Source: an optimization exercise on an open RTL-to-GDS flow (aim: small area). Production flows keep margins and buffers that such runs may drop.
The RTL was checked by simulation tests, not by an equivalence proof against the original design.
The series may have gaps, and a smaller design here may also do less where the tests do not look.
Power and IR drop assume default switching activity.

### flow/config.mk
export PLATFORM = sky130hd
export DESIGN_NAME = vga_pixel_gen
export DESIGN_NICKNAME = vga_pixel_gen
export VERILOG_FILES = /design/flow/design.v
export SDC_FILE = /design/flow/constraint.sdc
export NUM_CORES = 4
export LEC_CHECK = 0
export CAP_MARGIN = 20
export CORE_MARGIN = 2
export CORE_UTILIZATION = 30
export SLEW_MARGIN = 20
### flow/constraint.sdc
create_clock -name core_clock -period 12.0 [get_ports {clk}]
set_input_delay 2.4000 -clock core_clock [delete_from_list [all_inputs] [get_ports {clk}]]
set_output_delay 2.4000 -clock core_clock [all_outputs]
set_load 0.01 [all_outputs]
### flow/design.v
`timescale 1ns / 1ps
module vga_theme_ctrl(clk, rst, chg, theme);
input clk, rst, chg;
output reg [1:0] theme;
always @(posedge clk) begin
    if (rst)
        theme <= 2'd0;
    else if (chg)
        theme <= (theme == 2'd2) ? 2'd0 : theme + 2'd1;
end
endmodule
`timescale 1ns / 1ps
module vga_num2pixel(num, on);
input [3:0] num;
output reg [8:0] on;    
always @(*) begin
    case (num)
        4'd0:  on = 9'b110111111;
        4'd1:  on = 9'b100000110;
        4'd2:  on = 9'b111011011;
        4'd3:  on = 9'b111001111;
        4'd4:  on = 9'b111100110;
        4'd5:  on = 9'b111101101;
        4'd6:  on = 9'b111111101;
        4'd7:  on = 9'b100000111;
        4'd8:  on = 9'b111111111;
        4'd9:  on = 9'b111100111;
        4'd11: on = 9'b000000000;
        default: on = 9'b111000000;
    endcase
end
endmodule
`timescale 1ns / 1ps
module vga_letter2pixel(clk, rst, hold, theme, valid, shine, ambiant, sfg, hfg, afg);
input clk, rst, hold, valid, shine, ambiant;
input [1:0] theme;
output reg sfg;
output reg [1:0] hfg;
output reg [11:0] afg;
always @(posedge clk) begin
    if (rst) begin
        sfg <= 1'b0;
        hfg <= 2'd0;
        afg <= 12'hfff;
    end
    else if (!hold) begin
        sfg <= (theme == 2'd1);
        case (theme)
            2'd0: begin
                if (shine && valid)
                    hfg <= (hfg == 2'd0) ? 2'd1 : 2'd0;
                if (ambiant && valid)
                    afg <= (afg[11:4] != 8'hff) ? 12'hfff : afg - 12'h001;
            end
            2'd1: begin
                if (shine)
                    hfg <= (hfg == 2'd2) ? 2'd1 : 2'd2;
                if (ambiant)
                    afg <= (afg[11:4] != 8'h00) ? 12'h000 : afg + 12'h001;
            end
            2'd2: begin
                if (shine)
                    hfg <= (hfg == 2'd0) ? 2'd3 : 2'd0;
                if (ambiant)
                    afg <= afg + 12'h001;
            end
            default: begin
                hfg <= 2'd0;
                afg <= 12'hfff;
            end
        endcase
    end
end
endmodule
`timescale 1ns / 1ps
module vga_pixel_gen(
    h_cnt, v_cnt, valid, t_chg, ambiant, shine, clk, rst,
    state, score0, score1, cnt0, cnt1,
    vgaRed, vgaGreen, vgaBlue
    );
    input [9:0] h_cnt, v_cnt;
    input valid, ambiant, shine, clk, t_chg, rst;
    input [3:0] state;
    input [3:0] score0, score1, cnt0, cnt1;
    output [3:0] vgaRed, vgaGreen, vgaBlue;
    wire [1:0] theme;
    vga_theme_ctrl theme_ctrl(.clk(clk), .rst(rst), .chg(t_chg), .theme(theme));
    reg [1:0] bgc;
    wire blink = (cnt0 <= 4'd5) && (cnt1 == 4'd0) && shine;
    always @(posedge clk) begin
        if (rst)
            bgc <= 2'd0;
        else if (theme == 2'd3)
            bgc <= 2'd0;
        else if (blink)
            bgc <= (bgc == theme) ? 2'd3 : theme;
        else
            bgc <= theme;
    end
    wire sfg;
    wire [1:0] hfg;
    wire [11:0] afg;
    vga_letter2pixel letters(.clk(clk), .rst(rst), .hold(t_chg), .theme(theme),
        .valid(valid), .shine(shine), .ambiant(ambiant),
        .sfg(sfg), .hfg(hfg), .afg(afg));
    vga_pixel_logic logic_(
        .h_cnt(h_cnt), .v_cnt(v_cnt), .valid(valid), .state(state),
        .score0(score0), .score1(score1), .cnt0(cnt0), .cnt1(cnt1),
        .theme(theme), .bgc(bgc), .sfg(sfg), .hfg(hfg), .afg(afg),
        .vgaRed(vgaRed), .vgaGreen(vgaGreen), .vgaBlue(vgaBlue));
endmodule
module vga_pixel_logic(h_cnt, v_cnt, valid, state, score0, score1, cnt0, cnt1, theme, bgc, sfg, hfg, afg, vgaRed, vgaGreen, vgaBlue);
  input [9:0] h_cnt;
  wire [9:0] h_cnt;
  input [9:0] v_cnt;
  wire [9:0] v_cnt;
  input valid;
  wire valid;
  input [3:0] state;
  wire [3:0] state;
  input [3:0] score0;
  wire [3:0] score0;
  input [3:0] score1;
  wire [3:0] score1;
  input [3:0] cnt0;
  wire [3:0] cnt0;
  input [3:0] cnt1;
  wire [3:0] cnt1;
  input [1:0] theme;
  wire [1:0] theme;
  input [1:0] bgc;
  wire [1:0] bgc;
  input sfg;
  wire sfg;
  input [1:0] hfg;
  wire [1:0] hfg;
  input [11:0] afg;
  wire [11:0] afg;
  output [3:0] vgaRed;
  wire [3:0] vgaRed;
  output [3:0] vgaGreen;
  wire [3:0] vgaGreen;
  output [3:0] vgaBlue;
  wire [3:0] vgaBlue;
  wire _0000_;
  wire _0001_;
  wire _0002_;
  wire _0003_;
  wire _0004_;
  wire _0005_;
  wire _0006_;
  wire _0007_;
  wire _0008_;
  wire _0009_;
  wire _0010_;
  wire _0011_;
  wire _0012_;
  wire _0013_;
  wire _0014_;
  wire _0015_;
  wire _0016_;
  wire _0017_;
  wire _0018_;
  wire _0019_;
  wire _0020_;
  wire _0021_;
  wire _0022_;
  wire _0023_;
  wire _0024_;
  wire _0025_;
  wire _0026_;
  wire _0027_;
  wire _0028_;
  wire _0029_;
  wire _0030_;
  wire _0031_;
  wire _0032_;
  wire _0033_;
  wire _0034_;
  wire _0035_;
  wire _0036_;
  wire _0037_;
  wire _0038_;
  wire _0039_;
  wire _0040_;
  wire _0041_;
  wire _0042_;
  wire _0043_;
  wire _0044_;
  wire _0045_;
  wire _0046_;
  wire _0047_;
  wire _0048_;
  wire _0049_;
  wire _0050_;
  wire _0051_;
  wire _0052_;
  wire _0053_;
  wire _0054_;
  wire _0055_;
  wire _0056_;
  wire _0057_;
  wire _0058_;
  wire _0059_;
  wire _0060_;
  wire _0061_;
  wire _0062_;
  wire _0063_;
  wire _0064_;
  wire _0065_;
  wire _0066_;
  wire _0067_;
  wire _0068_;
  wire _0069_;
  wire _0070_;
  wire _0071_;
  wire _0072_;
  wire _0073_;
  wire _0074_;
  wire _0075_;
  wire _0076_;
  wire _0077_;
  wire _0078_;
  wire _0079_;
  wire _0080_;
  wire _0081_;
  wire _0082_;
  wire _0083_;
  wire _0084_;
  wire _0085_;
  wire _0086_;
  wire _0087_;
  wire _0088_;
  wire _0089_;
  wire _0090_;
  wire _0091_;
  wire _0092_;
  wire _0093_;
  wire _0094_;
  wire _0095_;
  wire _0096_;
  wire _0097_;
  wire _0098_;
  wire _0099_;
  wire _0100_;
  wire _0101_;
  wire _0102_;
  wire _0103_;
  wire _0104_;
  wire _0105_;
  wire _0106_;
  wire _0107_;
  wire _0108_;
  wire _0109_;
  wire _0110_;
  wire _0111_;
  wire _0112_;
  wire _0113_;
  wire _0114_;
  wire _0115_;
  wire _0116_;
  wire _0117_;
  wire _0118_;
  wire _0119_;
  wire _0120_;
  wire _0121_;
  wire _0122_;
  wire _0123_;
  wire _0124_;
  wire _0125_;
  wire _0126_;
  wire _0127_;
  wire _0128_;
  wire _0129_;
  wire _0130_;
  wire _0131_;
  wire _0132_;
  wire _0133_;
  wire _0134_;
  wire _0135_;
  wire _0136_;
  wire _0137_;
  wire _0138_;
  wire _0139_;
  wire _0140_;
  wire _0141_;
  wire _0142_;
  wire _0143_;
  wire _0144_;
  wire _0145_;
  wire _0146_;
  wire _0147_;
  wire _0148_;
  wire _0149_;
  wire _0150_;
  wire _0151_;
  wire _0152_;
  wire _0153_;
  wire _0154_;
  wire _0155_;
  wire _0156_;
  wire _0157_;
  wire _0158_;
  wire _0159_;
  wire _0160_;
  wire _0161_;
  wire _0162_;
  wire _0163_;
  wire _0164_;
  wire _0165_;
  wire _0166_;
  wire _0167_;
  wire _0168_;
  wire _0169_;
  wire _0170_;
  wire _0171_;
  wire _0172_;
  wire _0173_;
  wire _0174_;
  wire _0175_;
  wire _0176_;
  wire _0177_;
  wire _0178_;
  wire _0179_;
  wire _0180_;
  wire _0181_;
  wire _0182_;
  wire _0183_;
  wire _0184_;
  wire _0185_;
  wire _0186_;
  wire _0187_;
  wire _0188_;
  wire _0189_;
  wire _0190_;
  wire _0191_;
  wire _0192_;
  wire _0193_;
  wire _0194_;
  wire _0195_;
  wire _0196_;
  wire _0197_;
  wire _0198_;
  wire _0199_;
  wire _0200_;
  wire _0201_;
  wire _0202_;
  wire _0203_;
  wire _0204_;
  wire _0205_;
  wire _0206_;
  wire _0207_;
  wire _0208_;
  wire _0209_;
  wire _0210_;
  wire _0211_;
  wire _0212_;
  wire _0213_;
  wire _0214_;
  wire _0215_;
  wire _0216_;
  wire _0217_;
  wire _0218_;
  wire _0219_;
  wire _0220_;
  wire _0221_;
  wire _0222_;
  wire _0223_;
  wire _0224_;
  wire _0225_;
  wire _0226_;
  wire _0227_;
  wire _0228_;
  wire _0229_;
  wire _0230_;
  wire _0231_;
  wire _0232_;
  wire _0233_;
  wire _0234_;
  wire _0235_;
  wire _0236_;
  wire _0237_;
  wire _0238_;
  wire _0239_;
  wire _0240_;
  wire _0241_;
  wire _0242_;
  wire _0243_;
  wire _0244_;
  wire _0245_;
  wire _0246_;
  wire _0247_;
  wire _0248_;
  wire _0249_;
  wire _0250_;
  wire _0251_;
  wire _0252_;
  wire _0253_;
  wire _0254_;
  wire _0255_;
  wire _0256_;
  wire _0257_;
  wire _0258_;
  wire _0259_;
  wire _0260_;
  wire _0261_;
  wire _0262_;
  wire _0263_;
  wire _0264_;
  wire _0265_;
  wire _0266_;
  wire _0267_;
  wire _0268_;
  wire _0269_;
  wire _0270_;
  wire _0271_;
  wire _0272_;
  wire _0273_;
  wire _0274_;
  wire _0275_;
  wire _0276_;
  wire _0277_;
  wire _0278_;
  wire _0279_;
  wire _0280_;
  wire _0281_;
  wire _0282_;
  wire _0283_;
  wire _0284_;
  wire _0285_;
  wire _0286_;
  wire _0287_;
  wire _0288_;
  wire _0289_;
  wire _0290_;
  wire _0291_;
  wire _0292_;
  wire _0293_;
  wire _0294_;
  wire _0295_;
  wire _0296_;
  wire _0297_;
  wire _0298_;
  wire _0299_;
  wire _0300_;
  wire _0301_;
  wire _0302_;
  wire _0303_;
  wire _0304_;
  wire _0305_;
  wire _0306_;
  wire _0307_;
  wire _0308_;
  wire _0309_;
  wire _0310_;
  wire _0311_;
  wire _0312_;
  wire _0313_;
  wire _0314_;
  wire _0315_;
  wire _0316_;
  wire _0317_;
  wire _0318_;
  wire _0319_;
  wire _0320_;
  wire _0321_;
  wire _0322_;
  wire _0323_;
  wire _0324_;
  wire _0325_;
  wire _0326_;
  wire _0327_;
  wire _0328_;
  wire _0329_;
  wire _0330_;
  wire _0331_;
  wire _0332_;
  wire _0333_;
  wire _0334_;
  wire _0335_;
  wire _0336_;
  wire _0337_;
  wire _0338_;
  wire _0339_;
  wire _0340_;
  wire _0341_;
  wire _0342_;
  wire _0343_;
  wire _0344_;
  wire _0345_;
  wire _0346_;
  wire _0347_;
  wire _0348_;
  wire _0349_;
  wire _0350_;
  wire _0351_;
  wire _0352_;
  wire _0353_;
  wire _0354_;
  wire _0355_;
  wire _0356_;
  wire _0357_;
  wire _0358_;
  wire _0359_;
  wire _0360_;
  wire _0361_;
  wire _0362_;
  wire _0363_;
  wire _0364_;
  wire _0365_;
  wire _0366_;
  wire _0367_;
  wire _0368_;
  wire _0369_;
  wire _0370_;
  wire _0371_;
  wire _0372_;
  wire _0373_;
  wire _0374_;
  wire _0375_;
  wire _0376_;
  wire _0377_;
  wire _0378_;
  wire _0379_;
  wire _0380_;
  wire _0381_;
  wire _0382_;
  wire _0383_;
  wire _0384_;
  wire _0385_;
  wire _0386_;
  wire _0387_;
  wire _0388_;
  wire _0389_;
  wire _0390_;
  wire _0391_;
  wire _0392_;
  wire _0393_;
  wire _0394_;
  wire _0395_;
  wire _0396_;
  wire _0397_;
  wire _0398_;
  wire _0399_;
  wire _0400_;
  wire _0401_;
  wire _0402_;
  wire _0403_;
  wire _0404_;
  wire _0405_;
  wire _0406_;
  wire _0407_;
  wire _0408_;
  wire _0409_;
  wire _0410_;
  wire _0411_;
  wire _0412_;
  wire _0413_;
  wire _0414_;
  wire _0415_;
  wire _0416_;
  wire _0417_;
  wire _0418_;
  wire _0419_;
  wire _0420_;
  wire _0421_;
  wire _0422_;
  wire _0423_;
  wire _0424_;
  wire _0425_;
  wire _0426_;
  wire _0427_;
  wire _0428_;
  wire _0429_;
  wire _0430_;
  wire _0431_;
  wire _0432_;
  wire _0433_;
  wire _0434_;
  wire _0435_;
  wire _0436_;
  wire _0437_;
  wire _0438_;
  wire _0439_;
  wire _0440_;
  wire _0441_;
  wire _0442_;
  wire _0443_;
  wire _0444_;
  wire _0445_;
  wire _0446_;
  wire _0447_;
  wire _0448_;
  wire _0449_;
  wire _0450_;
  wire _0451_;
  wire _0452_;
  wire _0453_;
  wire _0454_;
  wire _0455_;
  wire _0456_;
  wire _0457_;
  wire _0458_;
  wire _0459_;
  wire _0460_;
  wire _0461_;
  wire _0462_;
  wire _0463_;
  wire _0464_;
  wire _0465_;
  wire _0466_;
  wire _0467_;
  wire _0468_;
  wire _0469_;
  wire _0470_;
  wire _0471_;
  wire _0472_;
  wire _0473_;
  wire _0474_;
  wire _0475_;
  wire _0476_;
  wire _0477_;
  wire _0478_;
  wire _0479_;
  wire _0480_;
  wire _0481_;
  wire _0482_;
  wire _0483_;
  wire _0484_;
  wire _0485_;
  wire _0486_;
  wire _0487_;
  wire _0488_;
  wire _0489_;
  wire _0490_;
  wire _0491_;
  wire _0492_;
  wire _0493_;
  wire _0494_;
  wire _0495_;
  wire _0496_;
  wire _0497_;
  wire _0498_;
  wire _0499_;
  wire _0500_;
  wire _0501_;
  wire _0502_;
  wire _0503_;
  wire _0504_;
  wire _0505_;
  wire _0506_;
  wire _0507_;
  wire _0508_;
  wire _0509_;
  wire _0510_;
  wire _0511_;
  wire _0512_;
  wire _0513_;
  wire _0514_;
  wire _0515_;
  wire _0516_;
  wire _0517_;
  wire _0518_;
  wire _0519_;
  wire _0520_;
  wire _0521_;
  wire _0522_;
  wire _0523_;
  wire _0524_;
  wire _0525_;
  wire _0526_;
  wire _0527_;
  wire _0528_;
  wire _0529_;
  wire _0530_;
  wire _0531_;
  wire _0532_;
  wire _0533_;
  wire _0534_;
  wire _0535_;
  wire _0536_;
  wire _0537_;
  wire _0538_;
  wire _0539_;
  wire _0540_;
  wire _0541_;
  wire _0542_;
  wire _0543_;
  wire _0544_;
  wire _0545_;
  wire _0546_;
  wire _0547_;
  wire _0548_;
  wire _0549_;
  wire _0550_;
  wire _0551_;
  wire _0552_;
  wire _0553_;
  wire _0554_;
  wire _0555_;
  wire _0556_;
  wire _0557_;
  wire _0558_;
  wire _0559_;
  wire _0560_;
  wire _0561_;
  wire _0562_;
  wire _0563_;
  wire _0564_;
  wire _0565_;
  wire _0566_;
  wire _0567_;
  wire _0568_;
  wire _0569_;
  wire _0570_;
  wire _0571_;
  wire _0572_;
  wire _0573_;
  wire _0574_;
  wire _0575_;
  wire _0576_;
  wire _0577_;
  wire _0578_;
  wire _0579_;
  wire _0580_;
  wire _0581_;
  wire _0582_;
  wire _0583_;
  wire _0584_;
  wire _0585_;
  wire _0586_;
  wire _0587_;
  wire _0588_;
  wire _0589_;
  wire _0590_;
  wire _0591_;
  wire _0592_;
  wire _0593_;
  wire _0594_;
  wire _0595_;
  wire _0596_;
  wire _0597_;
  wire _0598_;
  wire _0599_;
  wire _0600_;
  wire _0601_;
  wire _0602_;
  wire _0603_;
  wire _0604_;
  wire _0605_;
  wire _0606_;
  wire _0607_;
  wire _0608_;
  wire _0609_;
  wire _0610_;
  wire _0611_;
  wire _0612_;
  wire _0613_;
  wire _0614_;
  wire _0615_;
  wire _0616_;
  wire _0617_;
  wire _0618_;
  wire _0619_;
  wire _0620_;
  wire _0621_;
  wire _0622_;
  wire _0623_;
  wire _0624_;
  wire _0625_;
  wire _0626_;
  wire _0627_;
  wire _0628_;
  wire _0629_;
  wire _0630_;
  wire _0631_;
  wire _0632_;
  wire _0633_;
  wire _0634_;
  wire _0635_;
  wire _0636_;
  wire _0637_;
  wire _0638_;
  wire _0639_;
  wire _0640_;
  wire _0641_;
  wire _0642_;
  wire _0643_;
  wire _0644_;
  wire _0645_;
  wire _0646_;
  wire _0647_;
  wire _0648_;
  wire _0649_;
  wire _0650_;
  wire _0651_;
  wire _0652_;
  wire _0653_;
  wire _0654_;
  wire _0655_;
  wire _0656_;
  wire _0657_;
  wire _0658_;
  wire _0659_;
  wire _0660_;
  wire _0661_;
  wire _0662_;
  wire _0663_;
  wire _0664_;
  wire _0665_;
  wire _0666_;
  wire _0667_;
  wire _0668_;
  wire _0669_;
  wire _0670_;
  wire _0671_;
  wire _0672_;
  wire _0673_;
  wire _0674_;
  wire _0675_;
  wire _0676_;
  wire _0677_;
  wire _0678_;
  wire _0679_;
  wire _0680_;
  wire _0681_;
  wire _0682_;
  wire _0683_;
  wire _0684_;
  wire _0685_;
  wire _0686_;
  wire _0687_;
  wire _0688_;
  wire _0689_;
  wire _0690_;
  wire _0691_;
  wire _0692_;
  wire _0693_;
  wire _0694_;
  wire _0695_;
  wire _0696_;
  wire _0697_;
  wire _0698_;
  wire _0699_;
  wire _0700_;
  wire _0701_;
  wire _0702_;
  wire _0703_;
  wire _0704_;
  wire _0705_;
  wire _0706_;
  wire _0707_;
  wire _0708_;
  wire _0709_;
  wire _0710_;
  wire _0711_;
  wire _0712_;
  wire _0713_;
  wire _0714_;
  wire _0715_;
  wire _0716_;
  wire _0717_;
  wire _0718_;
  wire _0719_;
  wire _0720_;
  wire _0721_;
  wire _0722_;
  wire _0723_;
  wire _0724_;
  wire _0725_;
  wire _0726_;
  wire _0727_;
  wire _0728_;
  wire _0729_;
  wire _0730_;
  wire _0731_;
  wire _0732_;
  wire _0733_;
  wire _0734_;
  wire _0735_;
  wire _0736_;
  wire _0737_;
  wire _0738_;
  wire _0739_;
  wire _0740_;
  wire _0741_;
  wire _0742_;
  wire _0743_;
  wire _0744_;
  wire _0745_;
  wire _0746_;
  wire _0747_;
  wire _0748_;
  wire _0749_;
  wire _0750_;
  wire _0751_;
  wire _0752_;
  wire _0753_;
  wire _0754_;
  wire _0755_;
  wire _0756_;
  wire _0757_;
  wire _0758_;
  wire _0759_;
  wire _0760_;
  wire _0761_;
  wire _0762_;
  wire _0763_;
  wire _0764_;
  wire _0765_;
  wire _0766_;
  wire _0767_;
  wire _0768_;
  wire _0769_;
  wire _0770_;
  wire _0771_;
  wire _0772_;
  wire _0773_;
  wire _0774_;
  wire _0775_;
  wire _0776_;
  wire _0777_;
  wire _0778_;
  wire _0779_;
  wire _0780_;
  wire _0781_;
  wire _0782_;
  wire _0783_;
  wire _0784_;
  wire _0785_;
  wire _0786_;
  wire _0787_;
  wire _0788_;
  wire _0789_;
  wire _0790_;
  wire _0791_;
  wire _0792_;
  wire _0793_;
  wire _0794_;
  wire _0795_;
  wire _0796_;
  wire _0797_;
  wire _0798_;
  wire _0799_;
  wire _0800_;
  wire _0801_;
  wire _0802_;
  wire _0803_;
  wire _0804_;
  wire _0805_;
  wire _0806_;
  wire _0807_;
  wire _0808_;
  wire _0809_;
  wire _0810_;
  wire _0811_;
  wire _0812_;
  wire _0813_;
  wire _0814_;
  wire _0815_;
  wire _0816_;
  wire _0817_;
  wire _0818_;
  wire _0819_;
  wire _0820_;
  wire _0821_;
  wire _0822_;
  wire _0823_;
  wire _0824_;
  wire _0825_;
  wire _0826_;
  wire _0827_;
  wire _0828_;
  wire _0829_;
  wire _0830_;
  wire _0831_;
  wire _0832_;
  wire _0833_;
  wire _0834_;
  wire _0835_;
  wire _0836_;
  wire _0837_;
  wire _0838_;
  wire _0839_;
  wire _0840_;
  wire _0841_;
  wire _0842_;
  wire _0843_;
  wire _0844_;
  wire _0845_;
  wire _0846_;
  wire _0847_;
  wire _0848_;
  wire _0849_;
  wire _0850_;
  wire _0851_;
  wire _0852_;
  wire _0853_;
  wire _0854_;
  wire _0855_;
  wire _0856_;
  wire _0857_;
  wire _0858_;
  wire _0859_;
  wire _0860_;
  wire _0861_;
  wire _0862_;
  wire _0863_;
  wire _0864_;
  wire _0865_;
  wire _0866_;
  wire _0867_;
  wire _0868_;
  wire _0869_;
  wire _0870_;
  wire _0871_;
  wire _0872_;
  wire _0873_;
  wire _0874_;
  wire _0875_;
  wire _0876_;
  wire _0877_;
  wire _0878_;
  wire _0879_;
  wire _0880_;
  wire _0881_;
  wire _0882_;
  wire _0883_;
  wire _0884_;
  wire _0885_;
  wire _0886_;
  wire _0887_;
  wire _0888_;
  wire _0889_;
  wire _0890_;
  wire _0891_;
  wire _0892_;
  wire _0893_;
  wire _0894_;
  wire _0895_;
  wire _0896_;
  wire _0897_;
  wire _0898_;
  wire _0899_;
  wire _0900_;
  wire _0901_;
  wire _0902_;
  wire _0903_;
  wire _0904_;
  wire _0905_;
  wire _0906_;
  wire _0907_;
  wire _0908_;
  wire _0909_;
  wire _0910_;
  wire _0911_;
  wire _0912_;
  wire _0913_;
  wire _0914_;
  wire _0915_;
  wire _0916_;
  wire _0917_;
  wire _0918_;
  wire _0919_;
  wire _0920_;
  wire _0921_;
  wire _0922_;
  wire _0923_;
  wire _0924_;
  wire _0925_;
  wire _0926_;
  wire _0927_;
  wire _0928_;
  wire _0929_;
  wire _0930_;
  wire _0931_;
  wire _0932_;
  wire _0933_;
  wire _0934_;
  wire _0935_;
  wire _0936_;
  wire _0937_;
  wire _0938_;
  wire _0939_;
  wire _0940_;
  wire _0941_;
  wire _0942_;
  wire _0943_;
  wire _0944_;
  wire _0945_;
  wire _0946_;
  wire _0947_;
  wire _0948_;
  wire _0949_;
  wire _0950_;
  wire _0951_;
  wire _0952_;
  wire _0953_;
  wire _0954_;
  wire _0955_;
  wire _0956_;
  wire _0957_;
  wire _0958_;
  wire _0959_;
  wire _0960_;
  wire _0961_;
  wire _0962_;
  wire _0963_;
  wire _0964_;
  wire _0965_;
  wire _0966_;
  wire _0967_;
  wire _0968_;
  wire _0969_;
  wire _0970_;
  wire _0971_;
  wire _0972_;
  wire _0973_;
  wire _0974_;
  wire _0975_;
  wire _0976_;
  wire _0977_;
  wire _0978_;
  wire _0979_;
  wire _0980_;
  wire _0981_;
  wire _0982_;
  wire _0983_;
  wire _0984_;
  wire _0985_;
  wire _0986_;
  wire _0987_;
  wire _0988_;
  wire _0989_;
  wire _0990_;
  wire _0991_;
  wire _0992_;
  wire _0993_;
  wire _0994_;
  wire _0995_;
  wire _0996_;
  wire _0997_;
  wire _0998_;
  wire _0999_;
  wire _1000_;
  wire _1001_;
  wire _1002_;
  wire _1003_;
  wire _1004_;
  wire _1005_;
  wire _1006_;
  wire _1007_;
  wire _1008_;
  wire _1009_;
  wire _1010_;
  wire _1011_;
  wire _1012_;
  wire _1013_;
  wire _1014_;
  wire _1015_;
  wire _1016_;
  wire _1017_;
  wire _1018_;
  wire _1019_;
  wire _1020_;
  wire _1021_;
  wire _1022_;
  wire _1023_;
  wire _1024_;
  wire _1025_;
  wire _1026_;
  wire _1027_;
  wire _1028_;
  wire _1029_;
  wire _1030_;
  wire _1031_;
  wire _1032_;
  wire _1033_;
  wire _1034_;
  wire _1035_;
  wire _1036_;
  wire _1037_;
  wire _1038_;
  wire _1039_;
  wire _1040_;
  wire _1041_;
  wire _1042_;
  wire _1043_;
  wire _1044_;
  wire _1045_;
  wire _1046_;
  wire _1047_;
  wire _1048_;
  wire _1049_;
  wire _1050_;
  wire _1051_;
  wire _1052_;
  wire _1053_;
  wire _1054_;
  wire _1055_;
  wire _1056_;
  wire _1057_;
  wire _1058_;
  wire _1059_;
  wire _1060_;
  wire _1061_;
  wire _1062_;
  wire _1063_;
  wire _1064_;
  wire _1065_;
  wire _1066_;
  wire _1067_;
  wire _1068_;
  wire _1069_;
  wire _1070_;
  wire _1071_;
  wire _1072_;
  wire _1073_;
  wire _1074_;
  wire _1075_;
  wire _1076_;
  wire _1077_;
  wire _1078_;
  wire _1079_;
  wire _1080_;
  wire _1081_;
  wire _1082_;
  wire _1083_;
  wire _1084_;
  wire _1085_;
  wire _1086_;
  wire _1087_;
  wire _1088_;
  wire _1089_;
  wire _1090_;
  wire _1091_;
  wire _1092_;
  wire _1093_;
  wire _1094_;
  wire _1095_;
  wire _1096_;
  wire _1097_;
  wire _1098_;
  wire _1099_;
  wire _1100_;
  wire _1101_;
  wire _1102_;
  wire _1103_;
  wire _1104_;
  wire _1105_;
  wire _1106_;
  assign _0810_ = 4'h1 >> { state[2], state[0] };
  assign _0821_ = 4'h1 >> state[2:1];
  assign _0832_ = 4'h1 >> { _0821_, state[3] };
  assign _0843_ = 4'h1 >> { _0832_, _0810_ };
  assign _0854_ = 4'h2 >> { _0843_, valid };
  assign _0865_ = 4'h1 >> bgc;
  assign _0876_ = 4'h8 >> bgc;
  assign _0887_ = 4'h1 >> { _0876_, _0865_ };
  assign _0898_ = 4'h8 >> { _0887_, valid };
  assign _0909_ = 4'h1 >> { _0898_, _0854_ };
  assign _0920_ = 4'h4 >> { _0821_, state[3] };
  assign _0931_ = 4'h8 >> { v_cnt[1], v_cnt[2] };
  assign _0942_ = 4'h1 >> { _0931_, v_cnt[3] };
  assign _0953_ = 4'h2 >> v_cnt[8:7];
  assign _0964_ = 4'h4 >> { _0953_, v_cnt[9] };
  assign _0975_ = 4'h8 >> { _0964_, v_cnt[6] };
  assign _0986_ = 4'h2 >> { v_cnt[4], v_cnt[5] };
  assign _0997_ = 4'h8 >> { _0986_, _0975_ };
  assign _1008_ = 4'h4 >> { _0997_, _0942_ };
  assign _1019_ = 4'h1 >> { v_cnt[1], v_cnt[2] };
  assign _1030_ = 4'h2 >> { _1019_, v_cnt[3] };
  assign _1041_ = 4'h8 >> { v_cnt[4], v_cnt[5] };
  assign _1052_ = 4'h8 >> { _1041_, _0975_ };
  assign _1063_ = 4'h4 >> { _1052_, _1030_ };
  assign _1074_ = 4'h1 >> { _1063_, _1008_ };
  assign _1085_ = 4'h2 >> v_cnt[9:8];
  assign _1096_ = 4'h4 >> { _1085_, v_cnt[7] };
  assign _0000_ = 4'h1 >> { v_cnt[4], v_cnt[5] };
  assign _0011_ = 4'h4 >> { _0000_, _1030_ };
  assign _0022_ = 4'h2 >> { _0011_, v_cnt[6] };
  assign _0033_ = 4'h2 >> { _0022_, _1096_ };
  assign _0044_ = 4'h4 >> { _1041_, _0942_ };
  assign _0054_ = 4'h4 >> { _1096_, v_cnt[6] };
  assign _0065_ = 4'h4 >> { _0054_, _0044_ };
  assign _0075_ = 4'h1 >> { _0065_, _1052_ };
  assign _0086_ = 4'h8 >> { _0075_, _0033_ };
  assign _0097_ = 4'h4 >> { _0964_, v_cnt[6] };
  assign _0108_ = 4'h4 >> { v_cnt[4], v_cnt[5] };
  assign _0119_ = 4'h4 >> { _0108_, _0942_ };
  assign _0128_ = 4'h8 >> { _0119_, _0097_ };
  assign _0138_ = 4'h2 >> { _1030_, _0986_ };
  assign _0148_ = 4'h8 >> { _0138_, _0097_ };
  assign _0159_ = 4'h1 >> { _0148_, _0128_ };
  assign _0170_ = 4'h4 >> { _0159_, _0086_ };
  assign _0178_ = 4'h8 >> { _0170_, _1074_ };
  assign _0188_ = 4'h2 >> { _1041_, _0975_ };
  assign _0198_ = 4'h8 >> { _0097_, v_cnt[5] };
  assign _0200_ = 4'h1 >> { _0198_, _0188_ };
  assign _0201_ = 4'h2 >> { _0200_, _0178_ };
  assign _0202_ = 4'h1 >> { v_cnt[0], v_cnt[1] };
  assign _0203_ = 4'h2 >> { _0202_, v_cnt[2] };
  assign _0204_ = 4'h1 >> { _0203_, v_cnt[3] };
  assign _0205_ = 4'h2 >> { _0204_, _0011_ };
  assign _0206_ = 4'h2 >> { h_cnt[9], h_cnt[7] };
  assign _0207_ = 4'h8 >> { _0206_, h_cnt[8] };
  assign _0208_ = 4'h4 >> { _0207_, h_cnt[6] };
  assign _0209_ = 4'h1 >> h_cnt[4:3];
  assign _0210_ = 4'h8 >> h_cnt[2:1];
  assign _0211_ = 4'h8 >> { _0210_, h_cnt[0] };
  assign _0212_ = 4'h2 >> { _0211_, _0209_ };
  assign _0213_ = 4'h2 >> { _0212_, h_cnt[5] };
  assign _0214_ = 4'h2 >> { _0213_, _0208_ };
  assign _0215_ = 4'h1 >> h_cnt[2:1];
  assign _0216_ = 4'h4 >> { _0215_, h_cnt[0] };
  assign _0217_ = 4'h2 >> { _0216_, h_cnt[3] };
  assign _0218_ = 4'h1 >> { h_cnt[4], h_cnt[5] };
  assign _0219_ = 4'h4 >> { _0218_, _0217_ };
  assign _0220_ = 4'h2 >> { _0219_, _0214_ };
  assign _0221_ = 4'h4 >> { _0215_, h_cnt[3] };
  assign _0222_ = 4'h8 >> { _0210_, h_cnt[3] };
  assign _0223_ = 4'h1 >> { _0222_, h_cnt[4] };
  assign _0224_ = 4'h4 >> { _0223_, _0221_ };
  assign _0225_ = 4'h8 >> { _0224_, _0220_ };
  assign _0226_ = 4'h1 >> { h_cnt[6], h_cnt[8] };
  assign _0227_ = 4'h8 >> { _0226_, _0206_ };
  assign _0228_ = 4'h8 >> { _0227_, h_cnt[5] };
  assign _0229_ = 4'h4 >> { h_cnt[6], h_cnt[8] };
  assign _0230_ = 4'h8 >> { _0229_, _0206_ };
  assign _0231_ = 4'h4 >> { _0230_, h_cnt[5] };
  assign _0232_ = 4'h1 >> { _0231_, _0228_ };
  assign _0233_ = 4'h2 >> { _0209_, h_cnt[5] };
  assign _0234_ = 4'h2 >> { _0210_, _0209_ };
  assign _0235_ = 4'h8 >> { _0234_, h_cnt[6] };
  assign _0236_ = 4'h1 >> { _0235_, _0233_ };
  assign _0237_ = 4'h1 >> { _0236_, _0232_ };
  assign _0238_ = 4'h4 >> { _0237_, h_cnt[4] };
  assign _0239_ = 4'h1 >> { h_cnt[2], h_cnt[3] };
  assign _0240_ = 4'h2 >> { _0239_, h_cnt[4] };
  assign _0241_ = 4'h4 >> { _0240_, _0217_ };
  assign _0242_ = 4'h8 >> { _0230_, h_cnt[5] };
  assign _0243_ = 4'h8 >> { _0242_, _0241_ };
  assign _0244_ = 4'h1 >> { _0243_, _0238_ };
  assign _0245_ = 4'h1 >> { h_cnt[0], h_cnt[1] };
  assign _0246_ = 4'h2 >> { _0245_, h_cnt[2] };
  assign _0247_ = 4'h8 >> { _0246_, h_cnt[3] };
  assign _0248_ = 4'h4 >> { _0221_, h_cnt[0] };
  assign _0249_ = 4'h1 >> { _0248_, _0247_ };
  assign _0250_ = 4'h4 >> { _0249_, _0244_ };
  assign _0251_ = 4'h1 >> { _0250_, _0225_ };
  assign _0252_ = 4'h8 >> { _0207_, h_cnt[6] };
  assign _0253_ = 4'h4 >> { _0252_, h_cnt[5] };
  assign _0254_ = 4'h8 >> { _0253_, _0241_ };
  assign _0255_ = 4'h8 >> { h_cnt[4], h_cnt[5] };
  assign _0256_ = 4'h8 >> { h_cnt[0], h_cnt[1] };
  assign _0257_ = 4'h8 >> { _0247_, h_cnt[5] };
  assign _0258_ = 4'h8 >> { _0257_, _0256_ };
  assign _0259_ = 4'h1 >> { _0258_, _0255_ };
  assign _0260_ = 4'h2 >> { _0259_, _0208_ };
  assign _0261_ = 4'h4 >> { _0260_, _0240_ };
  assign _0262_ = 4'h1 >> { _0261_, _0254_ };
  assign _0263_ = 4'h8 >> h_cnt[4:3];
  assign _0264_ = 4'h8 >> { _0263_, h_cnt[2] };
  assign _0265_ = 4'h8 >> { h_cnt[7], h_cnt[8] };
  assign _0266_ = 4'h1 >> { _0265_, _0264_ };
  assign _0267_ = 4'h2 >> { h_cnt[7], h_cnt[8] };
  assign _0268_ = 4'h4 >> { _0267_, h_cnt[9] };
  assign _0269_ = 4'h8 >> { _0268_, h_cnt[6] };
  assign _0270_ = 4'h8 >> { _0269_, h_cnt[5] };
  assign _0271_ = 4'h1 >> h_cnt[6:5];
  assign _0272_ = 4'h4 >> { _0271_, h_cnt[9] };
  assign _0273_ = 4'h8 >> { _0272_, _0234_ };
  assign _0274_ = 4'h1 >> { _0273_, _0270_ };
  assign _0275_ = 4'h1 >> { _0274_, _0266_ };
  assign _0276_ = 4'h4 >> h_cnt[2:1];
  assign _0277_ = 4'h2 >> { _0276_, _0275_ };
  assign _0278_ = 4'h1 >> { _0210_, h_cnt[3] };
  assign _0279_ = 4'h1 >> { _0256_, h_cnt[2] };
  assign _0280_ = 4'h2 >> h_cnt[4:3];
  assign _0281_ = 4'h4 >> { _0280_, _0279_ };
  assign _0282_ = 4'h4 >> { _0279_, h_cnt[3] };
  assign _0283_ = 4'h1 >> { _0282_, h_cnt[4] };
  assign _0284_ = 4'h4 >> { _0283_, _0281_ };
  assign _0285_ = 4'h4 >> { _0284_, _0278_ };
  assign _0286_ = 4'h8 >> { _0285_, _0270_ };
  assign _0287_ = 4'h4 >> { _0227_, h_cnt[5] };
  assign _0288_ = 4'h2 >> { _0279_, _0263_ };
  assign _0289_ = 4'h2 >> { _0215_, _0212_ };
  assign _0290_ = 4'h1 >> { _0289_, _0288_ };
  assign _0291_ = 4'h2 >> { _0290_, _0287_ };
  assign _0292_ = 4'h4 >> { _0268_, h_cnt[6] };
  assign _0293_ = 4'h4 >> { _0292_, h_cnt[5] };
  assign _0294_ = 4'h4 >> { _0263_, _0215_ };
  assign _0295_ = 4'h8 >> { _0294_, _0293_ };
  assign _0296_ = 4'h4 >> { _0295_, _0211_ };
  assign _0297_ = 4'h1 >> { _0296_, _0291_ };
  assign _0298_ = 4'h4 >> { _0297_, _0286_ };
  assign _0299_ = 4'h4 >> { _0298_, _0277_ };
  assign _0300_ = 4'h8 >> { _0299_, _0262_ };
  assign _0301_ = 4'h8 >> { _0300_, _0251_ };
  assign _0302_ = 4'h8 >> v_cnt[6:5];
  assign _0303_ = 4'h4 >> { _0202_, v_cnt[2] };
  assign _0304_ = 4'h2 >> { _0303_, _0302_ };
  assign _0305_ = 4'h8 >> { _0931_, v_cnt[0] };
  assign _0306_ = 4'h1 >> { v_cnt[4], v_cnt[6] };
  assign _0307_ = 4'h4 >> { _0306_, _0305_ };
  assign _0308_ = 4'h1 >> { _0307_, _0304_ };
  assign _0309_ = 4'h4 >> { _0308_, _0301_ };
  assign _0310_ = 4'h1 >> { _0309_, _0205_ };
  assign _0311_ = 4'h8 >> { _0292_, h_cnt[5] };
  assign _0312_ = 4'h4 >> { _0311_, _0263_ };
  assign _0313_ = 4'h1 >> { _0312_, _0270_ };
  assign _0314_ = 4'h1 >> { _0313_, _0235_ };
  assign _0315_ = 4'h8 >> { _0263_, _0246_ };
  assign _0316_ = 4'h8 >> { _0215_, _0209_ };
  assign _0317_ = 4'h2 >> { _0316_, _0287_ };
  assign _0318_ = 4'h4 >> { _0317_, _0315_ };
  assign _0319_ = 4'h8 >> { h_cnt[2], h_cnt[3] };
  assign _0320_ = 4'h1 >> { _0319_, h_cnt[4] };
  assign _0321_ = 4'h8 >> { _0320_, _0242_ };
  assign _0322_ = 4'h4 >> { _0231_, _0223_ };
  assign _0323_ = 4'h1 >> { _0322_, _0321_ };
  assign _0324_ = 4'h4 >> { _0323_, _0295_ };
  assign _0325_ = 4'h4 >> { _0324_, _0318_ };
  assign _0326_ = 4'h4 >> { _0325_, _0314_ };
  assign _0327_ = 4'h1 >> { _0237_, _0220_ };
  assign _0328_ = 4'h8 >> { _0327_, _0326_ };
  assign _0329_ = 4'h8 >> { _0328_, _0262_ };
  assign _0330_ = 4'h2 >> { _0221_, h_cnt[4] };
  assign _0331_ = 4'h2 >> { _0330_, _0293_ };
  assign _0332_ = 4'h8 >> { _0242_, _0240_ };
  assign _0333_ = 4'h2 >> { _0332_, _0205_ };
  assign _0334_ = 4'h4 >> { _0333_, _0331_ };
  assign _0335_ = 4'h4 >> { _0334_, _0277_ };
  assign _0336_ = 4'h8 >> { _0335_, _0329_ };
  assign _0337_ = 4'h1 >> { _0336_, _0310_ };
  assign _0338_ = 4'h4 >> { _0269_, h_cnt[5] };
  assign _0339_ = 4'h8 >> { _0263_, _0210_ };
  assign _0340_ = 4'h2 >> { _0339_, _0338_ };
  assign _0341_ = 4'h1 >> { _0340_, _0243_ };
  assign _0342_ = 4'h8 >> { _0341_, _0329_ };
  assign _0343_ = 4'h2 >> { _0342_, _0307_ };
  assign _0344_ = 4'h1 >> { _0247_, h_cnt[4] };
  assign _0345_ = 4'h1 >> { _0344_, h_cnt[5] };
  assign _0346_ = 4'h4 >> { _0345_, _0240_ };
  assign _0347_ = 4'h8 >> { _0330_, h_cnt[5] };
  assign _0348_ = 4'h2 >> { _0347_, _0252_ };
  assign _0349_ = 4'h4 >> { _0348_, _0346_ };
  assign _0350_ = 4'h1 >> { _0349_, _0260_ };
  assign _0351_ = 4'h8 >> { _0350_, _0326_ };
  assign _0352_ = 4'h8 >> { _0351_, _0251_ };
  assign _0353_ = 4'h2 >> { _0352_, _0304_ };
  assign _0354_ = 4'h8 >> { _0293_, _0285_ };
  assign _0355_ = 4'h4 >> { _0321_, _0212_ };
  assign _0356_ = 4'h1 >> { _0355_, _0354_ };
  assign _0357_ = 4'h2 >> { _0356_, _0022_ };
  assign _0358_ = 4'h4 >> { _0338_, _0240_ };
  assign _0359_ = 4'h1 >> { _0330_, _0320_ };
  assign _0360_ = 4'h8 >> { _0359_, _0358_ };
  assign _0361_ = 4'h2 >> { _0344_, _0331_ };
  assign _0362_ = 4'h2 >> { _0282_, h_cnt[4] };
  assign _0363_ = 4'h2 >> { _0362_, _0322_ };
  assign _0364_ = 4'h1 >> { _0363_, _0361_ };
  assign _0365_ = 4'h1 >> { _0364_, _0022_ };
  assign _0366_ = 4'h1 >> { _0365_, _0360_ };
  assign _0367_ = 4'h4 >> { _0366_, _0357_ };
  assign _0368_ = 4'h4 >> { _0367_, _0353_ };
  assign _0369_ = 4'h4 >> { _0368_, _0343_ };
  assign _0370_ = 4'h4 >> { _0369_, _0337_ };
  assign _0371_ = 4'h2 >> { _0370_, _0201_ };
  assign _0372_ = 4'h8 >> { _0371_, hfg[1] };
  assign _0373_ = 4'h2 >> { _0372_, _0920_ };
  assign _0374_ = 4'h8 >> { _0302_, _1096_ };
  assign _0375_ = 4'h4 >> { _0374_, v_cnt[4] };
  assign _0376_ = 4'h1 >> v_cnt[6:5];
  assign _0377_ = 4'h2 >> { v_cnt[4], v_cnt[7] };
  assign _0378_ = 4'h8 >> { _0377_, _1085_ };
  assign _0379_ = 4'h8 >> { _0378_, _0376_ };
  assign _0380_ = 4'h1 >> { _0379_, _0374_ };
  assign _0381_ = 4'h1 >> { _0380_, _0375_ };
  assign _0382_ = 4'h8 >> { v_cnt[2], v_cnt[3] };
  assign _0383_ = 4'h2 >> { _0382_, v_cnt[4] };
  assign _0384_ = 4'h2 >> v_cnt[4:3];
  assign _0385_ = 4'h1 >> { _0384_, _0383_ };
  assign _0386_ = 4'h2 >> { _0385_, _0374_ };
  assign _0387_ = 4'h8 >> { _0311_, _0288_ };
  assign _0388_ = 4'h2 >> { _0246_, _0209_ };
  assign _0389_ = 4'h8 >> { _0388_, _0338_ };
  assign _0390_ = 4'h1 >> { _0389_, _0387_ };
  assign _0391_ = 4'h4 >> { _0293_, _0247_ };
  assign _0392_ = 4'h8 >> { _0391_, _0362_ };
  assign _0393_ = 4'h2 >> { _0392_, _0390_ };
  assign _0394_ = 4'h8 >> { _0393_, _0292_ };
  assign _0395_ = 4'h8 >> { _0394_, _0213_ };
  assign _0396_ = 4'h1 >> { _0246_, h_cnt[3] };
  assign _0397_ = 4'h2 >> { _0396_, h_cnt[4] };
  assign _0398_ = 4'h4 >> { _0316_, h_cnt[0] };
  assign _0399_ = 4'h1 >> { _0398_, _0397_ };
  assign _0400_ = 4'h8 >> { _0399_, _0214_ };
  assign _0401_ = 4'h2 >> { _0320_, _0253_ };
  assign _0402_ = 4'h8 >> { v_cnt[0], v_cnt[1] };
  assign _0403_ = 4'h1 >> { v_cnt[2], v_cnt[4] };
  assign _0404_ = 4'h4 >> { _0403_, _0402_ };
  assign _0405_ = 4'h4 >> { _0404_, _0358_ };
  assign _0406_ = 4'h4 >> { _0405_, _0401_ };
  assign _0407_ = 4'h4 >> { _0406_, _0400_ };
  assign _0408_ = 4'h4 >> { _0407_, _0395_ };
  assign _0409_ = 4'h2 >> { _0408_, _0386_ };
  assign _0410_ = 4'h1 >> { _0409_, _0381_ };
  assign _0411_ = 4'h1 >> { _0339_, h_cnt[5] };
  assign _0412_ = 4'h2 >> { _0411_, h_cnt[6] };
  assign _0413_ = 4'h8 >> { _0412_, _0268_ };
  assign _0414_ = 4'h4 >> { _0413_, _0275_ };
  assign _0415_ = 4'h8 >> { _0414_, _0233_ };
  assign _0416_ = 4'h2 >> { _0362_, _0292_ };
  assign _0417_ = 4'h4 >> { _0416_, h_cnt[5] };
  assign _0418_ = 4'h1 >> { _0417_, _0415_ };
  assign _0419_ = 4'h1 >> { _0293_, _0217_ };
  assign _0420_ = 4'h2 >> { _0419_, h_cnt[4] };
  assign _0421_ = 4'h4 >> { _0420_, _0418_ };
  assign _0422_ = 4'h8 >> { _0347_, _0215_ };
  assign _0423_ = 4'h4 >> { _0255_, h_cnt[3] };
  assign _0424_ = 4'h8 >> { _0423_, _0211_ };
  assign _0425_ = 4'h4 >> { _0245_, h_cnt[5] };
  assign _0426_ = 4'h8 >> { _0425_, _0289_ };
  assign _0427_ = 4'h1 >> { _0426_, _0424_ };
  assign _0428_ = 4'h4 >> { _0427_, _0422_ };
  assign _0429_ = 4'h2 >> { _0428_, _0230_ };
  assign _0430_ = 4'h4 >> { _0253_, _0245_ };
  assign _0431_ = 4'h8 >> { _0231_, h_cnt[1] };
  assign _0432_ = 4'h1 >> { _0431_, _0430_ };
  assign _0433_ = 4'h4 >> { _0209_, h_cnt[2] };
  assign _0434_ = 4'h4 >> { _0433_, _0432_ };
  assign _0435_ = 4'h1 >> { _0434_, _0429_ };
  assign _0436_ = 4'h4 >> { _0435_, _0421_ };
  assign _0437_ = 4'h4 >> { _0436_, _0409_ };
  assign _0438_ = 4'h8 >> { _0286_, h_cnt[3] };
  assign _0439_ = 4'h1 >> { _0217_, h_cnt[4] };
  assign _0440_ = 4'h4 >> { _0439_, _0278_ };
  assign _0441_ = 4'h8 >> { _0263_, _0211_ };
  assign _0442_ = 4'h1 >> { _0441_, _0440_ };
  assign _0443_ = 4'h2 >> { _0442_, _0242_ };
  assign _0444_ = 4'h8 >> { _0253_, _0212_ };
  assign _0445_ = 4'h8 >> { _0444_, h_cnt[2] };
  assign _0446_ = 4'h4 >> { _0246_, h_cnt[5] };
  assign _0447_ = 4'h4 >> { _0230_, h_cnt[4] };
  assign _0448_ = 4'h8 >> { _0447_, _0446_ };
  assign _0449_ = 4'h2 >> { _0404_, _0386_ };
  assign _0450_ = 4'h4 >> { _0449_, _0448_ };
  assign _0451_ = 4'h2 >> { _0256_, _0228_ };
  assign _0452_ = 4'h8 >> { _0451_, _0281_ };
  assign _0453_ = 4'h8 >> { _0316_, _0293_ };
  assign _0454_ = 4'h1 >> { _0453_, _0452_ };
  assign _0455_ = 4'h8 >> { _0454_, _0450_ };
  assign _0456_ = 4'h4 >> { _0455_, _0445_ };
  assign _0457_ = 4'h4 >> { _0456_, _0443_ };
  assign _0458_ = 4'h4 >> { _0457_, _0438_ };
  assign _0459_ = 4'h1 >> { _0458_, _0437_ };
  assign _0460_ = 4'h8 >> { _0248_, h_cnt[4] };
  assign _0461_ = 4'h1 >> { _0460_, _0281_ };
  assign _0462_ = 4'h8 >> { _0461_, _0358_ };
  assign _0463_ = 4'h4 >> { h_cnt[2], h_cnt[3] };
  assign _0464_ = 4'h1 >> { _0451_, _0253_ };
  assign _0465_ = 4'h2 >> { _0464_, _0463_ };
  assign _0466_ = 4'h1 >> { _0465_, _0462_ };
  assign _0467_ = 4'h1 >> { _0466_, _0283_ };
  assign _0468_ = 4'h1 >> { _0279_, _0210_ };
  assign _0469_ = 4'h8 >> { _0468_, _0423_ };
  assign _0470_ = 4'h2 >> { h_cnt[4], h_cnt[5] };
  assign _0471_ = 4'h4 >> { _0470_, h_cnt[1] };
  assign _0472_ = 4'h1 >> { _0471_, _0425_ };
  assign _0473_ = 4'h2 >> { _0472_, _0319_ };
  assign _0474_ = 4'h4 >> { h_cnt[1], h_cnt[5] };
  assign _0475_ = 4'h4 >> { h_cnt[0], h_cnt[4] };
  assign _0476_ = 4'h4 >> { _0475_, _0471_ };
  assign _0477_ = 4'h1 >> { _0476_, _0474_ };
  assign _0478_ = 4'h2 >> { h_cnt[2], h_cnt[3] };
  assign _0479_ = 4'h4 >> { _0478_, _0477_ };
  assign _0480_ = 4'h1 >> { _0479_, _0473_ };
  assign _0481_ = 4'h4 >> { _0480_, _0469_ };
  assign _0482_ = 4'h2 >> { _0481_, _0208_ };
  assign _0483_ = 4'h4 >> { _0416_, _0259_ };
  assign _0484_ = 4'h8 >> { _0287_, _0263_ };
  assign _0485_ = 4'h8 >> { _0484_, _0468_ };
  assign _0486_ = 4'h8 >> { _0448_, h_cnt[3] };
  assign _0487_ = 4'h1 >> { _0486_, _0485_ };
  assign _0488_ = 4'h4 >> { _0487_, _0483_ };
  assign _0489_ = 4'h4 >> { _0488_, _0482_ };
  assign _0490_ = 4'h4 >> { _0489_, _0467_ };
  assign _0491_ = 4'h4 >> { _0490_, _0459_ };
  assign _0492_ = 4'h1 >> { _0491_, _0410_ };
  assign _0493_ = 4'h4 >> { _0382_, _0202_ };
  assign _0494_ = 4'h8 >> { _0493_, _0379_ };
  assign _0495_ = 4'h2 >> { _1019_, v_cnt[4] };
  assign _0496_ = 4'h4 >> { _0495_, _0203_ };
  assign _0497_ = 4'h1 >> { _0496_, _0404_ };
  assign _0498_ = 4'h8 >> { _0374_, v_cnt[3] };
  assign _0499_ = 4'h4 >> { _0498_, _0497_ };
  assign _0500_ = 4'h1 >> { _0499_, _0494_ };
  assign _0501_ = 4'h4 >> { _0344_, _0216_ };
  assign _0502_ = 4'h8 >> { _0397_, h_cnt[5] };
  assign _0503_ = 4'h2 >> { _0247_, _0218_ };
  assign _0504_ = 4'h2 >> { _0503_, _0230_ };
  assign _0505_ = 4'h4 >> { _0504_, _0502_ };
  assign _0506_ = 4'h4 >> { _0505_, _0501_ };
  assign _0507_ = 4'h1 >> { _0294_, _0209_ };
  assign _0508_ = 4'h2 >> { _0507_, _0442_ };
  assign _0509_ = 4'h2 >> { _0508_, _0242_ };
  assign _0510_ = 4'h1 >> { _0509_, _0506_ };
  assign _0511_ = 4'h8 >> { _0510_, _0418_ };
  assign _0512_ = 4'h1 >> { _0511_, _0500_ };
  assign _0513_ = 4'h8 >> { _0494_, _0358_ };
  assign _0514_ = 4'h1 >> { _0444_, _0208_ };
  assign _0515_ = 4'h1 >> { _0362_, _0223_ };
  assign _0516_ = 4'h2 >> { _0515_, h_cnt[5] };
  assign _0517_ = 4'h1 >> { _0294_, h_cnt[6] };
  assign _0518_ = 4'h4 >> { _0517_, _0516_ };
  assign _0519_ = 4'h1 >> { _0518_, _0514_ };
  assign _0520_ = 4'h8 >> { _0231_, _0209_ };
  assign _0521_ = 4'h1 >> { _0288_, h_cnt[5] };
  assign _0522_ = 4'h2 >> { _0521_, _0227_ };
  assign _0523_ = 4'h1 >> { _0259_, _0240_ };
  assign _0524_ = 4'h2 >> { _0523_, _0522_ };
  assign _0525_ = 4'h1 >> { _0524_, _0520_ };
  assign _0526_ = 4'h4 >> { _0525_, _0519_ };
  assign _0527_ = 4'h2 >> { _0526_, _0499_ };
  assign _0528_ = 4'h1 >> { _0527_, _0513_ };
  assign _0529_ = 4'h4 >> { _0528_, _0512_ };
  assign _0530_ = 4'h4 >> { _0529_, _0492_ };
  assign _0531_ = 4'h2 >> { _0530_, _0373_ };
  assign _0532_ = 4'h4 >> { _0531_, _0909_ };
  assign _0533_ = 4'h8 >> { _0532_, afg[2] };
  assign _0534_ = 4'h4 >> { hfg[0], hfg[1] };
  assign _0535_ = 4'h2 >> { hfg[0], hfg[1] };
  assign _0536_ = 4'h2 >> { _0535_, _0371_ };
  assign _0537_ = 4'h4 >> { _0536_, _0534_ };
  assign _0538_ = 4'h2 >> { _0371_, _0887_ };
  assign _0539_ = 4'h8 >> { _0538_, _0530_ };
  assign _0540_ = 4'h1 >> { _0539_, _0537_ };
  assign _0541_ = 4'h2 >> { _0540_, _0920_ };
  assign _0542_ = 4'h4 >> { _0541_, _0909_ };
  assign _0543_ = 4'h4 >> { _0542_, _0372_ };
  assign _0544_ = 4'h8 >> { _0207_, h_cnt[5] };
  assign _0545_ = 4'h8 >> { _0544_, h_cnt[6] };
  assign _0546_ = 4'h4 >> { _0545_, _0210_ };
  assign _0547_ = 4'h8 >> { _0546_, _0217_ };
  assign _0548_ = 4'h2 >> { _0264_, _0208_ };
  assign _0549_ = 4'h8 >> { _0548_, _0213_ };
  assign _0550_ = 4'h1 >> { _0549_, _0402_ };
  assign _0551_ = 4'h4 >> { _0550_, _0547_ };
  assign _0552_ = 4'h2 >> { _0215_, h_cnt[3] };
  assign _0553_ = 4'h8 >> { _0552_, _0218_ };
  assign _0554_ = 4'h4 >> { _0553_, _0246_ };
  assign _0555_ = 4'h8 >> { _0554_, _0252_ };
  assign _0556_ = 4'h4 >> { _0544_, _0439_ };
  assign _0557_ = 4'h2 >> { _0463_, h_cnt[6] };
  assign _0558_ = 4'h1 >> { _0239_, h_cnt[6] };
  assign _0559_ = 4'h1 >> { _0558_, _0256_ };
  assign _0560_ = 4'h4 >> { _0559_, _0557_ };
  assign _0561_ = 4'h8 >> { _0560_, _0556_ };
  assign _0562_ = 4'h1 >> { _0561_, _0555_ };
  assign _0563_ = 4'h1 >> { _0398_, _0280_ };
  assign _0564_ = 4'h2 >> { _0563_, _0546_ };
  assign _0565_ = 4'h2 >> { _0564_, _0402_ };
  assign _0566_ = 4'h8 >> { _0565_, _0562_ };
  assign _0567_ = 4'h1 >> { _0566_, _0551_ };
  assign _0568_ = 4'h8 >> { _0264_, _0253_ };
  assign _0569_ = 4'h1 >> { _0568_, v_cnt[2] };
  assign _0570_ = 4'h4 >> { _0569_, _0567_ };
  assign _0571_ = 4'h4 >> { _0568_, _0256_ };
  assign _0572_ = 4'h4 >> { _0545_, _0480_ };
  assign _0573_ = 4'h1 >> { _0572_, _0571_ };
  assign _0574_ = 4'h8 >> { _0573_, _0562_ };
  assign _0575_ = 4'h8 >> { _0215_, _0202_ };
  assign _0576_ = 4'h2 >> { _0402_, h_cnt[0] };
  assign _0577_ = 4'h4 >> { _0576_, _0468_ };
  assign _0578_ = 4'h1 >> { _0577_, _0575_ };
  assign _0579_ = 4'h8 >> { _0545_, _0439_ };
  assign _0580_ = 4'h4 >> { _0579_, _0578_ };
  assign _0581_ = 4'h2 >> { _0580_, v_cnt[2] };
  assign _0582_ = 4'h8 >> { _0581_, _0574_ };
  assign _0583_ = 4'h2 >> { _0582_, v_cnt[3] };
  assign _0584_ = 4'h4 >> { _0583_, _0570_ };
  assign _0585_ = 4'h8 >> { _0545_, _0289_ };
  assign _0586_ = 4'h8 >> { _0382_, v_cnt[1] };
  assign _0587_ = 4'h4 >> { _0468_, v_cnt[0] };
  assign _0588_ = 4'h2 >> { _0587_, _0586_ };
  assign _0589_ = 4'h8 >> { _0588_, _0585_ };
  assign _0590_ = 4'h1 >> { _0589_, _0584_ };
  assign _0591_ = 4'h2 >> { _0590_, _0375_ };
  assign _0592_ = 4'h2 >> { _0441_, _0242_ };
  assign _0593_ = 4'h4 >> { _0592_, _0284_ };
  assign _0594_ = 4'h1 >> { _0241_, _0232_ };
  assign _0595_ = 4'h4 >> { _0594_, _0345_ };
  assign _0596_ = 4'h1 >> { _0595_, _0593_ };
  assign _0597_ = 4'h8 >> { _0330_, _0231_ };
  assign _0598_ = 4'h8 >> { _0597_, _0396_ };
  assign _0599_ = 4'h1 >> { _0552_, h_cnt[4] };
  assign _0600_ = 4'h2 >> { _0599_, _0227_ };
  assign _0601_ = 4'h8 >> { _0600_, _0521_ };
  assign _0602_ = 4'h1 >> { _0601_, _0598_ };
  assign _0603_ = 4'h8 >> { _0602_, _0596_ };
  assign _0604_ = 4'h1 >> { _0402_, v_cnt[2] };
  assign _0605_ = 4'h2 >> { _0931_, v_cnt[4] };
  assign _0606_ = 4'h4 >> { _0605_, _0604_ };
  assign _0607_ = 4'h4 >> { _0606_, _0603_ };
  assign _0608_ = 4'h8 >> { _0468_, _0242_ };
  assign _0609_ = 4'h1 >> { _0263_, _0212_ };
  assign _0610_ = 4'h8 >> { _0609_, _0287_ };
  assign _0611_ = 4'h1 >> { _0610_, _0608_ };
  assign _0612_ = 4'h4 >> { _0611_, _0597_ };
  assign _0613_ = 4'h8 >> { _0554_, _0230_ };
  assign _0614_ = 4'h1 >> { _0245_, h_cnt[2] };
  assign _0615_ = 4'h2 >> { _0614_, h_cnt[4] };
  assign _0616_ = 4'h2 >> { _0423_, _0228_ };
  assign _0617_ = 4'h4 >> { _0616_, _0615_ };
  assign _0618_ = 4'h4 >> { _0617_, _0283_ };
  assign _0619_ = 4'h1 >> { _0618_, _0613_ };
  assign _0620_ = 4'h1 >> { _0601_, _0593_ };
  assign _0621_ = 4'h8 >> { _0620_, _0619_ };
  assign _0622_ = 4'h8 >> { _0621_, _0612_ };
  assign _0623_ = 4'h4 >> { _0403_, _0202_ };
  assign _0624_ = 4'h4 >> { _0623_, _0622_ };
  assign _0625_ = 4'h1 >> { _0624_, _0607_ };
  assign _0626_ = 4'h8 >> { _0198_, v_cnt[3] };
  assign _0627_ = 4'h4 >> { _0626_, _0625_ };
  assign _0628_ = 4'h1 >> { v_cnt[2], v_cnt[3] };
  assign _0629_ = 4'h2 >> { v_cnt[1], v_cnt[4] };
  assign _0630_ = 4'h8 >> { _0629_, _0628_ };
  assign _0631_ = 4'h8 >> { _0630_, _0468_ };
  assign _0632_ = 4'h8 >> { _0631_, _0585_ };
  assign _0633_ = 4'h2 >> { _0632_, _0574_ };
  assign _0634_ = 4'h2 >> { _0633_, _0381_ };
  assign _0635_ = 4'h4 >> { _0382_, v_cnt[4] };
  assign _0636_ = 4'h1 >> { _0635_, _0383_ };
  assign _0637_ = 4'h2 >> { _0636_, _0198_ };
  assign _0638_ = 4'h2 >> { _0637_, _0159_ };
  assign _0639_ = 4'h8 >> { _0608_, _0280_ };
  assign _0640_ = 4'h1 >> { _0639_, _0598_ };
  assign _0641_ = 4'h8 >> { _0640_, _0619_ };
  assign _0642_ = 4'h2 >> { _0637_, _0599_ };
  assign _0643_ = 4'h4 >> { _0642_, _0611_ };
  assign _0644_ = 4'h8 >> { _0242_, _0209_ };
  assign _0645_ = 4'h1 >> { _0644_, _0484_ };
  assign _0646_ = 4'h8 >> { _0637_, _0279_ };
  assign _0647_ = 4'h4 >> { _0646_, _0645_ };
  assign _0648_ = 4'h1 >> { _0647_, _0643_ };
  assign _0649_ = 4'h8 >> { _0648_, _0641_ };
  assign _0650_ = 4'h1 >> { _0649_, _0638_ };
  assign _0651_ = 4'h2 >> { _0278_, h_cnt[4] };
  assign _0652_ = 4'h1 >> { _0398_, v_cnt[4] };
  assign _0653_ = 4'h4 >> { _0652_, _0651_ };
  assign _0654_ = 4'h8 >> { _0653_, _0253_ };
  assign _0655_ = 4'h4 >> { h_cnt[9], h_cnt[7] };
  assign _0656_ = 4'h8 >> { _0655_, _0226_ };
  assign _0657_ = 4'h4 >> { _0656_, h_cnt[5] };
  assign _0658_ = 4'h8 >> { _0657_, _0209_ };
  assign _0659_ = 4'h8 >> { _0545_, _0240_ };
  assign _0660_ = 4'h1 >> { _0659_, _0658_ };
  assign _0661_ = 4'h4 >> { _0660_, _0654_ };
  assign _0662_ = 4'h1 >> { _0661_, _0500_ };
  assign _0663_ = 4'h8 >> { _0612_, _0596_ };
  assign _0664_ = 4'h2 >> { _0303_, v_cnt[3] };
  assign _0665_ = 4'h2 >> { _0664_, _0128_ };
  assign _0666_ = 4'h4 >> { _0665_, _0663_ };
  assign _0667_ = 4'h1 >> { _0666_, _0662_ };
  assign _0668_ = 4'h4 >> { _0667_, _0650_ };
  assign _0669_ = 4'h4 >> { _0668_, _0634_ };
  assign _0670_ = 4'h4 >> { _0669_, _0627_ };
  assign _0671_ = 4'h4 >> { _0670_, _0591_ };
  assign _0672_ = 4'h2 >> { _0671_, sfg };
  assign _0673_ = 4'h8 >> { state[0], state[1] };
  assign _0674_ = 4'h1 >> { _0673_, state[2] };
  assign _0675_ = 4'h8 >> { _0673_, state[2] };
  assign _0676_ = 4'h1 >> { _0675_, _0674_ };
  assign _0677_ = 4'h4 >> { _0676_, _0672_ };
  assign _0678_ = 4'h4 >> { _0677_, _0909_ };
  assign _0679_ = 4'h2 >> { _0628_, v_cnt[6] };
  assign _0680_ = 4'h8 >> { _0679_, _1096_ };
  assign _0681_ = 4'h8 >> { _0680_, _0108_ };
  assign _0682_ = 4'h2 >> { _0681_, _0380_ };
  assign _0683_ = 4'h8 >> { _0656_, h_cnt[5] };
  assign _0684_ = 4'h8 >> { _0683_, _0599_ };
  assign _0685_ = 4'h8 >> { _0657_, _0263_ };
  assign _0686_ = 4'h1 >> { _0685_, _0684_ };
  assign _0687_ = 4'h1 >> { h_cnt[5], h_cnt[8] };
  assign _0688_ = 4'h4 >> { _0687_, _0263_ };
  assign _0689_ = 4'h8 >> { _0688_, _0655_ };
  assign _0690_ = 4'h8 >> { _0689_, h_cnt[6] };
  assign _0691_ = 4'h2 >> { _0690_, _0686_ };
  assign _0692_ = 4'h4 >> { _0681_, _1030_ };
  assign _0693_ = 4'h8 >> { _0379_, _1030_ };
  assign _0694_ = 4'h1 >> { _0635_, _0630_ };
  assign _0695_ = 4'h4 >> { _0694_, _0693_ };
  assign _0696_ = 4'h4 >> { _0695_, _0692_ };
  assign _0697_ = 4'h1 >> { _0696_, _0691_ };
  assign _0698_ = 4'h8 >> { _0689_, _0330_ };
  assign _0699_ = 4'h8 >> { _0683_, _0552_ };
  assign _0700_ = 4'h1 >> { _0699_, _0698_ };
  assign _0701_ = 4'h4 >> { _0700_, _0697_ };
  assign _0702_ = 4'h1 >> { _0701_, _0682_ };
  assign _0703_ = 4'h1 >> { _0702_, _0887_ };
  assign _0704_ = 4'h2 >> { _0521_, _0394_ };
  assign _0705_ = 4'h8 >> { _0340_, _0240_ };
  assign _0706_ = 4'h1 >> { _0705_, _0275_ };
  assign _0707_ = 4'h8 >> { _0706_, _0393_ };
  assign _0708_ = 4'h4 >> { _0707_, _0413_ };
  assign _0709_ = 4'h4 >> { _0708_, _0704_ };
  assign _0710_ = 4'h8 >> v_cnt[4:3];
  assign _0711_ = 4'h2 >> { _0710_, _0376_ };
  assign _0712_ = 4'h8 >> { _0711_, _1096_ };
  assign _0713_ = 4'h1 >> { _0712_, _1052_ };
  assign _0714_ = 4'h4 >> { _0000_, v_cnt[3] };
  assign _0715_ = 4'h2 >> { _0714_, _0188_ };
  assign _0716_ = 4'h2 >> { _0715_, _0713_ };
  assign _0717_ = 4'h1 >> { _0716_, _0707_ };
  assign _0718_ = 4'h8 >> { _0716_, _0975_ };
  assign _0719_ = 4'h8 >> { _0586_, v_cnt[4] };
  assign _0720_ = 4'h8 >> { _0719_, _0198_ };
  assign _0721_ = 4'h1 >> { _0720_, _0718_ };
  assign _0722_ = 4'h1 >> { _0586_, v_cnt[4] };
  assign _0723_ = 4'h2 >> { _0722_, _0712_ };
  assign _0724_ = 4'h1 >> { _0723_, _1008_ };
  assign _0725_ = 4'h8 >> { _0724_, _0721_ };
  assign _0726_ = 4'h4 >> { _0725_, _0717_ };
  assign _0727_ = 4'h1 >> { _0726_, _0709_ };
  assign _0728_ = 4'h4 >> { theme[0], theme[1] };
  assign _0729_ = 4'h2 >> { theme[0], theme[1] };
  assign _0730_ = 4'h1 >> { _0729_, _0728_ };
  assign _0731_ = 4'h1 >> { cnt1[1], cnt1[2] };
  assign _0732_ = 4'h2 >> { _0731_, cnt1[3] };
  assign _0733_ = 4'h4 >> { _0731_, cnt1[3] };
  assign _0734_ = 4'h8 >> { _0733_, cnt1[0] };
  assign _0735_ = 4'h4 >> { cnt1[1], cnt1[2] };
  assign _0736_ = 4'h2 >> { cnt1[1], cnt1[2] };
  assign _0737_ = 4'h2 >> { _0736_, cnt1[0] };
  assign _0738_ = 4'h4 >> { _0737_, _0735_ };
  assign _0739_ = 4'h2 >> { _0738_, _0379_ };
  assign _0740_ = 4'h1 >> { _0739_, _0681_ };
  assign _0741_ = 4'h4 >> { _0736_, cnt1[0] };
  assign _0742_ = 4'h1 >> { _0741_, _0686_ };
  assign _0743_ = 4'h4 >> { _0742_, _0740_ };
  assign _0744_ = 4'h1 >> { _0736_, cnt1[0] };
  assign _0745_ = 4'h2 >> { _0744_, _0381_ };
  assign _0746_ = 4'h4 >> { _0735_, _0381_ };
  assign _0747_ = 4'h4 >> { _0689_, h_cnt[6] };
  assign _0748_ = 4'h8 >> cnt1[1:0];
  assign _0749_ = 4'h2 >> { _0748_, _0747_ };
  assign _0750_ = 4'h4 >> { _0749_, _0746_ };
  assign _0751_ = 4'h4 >> { _0750_, _0745_ };
  assign _0752_ = 4'h1 >> { _0751_, _0743_ };
  assign _0753_ = 4'h1 >> { _0752_, _0734_ };
  assign _0754_ = 4'h8 >> { _0552_, _0470_ };
  assign _0755_ = 4'h2 >> { _0374_, v_cnt[4] };
  assign _0756_ = 4'h1 >> { _0755_, _0375_ };
  assign _0757_ = 4'h1 >> { _0756_, cnt1[2] };
  assign _0758_ = 4'h4 >> { _0756_, _0735_ };
  assign _0759_ = 4'h1 >> cnt1[1:0];
  assign _0760_ = 4'h1 >> { _0759_, _0748_ };
  assign _0761_ = 4'h4 >> { _0760_, _0758_ };
  assign _0762_ = 4'h4 >> { _0761_, _0757_ };
  assign _0763_ = 4'h2 >> { _0762_, _0754_ };
  assign _0764_ = 4'h1 >> { _0763_, _0753_ };
  assign _0765_ = 4'h1 >> { _0764_, _0732_ };
  assign _0766_ = 4'h4 >> cnt0[1:0];
  assign _0767_ = 4'h4 >> { _0766_, cnt0[3] };
  assign _0768_ = 4'h8 >> { _0767_, _0756_ };
  assign _0769_ = 4'h1 >> { cnt0[1], cnt0[2] };
  assign _0770_ = 4'h4 >> { _0769_, cnt0[0] };
  assign _0771_ = 4'h2 >> { _0769_, cnt0[3] };
  assign _0772_ = 4'h8 >> cnt0[1:0];
  assign _0773_ = 4'h2 >> { _0772_, cnt0[2] };
  assign _0774_ = 4'h1 >> { _0773_, cnt0[3] };
  assign _0775_ = 4'h1 >> { _0774_, _0771_ };
  assign _0776_ = 4'h4 >> { _0775_, _0756_ };
  assign _0777_ = 4'h1 >> { _0776_, _0770_ };
  assign _0778_ = 4'h4 >> { _0777_, _0768_ };
  assign _0779_ = 4'h2 >> { _0778_, _0255_ };
  assign _0780_ = 4'h1 >> { _0779_, _0765_ };
  assign _0781_ = 4'h8 >> { cnt0[0], cnt0[2] };
  assign _0782_ = 4'h1 >> { _0781_, cnt0[1] };
  assign _0783_ = 4'h4 >> { _0782_, _0771_ };
  assign _0784_ = 4'h1 >> { _0772_, cnt0[2] };
  assign _0785_ = 4'h8 >> { _0784_, _0756_ };
  assign _0786_ = 4'h1 >> { _0776_, cnt0[3] };
  assign _0787_ = 4'h4 >> { _0786_, _0785_ };
  assign _0788_ = 4'h1 >> { _0787_, _0783_ };
  assign _0789_ = 4'h2 >> { _0788_, _0330_ };
  assign _0790_ = 4'h8 >> { _0781_, cnt0[1] };
  assign _0791_ = 4'h1 >> { _0790_, _0769_ };
  assign _0792_ = 4'h2 >> { _0791_, cnt0[0] };
  assign _0793_ = 4'h2 >> { _0792_, _0379_ };
  assign _0794_ = 4'h1 >> { _0793_, _0681_ };
  assign _0795_ = 4'h1 >> { _0770_, cnt0[3] };
  assign _0796_ = 4'h8 >> { _0795_, _0783_ };
  assign _0797_ = 4'h1 >> { _0796_, _0771_ };
  assign _0798_ = 4'h4 >> { _0797_, _0330_ };
  assign _0799_ = 4'h4 >> { _0798_, _0794_ };
  assign _0800_ = 4'h1 >> { _0799_, _0789_ };
  assign _0801_ = 4'h2 >> { _0800_, h_cnt[6] };
  assign _0802_ = 4'h1 >> { _0733_, _0686_ };
  assign _0803_ = 4'h1 >> { _0802_, _0747_ };
  assign _0804_ = 4'h4 >> { _0738_, cnt1[3] };
  assign _0805_ = 4'h1 >> { _0804_, _0803_ };
  assign _0806_ = 4'h1 >> { _0805_, _0754_ };
  assign _0807_ = 4'h8 >> { cnt1[0], cnt1[3] };
  assign _0808_ = 4'h8 >> { _0807_, _0735_ };
  assign _0809_ = 4'h1 >> { _0808_, _0806_ };
  assign _0811_ = 4'h1 >> { _0791_, cnt0[3] };
  assign _0812_ = 4'h4 >> cnt0[3:2];
  assign _0813_ = 4'h8 >> { _0812_, _0772_ };
  assign _0814_ = 4'h1 >> { _0255_, h_cnt[6] };
  assign _0815_ = 4'h1 >> { _0814_, _0813_ };
  assign _0816_ = 4'h4 >> { _0815_, _0811_ };
  assign _0817_ = 4'h1 >> { _0816_, _0809_ };
  assign _0818_ = 4'h1 >> { _0694_, v_cnt[7] };
  assign _0819_ = 4'h4 >> { _0818_, _0817_ };
  assign _0820_ = 4'h1 >> { _0819_, _0801_ };
  assign _0822_ = 4'h8 >> { _0820_, _0780_ };
  assign _0823_ = 4'h2 >> { _0822_, _0730_ };
  assign _0824_ = 4'h4 >> { _0822_, _0730_ };
  assign _0825_ = 4'h2 >> { _0824_, _0702_ };
  assign _0826_ = 4'h4 >> { _0825_, _0823_ };
  assign _0827_ = 4'h1 >> { _0826_, _0727_ };
  assign _0828_ = 4'h4 >> { _0827_, _0703_ };
  assign _0829_ = 4'h2 >> { _0828_, _0671_ };
  assign _0830_ = 4'h2 >> { _0829_, _0678_ };
  assign _0831_ = 4'h2 >> { _0347_, _0269_ };
  assign _0833_ = 4'h2 >> { _0222_, _0218_ };
  assign _0834_ = 4'h2 >> { _0833_, _0292_ };
  assign _0835_ = 4'h1 >> { _0834_, _0831_ };
  assign _0836_ = 4'h8 >> { _0200_, _0075_ };
  assign _0837_ = 4'h1 >> { _0255_, _0218_ };
  assign _0838_ = 4'h2 >> { _0835_, _0553_ };
  assign _0839_ = 4'h8 >> { _0359_, _0270_ };
  assign _0840_ = 4'h8 >> { _0239_, h_cnt[4] };
  assign _0841_ = 4'h8 >> { _0840_, _0293_ };
  assign _0842_ = 4'h1 >> { _0841_, _0839_ };
  assign _0844_ = 4'h4 >> { _0842_, _0838_ };
  assign _0845_ = 4'h4 >> { _0844_, _0837_ };
  assign _0846_ = 4'h1 >> { _0651_, _0316_ };
  assign _0847_ = 4'h8 >> { _0846_, _0311_ };
  assign _0848_ = 4'h2 >> { _0847_, _0292_ };
  assign _0849_ = 4'h4 >> { _0848_, _0845_ };
  assign _0850_ = 4'h1 >> { _0849_, _0412_ };
  assign _0851_ = 4'h1 >> { _0850_, _0836_ };
  assign _0852_ = 4'h2 >> { _0851_, _0178_ };
  assign _0853_ = 4'h1 >> { _0852_, _0835_ };
  assign _0855_ = 4'h8 >> { _0775_, _0201_ };
  assign _0856_ = 4'h4 >> { _0767_, _0201_ };
  assign _0857_ = 4'h1 >> { _0856_, _0770_ };
  assign _0858_ = 4'h4 >> { _0857_, _0855_ };
  assign _0859_ = 4'h2 >> { _0858_, _0849_ };
  assign _0860_ = 4'h4 >> { _0766_, cnt0[2] };
  assign _0861_ = 4'h1 >> { _0860_, _0075_ };
  assign _0862_ = 4'h4 >> { _0075_, cnt0[2] };
  assign _0863_ = 4'h1 >> cnt0[1:0];
  assign _0864_ = 4'h1 >> { _0863_, _0772_ };
  assign _0866_ = 4'h4 >> { _0864_, _0862_ };
  assign _0867_ = 4'h2 >> { _0866_, _0201_ };
  assign _0868_ = 4'h1 >> { _0867_, _0861_ };
  assign _0869_ = 4'h2 >> { _0771_, _0412_ };
  assign _0870_ = 4'h4 >> { _0869_, _0868_ };
  assign _0871_ = 4'h2 >> { _0792_, _0086_ };
  assign _0872_ = 4'h2 >> { _0871_, _0159_ };
  assign _0873_ = 4'h2 >> { _0872_, _0797_ };
  assign _0874_ = 4'h4 >> { _0811_, _0412_ };
  assign _0875_ = 4'h1 >> { _0874_, _0813_ };
  assign _0877_ = 4'h4 >> { _0875_, _1074_ };
  assign _0878_ = 4'h1 >> { _0877_, _0873_ };
  assign _0879_ = 4'h4 >> { _0878_, _0870_ };
  assign _0880_ = 4'h4 >> { _0879_, _0859_ };
  assign _0881_ = 4'h1 >> { _0880_, _0730_ };
  assign _0882_ = 4'h8 >> { _0880_, _0730_ };
  assign _0883_ = 4'h1 >> { _0882_, _0881_ };
  assign _0884_ = 4'h2 >> { _0883_, _0853_ };
  assign _0885_ = 4'h1 >> { _0853_, _0887_ };
  assign _0886_ = 4'h8 >> { _0832_, _0810_ };
  assign _0888_ = 4'h8 >> { _0886_, valid };
  assign _0889_ = 4'h4 >> { _0888_, _0885_ };
  assign _0890_ = 4'h4 >> { _0889_, _0884_ };
  assign _0891_ = 4'h1 >> { _0424_, _0263_ };
  assign _0892_ = 4'h2 >> { _0891_, _0270_ };
  assign _0893_ = 4'h4 >> { _0892_, _0247_ };
  assign _0894_ = 4'h1 >> { _0893_, _0462_ };
  assign _0895_ = 4'h1 >> { _0894_, _0396_ };
  assign _0896_ = 4'h2 >> { _0211_, h_cnt[4] };
  assign _0897_ = 4'h8 >> { _0896_, _0217_ };
  assign _0899_ = 4'h8 >> { _0897_, _0214_ };
  assign _0900_ = 4'h1 >> { _0899_, _0895_ };
  assign _0901_ = 4'h2 >> { _0398_, h_cnt[5] };
  assign _0902_ = 4'h2 >> { _0521_, _0252_ };
  assign _0903_ = 4'h4 >> { _0902_, _0901_ };
  assign _0904_ = 4'h2 >> { _0903_, _0900_ };
  assign _0905_ = 4'h4 >> { _0814_, _0258_ };
  assign _0906_ = 4'h8 >> { _0905_, _0556_ };
  assign _0907_ = 4'h2 >> { _0906_, _0904_ };
  assign _0908_ = 4'h2 >> { _0907_, _0715_ };
  assign _0910_ = 4'h2 >> { _0461_, _0253_ };
  assign _0911_ = 4'h8 >> { _0658_, _0279_ };
  assign _0912_ = 4'h8 >> { _0545_, _0315_ };
  assign _0913_ = 4'h1 >> { _0912_, _0911_ };
  assign _0914_ = 4'h4 >> { _0913_, _0910_ };
  assign _0915_ = 4'h8 >> { _0914_, _0900_ };
  assign _0916_ = 4'h1 >> { _0915_, _0713_ };
  assign _0917_ = 4'h4 >> { _0000_, _0931_ };
  assign _0918_ = 4'h8 >> { _0917_, _0715_ };
  assign _0919_ = 4'h8 >> { _0493_, _0997_ };
  assign _0921_ = 4'h4 >> { _0628_, _0402_ };
  assign _0922_ = 4'h8 >> { _0921_, _1052_ };
  assign _0923_ = 4'h1 >> { _0922_, _0919_ };
  assign _0924_ = 4'h4 >> { _0923_, _0918_ };
  assign _0925_ = 4'h2 >> { _0248_, h_cnt[4] };
  assign _0926_ = 4'h4 >> { _0925_, _0288_ };
  assign _0927_ = 4'h2 >> { _0926_, _0252_ };
  assign _0928_ = 4'h1 >> { _0911_, _0556_ };
  assign _0929_ = 4'h4 >> { _0928_, _0927_ };
  assign _0930_ = 4'h1 >> { _0837_, h_cnt[3] };
  assign _0932_ = 4'h2 >> { _0930_, _0269_ };
  assign _0933_ = 4'h4 >> { _0932_, _0257_ };
  assign _0934_ = 4'h4 >> { _0548_, h_cnt[5] };
  assign _0935_ = 4'h1 >> { _0934_, _0892_ };
  assign _0936_ = 4'h4 >> { _0935_, _0933_ };
  assign _0937_ = 4'h8 >> { _0936_, _0929_ };
  assign _0938_ = 4'h1 >> { _0937_, _0924_ };
  assign _0939_ = 4'h8 >> { _0723_, _0694_ };
  assign _0940_ = 4'h4 >> { _0939_, _0929_ };
  assign _0941_ = 4'h8 >> { _0715_, _0213_ };
  assign _0943_ = 4'h8 >> { _0941_, _0933_ };
  assign _0944_ = 4'h1 >> { _0943_, _0940_ };
  assign _0945_ = 4'h4 >> { _0944_, _0938_ };
  assign _0946_ = 4'h4 >> { _0945_, _0916_ };
  assign _0947_ = 4'h4 >> { _0946_, _0908_ };
  assign _0948_ = 4'h2 >> { _0947_, _0675_ };
  assign _0949_ = 4'h2 >> { _0910_, _0904_ };
  assign _0950_ = 4'h1 >> { _0949_, _0713_ };
  assign _0951_ = 4'h4 >> { _0939_, _0937_ };
  assign _0952_ = 4'h1 >> { _0929_, _0924_ };
  assign _0954_ = 4'h2 >> { _0935_, _0918_ };
  assign _0955_ = 4'h1 >> { _0954_, state[1] };
  assign _0956_ = 4'h4 >> { _0955_, _0952_ };
  assign _0957_ = 4'h4 >> { _0956_, _0951_ };
  assign _0958_ = 4'h4 >> { _0957_, _0908_ };
  assign _0959_ = 4'h4 >> { _0958_, _0950_ };
  assign _0960_ = 4'h2 >> { _0847_, _0845_ };
  assign _0961_ = 4'h8 >> { _1052_, _1030_ };
  assign _0962_ = 4'h8 >> { _0680_, _0011_ };
  assign _0963_ = 4'h1 >> { _0962_, _0961_ };
  assign _0965_ = 4'h2 >> { _0963_, _0268_ };
  assign _0966_ = 4'h4 >> { _0965_, _0960_ };
  assign _0967_ = 4'h4 >> { _0204_, v_cnt[4] };
  assign _0968_ = 4'h2 >> { _0967_, v_cnt[5] };
  assign _0969_ = 4'h4 >> { _0714_, _0203_ };
  assign _0970_ = 4'h1 >> { _0969_, _0968_ };
  assign _0971_ = 4'h1 >> { _0970_, _0255_ };
  assign _0972_ = 4'h2 >> { _0971_, _0847_ };
  assign _0973_ = 4'h2 >> { _0972_, _0844_ };
  assign _0974_ = 4'h8 >> { _0710_, _0305_ };
  assign _0976_ = 4'h2 >> { _0974_, _0376_ };
  assign _0977_ = 4'h8 >> { _0976_, _0847_ };
  assign _0978_ = 4'h2 >> { _0977_, _0033_ };
  assign _0979_ = 4'h4 >> { _0978_, _0973_ };
  assign _0980_ = 4'h2 >> { _0979_, state[1] };
  assign _0981_ = 4'h4 >> { _0980_, _0966_ };
  assign _0982_ = 4'h2 >> { _0981_, state[3] };
  assign _0983_ = 4'h4 >> { _0982_, _0959_ };
  assign _0984_ = 4'h1 >> { _0983_, _0948_ };
  assign _0985_ = 4'h1 >> { _0984_, sfg };
  assign _0987_ = 4'h8 >> { _0821_, state[0] };
  assign _0988_ = 4'h4 >> { _0837_, _0258_ };
  assign _0989_ = 4'h4 >> { _0988_, _0918_ };
  assign _0990_ = 4'h2 >> { _0989_, _0505_ };
  assign _0991_ = 4'h8 >> { _0292_, _0212_ };
  assign _0992_ = 4'h8 >> { _0216_, h_cnt[5] };
  assign _0993_ = 4'h1 >> { _0992_, _0446_ };
  assign _0994_ = 4'h8 >> { _0993_, _0991_ };
  assign _0995_ = 4'h8 >> { _0315_, _0228_ };
  assign _0996_ = 4'h8 >> { _0441_, _0242_ };
  assign _0998_ = 4'h8 >> { _0282_, _0231_ };
  assign _0999_ = 4'h1 >> { _0998_, _0996_ };
  assign _1000_ = 4'h4 >> { _0999_, _0995_ };
  assign _1001_ = 4'h4 >> { _1000_, _0994_ };
  assign _1002_ = 4'h4 >> { _1001_, _0990_ };
  assign _1003_ = 4'h1 >> { _1002_, _0716_ };
  assign _1004_ = 4'h4 >> { _0292_, _0213_ };
  assign _1005_ = 4'h1 >> { _1004_, _0505_ };
  assign _1006_ = 4'h2 >> { _1005_, _0939_ };
  assign _1007_ = 4'h2 >> { _0901_, _0715_ };
  assign _1009_ = 4'h2 >> { _0939_, _0923_ };
  assign _1010_ = 4'h4 >> { _1009_, _1007_ };
  assign _1011_ = 4'h2 >> { _1010_, _0522_ };
  assign _1012_ = 4'h1 >> { _1011_, _1006_ };
  assign _1013_ = 4'h4 >> { _1012_, _1003_ };
  assign _1014_ = 4'h1 >> { _1013_, state[1] };
  assign _1015_ = 4'h2 >> { _1014_, _0810_ };
  assign _1016_ = 4'h2 >> { _1015_, state[3] };
  assign _1017_ = 4'h1 >> { _1016_, _0987_ };
  assign _1018_ = 4'h4 >> { _1017_, _0985_ };
  assign _1020_ = 4'h8 >> { _0981_, state[3] };
  assign _1021_ = 4'h8 >> { _1020_, _0887_ };
  assign _1022_ = 4'h2 >> { _1021_, _1018_ };
  assign _1023_ = 4'h1 >> { _1022_, _0909_ };
  assign _1024_ = 4'h1 >> { _1023_, _0890_ };
  assign _1025_ = 4'h4 >> { _1024_, _0830_ };
  assign _1026_ = 4'h4 >> { _1025_, _0543_ };
  assign _1027_ = 4'h1 >> score1[2:1];
  assign _1028_ = 4'h2 >> { _1027_, score1[3] };
  assign _1029_ = 4'h4 >> score1[1:0];
  assign _1031_ = 4'h2 >> score1[1:0];
  assign _1032_ = 4'h1 >> { _1031_, _1029_ };
  assign _1033_ = 4'h2 >> { _1032_, score1[2] };
  assign _1034_ = 4'h4 >> { _1029_, _0713_ };
  assign _1035_ = 4'h1 >> { _1034_, _1033_ };
  assign _1036_ = 4'h2 >> { _0713_, score1[2] };
  assign _1037_ = 4'h1 >> { _1036_, _1035_ };
  assign _1038_ = 4'h1 >> { _1037_, _0390_ };
  assign _1039_ = 4'h4 >> { _1027_, score1[0] };
  assign _1040_ = 4'h2 >> score1[2:1];
  assign _1042_ = 4'h1 >> { _1040_, _1029_ };
  assign _1043_ = 4'h1 >> { _1042_, score1[3] };
  assign _1044_ = 4'h1 >> { _1043_, _1039_ };
  assign _1045_ = 4'h4 >> { _1033_, score1[3] };
  assign _1046_ = 4'h2 >> { _1045_, _1044_ };
  assign _1047_ = 4'h8 >> { score1[3], score1[0] };
  assign _1048_ = 4'h1 >> { _1047_, score1[1] };
  assign _1049_ = 4'h8 >> { _1048_, _1046_ };
  assign _1050_ = 4'h1 >> { _1049_, _0721_ };
  assign _1051_ = 4'h8 >> { _1050_, _0704_ };
  assign _1053_ = 4'h1 >> { _1051_, _1038_ };
  assign _1054_ = 4'h1 >> { _1053_, _1028_ };
  assign _1055_ = 4'h2 >> { _1046_, _0704_ };
  assign _1056_ = 4'h1 >> score0[2:1];
  assign _1057_ = 4'h4 >> { _1056_, score0[0] };
  assign _1058_ = 4'h8 >> { score0[2], score0[0] };
  assign _1059_ = 4'h2 >> { score0[3], score0[1] };
  assign _1060_ = 4'h4 >> { _1059_, _1058_ };
  assign _1061_ = 4'h1 >> { _1060_, _1057_ };
  assign _1062_ = 4'h8 >> { _1058_, score0[1] };
  assign _1064_ = 4'h1 >> { score0[0], score0[1] };
  assign _1065_ = 4'h2 >> { _1064_, score0[2] };
  assign _1066_ = 4'h4 >> { _1065_, _1062_ };
  assign _1067_ = 4'h4 >> { _1066_, score0[3] };
  assign _1068_ = 4'h2 >> { _1067_, _1061_ };
  assign _1069_ = 4'h2 >> { _1068_, _0414_ };
  assign _1070_ = 4'h1 >> { _1061_, score0[0] };
  assign _1071_ = 4'h8 >> { _1070_, _0705_ };
  assign _1072_ = 4'h1 >> { _1044_, score1[0] };
  assign _1073_ = 4'h8 >> { _1072_, _0392_ };
  assign _1075_ = 4'h1 >> { _1073_, _1071_ };
  assign _1076_ = 4'h4 >> { _1075_, _1069_ };
  assign _1077_ = 4'h4 >> { _1076_, _1055_ };
  assign _1078_ = 4'h1 >> { _1077_, _0713_ };
  assign _1079_ = 4'h2 >> { _1056_, score0[3] };
  assign _1080_ = 4'h2 >> score0[2:1];
  assign _1081_ = 4'h4 >> { _1080_, score0[0] };
  assign _1082_ = 4'h4 >> { _1081_, _0713_ };
  assign _1083_ = 4'h8 >> { _1066_, _0713_ };
  assign _1084_ = 4'h2 >> { _1083_, _0275_ };
  assign _1086_ = 4'h4 >> { _1084_, _1082_ };
  assign _1087_ = 4'h8 >> { score0[3], score0[0] };
  assign _1088_ = 4'h1 >> { _1087_, score0[1] };
  assign _1089_ = 4'h8 >> { _1088_, _1068_ };
  assign _1090_ = 4'h2 >> { _1089_, _0414_ };
  assign _1091_ = 4'h4 >> { _1090_, _0721_ };
  assign _1092_ = 4'h1 >> { _1091_, _1086_ };
  assign _1093_ = 4'h1 >> { _1092_, _1079_ };
  assign _1094_ = 4'h4 >> { _0390_, _0292_ };
  assign _1095_ = 4'h4 >> score1[2:1];
  assign _1097_ = 4'h1 >> { _1095_, score1[3] };
  assign _1098_ = 4'h8 >> { _1097_, _1042_ };
  assign _1099_ = 4'h8 >> { _1047_, _1040_ };
  assign _1100_ = 4'h1 >> { _1099_, _1098_ };
  assign _1101_ = 4'h4 >> { _1100_, _1094_ };
  assign _1102_ = 4'h8 >> { _1087_, _1080_ };
  assign _1103_ = 4'h1 >> { _1062_, _1056_ };
  assign _1104_ = 4'h1 >> { _1103_, score0[3] };
  assign _1105_ = 4'h1 >> { _1104_, _1102_ };
  assign _1106_ = 4'h8 >> { _1105_, _1094_ };
  assign _0001_ = 4'h1 >> { _1106_, _1101_ };
  assign _0002_ = 4'h2 >> { _0001_, _1008_ };
  assign _0003_ = 4'h1 >> { _1040_, score1[0] };
  assign _0004_ = 4'h2 >> { _0003_, _1097_ };
  assign _0005_ = 4'h1 >> { _0004_, _1028_ };
  assign _0006_ = 4'h8 >> { _0005_, _0392_ };
  assign _0007_ = 4'h1 >> { _1064_, score0[3] };
  assign _0008_ = 4'h4 >> { _0007_, _1066_ };
  assign _0009_ = 4'h1 >> { _0008_, _1079_ };
  assign _0010_ = 4'h8 >> { _0009_, _0705_ };
  assign _0012_ = 4'h1 >> { _0010_, _0006_ };
  assign _0013_ = 4'h2 >> { _0012_, _0713_ };
  assign _0014_ = 4'h1 >> { _0013_, _0002_ };
  assign _0015_ = 4'h4 >> { _0014_, _1093_ };
  assign _0016_ = 4'h4 >> { _0015_, _1078_ };
  assign _0017_ = 4'h4 >> { _0016_, _1054_ };
  assign _0018_ = 4'h8 >> { _1056_, _1027_ };
  assign _0019_ = 4'h8 >> { _1087_, _1047_ };
  assign _0020_ = 4'h8 >> { _0019_, _0018_ };
  assign _0021_ = 4'h1 >> { _0020_, _0017_ };
  assign _0023_ = 4'h1 >> { _1065_, score0[3] };
  assign _0024_ = 4'h8 >> { _0023_, _1039_ };
  assign _0025_ = 4'h2 >> { _0024_, score1[3] };
  assign _0026_ = 4'h1 >> { _0025_, state[1] };
  assign _0027_ = 4'h2 >> { _0023_, score1[0] };
  assign _0028_ = 4'h1 >> score1[3:2];
  assign _0029_ = 4'h4 >> { _0028_, score1[1] };
  assign _0030_ = 4'h4 >> { _0029_, _0027_ };
  assign _0031_ = 4'h2 >> { _0030_, state[0] };
  assign _0032_ = 4'h4 >> { _0031_, _0026_ };
  assign _0034_ = 4'h1 >> { state[0], state[1] };
  assign _0035_ = 4'h4 >> { _0034_, _0028_ };
  assign _0036_ = 4'h1 >> { _0035_, _0032_ };
  assign _0037_ = 4'h4 >> { _0036_, _0730_ };
  assign _0038_ = 4'h1 >> { theme[0], theme[1] };
  assign _0039_ = 4'h4 >> { _0038_, _0036_ };
  assign _0040_ = 4'h1 >> { _0039_, _0037_ };
  assign _0041_ = 4'h2 >> { _0040_, _0021_ };
  assign _0042_ = 4'h8 >> { _0017_, _0730_ };
  assign _0043_ = 4'h8 >> { _0036_, _0728_ };
  assign _0045_ = 4'h1 >> { _0043_, _0020_ };
  assign _0046_ = 4'h1 >> { _0045_, _0017_ };
  assign _0047_ = 4'h2 >> { _0036_, _0020_ };
  assign _0048_ = 4'h2 >> { _0047_, _0727_ };
  assign _0049_ = 4'h4 >> { _0048_, _0046_ };
  assign _0050_ = 4'h4 >> { _0049_, _0042_ };
  assign _0051_ = 4'h4 >> { _0050_, _0041_ };
  assign _0052_ = 4'h8 >> { _0051_, _0678_ };
  assign _0053_ = 4'h2 >> { _0052_, _1026_ };
  assign vgaBlue[2] = 4'hb >> { _0053_, _0533_ };
  assign _0055_ = 4'h8 >> { _0532_, afg[4] };
  assign _0056_ = 4'h8 >> { _0729_, _0702_ };
  assign _0057_ = 4'h2 >> { _0056_, _0829_ };
  assign _0058_ = 4'h4 >> { _0057_, _0050_ };
  assign _0059_ = 4'h2 >> { _0058_, _0678_ };
  assign _0060_ = 4'h8 >> { _1013_, _0675_ };
  assign _0061_ = 4'h8 >> { _0060_, _0947_ };
  assign _0062_ = 4'h4 >> { _0061_, _0909_ };
  assign _0063_ = 4'h4 >> { _0884_, _0729_ };
  assign _0064_ = 4'h2 >> { _0063_, _0889_ };
  assign _0066_ = 4'h1 >> { _0064_, _1023_ };
  assign _0067_ = 4'h4 >> { _0066_, _0542_ };
  assign _0068_ = 4'h4 >> { _0067_, _0062_ };
  assign _0069_ = 4'h4 >> { _0068_, _0059_ };
  assign vgaGreen[0] = 4'hb >> { _0069_, _0055_ };
  assign _0070_ = 4'h4 >> { _0843_, bgc[0] };
  assign _0071_ = 4'h2 >> { _0070_, valid };
  assign _0072_ = 4'h4 >> { _0071_, _0909_ };
  assign _0073_ = 4'h2 >> { _0047_, _0728_ };
  assign _0074_ = 4'h2 >> { _0073_, _0017_ };
  assign _0076_ = 4'h8 >> { _0021_, _0728_ };
  assign _0077_ = 4'h2 >> { _0020_, _0729_ };
  assign _0078_ = 4'h4 >> { _0077_, _0036_ };
  assign _0079_ = 4'h2 >> { _0078_, _0727_ };
  assign _0080_ = 4'h4 >> { _0079_, _0074_ };
  assign _0081_ = 4'h1 >> { _0080_, _0050_ };
  assign _0082_ = 4'h1 >> { _0081_, _0076_ };
  assign _0083_ = 4'h4 >> { _0082_, _0041_ };
  assign _0084_ = 4'h4 >> { _0083_, _0074_ };
  assign _0085_ = 4'h8 >> { _0084_, _0050_ };
  assign _0087_ = 4'h2 >> { _0702_, bgc[0] };
  assign _0088_ = 4'h4 >> { _0087_, _0727_ };
  assign _0089_ = 4'h4 >> { _0088_, bgc[1] };
  assign _0090_ = 4'h2 >> { _0089_, _0671_ };
  assign _0091_ = 4'h1 >> { _0822_, _0728_ };
  assign _0092_ = 4'h8 >> { _0822_, _0728_ };
  assign _0093_ = 4'h1 >> { _0092_, _0091_ };
  assign _0094_ = 4'h2 >> { _0093_, _0702_ };
  assign _0095_ = 4'h4 >> { _0094_, _0729_ };
  assign _0096_ = 4'h2 >> { _0095_, _0090_ };
  assign _0098_ = 4'h4 >> { _0096_, _0085_ };
  assign _0099_ = 4'h2 >> { _0098_, _0677_ };
  assign _0100_ = 4'h8 >> { _0530_, bgc[0] };
  assign _0101_ = 4'h1 >> { _0100_, _0371_ };
  assign _0102_ = 4'h2 >> { _0101_, _0541_ };
  assign _0103_ = 4'h4 >> { _0102_, _0372_ };
  assign _0104_ = 4'h4 >> { _0886_, _0853_ };
  assign _0105_ = 4'h1 >> { _0104_, _1020_ };
  assign _0106_ = 4'h2 >> { _0105_, bgc[0] };
  assign _0107_ = 4'h4 >> { _0106_, bgc[1] };
  assign _0109_ = 4'h4 >> { _0880_, _0728_ };
  assign _0110_ = 4'h2 >> { _0880_, _0728_ };
  assign _0111_ = 4'h8 >> { _0886_, _0853_ };
  assign _0112_ = 4'h4 >> { _0111_, _0110_ };
  assign _0113_ = 4'h4 >> { _0112_, _0109_ };
  assign _0114_ = 4'h1 >> { _0113_, _0107_ };
  assign _0115_ = 4'h2 >> { _1020_, _0884_ };
  assign _0116_ = 4'h1 >> { _0115_, _0114_ };
  assign _0117_ = 4'h8 >> { _0531_, afg[1] };
  assign _0118_ = 4'h2 >> { _0117_, _1018_ };
  assign _0120_ = 4'h4 >> { _0118_, _0116_ };
  assign _0121_ = 4'h4 >> { _0120_, _0103_ };
  assign _0122_ = 4'h4 >> { _0121_, _0099_ };
  assign vgaBlue[1] = 4'h2 >> { _0122_, _0072_ };
  assign _0123_ = 4'h2 >> { _0082_, _0057_ };
  assign _0124_ = 4'h2 >> { _0123_, _0678_ };
  assign _0125_ = 4'h8 >> { _0532_, afg[5] };
  assign _0126_ = 4'h2 >> { _0125_, _0067_ };
  assign vgaGreen[1] = 4'hb >> { _0126_, _0124_ };
  assign _0127_ = 4'h8 >> { _0532_, afg[0] };
  assign vgaBlue[0] = 4'hd >> { _0127_, _0053_ };
  assign _0129_ = 4'h2 >> { _0088_, _0671_ };
  assign _0130_ = 4'h4 >> { _0129_, _0095_ };
  assign _0131_ = 4'h4 >> { _0130_, _0084_ };
  assign _0132_ = 4'h2 >> { _0131_, _0677_ };
  assign _0133_ = 4'h8 >> { _0531_, afg[8] };
  assign _0134_ = 4'h2 >> { _0101_, _0373_ };
  assign _0135_ = 4'h2 >> { _0061_, _1018_ };
  assign _0136_ = 4'h4 >> { _0113_, _0729_ };
  assign _0137_ = 4'h1 >> { _0136_, _0106_ };
  assign _0139_ = 4'h8 >> { _0137_, _0135_ };
  assign _0140_ = 4'h4 >> { _0139_, _0134_ };
  assign _0141_ = 4'h4 >> { _0140_, _0133_ };
  assign _0142_ = 4'h4 >> { _0141_, _0132_ };
  assign vgaRed[0] = 4'h2 >> { _0142_, _0071_ };
  assign _0143_ = 4'h1 >> { _0071_, _0898_ };
  assign _0144_ = 4'h8 >> { _0829_, _0865_ };
  assign _0145_ = 4'h2 >> { _0144_, _0827_ };
  assign _0146_ = 4'h1 >> { _0145_, _0083_ };
  assign _0147_ = 4'h2 >> { _0146_, _0677_ };
  assign _0149_ = 4'h4 >> { _1020_, _0865_ };
  assign _0150_ = 4'h2 >> { _0149_, _0135_ };
  assign _0151_ = 4'h2 >> { _0853_, _0865_ };
  assign _0152_ = 4'h2 >> { _0151_, _0886_ };
  assign _0153_ = 4'h4 >> { _0152_, _0884_ };
  assign _0154_ = 4'h4 >> { _0530_, _0865_ };
  assign _0155_ = 4'h1 >> { _0154_, _0371_ };
  assign _0156_ = 4'h2 >> { _0155_, _0373_ };
  assign _0157_ = 4'h1 >> { _0156_, _0153_ };
  assign _0158_ = 4'h8 >> { _0157_, _0150_ };
  assign _0160_ = 4'h4 >> { _0158_, _0147_ };
  assign _0161_ = 4'h1 >> { _0160_, _0143_ };
  assign _0162_ = 4'h1 >> { _0079_, _0017_ };
  assign _0163_ = 4'h2 >> { _0162_, _0082_ };
  assign _0164_ = 4'h1 >> { _0163_, _0056_ };
  assign _0165_ = 4'h4 >> { _0164_, _0145_ };
  assign _0166_ = 4'h8 >> { _0165_, _0158_ };
  assign _0167_ = 4'h2 >> { _0166_, _0161_ };
  assign _0168_ = 4'h8 >> { _0531_, _0854_ };
  assign _0169_ = 4'h8 >> { _0168_, afg[10] };
  assign vgaRed[2] = 4'he >> { _0169_, _0167_ };
  assign _0171_ = 4'h8 >> { _0168_, afg[9] };
  assign vgaRed[1] = 4'he >> { _0171_, _0161_ };
  assign _0172_ = 4'h8 >> { _0532_, afg[6] };
  assign _0173_ = 4'h1 >> { _0172_, _0124_ };
  assign vgaGreen[2] = 4'h7 >> { _0173_, _0069_ };
  assign _0174_ = 4'h2 >> { _0165_, _0677_ };
  assign _0175_ = 4'h2 >> { _0530_, afg[11] };
  assign _0176_ = 4'h1 >> { _0175_, _0154_ };
  assign _0177_ = 4'h1 >> { _0176_, _0371_ };
  assign _0179_ = 4'h1 >> { _0177_, _0536_ };
  assign _0180_ = 4'h2 >> { _0179_, _0920_ };
  assign _0181_ = 4'h4 >> { _0152_, _0063_ };
  assign _0182_ = 4'h2 >> { _0181_, _0150_ };
  assign _0183_ = 4'h4 >> { _0182_, _0180_ };
  assign _0184_ = 4'h4 >> { _0183_, _0174_ };
  assign vgaRed[3] = 4'h1 >> { _0184_, _0143_ };
  assign _0185_ = 4'h8 >> { _0083_, _0678_ };
  assign _0186_ = 4'h8 >> { _0532_, afg[3] };
  assign _0187_ = 4'h1 >> { _0186_, _0185_ };
  assign vgaBlue[3] = 4'h7 >> { _0187_, _1026_ };
  assign _0189_ = 4'h8 >> { _0043_, _0021_ };
  assign _0190_ = 4'h2 >> { _0189_, _0080_ };
  assign _0191_ = 4'h2 >> { _0094_, _0090_ };
  assign _0192_ = 4'h4 >> { _0191_, _0190_ };
  assign _0193_ = 4'h2 >> { _0192_, _0677_ };
  assign _0194_ = 4'h8 >> { _0531_, afg[7] };
  assign _0195_ = 4'h8 >> { _0135_, _0114_ };
  assign _0196_ = 4'h4 >> { _0195_, _0194_ };
  assign _0197_ = 4'h4 >> { _0196_, _0193_ };
  assign _0199_ = 4'h4 >> { _0197_, _0102_ };
  assign vgaGreen[3] = 4'h2 >> { _0199_, _0072_ };
endmodule
### flow/flow/run.sh
#!/bin/bash
# Own layout flow: the standard flow, with two changes:
#  - synthesis is the standard synthesis script, but Yosys's abc call maps
#    with an area-oriented script (flow/abc_area_map.script) instead of ORFS's
#    delay-oriented one; registers, names, flattening and renaming unchanged.
#  - port buffers use the smallest buffer (sky130_fd_sc_hd__buf_1).
# Each tool's output goes to a log file of its own in this folder.
set -euo pipefail
W=$(pwd)
cat > "$W/own_synth.tcl" <<EOT
proc abc {args} {
  set i [lsearch -exact \$args -script]
  if {\$i >= 0} { lset args [expr {\$i + 1}] {$W/flow/abc_area_map.script} }
  yosys abc {*}\$args
}
source {$W/synth_recipe.tcl}
EOT
sed "s#SYNTH_SCRIPT=[^ ]*#SYNTH_SCRIPT=$W/own_synth.tcl#" standard.sh > own_standard.sh
grep -q "own_synth.tcl" own_standard.sh
bash own_standard.sh synth > "$W/log_synth.txt" 2>&1
bash own_standard.sh "BUFFER_PORTS_ARGS=-buffer_cell sky130_fd_sc_hd__buf_1" finish > "$W/log_layout.txt" 2>&1
test -f out/final.def
### flow/flow/abc_area_map.script
strash
dch -f
amap
topo
### flow/standard.sh
#!/bin/bash
# synth_recipe.tcl (not shown) runs the flow's synth.tcl, then flattens the netlist and writes it again
# the make line also repeats each setting of config.mk as NAME=value (left out here)
make -C /OpenROAD-flow-scripts/flow DESIGN_CONFIG=/design/flow/config.mk WORK_HOME=/design/flow/orfs CLKGATE_MAP_FILE= SYNTH_SCRIPT=/design/flow/synth_recipe.tcl "${@:-finish}"
==> run summary, run 1 <==
Outcome
The run finished with no timing, DRC or antenna violations.

Final layout
The largest cell class by area is multi-input gates. At the end of the flow, the number of nets in the layout was 1,045. The number of flip-flops and latches is 19. The non-clock buffer area fraction after layout is 4.68%. Fill cells in the final layout number 1,888. Once layout is done, the placed cells without fillers occupy 5690 sq um. The layout overhead on the synthesized area is 12.4%.

The register with the most flip-flops in the layout has 12 of them. The layout has 4 clock buffers. letters.afg holds more flip-flops than any other register. The sequential cells in the finished layout cover a total of 380 sq um.

Clocking
The TritonCTS clock tree is built. CTS built an H-tree with a depth of 1. For the worst-skew pair, the clock arrives at the later sink with an insertion delay of roughly 0.26 ns.

The number of buffers between clock root and the deepest sink is 2. The count of hold buffers inserted by post-cts repair is 0. Post-CTS timing repair inserted 0 buffers for setup.

Timing
The worst hold slack after final layout is between 0.5 and 0.6 ns. The total count of hold-check failures in the final report is 0. For the final routed database, the setup TNS stands at 0 ns.

The final count of negative-setup-slack endpoints is 0.

GRT
The global router's overall resource usage is 25.9%. The number of global-route vias before repair is 7,032.

Power and ir drop
In this run, flip-flops and latches consume 22.9% of the power. Across the VDD grid, the largest voltage drop is 78.6 uV. The power consumed by combinational cells is about 0.19 mW. For this design the total switching power over the nets is 0.166 mW.

The group drawing the most power is combinational logic. Net switching is 49.7% of the power. The reported leakage power is 1.77 nW.

Placement
The number of port buffers is 57. The congestion estimate from routability-driven global placement came to 1.14.

Synth
Sequential cells were found to cover 7.51% of the synthesized design area. The net count of the mapped netlist is a little under 1,000. The number of flops mapped to enable cells by yosys is 0. The synthesized netlist occupies a cell area of 5070 sq um. Yosys attributes the largest share of cell area to sky130_fd_sc_hd__nor2_1 (16%), sky130_fd_sc_hd__clkinv_1 (11%), sky130_fd_sc_hd__dfxtp_1 (7.5%). The biggest area contributor in the post-synthesis netlist is sky130_fd_sc_hd__nor2_1. The synthesized area divided by synthesized cell count is ~5.6 sq um.

Die
The floorplan step set the die height to 134 microns. Measured along the x axis, the die boundary spans 134 microns. During I/O placement, the number of pins put on the boundary was slightly below 60.

Critical path
The reg-to-reg endpoint is letters.afg[1]. STA classifies the critical path endpoint as an output pin. By startpoint and endpoint, the worst setup path is classified as input pin to output pin. The startpoint identified for the worst register-to-register timing path is theme_ctrl.theme[1]. The endpoint required time on the critical path is 9.60 ns. The arrival time of data at the critical path endpoint is 8.46 ns.

The slowest stage of the critical path belongs to the cell sky130_fd_sc_hd__buf_1. The worst setup path is launched from an input pin. In this design, the stage delay of the slowest critical-path cell is 0.67 ns.

The maximum fanout along the worst path is 18. The kind of cell with the highest combined delay along the critical path is compound AO/OA/AOI/OAI gates. The cell that appears most often on the critical path is sky130_fd_sc_hd__clkinv_1.

Min path
In this run the worst hold path is classified as flop to flop. The instance count along the most critical hold path is 2.

Detailed routing
The via density per instance is 6.37. The average wire per standard cell is 20.0 microns. The post-detailed-route DRC marker count is 0.
run 1: metrics by stage:
step | power (mW) | cells
after detailed placement | 0.255 | 1194
after global placement | 0.259 | 1194
after CTS | 0.327 | 1198
after floorplan | 0.193 | 910
final | 0.335 | 1198
after global routing | 0.356 | 1198
run 1: kinds of logic (layout without fill, tap and decap cells):
logic type,Yosys count,in the layout,synth area share (%)
compound gates,299,299,39.9
buf+inv,155,223,11.5
fa+ha+maj,20,20,4.94
simple gates,417,417,36.2
flops,19,19,7.51
run 1: layer usage:
metal	wire length [microns]	vias to the layer above	global-route usage, %
met5	0	-	0
met1	9780	3463	33.9
met3	2860	134	5.63
li1	-	3475	-
met2	9950	561	40.3
met4	1310	0	12.1
run 1: worst max-delay path by stage:
stage / start / endpoint / depth (start not counted)
after floorplan: h_cnt[8] / vgaRed[2] / 22
after global placement: h_cnt[4] / vgaBlue[1] / 25
after detailed placement: h_cnt[4] / vgaBlue[1] / 25
after CTS: h_cnt[4] / vgaBlue[1] / 25
after global routing: h_cnt[4] / vgaBlue[1] / 25
final: h_cnt[4] / vgaBlue[1] / 25
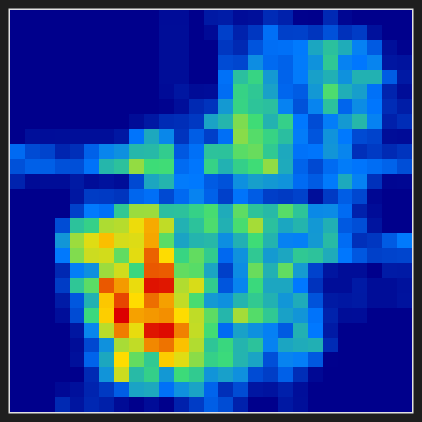
run_1/route_heat.png
Scale: 3 px per micron. 27 x 27 tiles, from dark blue (low) to red (high), scaled to the fullest tile. Values are wire area over tile area, all layers added.
emptiest ninth of the die: top left
nearly empty tiles: 28%
fullest tile: 1.1
mean over tiles: 0.24
tiles over half the peak: 13%
overall via count from detail_route: 7,633
final WL: 23.9 mm

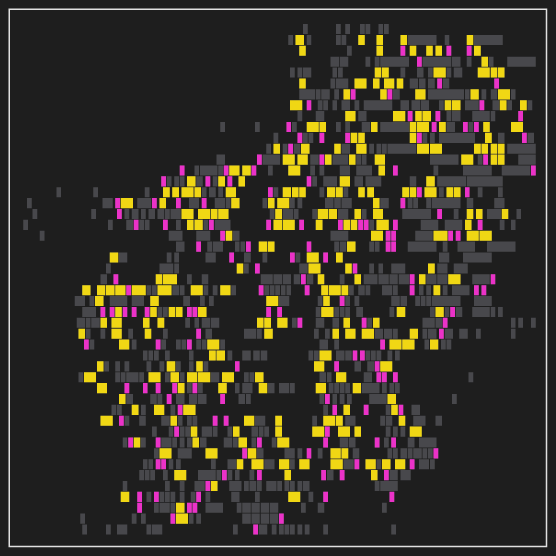
run_1/gates.png
Scale: 4 px per micron.
| colour | family | cells | most used |
|---|---|---|---|
| magenta | inv cells | 155 | clkinv_1 |
| yellow | aoi and oai cells | 255 | o21ai_0 |
non-filler cells, final: 1,198
most frequent standard cell in the layout excluding fill and tap cells: sky130_fd_sc_hd__nor2_1
multi-input logic portion of the cell area: 72.2%

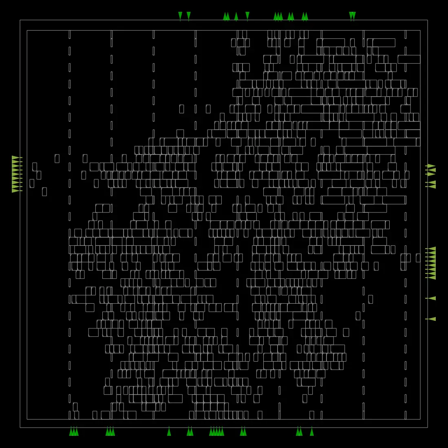
run_1/placed.png
sequential portion of the cell area: 6.68%
total number of placement rows: 47
standard cell core area: 16,500 sq um

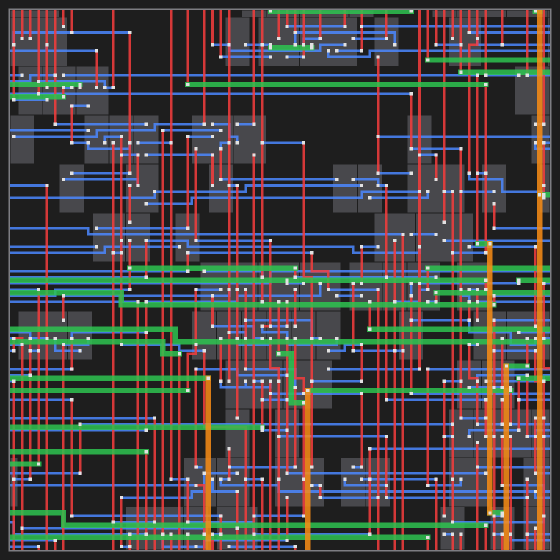
run_1/closeup.png
Window x 52 to 82, y 52 to 82 microns. Cells in grey, sequential cells in the stronger grey; small squares are vias.
| colour | layer |
|---|---|
| green | M3 |
| blue | M1 |
| red | M2 |
| orange | M4 |
cells with their middle in the window: 68
most frequent: nor2_1 (15), clkinv_1 (15), a21oi_1 (6)
sequential cells in the window: 0

run_1/congestion_map.png
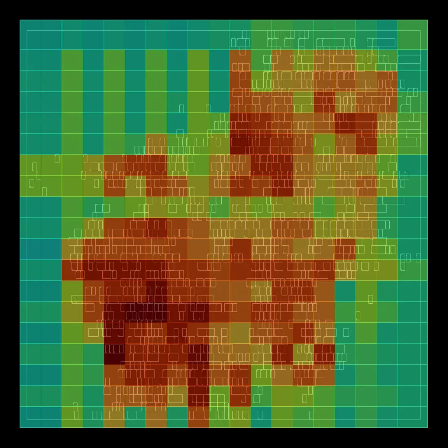

--- run 2 (changed files replaced; the others as in run 1) ---
==> flow/design.v <==
`timescale 1ns / 1ps
module vga_theme_ctrl(clk, theme_d, theme);
input clk;
input [1:0] theme_d;
output reg [1:0] theme;
always @(posedge clk)
    theme <= theme_d;
endmodule
module vga_pixel_logic(h_cnt, v_cnt, valid, t_chg, ambiant, shine, rst, state, score0, score1, cnt0, cnt1, theme, bgc, hfg, sfg, afg, theme_d, bgc_d, hfg_d, sfg_d, afg_d, vgaRed, vgaGreen, vgaBlue);
  input [9:0] h_cnt;
  input [9:0] v_cnt;
  input valid;
  input t_chg;
  input ambiant;
  input shine;
  input rst;
  input [3:0] state;
  input [3:0] score0;
  input [3:0] score1;
  input [3:0] cnt0;
  input [3:0] cnt1;
  input [1:0] theme;
  input [1:0] bgc;
  input [1:0] hfg;
  input sfg;
  input [11:0] afg;
  output [1:0] theme_d;
  output [1:0] bgc_d;
  output [1:0] hfg_d;
  output sfg_d;
  output [11:0] afg_d;
  output [3:0] vgaRed;
  output [3:0] vgaGreen;
  output [3:0] vgaBlue;
  wire n65;
  wire n66;
  wire n67;
  wire n68;
  wire n69;
  wire n70;
  wire n71;
  wire n72;
  wire n73;
  wire n74;
  wire n75;
  wire n76;
  wire n77;
  wire n78;
  wire n79;
  wire n80;
  wire n81;
  wire n82;
  wire n83;
  wire n84;
  wire n85;
  wire n86;
  wire n87;
  wire n88;
  wire n89;
  wire n90;
  wire n91;
  wire n92;
  wire n93;
  wire n94;
  wire n95;
  wire n96;
  wire n97;
  wire n98;
  wire n99;
  wire n100;
  wire n101;
  wire n102;
  wire n103;
  wire n104;
  wire n105;
  wire n106;
  wire n107;
  wire n108;
  wire n109;
  wire n110;
  wire n111;
  wire n112;
  wire n113;
  wire n114;
  wire n115;
  wire n116;
  wire n117;
  wire n118;
  wire n119;
  wire n120;
  wire n121;
  wire n122;
  wire n123;
  wire n124;
  wire n125;
  wire n126;
  wire n127;
  wire n128;
  wire n129;
  wire n130;
  wire n131;
  wire n132;
  wire n133;
  wire n134;
  wire n135;
  wire n136;
  wire n137;
  wire n138;
  wire n139;
  wire n140;
  wire n141;
  wire n142;
  wire n143;
  wire n144;
  wire n145;
  wire n146;
  wire n147;
  wire n148;
  wire n149;
  wire n150;
  wire n151;
  wire n152;
  wire n153;
  wire n154;
  wire n155;
  wire n156;
  wire n157;
  wire n158;
  wire n159;
  wire n160;
  wire n161;
  wire n162;
  wire n163;
  wire n164;
  wire n165;
  wire n166;
  wire n167;
  wire n168;
  wire n169;
  wire n170;
  wire n171;
  wire n172;
  wire n173;
  wire n174;
  wire n175;
  wire n176;
  wire n177;
  wire n178;
  wire n179;
  wire n180;
  wire n181;
  wire n182;
  wire n183;
  wire n184;
  wire n185;
  wire n186;
  wire n187;
  wire n188;
  wire n189;
  wire n190;
  wire n191;
  wire n192;
  wire n193;
  wire n194;
  wire n195;
  wire n196;
  wire n197;
  wire n198;
  wire n199;
  wire n200;
  wire n201;
  wire n202;
  wire n203;
  wire n204;
  wire n205;
  wire n206;
  wire n207;
  wire n208;
  wire n209;
  wire n210;
  wire n211;
  wire n212;
  wire n213;
  wire n214;
  wire n215;
  wire n216;
  wire n217;
  wire n218;
  wire n219;
  wire n220;
  wire n221;
  wire n222;
  wire n223;
  wire n224;
  wire n225;
  wire n226;
  wire n227;
  wire n228;
  wire n229;
  wire n230;
  wire n231;
  wire n232;
  wire n233;
  wire n234;
  wire n235;
  wire n236;
  wire n237;
  wire n238;
  wire n239;
  wire n240;
  wire n241;
  wire n242;
  wire n243;
  wire n244;
  wire n245;
  wire n246;
  wire n247;
  wire n248;
  wire n249;
  wire n250;
  wire n251;
  wire n252;
  wire n253;
  wire n254;
  wire n255;
  wire n256;
  wire n257;
  wire n258;
  wire n259;
  wire n260;
  wire n261;
  wire n262;
  wire n263;
  wire n264;
  wire n265;
  wire n266;
  wire n267;
  wire n268;
  wire n269;
  wire n270;
  wire n271;
  wire n272;
  wire n273;
  wire n274;
  wire n275;
  wire n276;
  wire n277;
  wire n278;
  wire n279;
  wire n280;
  wire n281;
  wire n282;
  wire n283;
  wire n284;
  wire n285;
  wire n286;
  wire n287;
  wire n288;
  wire n289;
  wire n290;
  wire n291;
  wire n292;
  wire n293;
  wire n294;
  wire n295;
  wire n296;
  wire n297;
  wire n298;
  wire n299;
  wire n300;
  wire n301;
  wire n302;
  wire n303;
  wire n304;
  wire n305;
  wire n306;
  wire n307;
  wire n308;
  wire n309;
  wire n310;
  wire n311;
  wire n312;
  wire n313;
  wire n314;
  wire n315;
  wire n316;
  wire n317;
  wire n318;
  wire n319;
  wire n320;
  wire n321;
  wire n322;
  wire n323;
  wire n324;
  wire n325;
  wire n326;
  wire n327;
  wire n328;
  wire n329;
  wire n330;
  wire n331;
  wire n332;
  wire n333;
  wire n334;
  wire n335;
  wire n336;
  wire n337;
  wire n338;
  wire n339;
  wire n340;
  wire n341;
  wire n342;
  wire n343;
  wire n344;
  wire n345;
  wire n346;
  wire n347;
  wire n348;
  wire n349;
  wire n350;
  wire n351;
  wire n352;
  wire n353;
  wire n354;
  wire n355;
  wire n356;
  wire n357;
  wire n358;
  wire n359;
  wire n360;
  wire n361;
  wire n362;
  wire n363;
  wire n364;
  wire n365;
  wire n366;
  wire n367;
  wire n368;
  wire n369;
  wire n370;
  wire n371;
  wire n372;
  wire n373;
  wire n374;
  wire n375;
  wire n376;
  wire n377;
  wire n378;
  wire n379;
  wire n380;
  wire n381;
  wire n382;
  wire n383;
  wire n384;
  wire n385;
  wire n386;
  wire n387;
  wire n388;
  wire n389;
  wire n390;
  wire n391;
  wire n392;
  wire n393;
  wire n394;
  wire n395;
  wire n396;
  wire n397;
  wire n398;
  wire n399;
  wire n400;
  wire n401;
  wire n402;
  wire n403;
  wire n404;
  wire n405;
  wire n406;
  wire n407;
  wire n408;
  wire n409;
  wire n410;
  wire n411;
  wire n412;
  wire n413;
  wire n414;
  wire n415;
  wire n416;
  wire n417;
  wire n418;
  wire n419;
  wire n420;
  wire n421;
  wire n422;
  wire n423;
  wire n424;
  wire n425;
  wire n426;
  wire n427;
  wire n428;
  wire n429;
  wire n430;
  wire n431;
  wire n432;
  wire n433;
  wire n434;
  wire n435;
  wire n436;
  wire n437;
  wire n438;
  wire n439;
  wire n440;
  wire n441;
  wire n442;
  wire n443;
  wire n444;
  wire n445;
  wire n446;
  wire n447;
  wire n448;
  wire n449;
  wire n450;
  wire n451;
  wire n452;
  wire n453;
  wire n454;
  wire n455;
  wire n456;
  wire n457;
  wire n458;
  wire n459;
  wire n460;
  wire n461;
  wire n462;
  wire n463;
  wire n464;
  wire n465;
  wire n466;
  wire n467;
  wire n468;
  wire n469;
  wire n470;
  wire n471;
  wire n472;
  wire n473;
  wire n474;
  wire n475;
  wire n476;
  wire n477;
  wire n478;
  wire n479;
  wire n480;
  wire n481;
  wire n482;
  wire n483;
  wire n484;
  wire n485;
  wire n486;
  wire n487;
  wire n488;
  wire n489;
  wire n490;
  wire n491;
  wire n492;
  wire n493;
  wire n494;
  wire n495;
  wire n496;
  wire n497;
  wire n498;
  wire n499;
  wire n500;
  wire n501;
  wire n502;
  wire n503;
  wire n504;
  wire n505;
  wire n506;
  wire n507;
  wire n508;
  wire n509;
  wire n510;
  wire n511;
  wire n512;
  wire n513;
  wire n514;
  wire n515;
  wire n516;
  wire n517;
  wire n518;
  wire n519;
  wire n520;
  wire n521;
  wire n522;
  wire n523;
  wire n524;
  wire n525;
  wire n526;
  wire n527;
  wire n528;
  wire n529;
  wire n530;
  wire n531;
  wire n532;
  wire n533;
  wire n534;
  wire n535;
  wire n536;
  wire n537;
  wire n538;
  wire n539;
  wire n540;
  wire n541;
  wire n542;
  wire n543;
  wire n544;
  wire n545;
  wire n546;
  wire n547;
  wire n548;
  wire n549;
  wire n550;
  wire n551;
  wire n552;
  wire n553;
  wire n554;
  wire n555;
  wire n556;
  wire n557;
  wire n558;
  wire n559;
  wire n560;
  wire n561;
  wire n562;
  wire n563;
  wire n564;
  wire n565;
  wire n566;
  wire n567;
  wire n568;
  wire n569;
  wire n570;
  wire n571;
  wire n572;
  wire n573;
  wire n574;
  wire n575;
  wire n576;
  wire n577;
  wire n578;
  wire n579;
  wire n580;
  wire n581;
  wire n582;
  wire n583;
  wire n584;
  wire n585;
  wire n586;
  wire n587;
  wire n588;
  wire n589;
  wire n590;
  wire n591;
  wire n592;
  wire n593;
  wire n594;
  wire n595;
  wire n596;
  wire n597;
  wire n598;
  wire n599;
  wire n600;
  wire n601;
  wire n602;
  wire n603;
  wire n604;
  wire n605;
  wire n606;
  wire n607;
  wire n608;
  wire n609;
  wire n610;
  wire n611;
  wire n612;
  wire n613;
  wire n614;
  wire n615;
  wire n616;
  wire n617;
  wire n618;
  wire n619;
  wire n620;
  wire n621;
  wire n622;
  wire n623;
  wire n624;
  wire n625;
  wire n626;
  wire n627;
  wire n628;
  wire n629;
  wire n630;
  wire n631;
  wire n632;
  wire n633;
  wire n634;
  wire n635;
  wire n636;
  wire n637;
  wire n638;
  wire n639;
  wire n640;
  wire n641;
  wire n642;
  wire n643;
  wire n644;
  wire n645;
  wire n646;
  wire n647;
  wire n648;
  wire n649;
  wire n650;
  wire n651;
  wire n652;
  wire n653;
  wire n654;
  wire n655;
  wire n656;
  wire n657;
  wire n658;
  wire n659;
  wire n660;
  wire n661;
  wire n662;
  wire n663;
  wire n664;
  wire n665;
  wire n666;
  wire n667;
  wire n668;
  wire n669;
  wire n670;
  wire n671;
  wire n672;
  wire n673;
  wire n674;
  wire n675;
  wire n676;
  wire n677;
  wire n678;
  wire n679;
  wire n680;
  wire n681;
  wire n682;
  wire n683;
  wire n684;
  wire n685;
  wire n686;
  wire n687;
  wire n688;
  wire n689;
  wire n690;
  wire n691;
  wire n692;
  wire n693;
  wire n694;
  wire n695;
  wire n696;
  wire n697;
  wire n698;
  wire n699;
  wire n700;
  wire n701;
  wire n702;
  wire n703;
  wire n704;
  wire n705;
  wire n706;
  wire n707;
  wire n708;
  wire n709;
  wire n710;
  wire n711;
  wire n712;
  wire n713;
  wire n714;
  wire n715;
  wire n716;
  wire n717;
  wire n718;
  wire n719;
  wire n720;
  wire n721;
  wire n722;
  wire n723;
  wire n724;
  wire n725;
  wire n726;
  wire n727;
  wire n728;
  wire n729;
  wire n730;
  wire n731;
  wire n732;
  wire n733;
  wire n734;
  wire n735;
  wire n736;
  wire n737;
  wire n738;
  wire n739;
  wire n740;
  wire n741;
  wire n742;
  wire n743;
  wire n744;
  wire n745;
  wire n746;
  wire n747;
  wire n748;
  wire n749;
  wire n750;
  wire n751;
  wire n752;
  wire n753;
  wire n754;
  wire n755;
  wire n756;
  wire n757;
  wire n758;
  wire n759;
  wire n760;
  wire n761;
  wire n762;
  wire n763;
  wire n764;
  wire n765;
  wire n766;
  wire n767;
  wire n768;
  wire n769;
  wire n770;
  wire n771;
  wire n772;
  wire n773;
  wire n774;
  wire n775;
  wire n776;
  wire n777;
  wire n778;
  wire n779;
  wire n780;
  wire n781;
  wire n782;
  wire n783;
  wire n784;
  wire n785;
  wire n786;
  wire n787;
  wire n788;
  wire n789;
  wire n790;
  wire n791;
  wire n792;
  wire n793;
  wire n794;
  wire n795;
  wire n796;
  wire n797;
  wire n798;
  wire n799;
  wire n800;
  wire n801;
  wire n802;
  wire n803;
  wire n804;
  wire n805;
  wire n806;
  wire n807;
  wire n808;
  wire n809;
  wire n810;
  wire n811;
  wire n812;
  wire n813;
  wire n814;
  wire n815;
  wire n816;
  wire n817;
  wire n818;
  wire n819;
  wire n820;
  wire n821;
  wire n822;
  wire n823;
  wire n824;
  wire n825;
  wire n826;
  wire n827;
  wire n828;
  wire n829;
  wire n830;
  wire n831;
  wire n832;
  wire n833;
  wire n834;
  wire n835;
  wire n836;
  wire n837;
  wire n838;
  wire n839;
  wire n840;
  wire n841;
  wire n842;
  wire n843;
  wire n844;
  wire n845;
  wire n846;
  wire n847;
  wire n848;
  wire n849;
  wire n850;
  wire n851;
  wire n852;
  wire n853;
  wire n854;
  wire n855;
  wire n856;
  wire n857;
  wire n858;
  wire n859;
  wire n860;
  wire n861;
  wire n862;
  wire n863;
  wire n864;
  wire n865;
  wire n866;
  wire n867;
  wire n868;
  wire n869;
  wire n870;
  wire n871;
  wire n872;
  wire n873;
  wire n874;
  wire n875;
  wire n876;
  wire n877;
  wire n878;
  wire n879;
  wire n880;
  wire n881;
  wire n882;
  wire n883;
  wire n884;
  wire n885;
  wire n886;
  wire n887;
  wire n888;
  wire n889;
  wire n890;
  wire n891;
  wire n892;
  wire n893;
  wire n894;
  wire n895;
  wire n896;
  wire n897;
  wire n898;
  wire n899;
  wire n900;
  wire n901;
  wire n902;
  wire n903;
  wire n904;
  wire n905;
  wire n906;
  wire n907;
  wire n908;
  wire n909;
  wire n910;
  wire n911;
  wire n912;
  wire n913;
  wire n914;
  wire n915;
  wire n916;
  wire n917;
  wire n918;
  wire n919;
  wire n920;
  wire n921;
  wire n922;
  wire n923;
  wire n924;
  wire n925;
  wire n926;
  wire n927;
  wire n928;
  wire n929;
  wire n930;
  wire n931;
  wire n932;
  wire n933;
  wire n934;
  wire n935;
  wire n936;
  wire n937;
  wire n938;
  wire n939;
  wire n940;
  wire n941;
  wire n942;
  wire n943;
  wire n944;
  wire n945;
  wire n946;
  wire n947;
  wire n948;
  wire n949;
  wire n950;
  wire n951;
  wire n952;
  wire n953;
  wire n954;
  wire n955;
  wire n956;
  wire n957;
  wire n958;
  wire n959;
  wire n960;
  wire n961;
  wire n962;
  wire n963;
  wire n964;
  wire n965;
  wire n966;
  wire n967;
  wire n968;
  wire n969;
  wire n970;
  wire n971;
  wire n972;
  wire n973;
  wire n974;
  wire n975;
  wire n976;
  wire n977;
  wire n978;
  wire n979;
  wire n980;
  wire n981;
  wire n982;
  wire n983;
  wire n984;
  wire n985;
  wire n986;
  wire n987;
  wire n988;
  wire n989;
  wire n990;
  wire n991;
  wire n992;
  wire n993;
  wire n994;
  wire n995;
  wire n996;
  wire n997;
  wire n998;
  wire n999;
  wire n1000;
  wire n1001;
  wire n1002;
  wire n1003;
  wire n1004;
  wire n1005;
  wire n1006;
  wire n1007;
  wire n1008;
  wire n1009;
  wire n1010;
  wire n1011;
  wire n1012;
  wire n1013;
  wire n1014;
  wire n1015;
  wire n1016;
  wire n1017;
  wire n1018;
  wire n1019;
  wire n1020;
  wire n1021;
  wire n1022;
  wire n1023;
  wire n1024;
  wire n1025;
  wire n1026;
  wire n1027;
  wire n1028;
  wire n1029;
  wire n1030;
  wire n1031;
  wire n1032;
  wire n1033;
  wire n1034;
  wire n1035;
  wire n1036;
  wire n1037;
  wire n1038;
  wire n1039;
  wire n1040;
  wire n1041;
  wire n1042;
  wire n1043;
  wire n1044;
  wire n1045;
  wire n1046;
  wire n1047;
  wire n1048;
  wire n1049;
  wire n1050;
  wire n1051;
  wire n1052;
  wire n1053;
  wire n1054;
  wire n1055;
  wire n1056;
  wire n1057;
  wire n1058;
  wire n1059;
  wire n1060;
  wire n1061;
  wire n1062;
  wire n1063;
  wire n1064;
  wire n1065;
  wire n1066;
  wire n1067;
  wire n1068;
  wire n1069;
  wire n1070;
  wire n1071;
  wire n1072;
  wire n1073;
  wire n1074;
  wire n1075;
  wire n1076;
  wire n1077;
  wire n1078;
  wire n1079;
  wire n1080;
  wire n1081;
  wire n1082;
  wire n1083;
  wire n1084;
  wire n1085;
  wire n1086;
  wire n1087;
  wire n1088;
  wire n1089;
  wire n1090;
  wire n1091;
  wire n1092;
  wire n1093;
  wire n1094;
  wire n1095;
  wire n1096;
  wire n1097;
  wire n1098;
  wire n1099;
  wire n1100;
  wire n1101;
  wire n1102;
  wire n1103;
  wire n1104;
  wire n1105;
  wire n1106;
  wire n1107;
  wire n1108;
  wire n1109;
  wire n1110;
  wire n1111;
  wire n1112;
  wire n1113;
  wire n1114;
  wire n1115;
  wire n1116;
  wire n1117;
  wire n1118;
  wire n1119;
  wire n1120;
  wire n1121;
  wire n1122;
  wire n1123;
  wire n1124;
  wire n1125;
  wire n1126;
  wire n1127;
  wire n1128;
  wire n1129;
  wire n1130;
  wire n1131;
  wire n1132;
  wire n1133;
  wire n1134;
  wire n1135;
  wire n1136;
  wire n1137;
  wire n1138;
  wire n1139;
  wire n1140;
  wire n1141;
  wire n1142;
  wire n1143;
  assign n65 = ~rst & t_chg;
  assign n66 = ~theme[1] & ~theme[0];
  assign n67 = n66 & n65;
  assign n68 = ~rst & ~t_chg;
  assign n69 = n68 & theme[0];
  assign n70 = ~n69 & ~n67;
  assign n71 = n68 & theme[1];
  assign n72 = ~theme[1] & theme[0];
  assign n73 = n72 & n65;
  assign n74 = ~n73 & ~n71;
  assign n75 = n72 & ~rst;
  assign n76 = ~cnt1[2] & ~cnt1[1];
  assign n77 = n76 & ~cnt1[3];
  assign n78 = cnt0[2] & cnt0[1];
  assign n79 = ~rst & shine;
  assign n80 = ~cnt1[0] & ~cnt0[3];
  assign n81 = n80 & n79;
  assign n82 = n81 & ~n78;
  assign n83 = n82 & n77;
  assign n84 = ~bgc[1] & ~theme[1];
  assign n85 = bgc[1] & theme[1];
  assign n86 = ~n85 & ~n84;
  assign n87 = ~n86 & ~bgc[0];
  assign n88 = n87 & n83;
  assign n89 = ~n88 & ~n75;
  assign n90 = theme[1] & ~rst;
  assign n91 = ~bgc[0] & ~theme[0];
  assign n92 = bgc[0] & theme[0];
  assign n93 = ~n92 & ~n91;
  assign n94 = ~n93 & ~bgc[1];
  assign n95 = n94 & n83;
  assign n96 = ~n95 & ~n90;
  assign n97 = n66 & ~valid;
  assign n98 = n68 & shine;
  assign n99 = n98 & ~n97;
  assign n100 = ~n99 & ~rst;
  assign n101 = n100 & hfg[0];
  assign n102 = ~hfg[1] & ~hfg[0];
  assign n103 = ~n102 & ~n72;
  assign n104 = ~n103 & n99;
  assign n105 = hfg[1] & ~hfg[0];
  assign n106 = ~n105 & n72;
  assign n107 = ~n106 & n104;
  assign n108 = ~n107 & ~n101;
  assign n109 = n100 & hfg[1];
  assign n110 = ~n105 & ~n66;
  assign n111 = n110 & n104;
  assign n112 = ~n111 & ~n109;
  assign n113 = n65 & sfg;
  assign n114 = n72 & n68;
  assign n115 = ~n114 & ~n113;
  assign n116 = ambiant & ~t_chg;
  assign n117 = n116 & n72;
  assign n118 = ~afg[10] & ~afg[9];
  assign n119 = n118 & ~afg[11];
  assign n120 = ~afg[4] & theme[0];
  assign n121 = ~afg[6] & ~afg[5];
  assign n122 = ~afg[8] & ~afg[7];
  assign n123 = n122 & n121;
  assign n124 = n123 & n120;
  assign n125 = n124 & n119;
  assign n126 = ~n125 & n117;
  assign n127 = n116 & ~n97;
  assign n128 = n127 & ~afg[0];
  assign n129 = n128 & ~n126;
  assign n130 = ~n127 & afg[0];
  assign n131 = n116 & valid;
  assign n132 = n131 & n66;
  assign n133 = ~n132 & ~rst;
  assign n134 = afg[10] & afg[9];
  assign n135 = n134 & afg[11];
  assign n136 = afg[4] & ~rst;
  assign n137 = afg[6] & afg[5];
  assign n138 = afg[8] & afg[7];
  assign n139 = n138 & n137;
  assign n140 = n139 & n136;
  assign n141 = n140 & n135;
  assign n142 = ~n141 & ~n133;
  assign n143 = ~n142 & ~n130;
  assign n144 = n143 & ~n129;
  assign n145 = n116 & ~n66;
  assign n146 = ~n145 & afg[0];
  assign n147 = ~n132 & ~afg[0];
  assign n148 = ~n147 & ~n146;
  assign n149 = n148 & afg[1];
  assign n150 = ~n148 & ~afg[1];
  assign n151 = ~n150 & ~n126;
  assign n152 = n151 & ~n149;
  assign n153 = ~n152 & ~n142;
  assign n154 = afg[1] & afg[0];
  assign n155 = ~afg[1] & ~afg[0];
  assign n156 = ~n155 & ~n154;
  assign n157 = ~n156 & n148;
  assign n158 = n157 & afg[2];
  assign n159 = ~n157 & ~afg[2];
  assign n160 = ~n159 & ~n126;
  assign n161 = n160 & ~n158;
  assign n162 = ~n161 & ~n142;
  assign n163 = n155 & ~afg[2];
  assign n164 = n163 & n131;
  assign n165 = n164 & ~afg[3];
  assign n166 = ~n164 & afg[3];
  assign n167 = ~n166 & ~n165;
  assign n168 = ~n167 & ~n145;
  assign n169 = ~n125 & ~theme[1];
  assign n170 = n154 & afg[2];
  assign n171 = n170 & afg[3];
  assign n172 = ~n170 & ~afg[3];
  assign n173 = ~n172 & n116;
  assign n174 = n173 & ~n171;
  assign n175 = n174 & ~n169;
  assign n176 = ~n175 & ~n142;
  assign n177 = n176 & ~n168;
  assign n178 = n171 & n116;
  assign n179 = n178 & afg[4];
  assign n180 = ~n178 & ~afg[4];
  assign n181 = ~n180 & ~n169;
  assign n182 = n181 & ~n179;
  assign n183 = ~n145 & afg[4];
  assign n184 = n183 & ~n165;
  assign n185 = ~n184 & ~n142;
  assign n186 = n185 & ~n182;
  assign n187 = n179 & theme[1];
  assign n188 = n187 & afg[5];
  assign n189 = ~n187 & ~afg[5];
  assign n190 = ~n189 & ~n117;
  assign n191 = n190 & ~n188;
  assign n192 = ~n191 & n133;
  assign n193 = ~n188 & ~afg[6];
  assign n194 = n188 & afg[6];
  assign n195 = ~n194 & ~n117;
  assign n196 = n195 & ~n193;
  assign n197 = ~n196 & ~n142;
  assign n198 = n195 & afg[7];
  assign n199 = n194 & ~afg[7];
  assign n200 = ~n199 & n133;
  assign n201 = n200 & ~n198;
  assign n202 = n194 & afg[7];
  assign n203 = ~n202 & ~afg[8];
  assign n204 = n202 & afg[8];
  assign n205 = ~n204 & ~n117;
  assign n206 = n205 & ~n203;
  assign n207 = ~n206 & n133;
  assign n208 = n205 & afg[9];
  assign n209 = n204 & ~afg[9];
  assign n210 = ~n209 & n133;
  assign n211 = n210 & ~n208;
  assign n212 = n204 & afg[9];
  assign n213 = ~n212 & ~afg[10];
  assign n214 = n212 & afg[10];
  assign n215 = ~n214 & ~n117;
  assign n216 = n215 & ~n213;
  assign n217 = ~n216 & n133;
  assign n218 = n215 & afg[11];
  assign n219 = n214 & ~afg[11];
  assign n220 = ~n219 & n133;
  assign n221 = n220 & ~n218;
  assign n222 = bgc[0] & valid;
  assign n223 = ~state[2] & ~state[1];
  assign n224 = ~n223 & ~state[3];
  assign n225 = ~state[2] & ~state[0];
  assign n226 = ~n225 & ~n224;
  assign n227 = ~n226 & valid;
  assign n228 = ~n227 & ~n222;
  assign n229 = n223 & ~state[3];
  assign n230 = ~v_cnt[8] & v_cnt[7];
  assign n231 = n230 & ~v_cnt[9];
  assign n232 = ~v_cnt[5] & ~v_cnt[4];
  assign n233 = n232 & ~v_cnt[3];
  assign n234 = v_cnt[5] & v_cnt[4];
  assign n235 = ~n234 & v_cnt[6];
  assign n236 = n235 & ~n233;
  assign n237 = n236 & n231;
  assign n238 = ~v_cnt[2] & ~v_cnt[1];
  assign n239 = ~n238 & v_cnt[3];
  assign n240 = ~n239 & n232;
  assign n241 = ~n240 & n237;
  assign n242 = ~v_cnt[2] & ~v_cnt[0];
  assign n243 = n242 & ~v_cnt[1];
  assign n244 = ~n243 & v_cnt[5];
  assign n245 = h_cnt[1] & h_cnt[0];
  assign n246 = n245 & h_cnt[2];
  assign n247 = ~n246 & ~h_cnt[3];
  assign n248 = h_cnt[6] & h_cnt[5];
  assign n249 = ~h_cnt[9] & h_cnt[7];
  assign n250 = n249 & ~h_cnt[8];
  assign n251 = n250 & n248;
  assign n252 = n251 & ~n247;
  assign n253 = ~h_cnt[3] & ~h_cnt[2];
  assign n254 = ~n253 & h_cnt[4];
  assign n255 = ~h_cnt[6] & h_cnt[4];
  assign n256 = n255 & n245;
  assign n257 = ~n256 & ~n254;
  assign n258 = h_cnt[8] & ~h_cnt[7];
  assign n259 = n258 & ~h_cnt[9];
  assign n260 = n259 & ~h_cnt[6];
  assign n261 = n260 & ~h_cnt[5];
  assign n262 = n261 & n257;
  assign n263 = ~n262 & ~n252;
  assign n264 = n263 & ~n244;
  assign n265 = ~h_cnt[4] & ~h_cnt[3];
  assign n266 = ~h_cnt[1] & ~h_cnt[0];
  assign n267 = ~n266 & h_cnt[2];
  assign n268 = n267 & h_cnt[3];
  assign n269 = n268 & n255;
  assign n270 = h_cnt[4] & h_cnt[3];
  assign n271 = n270 & h_cnt[1];
  assign n272 = n271 & h_cnt[2];
  assign n273 = ~n272 & ~h_cnt[5];
  assign n274 = n273 & ~n269;
  assign n275 = ~n274 & ~n253;
  assign n276 = ~n275 & ~n265;
  assign n277 = ~n268 & ~h_cnt[4];
  assign n278 = ~n277 & ~n254;
  assign n279 = n250 & ~n245;
  assign n280 = ~n279 & n278;
  assign n281 = ~h_cnt[6] & h_cnt[5];
  assign n282 = h_cnt[6] & ~h_cnt[5];
  assign n283 = n282 & ~h_cnt[4];
  assign n284 = ~n283 & ~n281;
  assign n285 = n284 & ~n255;
  assign n286 = n249 & h_cnt[8];
  assign n287 = n286 & h_cnt[6];
  assign n288 = n287 & ~n247;
  assign n289 = ~n288 & n249;
  assign n290 = n289 & ~n285;
  assign n291 = n290 & ~n280;
  assign n292 = n291 & ~n276;
  assign n293 = ~n292 & ~h_cnt[5];
  assign n294 = ~n293 & ~n259;
  assign n295 = h_cnt[2] & h_cnt[1];
  assign n296 = h_cnt[6] & ~h_cnt[4];
  assign n297 = n296 & ~n295;
  assign n298 = ~n297 & ~n265;
  assign n299 = ~n295 & ~h_cnt[3];
  assign n300 = ~n299 & ~n282;
  assign n301 = ~n300 & ~n298;
  assign n302 = n250 & ~h_cnt[5];
  assign n303 = ~n302 & ~n248;
  assign n304 = ~n303 & ~n301;
  assign n305 = ~n270 & ~h_cnt[6];
  assign n306 = n305 & h_cnt[5];
  assign n307 = ~n306 & ~n304;
  assign n308 = ~n307 & ~n294;
  assign n309 = h_cnt[3] & h_cnt[2];
  assign n310 = ~n309 & ~h_cnt[4];
  assign n311 = n310 & n251;
  assign n312 = n270 & n259;
  assign n313 = n265 & n250;
  assign n314 = ~n313 & ~n312;
  assign n315 = ~h_cnt[6] & ~h_cnt[5];
  assign n316 = ~h_cnt[2] & ~h_cnt[1];
  assign n317 = ~n316 & n315;
  assign n318 = n317 & ~n314;
  assign n319 = ~n318 & ~n311;
  assign n320 = n319 & ~n308;
  assign n321 = n259 & h_cnt[6];
  assign n322 = ~n245 & ~h_cnt[2];
  assign n323 = ~n322 & h_cnt[3];
  assign n324 = ~n323 & ~h_cnt[4];
  assign n325 = n324 & n321;
  assign n326 = n325 & ~n320;
  assign n327 = n254 & n251;
  assign n328 = ~n246 & ~h_cnt[4];
  assign n329 = n286 & n281;
  assign n330 = n329 & ~n328;
  assign n331 = n330 & n278;
  assign n332 = ~n331 & ~n327;
  assign n333 = n266 & ~h_cnt[2];
  assign n334 = ~n333 & h_cnt[3];
  assign n335 = n334 & h_cnt[4];
  assign n336 = ~n335 & ~n332;
  assign n337 = ~h_cnt[6] & ~h_cnt[2];
  assign n338 = n265 & ~h_cnt[5];
  assign n339 = n338 & n286;
  assign n340 = n339 & n337;
  assign n341 = n321 & h_cnt[5];
  assign n342 = n341 & n272;
  assign n343 = ~n342 & ~n340;
  assign n344 = n318 & ~n246;
  assign n345 = n286 & n282;
  assign n346 = ~n334 & n254;
  assign n347 = n346 & n345;
  assign n348 = n323 & n255;
  assign n349 = n348 & n302;
  assign n350 = ~n349 & ~n347;
  assign n351 = n350 & ~n344;
  assign n352 = n351 & n343;
  assign n353 = n352 & ~n336;
  assign n354 = n353 & ~n326;
  assign n355 = n354 & n264;
  assign n356 = ~n336 & n320;
  assign n357 = ~h_cnt[5] & h_cnt[1];
  assign n358 = h_cnt[6] & h_cnt[2];
  assign n359 = ~n358 & ~n357;
  assign n360 = ~h_cnt[4] & h_cnt[3];
  assign n361 = n360 & ~n337;
  assign n362 = n361 & ~n359;
  assign n363 = ~n337 & ~n316;
  assign n364 = h_cnt[4] & ~h_cnt[3];
  assign n365 = ~n282 & ~n281;
  assign n366 = n365 & n364;
  assign n367 = n366 & ~n363;
  assign n368 = ~n367 & ~n362;
  assign n369 = h_cnt[5] & h_cnt[4];
  assign n370 = ~h_cnt[5] & ~h_cnt[4];
  assign n371 = ~n370 & ~n369;
  assign n372 = ~n371 & n284;
  assign n373 = n372 & n368;
  assign n374 = n278 & ~h_cnt[5];
  assign n375 = ~n369 & ~h_cnt[6];
  assign n376 = ~n375 & n286;
  assign n377 = n376 & ~n374;
  assign n378 = n377 & ~n373;
  assign n379 = ~n378 & ~n264;
  assign n380 = n379 & n356;
  assign n381 = ~n380 & ~n355;
  assign n382 = n324 & ~n299;
  assign n383 = n382 & ~n263;
  assign n384 = ~n383 & ~n381;
  assign n385 = ~n384 & n241;
  assign n386 = n281 & n250;
  assign n387 = n386 & ~n346;
  assign n388 = ~n268 & h_cnt[6];
  assign n389 = ~n388 & ~n280;
  assign n390 = ~n389 & n250;
  assign n391 = n390 & n320;
  assign n392 = ~n391 & ~n387;
  assign n393 = n299 & n251;
  assign n394 = n265 & ~n246;
  assign n395 = ~n394 & n305;
  assign n396 = n395 & n302;
  assign n397 = ~n396 & ~n393;
  assign n398 = ~n322 & ~n246;
  assign n399 = n398 & n252;
  assign n400 = n316 & ~h_cnt[3];
  assign n401 = ~n400 & h_cnt[4];
  assign n402 = n401 & h_cnt[6];
  assign n403 = n402 & n302;
  assign n404 = ~n403 & ~n399;
  assign n405 = n404 & n397;
  assign n406 = n405 & n392;
  assign n407 = n322 & ~h_cnt[3];
  assign n408 = ~n407 & ~n406;
  assign n409 = n302 & h_cnt[6];
  assign n410 = n409 & ~n408;
  assign n411 = ~h_cnt[4] & ~h_cnt[1];
  assign n412 = ~n411 & n410;
  assign n413 = ~n401 & n259;
  assign n414 = n413 & n374;
  assign n415 = v_cnt[1] & v_cnt[0];
  assign n416 = ~n415 & v_cnt[3];
  assign n417 = ~v_cnt[1] & ~v_cnt[0];
  assign n418 = ~v_cnt[3] & ~v_cnt[2];
  assign n419 = v_cnt[3] & v_cnt[2];
  assign n420 = ~n419 & ~n418;
  assign n421 = n420 & ~n417;
  assign n422 = ~n421 & ~n416;
  assign n423 = ~n422 & ~v_cnt[4];
  assign n424 = ~n423 & ~n414;
  assign n425 = n424 & n354;
  assign n426 = n425 & ~n412;
  assign n427 = ~n426 & ~n241;
  assign n428 = n315 & n286;
  assign n429 = ~n334 & ~h_cnt[4];
  assign n430 = ~n429 & n428;
  assign n431 = n409 & n299;
  assign n432 = ~n431 & ~n430;
  assign n433 = ~n394 & ~n250;
  assign n434 = ~n286 & n265;
  assign n435 = ~n434 & n281;
  assign n436 = n435 & ~n433;
  assign n437 = ~n436 & n432;
  assign n438 = ~n400 & n277;
  assign n439 = n438 & ~n437;
  assign n440 = n310 & h_cnt[6];
  assign n441 = ~n440 & n413;
  assign n442 = n441 & n282;
  assign n443 = n411 & h_cnt[0];
  assign n444 = n443 & ~n432;
  assign n445 = ~n444 & ~n442;
  assign n446 = n445 & ~n439;
  assign n447 = n446 & ~n427;
  assign n448 = ~n414 & ~n321;
  assign n449 = ~n448 & n274;
  assign n450 = ~n449 & ~v_cnt[6];
  assign n451 = ~n441 & v_cnt[6];
  assign n452 = n451 & n343;
  assign n453 = n452 & n332;
  assign n454 = ~n453 & ~n450;
  assign n455 = n423 & ~n347;
  assign n456 = n455 & n437;
  assign n457 = n456 & ~n454;
  assign n458 = n457 & n356;
  assign n459 = ~n458 & ~n447;
  assign n460 = ~n459 & ~n385;
  assign n461 = v_cnt[5] & ~v_cnt[4];
  assign n462 = n461 & ~n239;
  assign n463 = n419 & v_cnt[4];
  assign n464 = ~n463 & v_cnt[5];
  assign n465 = n464 & ~n462;
  assign n466 = v_cnt[2] & v_cnt[1];
  assign n467 = ~n466 & ~v_cnt[3];
  assign n468 = ~n467 & n234;
  assign n469 = ~n468 & ~v_cnt[6];
  assign n470 = n469 & ~n465;
  assign n471 = v_cnt[6] & v_cnt[5];
  assign n472 = n471 & n231;
  assign n473 = n467 & ~v_cnt[4];
  assign n474 = ~n473 & n472;
  assign n475 = ~n474 & n231;
  assign n476 = n475 & ~n470;
  assign n477 = n476 & ~n460;
  assign n478 = ~v_cnt[9] & v_cnt[8];
  assign n479 = n478 & ~v_cnt[7];
  assign n480 = n479 & v_cnt[6];
  assign n481 = n480 & n234;
  assign n482 = ~v_cnt[6] & ~v_cnt[5];
  assign n483 = v_cnt[7] & ~v_cnt[4];
  assign n484 = n483 & n482;
  assign n485 = n484 & n478;
  assign n486 = ~n485 & ~n481;
  assign n487 = v_cnt[5] & v_cnt[3];
  assign n488 = n487 & n480;
  assign n489 = ~n488 & n486;
  assign n490 = n322 & h_cnt[5];
  assign n491 = ~n490 & ~n291;
  assign n492 = ~n321 & ~h_cnt[2];
  assign n493 = n302 & n266;
  assign n494 = ~n493 & ~n492;
  assign n495 = n494 & ~n491;
  assign n496 = ~n266 & ~h_cnt[2];
  assign n497 = ~n496 & n250;
  assign n498 = n497 & n406;
  assign n499 = ~n498 & ~n495;
  assign n500 = ~n360 & ~n358;
  assign n501 = n360 & n358;
  assign n502 = ~n501 & ~n464;
  assign n503 = ~n502 & ~n500;
  assign n504 = n503 & ~n499;
  assign n505 = ~n316 & h_cnt[3];
  assign n506 = ~n505 & h_cnt[4];
  assign n507 = n506 & ~n263;
  assign n508 = n341 & n270;
  assign n509 = ~n508 & ~n339;
  assign n510 = n496 & h_cnt[6];
  assign n511 = n510 & ~n509;
  assign n512 = ~n511 & ~n507;
  assign n513 = ~n512 & ~n464;
  assign n514 = ~n287 & h_cnt[2];
  assign n515 = ~n514 & ~h_cnt[5];
  assign n516 = n386 & ~n245;
  assign n517 = ~n516 & ~n515;
  assign n518 = n364 & ~n333;
  assign n519 = n407 & ~h_cnt[4];
  assign n520 = ~n519 & ~n518;
  assign n521 = ~n520 & ~n492;
  assign n522 = ~n270 & ~n265;
  assign n523 = n522 & ~n295;
  assign n524 = ~n316 & ~h_cnt[4];
  assign n525 = ~n524 & ~n523;
  assign n526 = n464 & n413;
  assign n527 = n526 & n525;
  assign n528 = ~n527 & ~n521;
  assign n529 = ~n528 & ~n517;
  assign n530 = ~n432 & ~n267;
  assign n531 = ~n522 & ~n316;
  assign n532 = n464 & ~h_cnt[3];
  assign n533 = ~n532 & n531;
  assign n534 = ~n533 & ~n360;
  assign n535 = ~n534 & n530;
  assign n536 = ~n394 & h_cnt[5];
  assign n537 = n536 & n260;
  assign n538 = n537 & ~n348;
  assign n539 = ~n267 & ~h_cnt[3];
  assign n540 = ~n539 & ~n323;
  assign n541 = ~n540 & ~n398;
  assign n542 = n541 & n538;
  assign n543 = n302 & n270;
  assign n544 = n286 & h_cnt[5];
  assign n545 = n544 & n522;
  assign n546 = ~n545 & ~n543;
  assign n547 = ~n322 & ~n295;
  assign n548 = n547 & ~h_cnt[6];
  assign n549 = n548 & ~n546;
  assign n550 = ~n549 & ~n542;
  assign n551 = n550 & ~n535;
  assign n552 = n551 & ~n529;
  assign n553 = n552 & ~n513;
  assign n554 = n553 & ~n504;
  assign n555 = ~n554 & ~n489;
  assign n556 = ~n238 & v_cnt[4];
  assign n557 = ~n417 & v_cnt[2];
  assign n558 = ~n557 & n556;
  assign n559 = ~v_cnt[4] & ~v_cnt[2];
  assign n560 = n559 & ~n415;
  assign n561 = ~n560 & ~n558;
  assign n562 = ~n561 & n488;
  assign n563 = n419 & ~n417;
  assign n564 = n563 & n485;
  assign n565 = ~n564 & ~n562;
  assign n566 = n449 & ~n401;
  assign n567 = ~n566 & ~n428;
  assign n568 = n333 & n265;
  assign n569 = ~n568 & ~n567;
  assign n570 = ~n539 & ~n268;
  assign n571 = n570 & h_cnt[4];
  assign n572 = ~n571 & n569;
  assign n573 = n345 & ~n310;
  assign n574 = ~n573 & ~n538;
  assign n575 = n574 & ~n572;
  assign n576 = ~n575 & ~v_cnt[4];
  assign n577 = ~n576 & ~n292;
  assign n578 = ~v_cnt[4] & v_cnt[2];
  assign n579 = n578 & ~n321;
  assign n580 = ~n579 & ~n577;
  assign n581 = n265 & h_cnt[0];
  assign n582 = ~n581 & ~n531;
  assign n583 = ~n582 & ~n406;
  assign n584 = ~n583 & n251;
  assign n585 = n409 & h_cnt[4];
  assign n586 = n309 & h_cnt[4];
  assign n587 = ~n586 & ~n265;
  assign n588 = n587 & n341;
  assign n589 = ~n588 & ~n262;
  assign n590 = n589 & ~n585;
  assign n591 = n590 & ~n584;
  assign n592 = n591 & ~n580;
  assign n593 = ~n592 & ~n565;
  assign n594 = ~n593 & ~n555;
  assign n595 = n594 & ~n477;
  assign n596 = n595 & n229;
  assign n597 = ~n415 & v_cnt[4];
  assign n598 = v_cnt[3] & ~v_cnt[2];
  assign n599 = n598 & ~n597;
  assign n600 = ~n464 & ~v_cnt[1];
  assign n601 = ~n600 & ~n599;
  assign n602 = ~n601 & n244;
  assign n603 = ~n602 & ~n465;
  assign n604 = n322 & h_cnt[3];
  assign n605 = n604 & n302;
  assign n606 = n605 & ~n603;
  assign n607 = ~n606 & n406;
  assign n608 = ~n505 & ~h_cnt[4];
  assign n609 = n608 & ~n490;
  assign n610 = ~v_cnt[5] & v_cnt[4];
  assign n611 = n610 & ~n467;
  assign n612 = ~n611 & ~n462;
  assign n613 = ~n612 & n397;
  assign n614 = ~n613 & n603;
  assign n615 = n337 & n270;
  assign n616 = ~n615 & n298;
  assign n617 = n616 & ~n530;
  assign n618 = ~n617 & ~n614;
  assign n619 = n618 & ~n609;
  assign n620 = ~n612 & n609;
  assign n621 = n620 & ~n618;
  assign n622 = n610 & ~n418;
  assign n623 = n622 & ~n239;
  assign n624 = ~n242 & ~v_cnt[1];
  assign n625 = ~n624 & n623;
  assign n626 = n608 & ~n365;
  assign n627 = ~n608 & ~n282;
  assign n628 = ~n627 & v_cnt[4];
  assign n629 = n628 & ~n626;
  assign n630 = ~n284 & ~v_cnt[4];
  assign n631 = ~n630 & n602;
  assign n632 = n631 & ~n629;
  assign n633 = ~n632 & ~n625;
  assign n634 = n633 & ~n621;
  assign n635 = n634 & ~n619;
  assign n636 = n231 & ~v_cnt[6];
  assign n637 = n636 & ~n635;
  assign n638 = n637 & ~n607;
  assign n639 = n295 & ~n247;
  assign n640 = ~n639 & n582;
  assign n641 = ~n640 & h_cnt[5];
  assign n642 = n461 & ~v_cnt[2];
  assign n643 = ~n642 & ~n398;
  assign n644 = ~n415 & n333;
  assign n645 = ~n644 & ~n643;
  assign n646 = n645 & ~n641;
  assign n647 = n417 & n333;
  assign n648 = ~n415 & ~n398;
  assign n649 = ~n648 & h_cnt[0];
  assign n650 = v_cnt[1] & h_cnt[1];
  assign n651 = ~n650 & ~h_cnt[0];
  assign n652 = ~n651 & ~h_cnt[3];
  assign n653 = n652 & ~n649;
  assign n654 = ~n653 & ~n647;
  assign n655 = ~n654 & v_cnt[3];
  assign n656 = n547 & ~n416;
  assign n657 = ~n656 & ~n655;
  assign n658 = ~n598 & v_cnt[6];
  assign n659 = n658 & ~n556;
  assign n660 = n659 & ~h_cnt[4];
  assign n661 = n660 & ~n657;
  assign n662 = ~n661 & ~n646;
  assign n663 = ~n270 & ~h_cnt[5];
  assign n664 = ~n358 & ~n296;
  assign n665 = ~n664 & ~n663;
  assign n666 = n665 & ~n662;
  assign n667 = n362 & ~n267;
  assign n668 = n369 & ~h_cnt[6];
  assign n669 = n668 & n407;
  assign n670 = ~n669 & ~n667;
  assign n671 = n670 & ~n666;
  assign n672 = ~n671 & ~n489;
  assign n673 = ~n581 & n525;
  assign n674 = ~n673 & n282;
  assign n675 = v_cnt[5] & ~h_cnt[6];
  assign n676 = n675 & ~n586;
  assign n677 = n676 & n536;
  assign n678 = ~n677 & ~n674;
  assign n679 = ~n565 & ~v_cnt[4];
  assign n680 = n679 & ~n678;
  assign n681 = ~n680 & ~n672;
  assign n682 = ~n681 & n286;
  assign n683 = ~h_cnt[8] & ~h_cnt[7];
  assign n684 = n683 & h_cnt[9];
  assign n685 = n338 & ~h_cnt[6];
  assign n686 = n685 & n684;
  assign n687 = n369 & n287;
  assign n688 = n687 & ~n299;
  assign n689 = ~n688 & ~n686;
  assign n690 = ~n689 & ~n565;
  assign n691 = ~n690 & ~n682;
  assign n692 = n691 & ~n638;
  assign n693 = ~n692 & sfg;
  assign n694 = state[1] & state[0];
  assign n695 = n694 & state[2];
  assign n696 = ~n225 & ~n223;
  assign n697 = n696 & ~n695;
  assign n698 = n697 & ~n693;
  assign n699 = n225 & n224;
  assign n700 = ~n699 & ~n698;
  assign n701 = n419 & v_cnt[1];
  assign n702 = n234 & ~v_cnt[6];
  assign n703 = n702 & n701;
  assign n704 = ~n703 & ~n235;
  assign n705 = ~n704 & n231;
  assign n706 = ~n586 & ~n348;
  assign n707 = ~n706 & h_cnt[5];
  assign n708 = n338 & ~n267;
  assign n709 = n708 & h_cnt[6];
  assign n710 = ~n709 & ~n707;
  assign n711 = ~n699 & n259;
  assign n712 = n711 & ~n710;
  assign n713 = ~n699 & n428;
  assign n714 = n713 & n301;
  assign n715 = ~n714 & ~n712;
  assign n716 = ~n715 & n705;
  assign n717 = ~n240 & v_cnt[6];
  assign n718 = ~n717 & n479;
  assign n719 = n472 & v_cnt[4];
  assign n720 = n719 & n239;
  assign n721 = ~n720 & ~n718;
  assign n722 = ~n721 & n259;
  assign n723 = n699 & n259;
  assign n724 = n723 & ~n373;
  assign n725 = n711 & ~n257;
  assign n726 = n725 & n274;
  assign n727 = n711 & ~n274;
  assign n728 = n727 & ~n707;
  assign n729 = ~n728 & ~n726;
  assign n730 = ~n729 & ~v_cnt[4];
  assign n731 = ~n730 & ~n724;
  assign n732 = ~n731 & ~n722;
  assign n733 = ~n732 & ~n716;
  assign n734 = ~n733 & n474;
  assign n735 = ~n699 & n684;
  assign n736 = n608 & n281;
  assign n737 = ~n305 & ~h_cnt[5];
  assign n738 = n737 & ~n402;
  assign n739 = ~n738 & ~n736;
  assign n740 = ~n739 & n735;
  assign n741 = n735 & ~n316;
  assign n742 = n522 & n371;
  assign n743 = n742 & ~n365;
  assign n744 = n743 & n741;
  assign n745 = ~n306 & n255;
  assign n746 = n745 & ~n737;
  assign n747 = n746 & n741;
  assign n748 = ~n747 & ~n744;
  assign n749 = n748 & ~n740;
  assign n750 = n659 & ~n489;
  assign n751 = n750 & ~n749;
  assign n752 = ~n751 & ~n734;
  assign n753 = ~n273 & h_cnt[6];
  assign n754 = ~n476 & ~n237;
  assign n755 = ~n754 & n724;
  assign n756 = n755 & n753;
  assign n757 = ~n622 & ~n461;
  assign n758 = ~n757 & n480;
  assign n759 = n758 & n744;
  assign n760 = ~n759 & ~n756;
  assign n761 = n760 & ~n716;
  assign n762 = v_cnt[4] & v_cnt[3];
  assign n763 = ~n762 & n482;
  assign n764 = n763 & n479;
  assign n765 = ~n764 & ~n719;
  assign n766 = ~n765 & ~n715;
  assign n767 = n479 & n469;
  assign n768 = ~n767 & ~n719;
  assign n769 = ~n768 & n724;
  assign n770 = n769 & n753;
  assign n771 = n744 & ~n486;
  assign n772 = ~n771 & ~n770;
  assign n773 = n772 & ~n766;
  assign n774 = ~n525 & n281;
  assign n775 = ~n774 & n375;
  assign n776 = n775 & n755;
  assign n777 = n726 & n705;
  assign n778 = n758 & n747;
  assign n779 = ~n778 & ~n777;
  assign n780 = n779 & ~n776;
  assign n781 = n780 & n773;
  assign n782 = n623 & n480;
  assign n783 = n782 & n740;
  assign n784 = n728 & ~n704;
  assign n785 = n724 & ~n612;
  assign n786 = ~n785 & ~n784;
  assign n787 = ~n236 & n231;
  assign n788 = n787 & ~n786;
  assign n789 = ~n788 & ~n783;
  assign n790 = n485 & n239;
  assign n791 = n790 & n740;
  assign n792 = n718 & ~n469;
  assign n793 = n792 & n724;
  assign n794 = ~n701 & ~v_cnt[4];
  assign n795 = ~n794 & n764;
  assign n796 = n795 & n728;
  assign n797 = ~n796 & ~n793;
  assign n798 = n797 & ~n791;
  assign n799 = n775 & n769;
  assign n800 = n747 & ~n486;
  assign n801 = ~n765 & n726;
  assign n802 = ~n801 & ~n800;
  assign n803 = n802 & ~n799;
  assign n804 = n803 & n798;
  assign n805 = n804 & n789;
  assign n806 = n805 & n781;
  assign n807 = n806 & n761;
  assign n808 = n807 & n752;
  assign n809 = n808 & ~n700;
  assign n810 = ~n612 & n422;
  assign n811 = ~n482 & h_cnt[4];
  assign n812 = ~n811 & ~n810;
  assign n813 = ~n812 & n774;
  assign n814 = ~n418 & v_cnt[6];
  assign n815 = n814 & n371;
  assign n816 = ~n815 & n368;
  assign n817 = n816 & ~n813;
  assign n818 = ~n817 & n722;
  assign n819 = ~n818 & state[1];
  assign n820 = n819 & state[3];
  assign n821 = ~n820 & ~n809;
  assign n822 = n821 & ~n596;
  assign n823 = ~n822 & bgc[0];
  assign n824 = n477 & n229;
  assign n825 = n824 & ~hfg[1];
  assign n826 = n569 & n540;
  assign n827 = n270 & n246;
  assign n828 = ~n827 & n428;
  assign n829 = n341 & ~n247;
  assign n830 = n829 & h_cnt[4];
  assign n831 = ~n830 & ~n828;
  assign n832 = n831 & ~n826;
  assign n833 = n334 & n255;
  assign n834 = ~n833 & ~n388;
  assign n835 = ~n834 & ~n832;
  assign n836 = n333 & ~h_cnt[3];
  assign n837 = ~n836 & ~n323;
  assign n838 = ~n837 & ~n536;
  assign n839 = ~n663 & n287;
  assign n840 = n839 & n838;
  assign n841 = ~n840 & ~n835;
  assign n842 = n829 & ~n268;
  assign n843 = ~n842 & n841;
  assign n844 = ~n843 & n241;
  assign n845 = n686 & n322;
  assign n846 = n544 & n334;
  assign n847 = ~n846 & ~n376;
  assign n848 = ~n838 & ~n575;
  assign n849 = ~n848 & ~n847;
  assign n850 = ~n849 & ~n845;
  assign n851 = n838 & n522;
  assign n852 = n851 & ~n765;
  assign n853 = n328 & n281;
  assign n854 = n853 & n241;
  assign n855 = n764 & n556;
  assign n856 = ~n466 & n232;
  assign n857 = n856 & n237;
  assign n858 = n597 & n418;
  assign n859 = n563 & ~v_cnt[4];
  assign n860 = ~n859 & ~n858;
  assign n861 = ~n860 & n472;
  assign n862 = ~n861 & ~n857;
  assign n863 = n862 & ~n855;
  assign n864 = n863 & ~n854;
  assign n865 = n864 & ~n852;
  assign n866 = ~n865 & ~n850;
  assign n867 = n687 & n268;
  assign n868 = ~n867 & ~n845;
  assign n869 = n868 & ~n835;
  assign n870 = ~n869 & ~n765;
  assign n871 = ~n277 & h_cnt[5];
  assign n872 = ~n708 & n321;
  assign n873 = n872 & ~n871;
  assign n874 = ~n873 & n831;
  assign n875 = ~n874 & ~n862;
  assign n876 = ~n875 & ~n870;
  assign n877 = n876 & ~n866;
  assign n878 = n877 & ~n844;
  assign n879 = ~n878 & n695;
  assign n880 = ~n819 & state[3];
  assign n881 = ~n880 & ~n879;
  assign n882 = n765 & ~n241;
  assign n883 = ~n882 & ~n841;
  assign n884 = ~n855 & n832;
  assign n885 = ~n857 & ~n855;
  assign n886 = ~n885 & ~n874;
  assign n887 = n886 & ~n884;
  assign n888 = ~n887 & ~state[1];
  assign n889 = n888 & ~n883;
  assign n890 = n889 & ~n866;
  assign n891 = ~n890 & sfg;
  assign n892 = n765 & ~n237;
  assign n893 = n584 & n271;
  assign n894 = ~n855 & ~n708;
  assign n895 = n894 & ~n641;
  assign n896 = ~n536 & n260;
  assign n897 = n896 & ~n895;
  assign n898 = ~n305 & ~n265;
  assign n899 = n898 & ~n570;
  assign n900 = n899 & ~n392;
  assign n901 = ~n900 & ~n897;
  assign n902 = n901 & ~n410;
  assign n903 = n902 & ~n893;
  assign n904 = ~n903 & ~n892;
  assign n905 = ~n838 & ~h_cnt[6];
  assign n906 = ~n905 & n237;
  assign n907 = ~n861 & ~n855;
  assign n908 = n907 & ~n906;
  assign n909 = n371 & h_cnt[6];
  assign n910 = n909 & ~n885;
  assign n911 = ~n348 & ~n281;
  assign n912 = n911 & ~n910;
  assign n913 = ~n912 & n250;
  assign n914 = n913 & ~n908;
  assign n915 = ~n914 & ~n904;
  assign n916 = n915 & n890;
  assign n917 = ~n916 & ~n891;
  assign n918 = n917 & ~n881;
  assign n919 = ~n918 & ~n226;
  assign n920 = n878 & n695;
  assign n921 = n920 & n915;
  assign n922 = ~n921 & n919;
  assign n923 = n698 & ~n692;
  assign n924 = ~n923 & n922;
  assign n925 = n924 & ~n825;
  assign n926 = ~n699 & ~h_cnt[9];
  assign n927 = score0[3] & ~score0[2];
  assign n928 = score1[3] & score1[0];
  assign n929 = n928 & n927;
  assign n930 = ~score1[2] & ~score1[1];
  assign n931 = ~score0[1] & score0[0];
  assign n932 = n931 & n930;
  assign n933 = n932 & n929;
  assign n934 = n933 & n926;
  assign n935 = ~n285 & score1[1];
  assign n936 = n285 & score0[1];
  assign n937 = ~n936 & n926;
  assign n938 = n937 & ~n935;
  assign n939 = n375 & h_cnt[9];
  assign n940 = n939 & ~cnt1[1];
  assign n941 = ~n939 & ~n926;
  assign n942 = n941 & ~cnt0[1];
  assign n943 = ~n942 & ~n940;
  assign n944 = n943 & ~n938;
  assign n945 = ~score1[2] & ~h_cnt[9];
  assign n946 = ~cnt1[2] & h_cnt[9];
  assign n947 = ~n946 & ~n945;
  assign n948 = ~n947 & ~n285;
  assign n949 = n285 & ~score0[2];
  assign n950 = ~n949 & ~n948;
  assign n951 = ~n950 & ~n941;
  assign n952 = n941 & ~cnt0[2];
  assign n953 = ~n952 & ~n951;
  assign n954 = n953 & ~n944;
  assign n955 = ~n954 & ~n761;
  assign n956 = ~n285 & score1[0];
  assign n957 = n285 & score0[0];
  assign n958 = ~n957 & n926;
  assign n959 = n958 & ~n956;
  assign n960 = n939 & ~cnt1[0];
  assign n961 = n941 & ~cnt0[0];
  assign n962 = ~n961 & ~n960;
  assign n963 = n962 & ~n959;
  assign n964 = n963 & n773;
  assign n965 = n964 & ~n955;
  assign n966 = n953 & n944;
  assign n967 = n966 & n806;
  assign n968 = ~n954 & ~n805;
  assign n969 = ~n953 & n944;
  assign n970 = ~n969 & ~n781;
  assign n971 = ~n970 & n761;
  assign n972 = n971 & ~n968;
  assign n973 = ~n972 & ~n967;
  assign n974 = ~n973 & ~n963;
  assign n975 = ~n974 & ~n965;
  assign n976 = ~n953 & ~n944;
  assign n977 = ~score1[3] & ~h_cnt[9];
  assign n978 = ~cnt1[3] & h_cnt[9];
  assign n979 = ~n978 & ~n977;
  assign n980 = ~n979 & ~n285;
  assign n981 = n285 & ~score0[3];
  assign n982 = ~n981 & ~n980;
  assign n983 = ~n982 & ~n941;
  assign n984 = n941 & ~cnt0[3];
  assign n985 = ~n984 & ~n983;
  assign n986 = ~n985 & n976;
  assign n987 = n986 & ~n975;
  assign n988 = ~n976 & ~n798;
  assign n989 = ~n988 & n752;
  assign n990 = ~n985 & n966;
  assign n991 = ~n990 & ~n989;
  assign n992 = ~n965 & ~n808;
  assign n993 = ~n944 & ~n780;
  assign n994 = ~n993 & n789;
  assign n995 = n994 & ~n992;
  assign n996 = n995 & ~n991;
  assign n997 = ~n985 & ~n974;
  assign n998 = n963 & ~n953;
  assign n999 = ~n998 & ~n752;
  assign n1000 = ~n999 & ~n976;
  assign n1001 = n1000 & ~n997;
  assign n1002 = ~n1001 & ~n996;
  assign n1003 = n1002 & ~n987;
  assign n1004 = n1003 & n72;
  assign n1005 = score1[2] & ~state[0];
  assign n1006 = ~n1005 & ~score1[3];
  assign n1007 = ~n1006 & ~state[1];
  assign n1008 = ~n1007 & ~n694;
  assign n1009 = ~score0[1] & ~score0[0];
  assign n1010 = ~n1009 & score0[2];
  assign n1011 = ~n1010 & ~score0[3];
  assign n1012 = ~n1011 & score1[0];
  assign n1013 = ~n1012 & ~score1[3];
  assign n1014 = ~state[1] & state[0];
  assign n1015 = n1014 & ~score1[0];
  assign n1016 = n1015 & n1011;
  assign n1017 = ~n1016 & ~n1013;
  assign n1018 = ~n1017 & n930;
  assign n1019 = ~n1018 & ~n1008;
  assign n1020 = ~n933 & ~h_cnt[9];
  assign n1021 = n1020 & n1019;
  assign n1022 = n1021 & n66;
  assign n1023 = ~n1021 & ~n66;
  assign n1024 = ~n1023 & ~n934;
  assign n1025 = n1024 & ~n1022;
  assign n1026 = ~n1025 & n1003;
  assign n1027 = ~n1026 & ~n1004;
  assign n1028 = ~n1027 & ~n934;
  assign n1029 = n1019 & n934;
  assign n1030 = ~n1029 & ~n808;
  assign n1031 = n1030 & n72;
  assign n1032 = ~n1031 & ~n1003;
  assign n1033 = ~n1032 & ~n700;
  assign n1034 = n1033 & ~n1028;
  assign n1035 = ~n594 & n229;
  assign n1036 = n1035 & afg[8];
  assign n1037 = ~n1036 & ~n1034;
  assign n1038 = n1037 & n925;
  assign n1039 = n1038 & ~n823;
  assign n1040 = ~n1039 & ~n228;
  assign n1041 = ~bgc[1] & ~bgc[0];
  assign n1042 = bgc[1] & bgc[0];
  assign n1043 = ~n1042 & ~n1041;
  assign n1044 = ~n1043 & n226;
  assign n1045 = ~n1044 & valid;
  assign n1046 = ~n1045 & ~n222;
  assign n1047 = ~n820 & ~n596;
  assign n1048 = ~n1047 & ~n1041;
  assign n1049 = ~n1048 & n925;
  assign n1050 = ~n1049 & ~n1046;
  assign n1051 = n1030 & ~n66;
  assign n1052 = ~n1051 & ~n1003;
  assign n1053 = ~n1052 & ~n700;
  assign n1054 = n1053 & ~n1028;
  assign n1055 = ~n1041 & n809;
  assign n1056 = ~n1055 & ~n1054;
  assign n1057 = ~n1056 & n227;
  assign n1058 = ~state[0] & valid;
  assign n1059 = n1058 & n1035;
  assign n1060 = n1059 & afg[9];
  assign n1061 = ~n1060 & ~n1057;
  assign n1062 = n1061 & ~n1050;
  assign n1063 = n1021 & theme[1];
  assign n1064 = n1063 & n1003;
  assign n1065 = ~n1064 & n1057;
  assign n1066 = n1059 & afg[10];
  assign n1067 = ~n1066 & ~n1065;
  assign n1068 = n1067 & ~n1050;
  assign n1069 = n824 & hfg[0];
  assign n1070 = n1035 & afg[11];
  assign n1071 = n1004 & ~n934;
  assign n1072 = ~n1071 & n1053;
  assign n1073 = ~n1072 & ~n1055;
  assign n1074 = ~n1073 & ~n1064;
  assign n1075 = ~n1074 & ~n1070;
  assign n1076 = n1075 & ~n1069;
  assign n1077 = ~n1076 & n227;
  assign n1078 = ~n1077 & ~n1050;
  assign n1079 = hfg[1] & hfg[0];
  assign n1080 = ~n1079 & ~n102;
  assign n1081 = ~n1080 & n824;
  assign n1082 = ~n1043 & n595;
  assign n1083 = n477 & ~n102;
  assign n1084 = ~n1083 & n229;
  assign n1085 = n1084 & ~n1082;
  assign n1086 = ~n1085 & ~n1081;
  assign n1087 = ~n594 & ~afg[4];
  assign n1088 = ~n1087 & ~n1086;
  assign n1089 = ~n923 & n919;
  assign n1090 = n1043 & ~n821;
  assign n1091 = ~n1090 & n1089;
  assign n1092 = n1091 & ~n1072;
  assign n1093 = ~n1026 & n698;
  assign n1094 = n1093 & ~n1052;
  assign n1095 = ~n1094 & n922;
  assign n1096 = n1095 & n1092;
  assign n1097 = n934 & ~n820;
  assign n1098 = n1097 & n1003;
  assign n1099 = n1098 & n922;
  assign n1100 = ~n1099 & ~n1096;
  assign n1101 = ~n1100 & ~n1088;
  assign n1102 = ~n1101 & n1045;
  assign n1103 = ~n594 & ~afg[5];
  assign n1104 = ~n1103 & ~n1086;
  assign n1105 = ~n1104 & n1092;
  assign n1106 = ~n1105 & n1045;
  assign n1107 = ~n594 & ~afg[6];
  assign n1108 = ~n1107 & ~n1086;
  assign n1109 = ~n1108 & n1096;
  assign n1110 = ~n1109 & n1045;
  assign n1111 = ~n1044 & ~n228;
  assign n1112 = ~n1063 & n1033;
  assign n1113 = n1112 & ~n1096;
  assign n1114 = n823 & ~bgc[1];
  assign n1115 = ~n1114 & n1089;
  assign n1116 = n1035 & afg[7];
  assign n1117 = ~n1116 & ~n921;
  assign n1118 = n1117 & ~n1081;
  assign n1119 = n1118 & n1115;
  assign n1120 = n1119 & ~n1113;
  assign n1121 = ~n1120 & n1111;
  assign n1122 = n1054 & n699;
  assign n1123 = ~n1122 & ~n1094;
  assign n1124 = n1123 & n1091;
  assign n1125 = n1124 & ~n1085;
  assign n1126 = ~n1125 & n1045;
  assign n1127 = n1124 & ~n594;
  assign n1128 = n1127 & ~afg[0];
  assign n1129 = ~n1128 & n1126;
  assign n1130 = n1035 & afg[1];
  assign n1131 = ~n1130 & ~n824;
  assign n1132 = ~n1131 & ~n1083;
  assign n1133 = n1033 & n1027;
  assign n1134 = ~n1133 & ~n1132;
  assign n1135 = n1134 & n1115;
  assign n1136 = ~n1135 & n1111;
  assign n1137 = n1127 & ~afg[2];
  assign n1138 = ~n1137 & n1126;
  assign n1139 = ~n594 & ~afg[3];
  assign n1140 = ~n1139 & n1085;
  assign n1141 = n1091 & ~n1054;
  assign n1142 = n1141 & ~n1140;
  assign n1143 = ~n1142 & n1045;
  assign theme_d[0] = ~n70;
  assign theme_d[1] = ~n74;
  assign bgc_d[0] = ~n89;
  assign bgc_d[1] = ~n96;
  assign hfg_d[0] = ~n108;
  assign hfg_d[1] = ~n112;
  assign sfg_d = ~n115;
  assign afg_d[0] = ~n144;
  assign afg_d[1] = ~n153;
  assign afg_d[2] = ~n162;
  assign afg_d[3] = ~n177;
  assign afg_d[4] = ~n186;
  assign afg_d[5] = ~n192;
  assign afg_d[6] = ~n197;
  assign afg_d[7] = ~n201;
  assign afg_d[8] = ~n207;
  assign afg_d[9] = ~n211;
  assign afg_d[10] = ~n217;
  assign afg_d[11] = ~n221;
  assign vgaRed[0] = n1040;
  assign vgaRed[1] = ~n1062;
  assign vgaRed[2] = ~n1068;
  assign vgaRed[3] = ~n1078;
  assign vgaGreen[0] = n1102;
  assign vgaGreen[1] = n1106;
  assign vgaGreen[2] = n1110;
  assign vgaGreen[3] = n1121;
  assign vgaBlue[0] = n1129;
  assign vgaBlue[1] = n1136;
  assign vgaBlue[2] = n1138;
  assign vgaBlue[3] = n1143;
endmodule
`timescale 1ns / 1ps
module vga_letter2pixel(clk, sfg_d, hfg_d, afg_d, sfg, hfg, afg);
input clk;
input sfg_d;
input [1:0] hfg_d;
input [11:0] afg_d;
output reg sfg;
output reg [1:0] hfg;
output reg [11:0] afg;
always @(posedge clk) begin
    sfg <= sfg_d;
    hfg <= hfg_d;
    afg <= afg_d;
end
endmodule
`timescale 1ns / 1ps
module vga_pixel_gen(
    h_cnt, v_cnt, valid, t_chg, ambiant, shine, clk, rst,
    state, score0, score1, cnt0, cnt1,
    vgaRed, vgaGreen, vgaBlue
    );
    input [9:0] h_cnt, v_cnt;
    input valid, ambiant, shine, clk, t_chg, rst;
    input [3:0] state;
    input [3:0] score0, score1, cnt0, cnt1;
    output [3:0] vgaRed, vgaGreen, vgaBlue;
    wire [1:0] theme, theme_d;
    vga_theme_ctrl theme_ctrl(.clk(clk), .theme_d(theme_d), .theme(theme));
    reg [1:0] bgc;
    wire [1:0] bgc_d;
    always @(posedge clk)
        bgc <= bgc_d;
    wire sfg, sfg_d;
    wire [1:0] hfg, hfg_d;
    wire [11:0] afg, afg_d;
    vga_letter2pixel letters(.clk(clk), .sfg_d(sfg_d), .hfg_d(hfg_d), .afg_d(afg_d),
        .sfg(sfg), .hfg(hfg), .afg(afg));
    vga_pixel_logic logic_(
        .h_cnt(h_cnt), .v_cnt(v_cnt), .valid(valid), .t_chg(t_chg),
        .ambiant(ambiant), .shine(shine), .rst(rst), .state(state),
        .score0(score0), .score1(score1), .cnt0(cnt0), .cnt1(cnt1),
        .theme(theme), .bgc(bgc), .sfg(sfg), .hfg(hfg), .afg(afg),
        .theme_d(theme_d), .bgc_d(bgc_d), .sfg_d(sfg_d), .hfg_d(hfg_d), .afg_d(afg_d),
        .vgaRed(vgaRed), .vgaGreen(vgaGreen), .vgaBlue(vgaBlue));
endmodule
==> flow/flow/run.sh <==
#!/bin/bash
# Own layout flow: the standard flow, with two changes:
#  - synthesis is the standard synthesis script, but Yosys's abc call maps
#    with an area-oriented script (flow/abc_area_map.script) instead of ORFS's
#    delay-oriented one; registers, names, flattening and renaming unchanged.
#  - port buffers use the smallest buffer (sky130_fd_sc_hd__buf_1).
# Each tool's output goes to a log file of its own in this folder.
set -euo pipefail
W=$(pwd)
cat > "$W/own_synth.tcl" <<EOT
proc abc {args} {
  puts "own flow: abc mapping script replaced by '$W/flow/abc_area_map.script'"
  set i [lsearch -exact \$args -script]
  if {\$i >= 0} { lset args [expr {\$i + 1}] {$W/flow/abc_area_map.script} }
  yosys abc {*}\$args
}
source {$W/synth_recipe.tcl}
EOT
sed "s#SYNTH_SCRIPT=[^ ]*#SYNTH_SCRIPT=$W/own_synth.tcl#" standard.sh > own_standard.sh
grep -q "own_synth.tcl" own_standard.sh
bash own_standard.sh synth > "$W/log_synth.txt" 2>&1
bash own_standard.sh "BUFFER_PORTS_ARGS=-buffer_cell sky130_fd_sc_hd__buf_1" finish > "$W/log_layout.txt" 2>&1
test -f out/final.def
==> flow/flow/abc_area_map.script <==
&get -n
&dch -f
&nf -p -R 1000 -C 32 -F 8
&put
==> flow/config.mk <==
export PLATFORM = sky130hd
export DESIGN_NAME = vga_pixel_gen
export DESIGN_NICKNAME = vga_pixel_gen
export VERILOG_FILES = /design/flow/design.v
export SDC_FILE = /design/flow/constraint.sdc
export NUM_CORES = 4
export LEC_CHECK = 0
export CAP_MARGIN = 20
export CORE_MARGIN = 2
export CORE_UTILIZATION = 50
export CTS_BUF_LIST = sky130_fd_sc_hd__clkbuf_8
export GPL_TIMING_DRIVEN = 0
export SLEW_MARGIN = 20
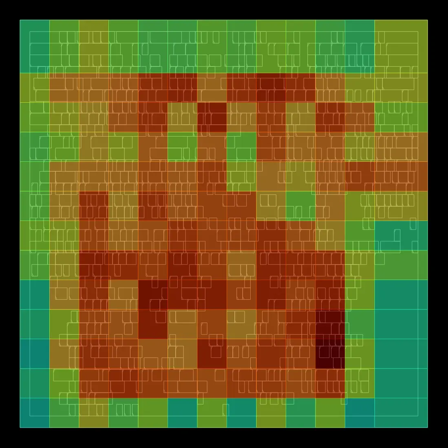
run_2/congestion_map.png
Routed WL per cell: 21.7 microns
most used routing layer in global routing: met1

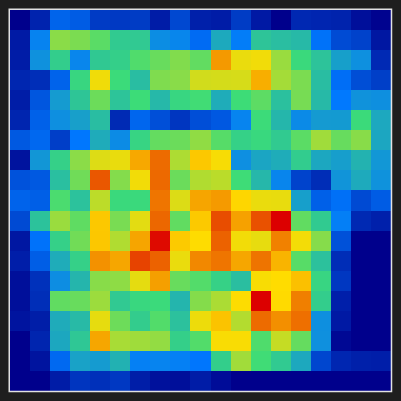
run_2/route_heat.png
Scale: 4 px per micron. 19 x 19 tiles, from dark blue (low) to red (high), scaled to the fullest tile. Values are wire area over tile area, all layers added.
Global Route Usage Sum: 40.0%
final WL: 18.5 mm

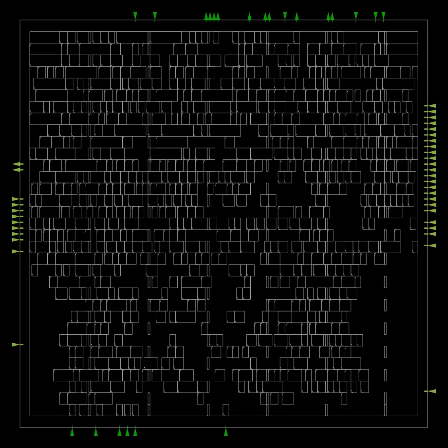
run_2/placed.png
tap cell instance count: 105
standard cell core area: 8130 sq um
final core utilization: 56.3%
filler cell count: 798

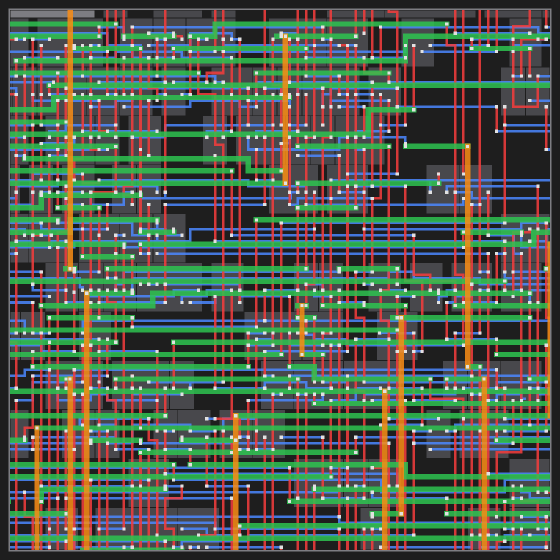
run_2/closeup.png
Window x 33 to 63, y 33 to 63 microns. Cells in grey, sequential cells in the stronger grey; small squares are vias.
| colour | layer |
|---|---|
| blue | M1 |
| red | M2 |
| green | M3 |
| orange | M4 |
cells with their middle in the window: 90
sequential cells in the window: 0
most frequent: nand2_1 (15)

==> run 2 against run 1 <==
Still clean; non-clock buffer count grew 4; cell count shrank 29%; total power shrank 12%; sequential power grew 8.0%; register-to-register slack better by 0.27 ns; hold slack got worse by 0.052 ns; via count fell by 19%; synthesized area is 18% lower; wire length down 23%; core utilization up 22 points; flip-flop and latch count is the same; critical endpoint is now vgaGreen[0]; largest cell class unchanged; largest power group unchanged; highest routed layer unchanged.
==> run summary, run 2 <==
Clocking
The clock reaches the later pin of the worst-skew pair after approximately 0.27 ns. TritonCTS built the clock tree. The count of hold buffers inserted by post-cts repair is 0. The number of buffers inserted by post-CTS setup repair is 0.

Final layout
The library cell used most frequently in the layout, excluding fill and tap cells, is sky130_fd_sc_hd__nand2_1. The register bank with the most flops is letters.afg. The post-layout instance count excluding filler cells is 849. The final non-filler cell area is 4580 sq um. The layout overhead on the synthesized area is 10.2%. The footprint of the flip-flops and latches is 380 sq um. The net count of the finished layout is 812.

Detailed routing
After detailed routing, the number of remaining DRC violations is 0. Wire segments on met3 add up to 3.17 mm in the final route. The via density per instance is around 7.3. The detailed router used layers up to and including met4. The routed length on met1 is 7.44 mm. The routed wire length on met2 is between 7 and 8 mm.

Synth
By area, the combinational part of the netlist is dominated by compound AO/OA/AOI/OAI gates. The number of flops mapped to enable cells by yosys is 0. The synthesized netlist devotes 37.3% of its cell area to simple gates.

In the post-synthesis netlist, the biggest area contributors are sky130_fd_sc_hd__nand2_1 (9.2%), sky130_fd_sc_hd__dfxtp_1 (9.2%), sky130_fd_sc_hd__o21ai_0 (8.5%). Counting every net in the synthesized netlist gives 748. sky130_fd_sc_hd__nand2_1 takes more of the synthesized area than any other cell. The post-synthesis cell area is 4160 sq um. The share of the Yosys chip area taken by registers is 9.15%.

The post-synthesis share of cell area spent on xor and xnor gates is under 10%. Measured against the total synthesized area, the mux share comes to 0.753%.

Placement
After detailed placement, the design holds a cell count of 844. The number of port buffers is 57. The final weighted congestion in routability-driven placement is 1.08.

Timing
On the final layout, the worst hold slack is roughly 0.52 ns. Setup violations remaining at the end of the flow were counted as 0. Adding up every negative setup slack in the final design gives 0 ns.

Power and ir drop
Power comes to 0.296 mW. The reported leakage power is 1.61 nW. IR analysis of the VDD net gives a maximum drop of 86.7 uV.

Critical path
For this run, the slowest stage of the critical path takes 0.79 ns. In this run the critical register-to-register path is launched from letters.afg[0]. The element type at the critical path start is an input pin.

The startpoint-to-endpoint class of the critical path is input pin to output pin. On the critical path the largest part of the delay comes from compound AO/OA/AOI/OAI gates. STA classifies the critical path endpoint as an output pin.

The arrival time of data at the critical path endpoint is 8.99 ns. Of all nets on the critical path, the largest fanout is 11. The cell with the biggest individual delay on the critical path is sky130_fd_sc_hd__o21ai_0.

Die
The die width is about 95 microns. The count of pins on the block boundary is 58.

Outcome
The flow ran to the end and the layout has no timing, DRC or antenna violations.
==> run 2: cell types whose count changed in the layout (fill, tap and decap cells not counted), sizes merged, moves of 10 or more <==
cell    previous run  this run
clkinv           155        27
nor2             220        91
nand3             18        31
o221ai            17         4
a21oi             50        67
nor3              42        15
nand2             64       102
a31oi             30        15
a211oi            12         2
and2               1        13
==> run 2: final timing paths <==
kind                          end  cells after the start
hold / removal     letters.hfg[1]                      2
hold reg to reg    letters.hfg[1]                      2
setup / recovery      vgaGreen[0]                     25
setup reg to reg  letters.afg[11]                      9
==> run 2: metal layers <==
layer  global-route usage (%)  vias to the layer above
met5                        0                        -
met2                     57.9                      596
met1                     58.0                     2768
li1                         -                     2726
met4                     9.06                        0
met3                     11.5                       67
==> run 2: power by group <==
part / internal (mW) / total [mW] / switching (mW)
sequential: 0.0705 / 0.0827 / 0.0121
combinational: 0.0544 / 0.163 / 0.109
clock: 0.0235 / 0.0503 / 0.0268
==> run 2: final cells by class <==
cell class / instances / area share [%]
clock buffer: 3 / 0.902
buffer: 9 / 1.48
clock inverter: 1 / 0.164
tap: 105 / 2.87
timing repair buffer: 59 / 5.05
multi-input combinational: 626 / 79.0
sequential: 19 / 8.31
inverter: 27 / 2.21
run_2/m3.png
Scale: 4 px per micron.
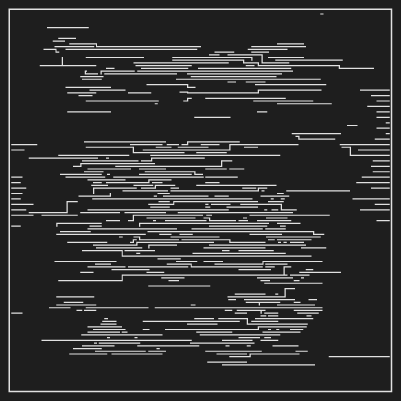

==> run 3, diff against run 2 <==
--- a/flow/config.mk
+++ b/flow/config.mk
@@ -9,5 +9,4 @@
 export CORE_MARGIN = 2
 export CORE_UTILIZATION = 50
 export CTS_BUF_LIST = sky130_fd_sc_hd__clkbuf_8
-export GPL_TIMING_DRIVEN = 0
 export SLEW_MARGIN = 20
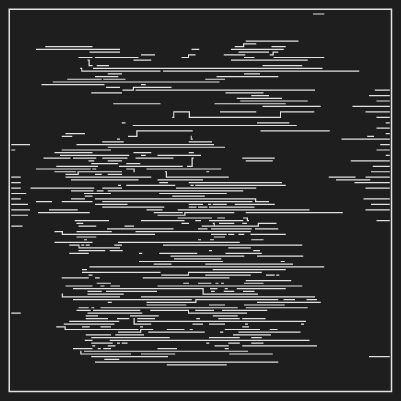
run_3/m3.png
Scale: 4 px per micron.
share of all routed wire: 17%
main direction: horizontal
overall via count from detail_route: 6,103
final WL: 18.4 mm

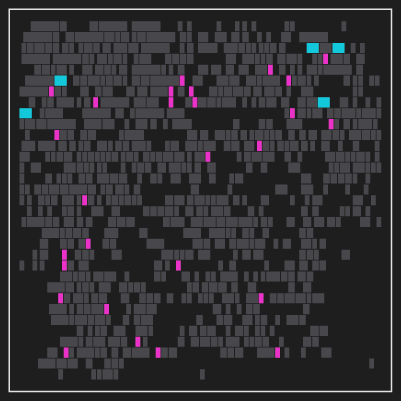
run_3/gates.png
Scale: 4 px per micron.
| colour | family | cells | most used |
|---|---|---|---|
| magenta | inv cells | 27 | clkinv_1 |
| cyan | xor and xnor cells | 5 | xor2_1 |
multi-input logic portion of the cell area: 79.4%
most frequent standard cell in the layout excluding fill and tap cells: sky130_fd_sc_hd__nand2_1
non-filler cells, final: 846

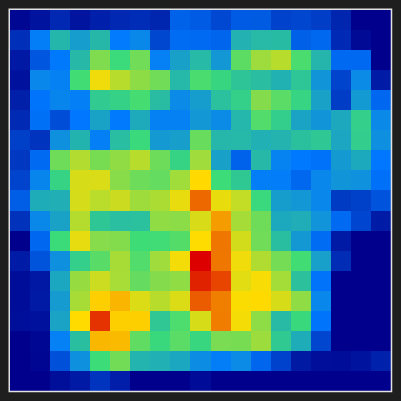
run_3/route_heat.png
Scale: 4 px per micron. 19 x 19 tiles, from dark blue (low) to red (high), scaled to the fullest tile. Values are wire area over tile area, all layers added.
Routed WL per cell: 21.8 microns
Global Route Usage Sum: 40.2%

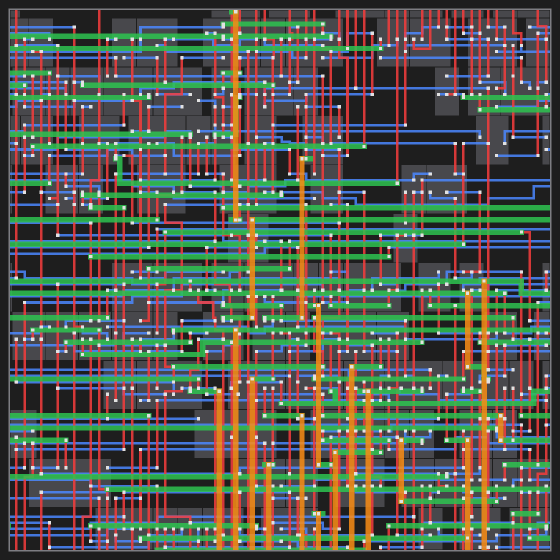
run_3/closeup.png
Window x 33 to 63, y 33 to 63 microns. Cells in grey, sequential cells in the stronger grey; small squares are vias.
| colour | layer |
|---|---|
| blue | M1 |
| red | M2 |
| green | M3 |
| orange | M4 |
cells with their middle in the window: 90
sequential cells in the window: 0
most frequent: nand2_1 (17), nor2_1 (8), o21ai_0 (7)

==> run 3 against run 2 <==
Final area fell by 0.79%; clock skew down 0.00075 ns; synthesized cell count did not move; synthesized area is the same; wire length is 0.20% lower; still clean on timing, DRC and antenna; core utilization down 0.45 points; combinational power about the same.
==> run summary, run 3 <==
Die
During I/O placement, the number of pins put on the boundary was 58. The region available for standard cell placement spans between 8000 and 9000 sq um.

Outcome
The flow ran to the end and the layout has no timing, DRC or antenna violations.

Power and ir drop
The clock network burns 16.4% of the power. Overall power consumption after layout is estimated at 0.292 mW. Sequential cells burn 28.3% of the power. The fraction of power consumed by combinational cells is 55.3%. The internal power consumption is 0.146 mW. The total net switching power is 0.146 mW.

Clocking
Clock latency on the worst-skew pair, taken at its later pin, is 0.27 ns. The TritonCTS clock tree is built. In this run the number of H-tree levels came out at 1.

Post-CTS timing repair inserted 0 buffers for setup.

Final layout
The flip-flop count of the largest register after layout is 12. The register bank with the most flops is letters.afg. The net count of the finished layout is 809.

Detailed routing
The top routing layer in use is met4. For this run, design rule violations remaining after detail routing come to 0. After detailed routing, the met2 layer carries 7.17 mm of wire. Using the TritonRoute via totals, the vias-per-cell ratio works out to 7.21.

Placement
Port buffering added 57 buffers.

Synth
Dividing the synthesized area by the synthesized cell count gives 6.10 sq um. The compound-cell area share of the yosys netlist is 41.3%. Of the post-synthesis cell area, the part taken by muxes is 0.753%. The sequential area share after synthesis is 9.15%. The fraction of the mapped netlist area in adder cells is 6.32%. The cell type with the largest total area after synthesis is sky130_fd_sc_hd__nand2_1. In the post-synthesis netlist, the biggest area contributors are sky130_fd_sc_hd__nand2_1 (9.2%), sky130_fd_sc_hd__dfxtp_1 (9.2%), sky130_fd_sc_hd__o21ai_0 (8.5%). The main combinational cell family by area after synthesis is compound AO/OA/AOI/OAI gates.

Of the total synthesized cell area, the portion taken by AND, OR, NAND and NOR gates is 37.3%.

Timing
Final hold analysis gives a worst-case slack of 0.508 ns. The total count of hold-check failures in the final report is 0. Setup violations remaining at the end of the flow were counted as 0. In the final timing run, aggregate negative setup slack is 0 ns.

GRT
The number of global-route vias before repair is 5,457. The met1 track utilization from global routing is 56.2%. In the global route stage, met2 resource usage came out at 57.1%.

The most used routing layer is met2.

Critical path
Tracing the worst setup path back leads to its startpoint at h_cnt[0]. The last element of the critical path is vgaGreen[0]. The reg-to-reg endpoint is letters.afg[11]. The number of cells on the critical path is 21.

The cell type group with the largest total delay on the critical path is compound AO/OA/AOI/OAI gates. Among all stages on the critical path, the largest delay is contributed by sky130_fd_sc_hd__nor4_1. STA puts the critical path data arrival time at between 8 and 9 ns. The reg-to-reg startpoint is letters.afg[0].

Min path
The worst hold path terminates at letters.hfg[1].
-- run 3: kinds of logic after synthesis --
group,Yosys count
xor gates and xnor gates,5
DFF,19
muxes,3
AOI/OAI and AO/OA,268
adders and majority gates,21
and+or+nand+nor,329
buffers and inverters,36
-- run 3: metrics by stage --
step	instances	instance area (sq um)	utilization [%]
6_report	846	4540	55.9
5_1_grt	846	4540	55.9
4_1_cts	846	4540	55.9
3_5_place_dp	842	4490	55.3
3_3_place_gp	842	4490	55.3
2_1_floorplan	681	4160	-
-- run 3: final cells by class --
class                   instances  area [sq um]
multi-input cells             626          3610
fillers                       816          3590
flip-flops and latches         19           380
repair buffers                 65           274
well taps                     105           131
inverters                      27           101
clock buffers                   3          41.3
clock inverters                 1          7.51
-- run 3: power by group through the flow --
stage	Combinational, mW	Clock, mW	Sequential, mW
2_1_floorplan	0.100	0	0.0789
3_3_place_gp	0.150	0	0.0824
3_5_place_dp	0.152	0	0.0830
4_1_cts	0.153	0.0484	0.0816
5_1_grt	0.174	0.0502	0.0831
6_report	0.162	0.0479	0.0825
run_3/placed.png
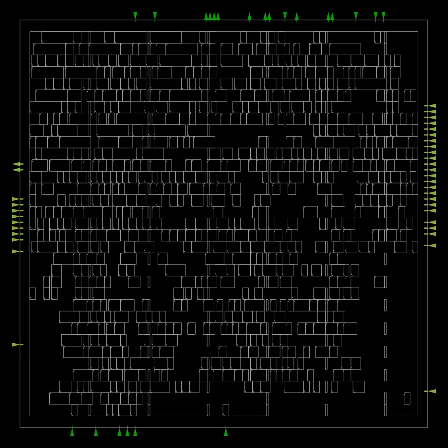

--- run 4: outline of the changes from run 3 ---
flow/design.v: 2269 -> 2239 lines; modules unchanged: 3
  vga_pixel_logic: edited, 2216 -> 2186 lines
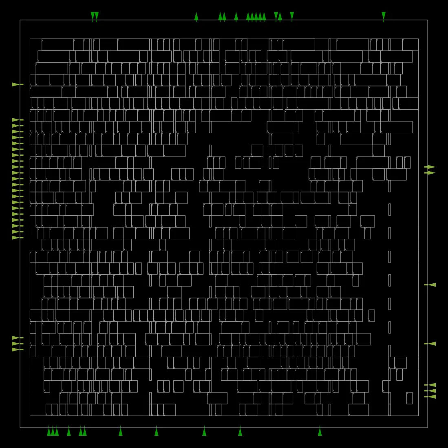
run_4/placed.png
non-filler cells, final: 828
filler cell count: 796
final core utilization: 57.5%

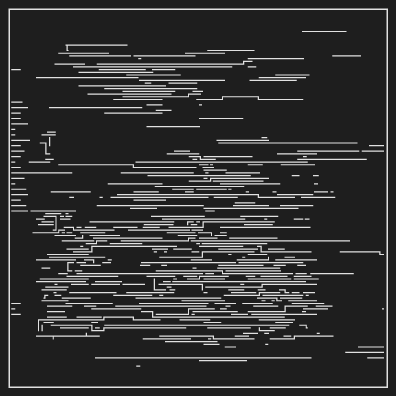
run_4/m3.png
Scale: 4 px per micron.
main direction: horizontal
share of all routed wire: 16%
overall via count from detail_route: 6,094
global-route track usage on met3: 12.8%
final WL: 18.8 mm

==> run 4 against run 3 <==
First-iteration DRC count grew 13%; non-clock buffer count grew 6; combinational power about the same; still clean; final area decreased by 1.3%; worst setup slack better by 0.17 ns; total power decreased by 1.2%; clock skew up 0.0038 ns; critical endpoint is now vgaGreen[3]; flip-flop and latch count did not move; wire length grew 2.0%; synthesized area decreased by 2.3%; highest routed layer is now met5; via count decreased by 0.15%; clock power about the same.
==> run summary, run 4 <==
Power and ir drop
The maximum ir drop on the vdd rail is around 55 uV. The clock share of power is 16.7%. The fraction of power spent switching nets is 49.7%. In this run, power in flip-flops and latches comes to roughly 0.08 mW. The group drawing the most power is combinational logic. For the clock group, total power comes out at 0.0480 mW.

The reported leakage power is 1.60 nW. In this run, power in combinational logic comes to 0.160 mW. The design draws 0.288 mW. The internal power of the cells totals 0.145 mW. The sequential power share is 27.9%. Summed over all nets, the switching power comes to 0.143 mW.

Critical path
The worst setup path startpoint is h_cnt[4]. The arrival time of data at the critical path endpoint is a little over 8 ns. The worst setup path is of the input pin to output pin kind. The element type at the critical path start is an input pin. The startpoint identified for the worst register-to-register timing path is letters.afg[1]. The endpoint required time on the critical path is 9.60 ns. STA classifies the critical path endpoint as an output pin.

In this run the worst setup path terminates at vgaGreen[3]. For the worst flop-to-flop path, the logic depth is 8.

Die
The floorplan step set the die width to 94.1 microns. The number of rows created at floorplan is 32. The total area inside the core boundary comes to 7810 sq um. The die height is 94.1 microns.

Synth
The sequential area share after synthesis is 9.37%. Each instance of the synthesized netlist takes up on average 6.15 sq um. The biggest area contributor in the post-synthesis netlist is sky130_fd_sc_hd__dfxtp_1. Counting every net in the synthesized netlist gives 720.

Outcome
The flow ran to the end and the layout has no timing, DRC or antenna violations.

Detailed routing
In the routed design, unresolved DRC markers number 0. The total length of routed met3 wires is 2.93 mm. The via density per instance is ~7.4.

Clocking
The TritonCTS clock tree is built. For the worst-skew pair, the clock arrives at the later sink with an insertion delay of 0.27 ns. The number of buffers between clock root and the deepest sink is 2. Post-CTS timing repair inserted 0 buffers for setup.

Final layout
Relative to the synthesized area, the layout overhead comes to 10.5%. The most common cell after layout, fill and taps aside is sky130_fd_sc_hd__nand2_1. The final non-filler cell area is ~4500 sq um. At the end of the flow, the number of nets in the layout was 787.

Timing
The final count of negative-setup-slack endpoints is 0. The total count of hold-check failures in the final report is 0. After routing, the total negative slack on setup checks comes to 0 ns.

Placement
The number of placed instances, taps included, is 824. The final weighted congestion in routability-driven placement is ~1.2. The count of buffers added on input and output ports is 57.

Min path
The instance count along the most critical hold path is 2.

GRT
The number of global-route vias before repair came to 5,423.
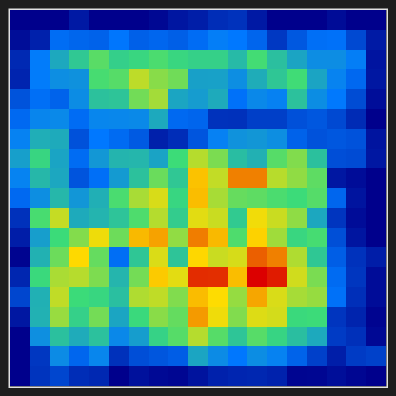
run_4/route_heat.png
Scale: 4 px per micron. 19 x 19 tiles, from dark blue (low) to red (high), scaled to the fullest tile. Values are wire area over tile area, all layers added.
nearly empty tiles: 8.3%
mean over tiles: 0.39
fullest tile: 1.1
densest ninth of the die: middle
Routed WL per cell: 22.7 microns
Global Route Usage Sum: 42.5%

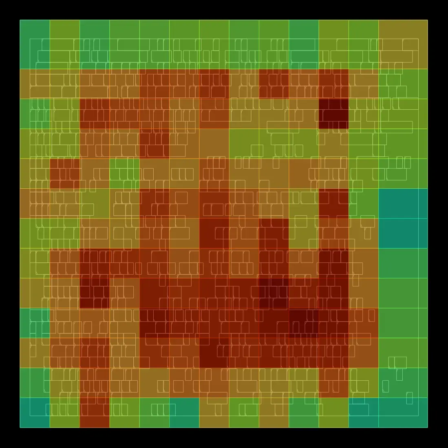
run_4/congestion_map.png
GRT met1 Usage: 58.9%
most used routing layer in global routing: met2
global-route track usage on met2: 61.7%

run 4: cell types whose count changed in the layout (fill, tap and decap cells not counted), moves of 6 or more:
cell,delta
sky130_fd_sc_hd__buf_4,+6
sky130_fd_sc_hd__nor3_1,+8
sky130_fd_sc_hd__o211ai_1,+8
sky130_fd_sc_hd__ha_1,-7
sky130_fd_sc_hd__o32ai_1,-7
sky130_fd_sc_hd__nand3b_1,-7
sky130_fd_sc_hd__nand3_1,-12
sky130_fd_sc_hd__nor2_1,-8
sky130_fd_sc_hd__nand2_1,-7
run 4: kinds of logic after synthesis:
kind of cell,Yosys count,share of synthesized area (%)
AND/OR/NAND/NOR,310,36.4
adder cells (fa/ha/maj),14,4.31
multiplexers,6,1.48
flip-flops,19,9.37
AO/OA/AOI/OAI,269,42.5
XOR/XNOR,10,2.16
buffers and inverters,32,3.79
run 4: cell type report:
class / count / area (sq um) / share of cell area [%]
clock buffers: 3 / 41.3 / 0.921
repair buffers: 71 / 319 / 7.11
well taps: 102 / 128 / 2.85
inverters: 23 / 86.3 / 1.92
multi-input cells: 609 / 3530 / 78.6
clock inverters: 1 / 5.00 / 0.112
flip-flops and latches: 19 / 380 / 8.48
run_4/closeup.png
Window x 32 to 62, y 32 to 62 microns. Cells in grey, sequential cells in the stronger grey; small squares are vias.
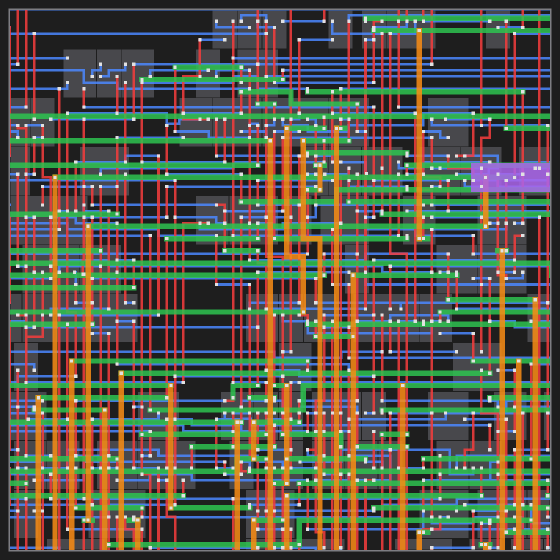

==> run 5, diff against run 4 <==
--- a/flow/flow/run.sh
+++ b/flow/flow/run.sh
@@ -1,10 +1,4 @@
 #!/bin/bash
-# Own layout flow: the standard flow, with two changes:
-#  - synthesis is the standard synthesis script, but Yosys's abc call maps
-#    with an area-oriented script (flow/abc_area_map.script) instead of ORFS's
-#    delay-oriented one; registers, names, flattening and renaming unchanged.
-#  - port buffers use the smallest buffer (sky130_fd_sc_hd__buf_1).
-# Each tool's output goes to a log file of its own in this folder.
 set -euo pipefail
 W=$(pwd)
 cat > "$W/own_synth.tcl" <<EOT
==> flow/flow/abc_area_map.script (replaced) <==
&get -n
&dch -f
&nf -p -R 1000 -C 32 -F 8
&put
mfs3 -ae
mfs3 -ae
--- a/flow/config.mk
+++ b/flow/config.mk
@@ -5,8 +5,8 @@
 export SDC_FILE = /design/flow/constraint.sdc
 export NUM_CORES = 4
 export LEC_CHECK = 0
-export CAP_MARGIN = 20
+export CAP_MARGIN = 0
 export CORE_MARGIN = 2
 export CORE_UTILIZATION = 50
 export CTS_BUF_LIST = sky130_fd_sc_hd__clkbuf_8
-export SLEW_MARGIN = 20
+export SLEW_MARGIN = 0
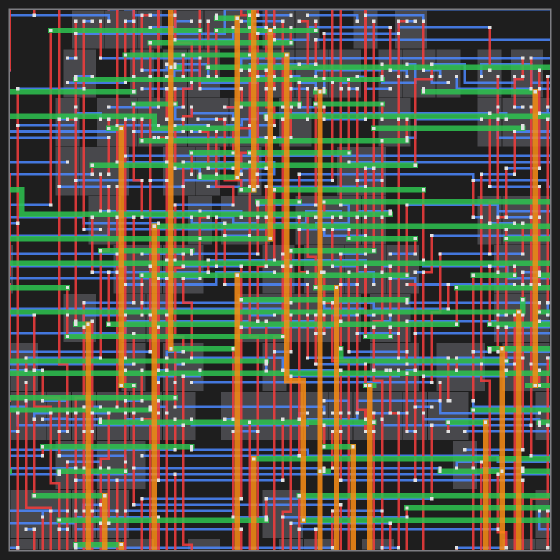
run_5/closeup.png
Window x 32 to 62, y 32 to 62 microns. Cells in grey, sequential cells in the stronger grey; small squares are vias.
| colour | layer |
|---|---|
| orange | M4 |
| red | M2 |
| green | M3 |
| blue | M1 |
cells with their middle in the window: 85
sequential cells in the window: 0
most frequent: nand2_1 (17), a21oi_1 (14), nor2_1 (9)

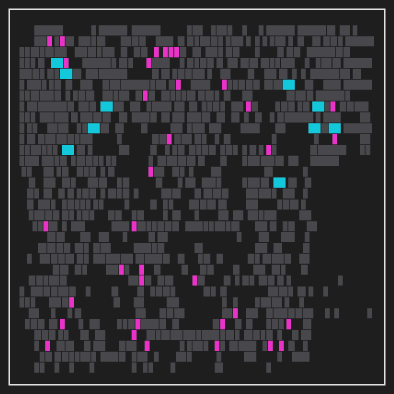
run_5/gates.png
Scale: 4 px per micron.
non-filler cells, final: 822
multi-input logic portion of the cell area: 78.2%

==> run 5 against run 4 <==
Final area decreased by 2.4%; synthesized cell count increased by 0.15%; synthesized area decreased by 1.4%; wire length decreased by 2.9%; non-clock buffer count decreased by 7; flip-flop and latch count unchanged; core utilization decreased by 0.81 points; cell count decreased by 0.72%; highest routed layer is now met4.
==> run summary, run 5 <==
Synth
The post-synthesis cell area is 4000 sq um. Yosys attributes the largest share of cell area to sky130_fd_sc_hd__nand2_1 (9.7%), sky130_fd_sc_hd__dfxtp_1 (9.5%), sky130_fd_sc_hd__a21oi_1 (9.0%). Summing the sequential cell areas from Yosys gives 9.50% of the chip area. The number of flops mapped to enable cells by yosys is 0.

A synthesized cell averages just over 6 sq um.

Final layout
The net count of the finished layout is 781. Buffers outside the clock tree occupy 6.09% of the routed design's cell area. The most common cell after layout, fill and taps aside is sky130_fd_sc_hd__nand2_1. The largest cell class by area is multi-input gates. In the final layout, clock buffers and inverters account for under 10% of the cell area. The number of flip-flops and latches is 19. Counting flops per register, the top entry is letters.afg. The flip-flop count of the largest register after layout is 12. The number of buffers outside the clock class in the layout is 64. The area taken by multi-input logic gates is 3420 sq um. The layout clock buffer count is 3. The number of signal-net inverters in the final layout is 35.

Outcome
The flow ran to the end and the layout has no timing, DRC or antenna violations.

Clocking
After clock tree synthesis, the setup repair step added 0 buffers. The later pin in the worst-skew pair is clocked with a latency of 0.28 ns. In this run the number of H-tree levels came out at 1. After clock tree synthesis, the flow added hold-fix buffers numbering 0. The longest clock path from root to sink contains 2 buffers.

Placement
During placement, the flow inserted port buffers numbering 57. The congestion estimate from routability-driven global placement came to 1.17.

Power and ir drop
The fraction of power consumed by combinational cells is 54.5%. The internal power consumption is 0.143 mW. The fraction of power spent switching nets is 49.9%. The clock share of power is 17.5%. The group drawing the most power is combinational logic. Per report_power, the Clock row totals 0.0499 mW. The analysis attributes to cell leakage a power of 1.53 nW.

Detailed routing
Detailed routing placed a total of 7.35 mm of wire on met2. In this run the top signal layer used is met4. Wire segments on met3 add up to 2.76 mm in the final route. In the final routed layout, each cell accounts on average for 22.2 microns. Across all layers, the routed design uses 6,042 vias. The final routed wirelength across all metal layers is between 15 and 20 mm.

The via density per instance is 7.35. The routed length on met1 is 6.94 mm.

Critical path
The number of cells on the critical path is 27. The endpoint identified for the worst register-to-register timing path is letters.afg[0]. The number of cells on the worst reg-to-reg path is 6. The cell with the biggest individual delay on the critical path is sky130_fd_sc_hd__buf_1. The most frequent cell on the critical path is sky130_fd_sc_hd__nor2_1.

The arrival time of data at the critical path endpoint is 8.52 ns. STA classifies the critical path endpoint as an output pin. Tracing the worst setup path back leads to its startpoint at h_cnt[4].

The endpoint required time on the critical path is 9.60 ns. The reg-to-reg startpoint is theme_ctrl.theme[0].

GRT
In the global route stage, met2 resource usage came out at 61.7%. The number of global-route vias before repair is 5,446. The layer flagged by global routing as most heavily used is met2.

Die
Pin placement for this block handled between 50 and 60 I/O pins.

Timing
Hold is met by 0.509 ns. Setup total negative slack on the finished layout was measured at 0 ns.

Min path
The worst hold path terminates at letters.hfg[1].
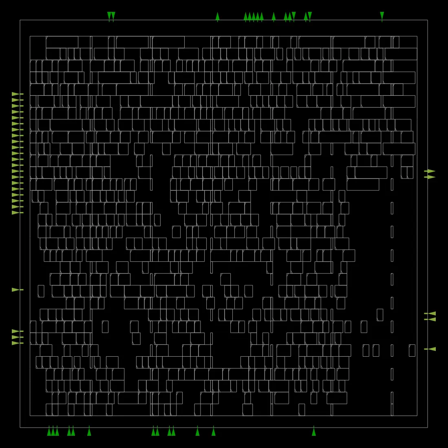
run_5/placed.png
tap cell instance count: 102
final core utilization: 56.6%
sequential portion of the cell area: 8.69%
filler cell count: 802
total number of placement rows: 32

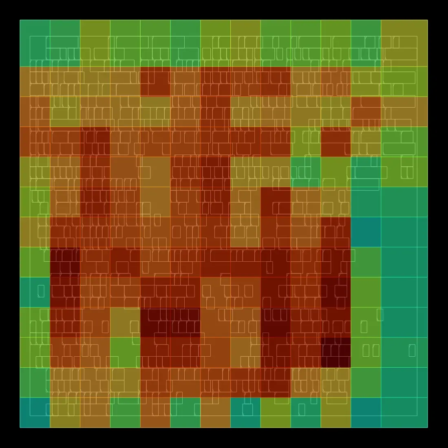
run_5/congestion_map.png
Global Route Usage Sum: 41.6%
GRT met1 Usage: 57.7%
global-route track usage on met3: 9.35%

[run 5: changes by cell type after synthesis, moves of 3 or more]
cell                       change
sky130_fd_sc_hd__and2_0        -4
sky130_fd_sc_hd__a21oi_1       +5
sky130_fd_sc_hd__a21o_1        -3
sky130_fd_sc_hd__nor2b_1       -4
sky130_fd_sc_hd__nor2_1        -8
sky130_fd_sc_hd__clkinv_1     +12
sky130_fd_sc_hd__nand2_1       +9
[run 5: through the flow]
step / cell area (sq um) / power, mW / worst slack [ns] / util (%)
2_1_floorplan: 4000 / 0.174 / 2.91 / -
3_3_place_gp: 4330 / 0.226 / 1.72 / 56.0
3_5_place_dp: 4330 / 0.227 / 1.60 / 56.0
4_1_cts: 4380 / 0.276 / 1.49 / 56.6
5_1_grt: 4380 / 0.300 / 0.748 / 56.6
6_report: 4380 / 0.285 / 1.08 / 56.6
[run 5: cell families after synthesis]
group / Yosys count / share of synthesized area, %
AO/OA/AOI/OAI: 268 / 42.5
XOR/XNOR: 10 / 2.19
adder cells (fa/ha/maj): 14 / 4.38
buffers and inverters: 44 / 4.97
flip-flops: 19 / 9.50
multiplexers: 6 / 1.50
AND/OR/NAND/NOR: 300 / 35.0
==> run 6, diff against run 5 <==
--- a/flow/config.mk
+++ b/flow/config.mk
@@ -5,8 +5,8 @@
 export SDC_FILE = /design/flow/constraint.sdc
 export NUM_CORES = 4
 export LEC_CHECK = 0
-export CAP_MARGIN = 0
+export CAP_MARGIN = 20
 export CORE_MARGIN = 2
 export CORE_UTILIZATION = 50
 export CTS_BUF_LIST = sky130_fd_sc_hd__clkbuf_8
-export SLEW_MARGIN = 0
+export SLEW_MARGIN = 20
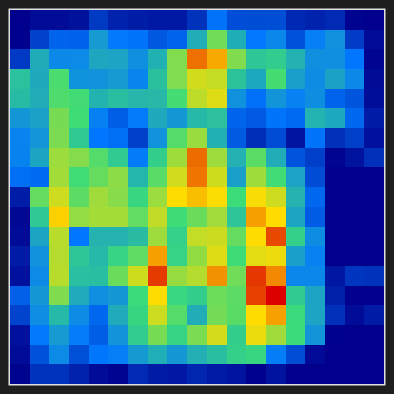
run_6/route_heat.png
Scale: 4 px per micron. 19 x 19 tiles, from dark blue (low) to red (high), scaled to the fullest tile. Values are wire area over tile area, all layers added.
densest ninth of the die: middle
fullest tile: 1.1
nearly empty tiles: 11%
tiles over half the peak: 28%
mean over tiles: 0.38
overall via count from detail_route: 6,042
final WL: 18.2 mm

==> run 6 against run 5 <==
Highest routed layer unchanged; final area did not move; synthesized area did not move; sequential share of layout area did not move.
==> run summary, run 6 <==
Outcome
The run finished with no timing, DRC or antenna violations.

Synth
By area the synthesized netlist is led by sky130_fd_sc_hd__nand2_1 (9.7%), sky130_fd_sc_hd__dfxtp_1 (9.5%), sky130_fd_sc_hd__a21oi_1 (9.0%). A synthesized cell averages 6.06 sq um. The number of nets handed over by synthesis was between 700 and 800. Of the synthesized area, sequential elements account for 9.50%. The proportion of synthesized area in mux cells is 1.50%.

GRT
The number of global-route vias before repair came to ~5,400. Global routing used 61.7% of the available met2 tracks. In the global route stage, overall resource usage came out at between 40% and 50%.

The most used routing layer is met2. The met1 track utilization from global routing is a little under 60%.

Critical path
The cell with the biggest individual delay on the critical path is sky130_fd_sc_hd__buf_1. In this run the worst path has a maximum fanout of 21. The peak per-stage delay on the critical path is 0.68 ns. On the critical path the largest part of the delay comes from compound AO/OA/AOI/OAI gates.

Power and ir drop
The sequential power share is 28.0%. Ranked by power, first place goes to combinational logic. The power consumed by combinational cells is 0.156 mW. The clock share of power is 17.5%. The total clock network power is between 0.04 and 0.05 mW. In this run switching power makes up approximately 50% of total power.

In this run the static leakage power is 1.53 nW.

Detailed routing
The average wire per standard cell is 22.2 microns. The via density per instance is around 7.4.

Clocking
CTS built an H-tree with a depth of 1. In this run the deepest clock path goes through 2 buffers.

Die
The total core area is 7730 sq um. The die height is about 93 microns. The die is 93.5 microns wide.

Final layout
Leaving out fill and tap cells, the most frequent cell in the layout is sky130_fd_sc_hd__nand2_1. The layout overhead on the synthesized area is 9.31%.

Placement
The count of buffers added on input and output ports is 57.

Timing
The sum of negative setup slack is 0 ns.
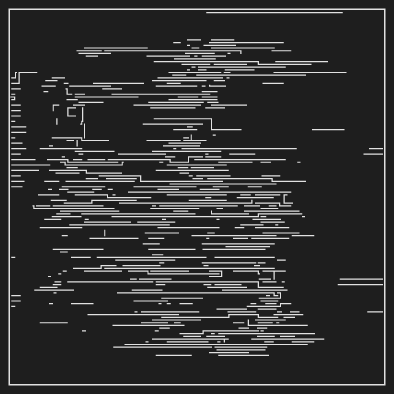
run_6/m3.png
Scale: 4 px per micron.

-- run 6: cell counts after synthesis --
No cell type changed its count.
-- run 6: final timing paths --
path,from,end,slack [ns],cells past startpoint
min reg2reg,letters.hfg[1],letters.hfg[1],0.51,2
min,letters.hfg[1],letters.hfg[1],0.51,2
max reg2reg,theme_ctrl.theme[0],letters.afg[0],9.90,6
max,h_cnt[4],vgaGreen[3],1.08,27
-- run 6: stage by stage --
step | utilization, % | setup WS [ns] | cells | power, mW | area [sq um]
after floorplan | - | 2.91 | 661 | 0.174 | 4000
after global placement | 56.0 | 1.72 | 818 | 0.226 | 4330
after detailed placement | 56.0 | 1.60 | 818 | 0.227 | 4330
after CTS | 56.6 | 1.49 | 822 | 0.276 | 4380
after global routing | 56.6 | 0.748 | 822 | 0.300 | 4380
final | 56.6 | 1.08 | 822 | 0.285 | 4380
-- run 6: area by class of cell --
| type | instances | area [sq um] |
|---|---|---|
| clock inverter | 1 | 5.00 |
| inverter | 35 | 131 |
| sequential | 19 | 380 |
| multi-input combinational | 598 | 3420 |
| fill | 802 | 3350 |
| tap | 102 | 128 |
| timing repair buffer | 64 | 267 |
| clock buffer | 3 | 41.3 |
==> run 7: too many edits to list; what changed since run 6 <==
flow/design.v: 2239 -> 2227 lines; modules unchanged: 3
  vga_pixel_logic: edited, 2186 -> 2174 lines
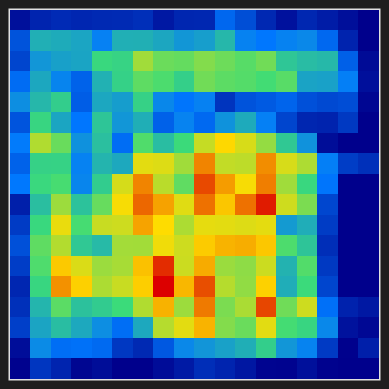
run_7/route_heat.png
Scale: 4 px per micron. 18 x 18 tiles, from dark blue (low) to red (high), scaled to the fullest tile. Values are wire area over tile area, all layers added.
tiles over half the peak: 36%
fullest tile: 1.0
nearly empty tiles: 9.0%
final WL: 18.4 mm
overall via count from detail_route: 6,063
Global Route Usage Sum: 42.7%

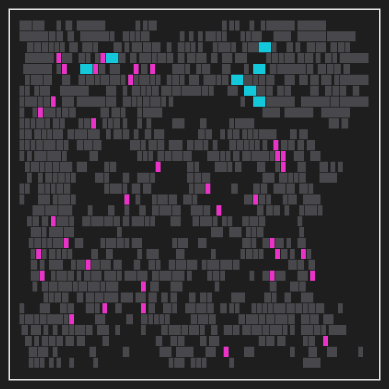
run_7/gates.png
Scale: 4 px per micron.
| colour | family | cells | most used |
|---|---|---|---|
| magenta | inv cells | 35 | clkinv_1 |
| cyan | xor and xnor cells | 7 | xnor2_1 |
multi-input logic portion of the cell area: 77.6%

==> run 7 against run 6 <==
Worst setup slack improved by 0.35 ns; synthesized cell count decreased by 0.91%; global-route usage increased by 1.0 points; sequential share of layout area increased by 0.13 points; clock-buffer cell count unchanged; clock power decreased by 5.0%; critical path depth increased by 2; first-iteration DRC count decreased by 13%; wire length increased by 0.82%; combinational power decreased by 7%; fmax increased by 3.3%; largest power group unchanged.
==> run summary, run 7 <==
Die
58 I/O pins were placed. The die width is 92.3 microns.

Timing
The total count of hold-check failures in the final report is 0.

Power and ir drop
Sequential cells account for between 20% and 30% of the total power. IR analysis of the VDD net gives a maximum drop of approximately 42 uV. The clock share of power is around 17%. The fraction of power consumed by combinational cells is 53.3%. For this design the total switching power over the nets is 0.134 mW.

Synth
The sequential area share after synthesis is between 9 and 10%. After synthesis the cells add up to 3890 sq um. The net count of the mapped netlist is 710.

Detailed routing
The routed length on met1 is approximately 7 mm. The total length of routed met3 wires is between 2 and 3 mm.

Clocking
The source-to-sink clock delay at the later pin of the worst-skew pair is ~0.27 ns. The TritonCTS clock tree is built. The count of hold buffers inserted by post-cts repair is 0. No sink is reached through more buffers than the 2 on the longest clock path.

Final layout
The final non-filler cell area is 4310 sq um. The most common cell after layout, fill and taps aside is sky130_fd_sc_hd__nand2_1.

Critical path
The setup check on the worst reg-to-reg path leaves a slack of 9.68 ns. The startpoint-to-endpoint class of the critical path is input pin to output pin. Following the worst setup path forward leads to its endpoint at vgaGreen[0]. The arrival time of data at the critical path endpoint is 8.17 ns.

Outcome
The run finished with no timing, DRC or antenna violations.

GRT
The number of global-route vias before repair came to between 5,000 and 6,000. The most used routing layer is met2.

Placement
Input and output buffers added on the ports amount to 57. At the end of routability-driven placement, the weighted congestion stood at 1.15.
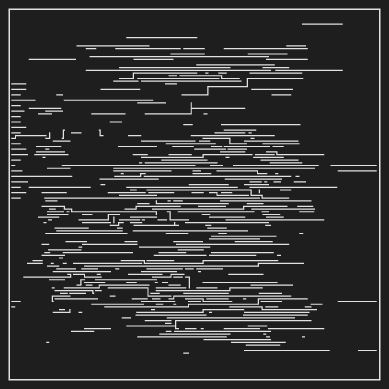
run_7/m3.png
Scale: 4 px per micron.
share of all routed wire: 16%
main direction: horizontal
longest straight run: 53.6 microns
wire length on this layer: 2,990 microns
nets with wire on the layer: 210
global-route track usage on met3: 13.9%

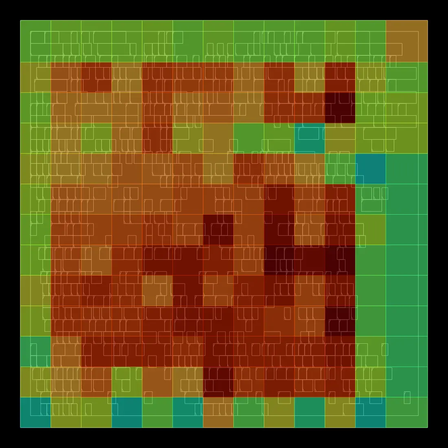
run_7/congestion_map.png
GRT met1 Usage: 56.7%
global-route track usage on met2: 62.3%
final core utilization: 56.4%
Routed WL per cell: 22.4 microns

run 7: cell count changes in the layout (fill, tap and decap cells not counted), sizes merged, moves of 5 or more:
cell and change:
a21oi -21, o211ai -9, nand3 +5, nor2 +16
mux2i -5, ha -5, o21ai +8
run 7: kinds of logic (layout without fill, tap and decap cells):
group                    after synthesis  count (layout)  share of synthesized area, %
XOR/XNOR                               7               7                          1.57
AND/OR/NAND/NOR                      323             323                          38.5
adder cells (fa/ha/maj)                9               9                          2.89
AO/OA/AOI/OAI                        256             256                          42.6
multiplexers                           1               1                         0.257
flip-flops                            19              19                          9.77
buffers and inverters                 40             105                          4.34
run 7: metrics by stage:
step	instances	worst slack [ns]
global placement	818	1.90
floorplan	655	3.07
global route	822	0.906
CTS	822	1.72
detailed placement	818	1.75
finish	822	1.43
run 7: layout make-up:
| class | count | area [sq um] | area share (%) |
|---|---|---|---|
| Timing Repair Buffer | 66 | 282 | 6.53 |
| Inverter | 35 | 131 | 3.05 |
| Tap cell | 102 | 128 | 2.96 |
| Clock buffer | 3 | 41.3 | 0.957 |
| Sequential cell | 19 | 380 | 8.82 |
| Clock inverter | 1 | 5.00 | 0.116 |
| Multi-Input combinational cell | 596 | 3350 | 77.6 |

==> afterwards: timing with drivers on the ports <==
How much do the figures lean on ideal ports? The routed layouts below were timed once more, with nothing changed but the port constraints.
Step 1: set_driving_cell puts a clkbuf_16 on clk and a buf_2 on each other input, an assumption about the parent block.
Step 2 times the ports against the registers' clock, not the clock port: input delays grow and output delays shrink by t, the midpoint of the rising clock arrivals with the driver on.
Three values: ideal ports, drivers, drivers and shift; two values: the first two.
| run | t (ns) | setup WS [ns] | worst setup path after step 2 | latest minus earliest clock arrival (ns) | worst slew at a driven data input, ns |
|---|---|---|---|---|---|
| run 1 | 0.281 | 1.137 / 1.108 / 1.108 | input to output | 0.006 / 0.006 | 0.05 |
| run 2 | 0.296 | 0.610 / 0.591 / 0.591 | input to output | 0.003 / 0.003 | 0.04 |
| run 3 | 0.295 | 1.136 / 1.114 / 1.114 | input to output | 0.003 / 0.003 | 0.04 |
| run 4 | 0.292 | 1.308 / 1.278 / 1.278 | input to output | 0.005 / 0.006 | 0.04 |
| run 5 | 0.294 | 1.082 / 1.055 / 1.055 | input to output | 0.013 / 0.013 | 0.03 |
| run 6 | 0.294 | 1.082 / 1.055 / 1.055 | input to output | 0.013 / 0.013 | 0.03 |
| run 7 | 0.290 | 1.427 / 1.402 / 1.402 | input to output | 0.016 / 0.015 | 0.03 |
After both steps every run listed still meets setup and hold. For run 4, which loses most, drivers alone change the setup slack by -0.030 ns; drivers and shift together by -0.030 ns.
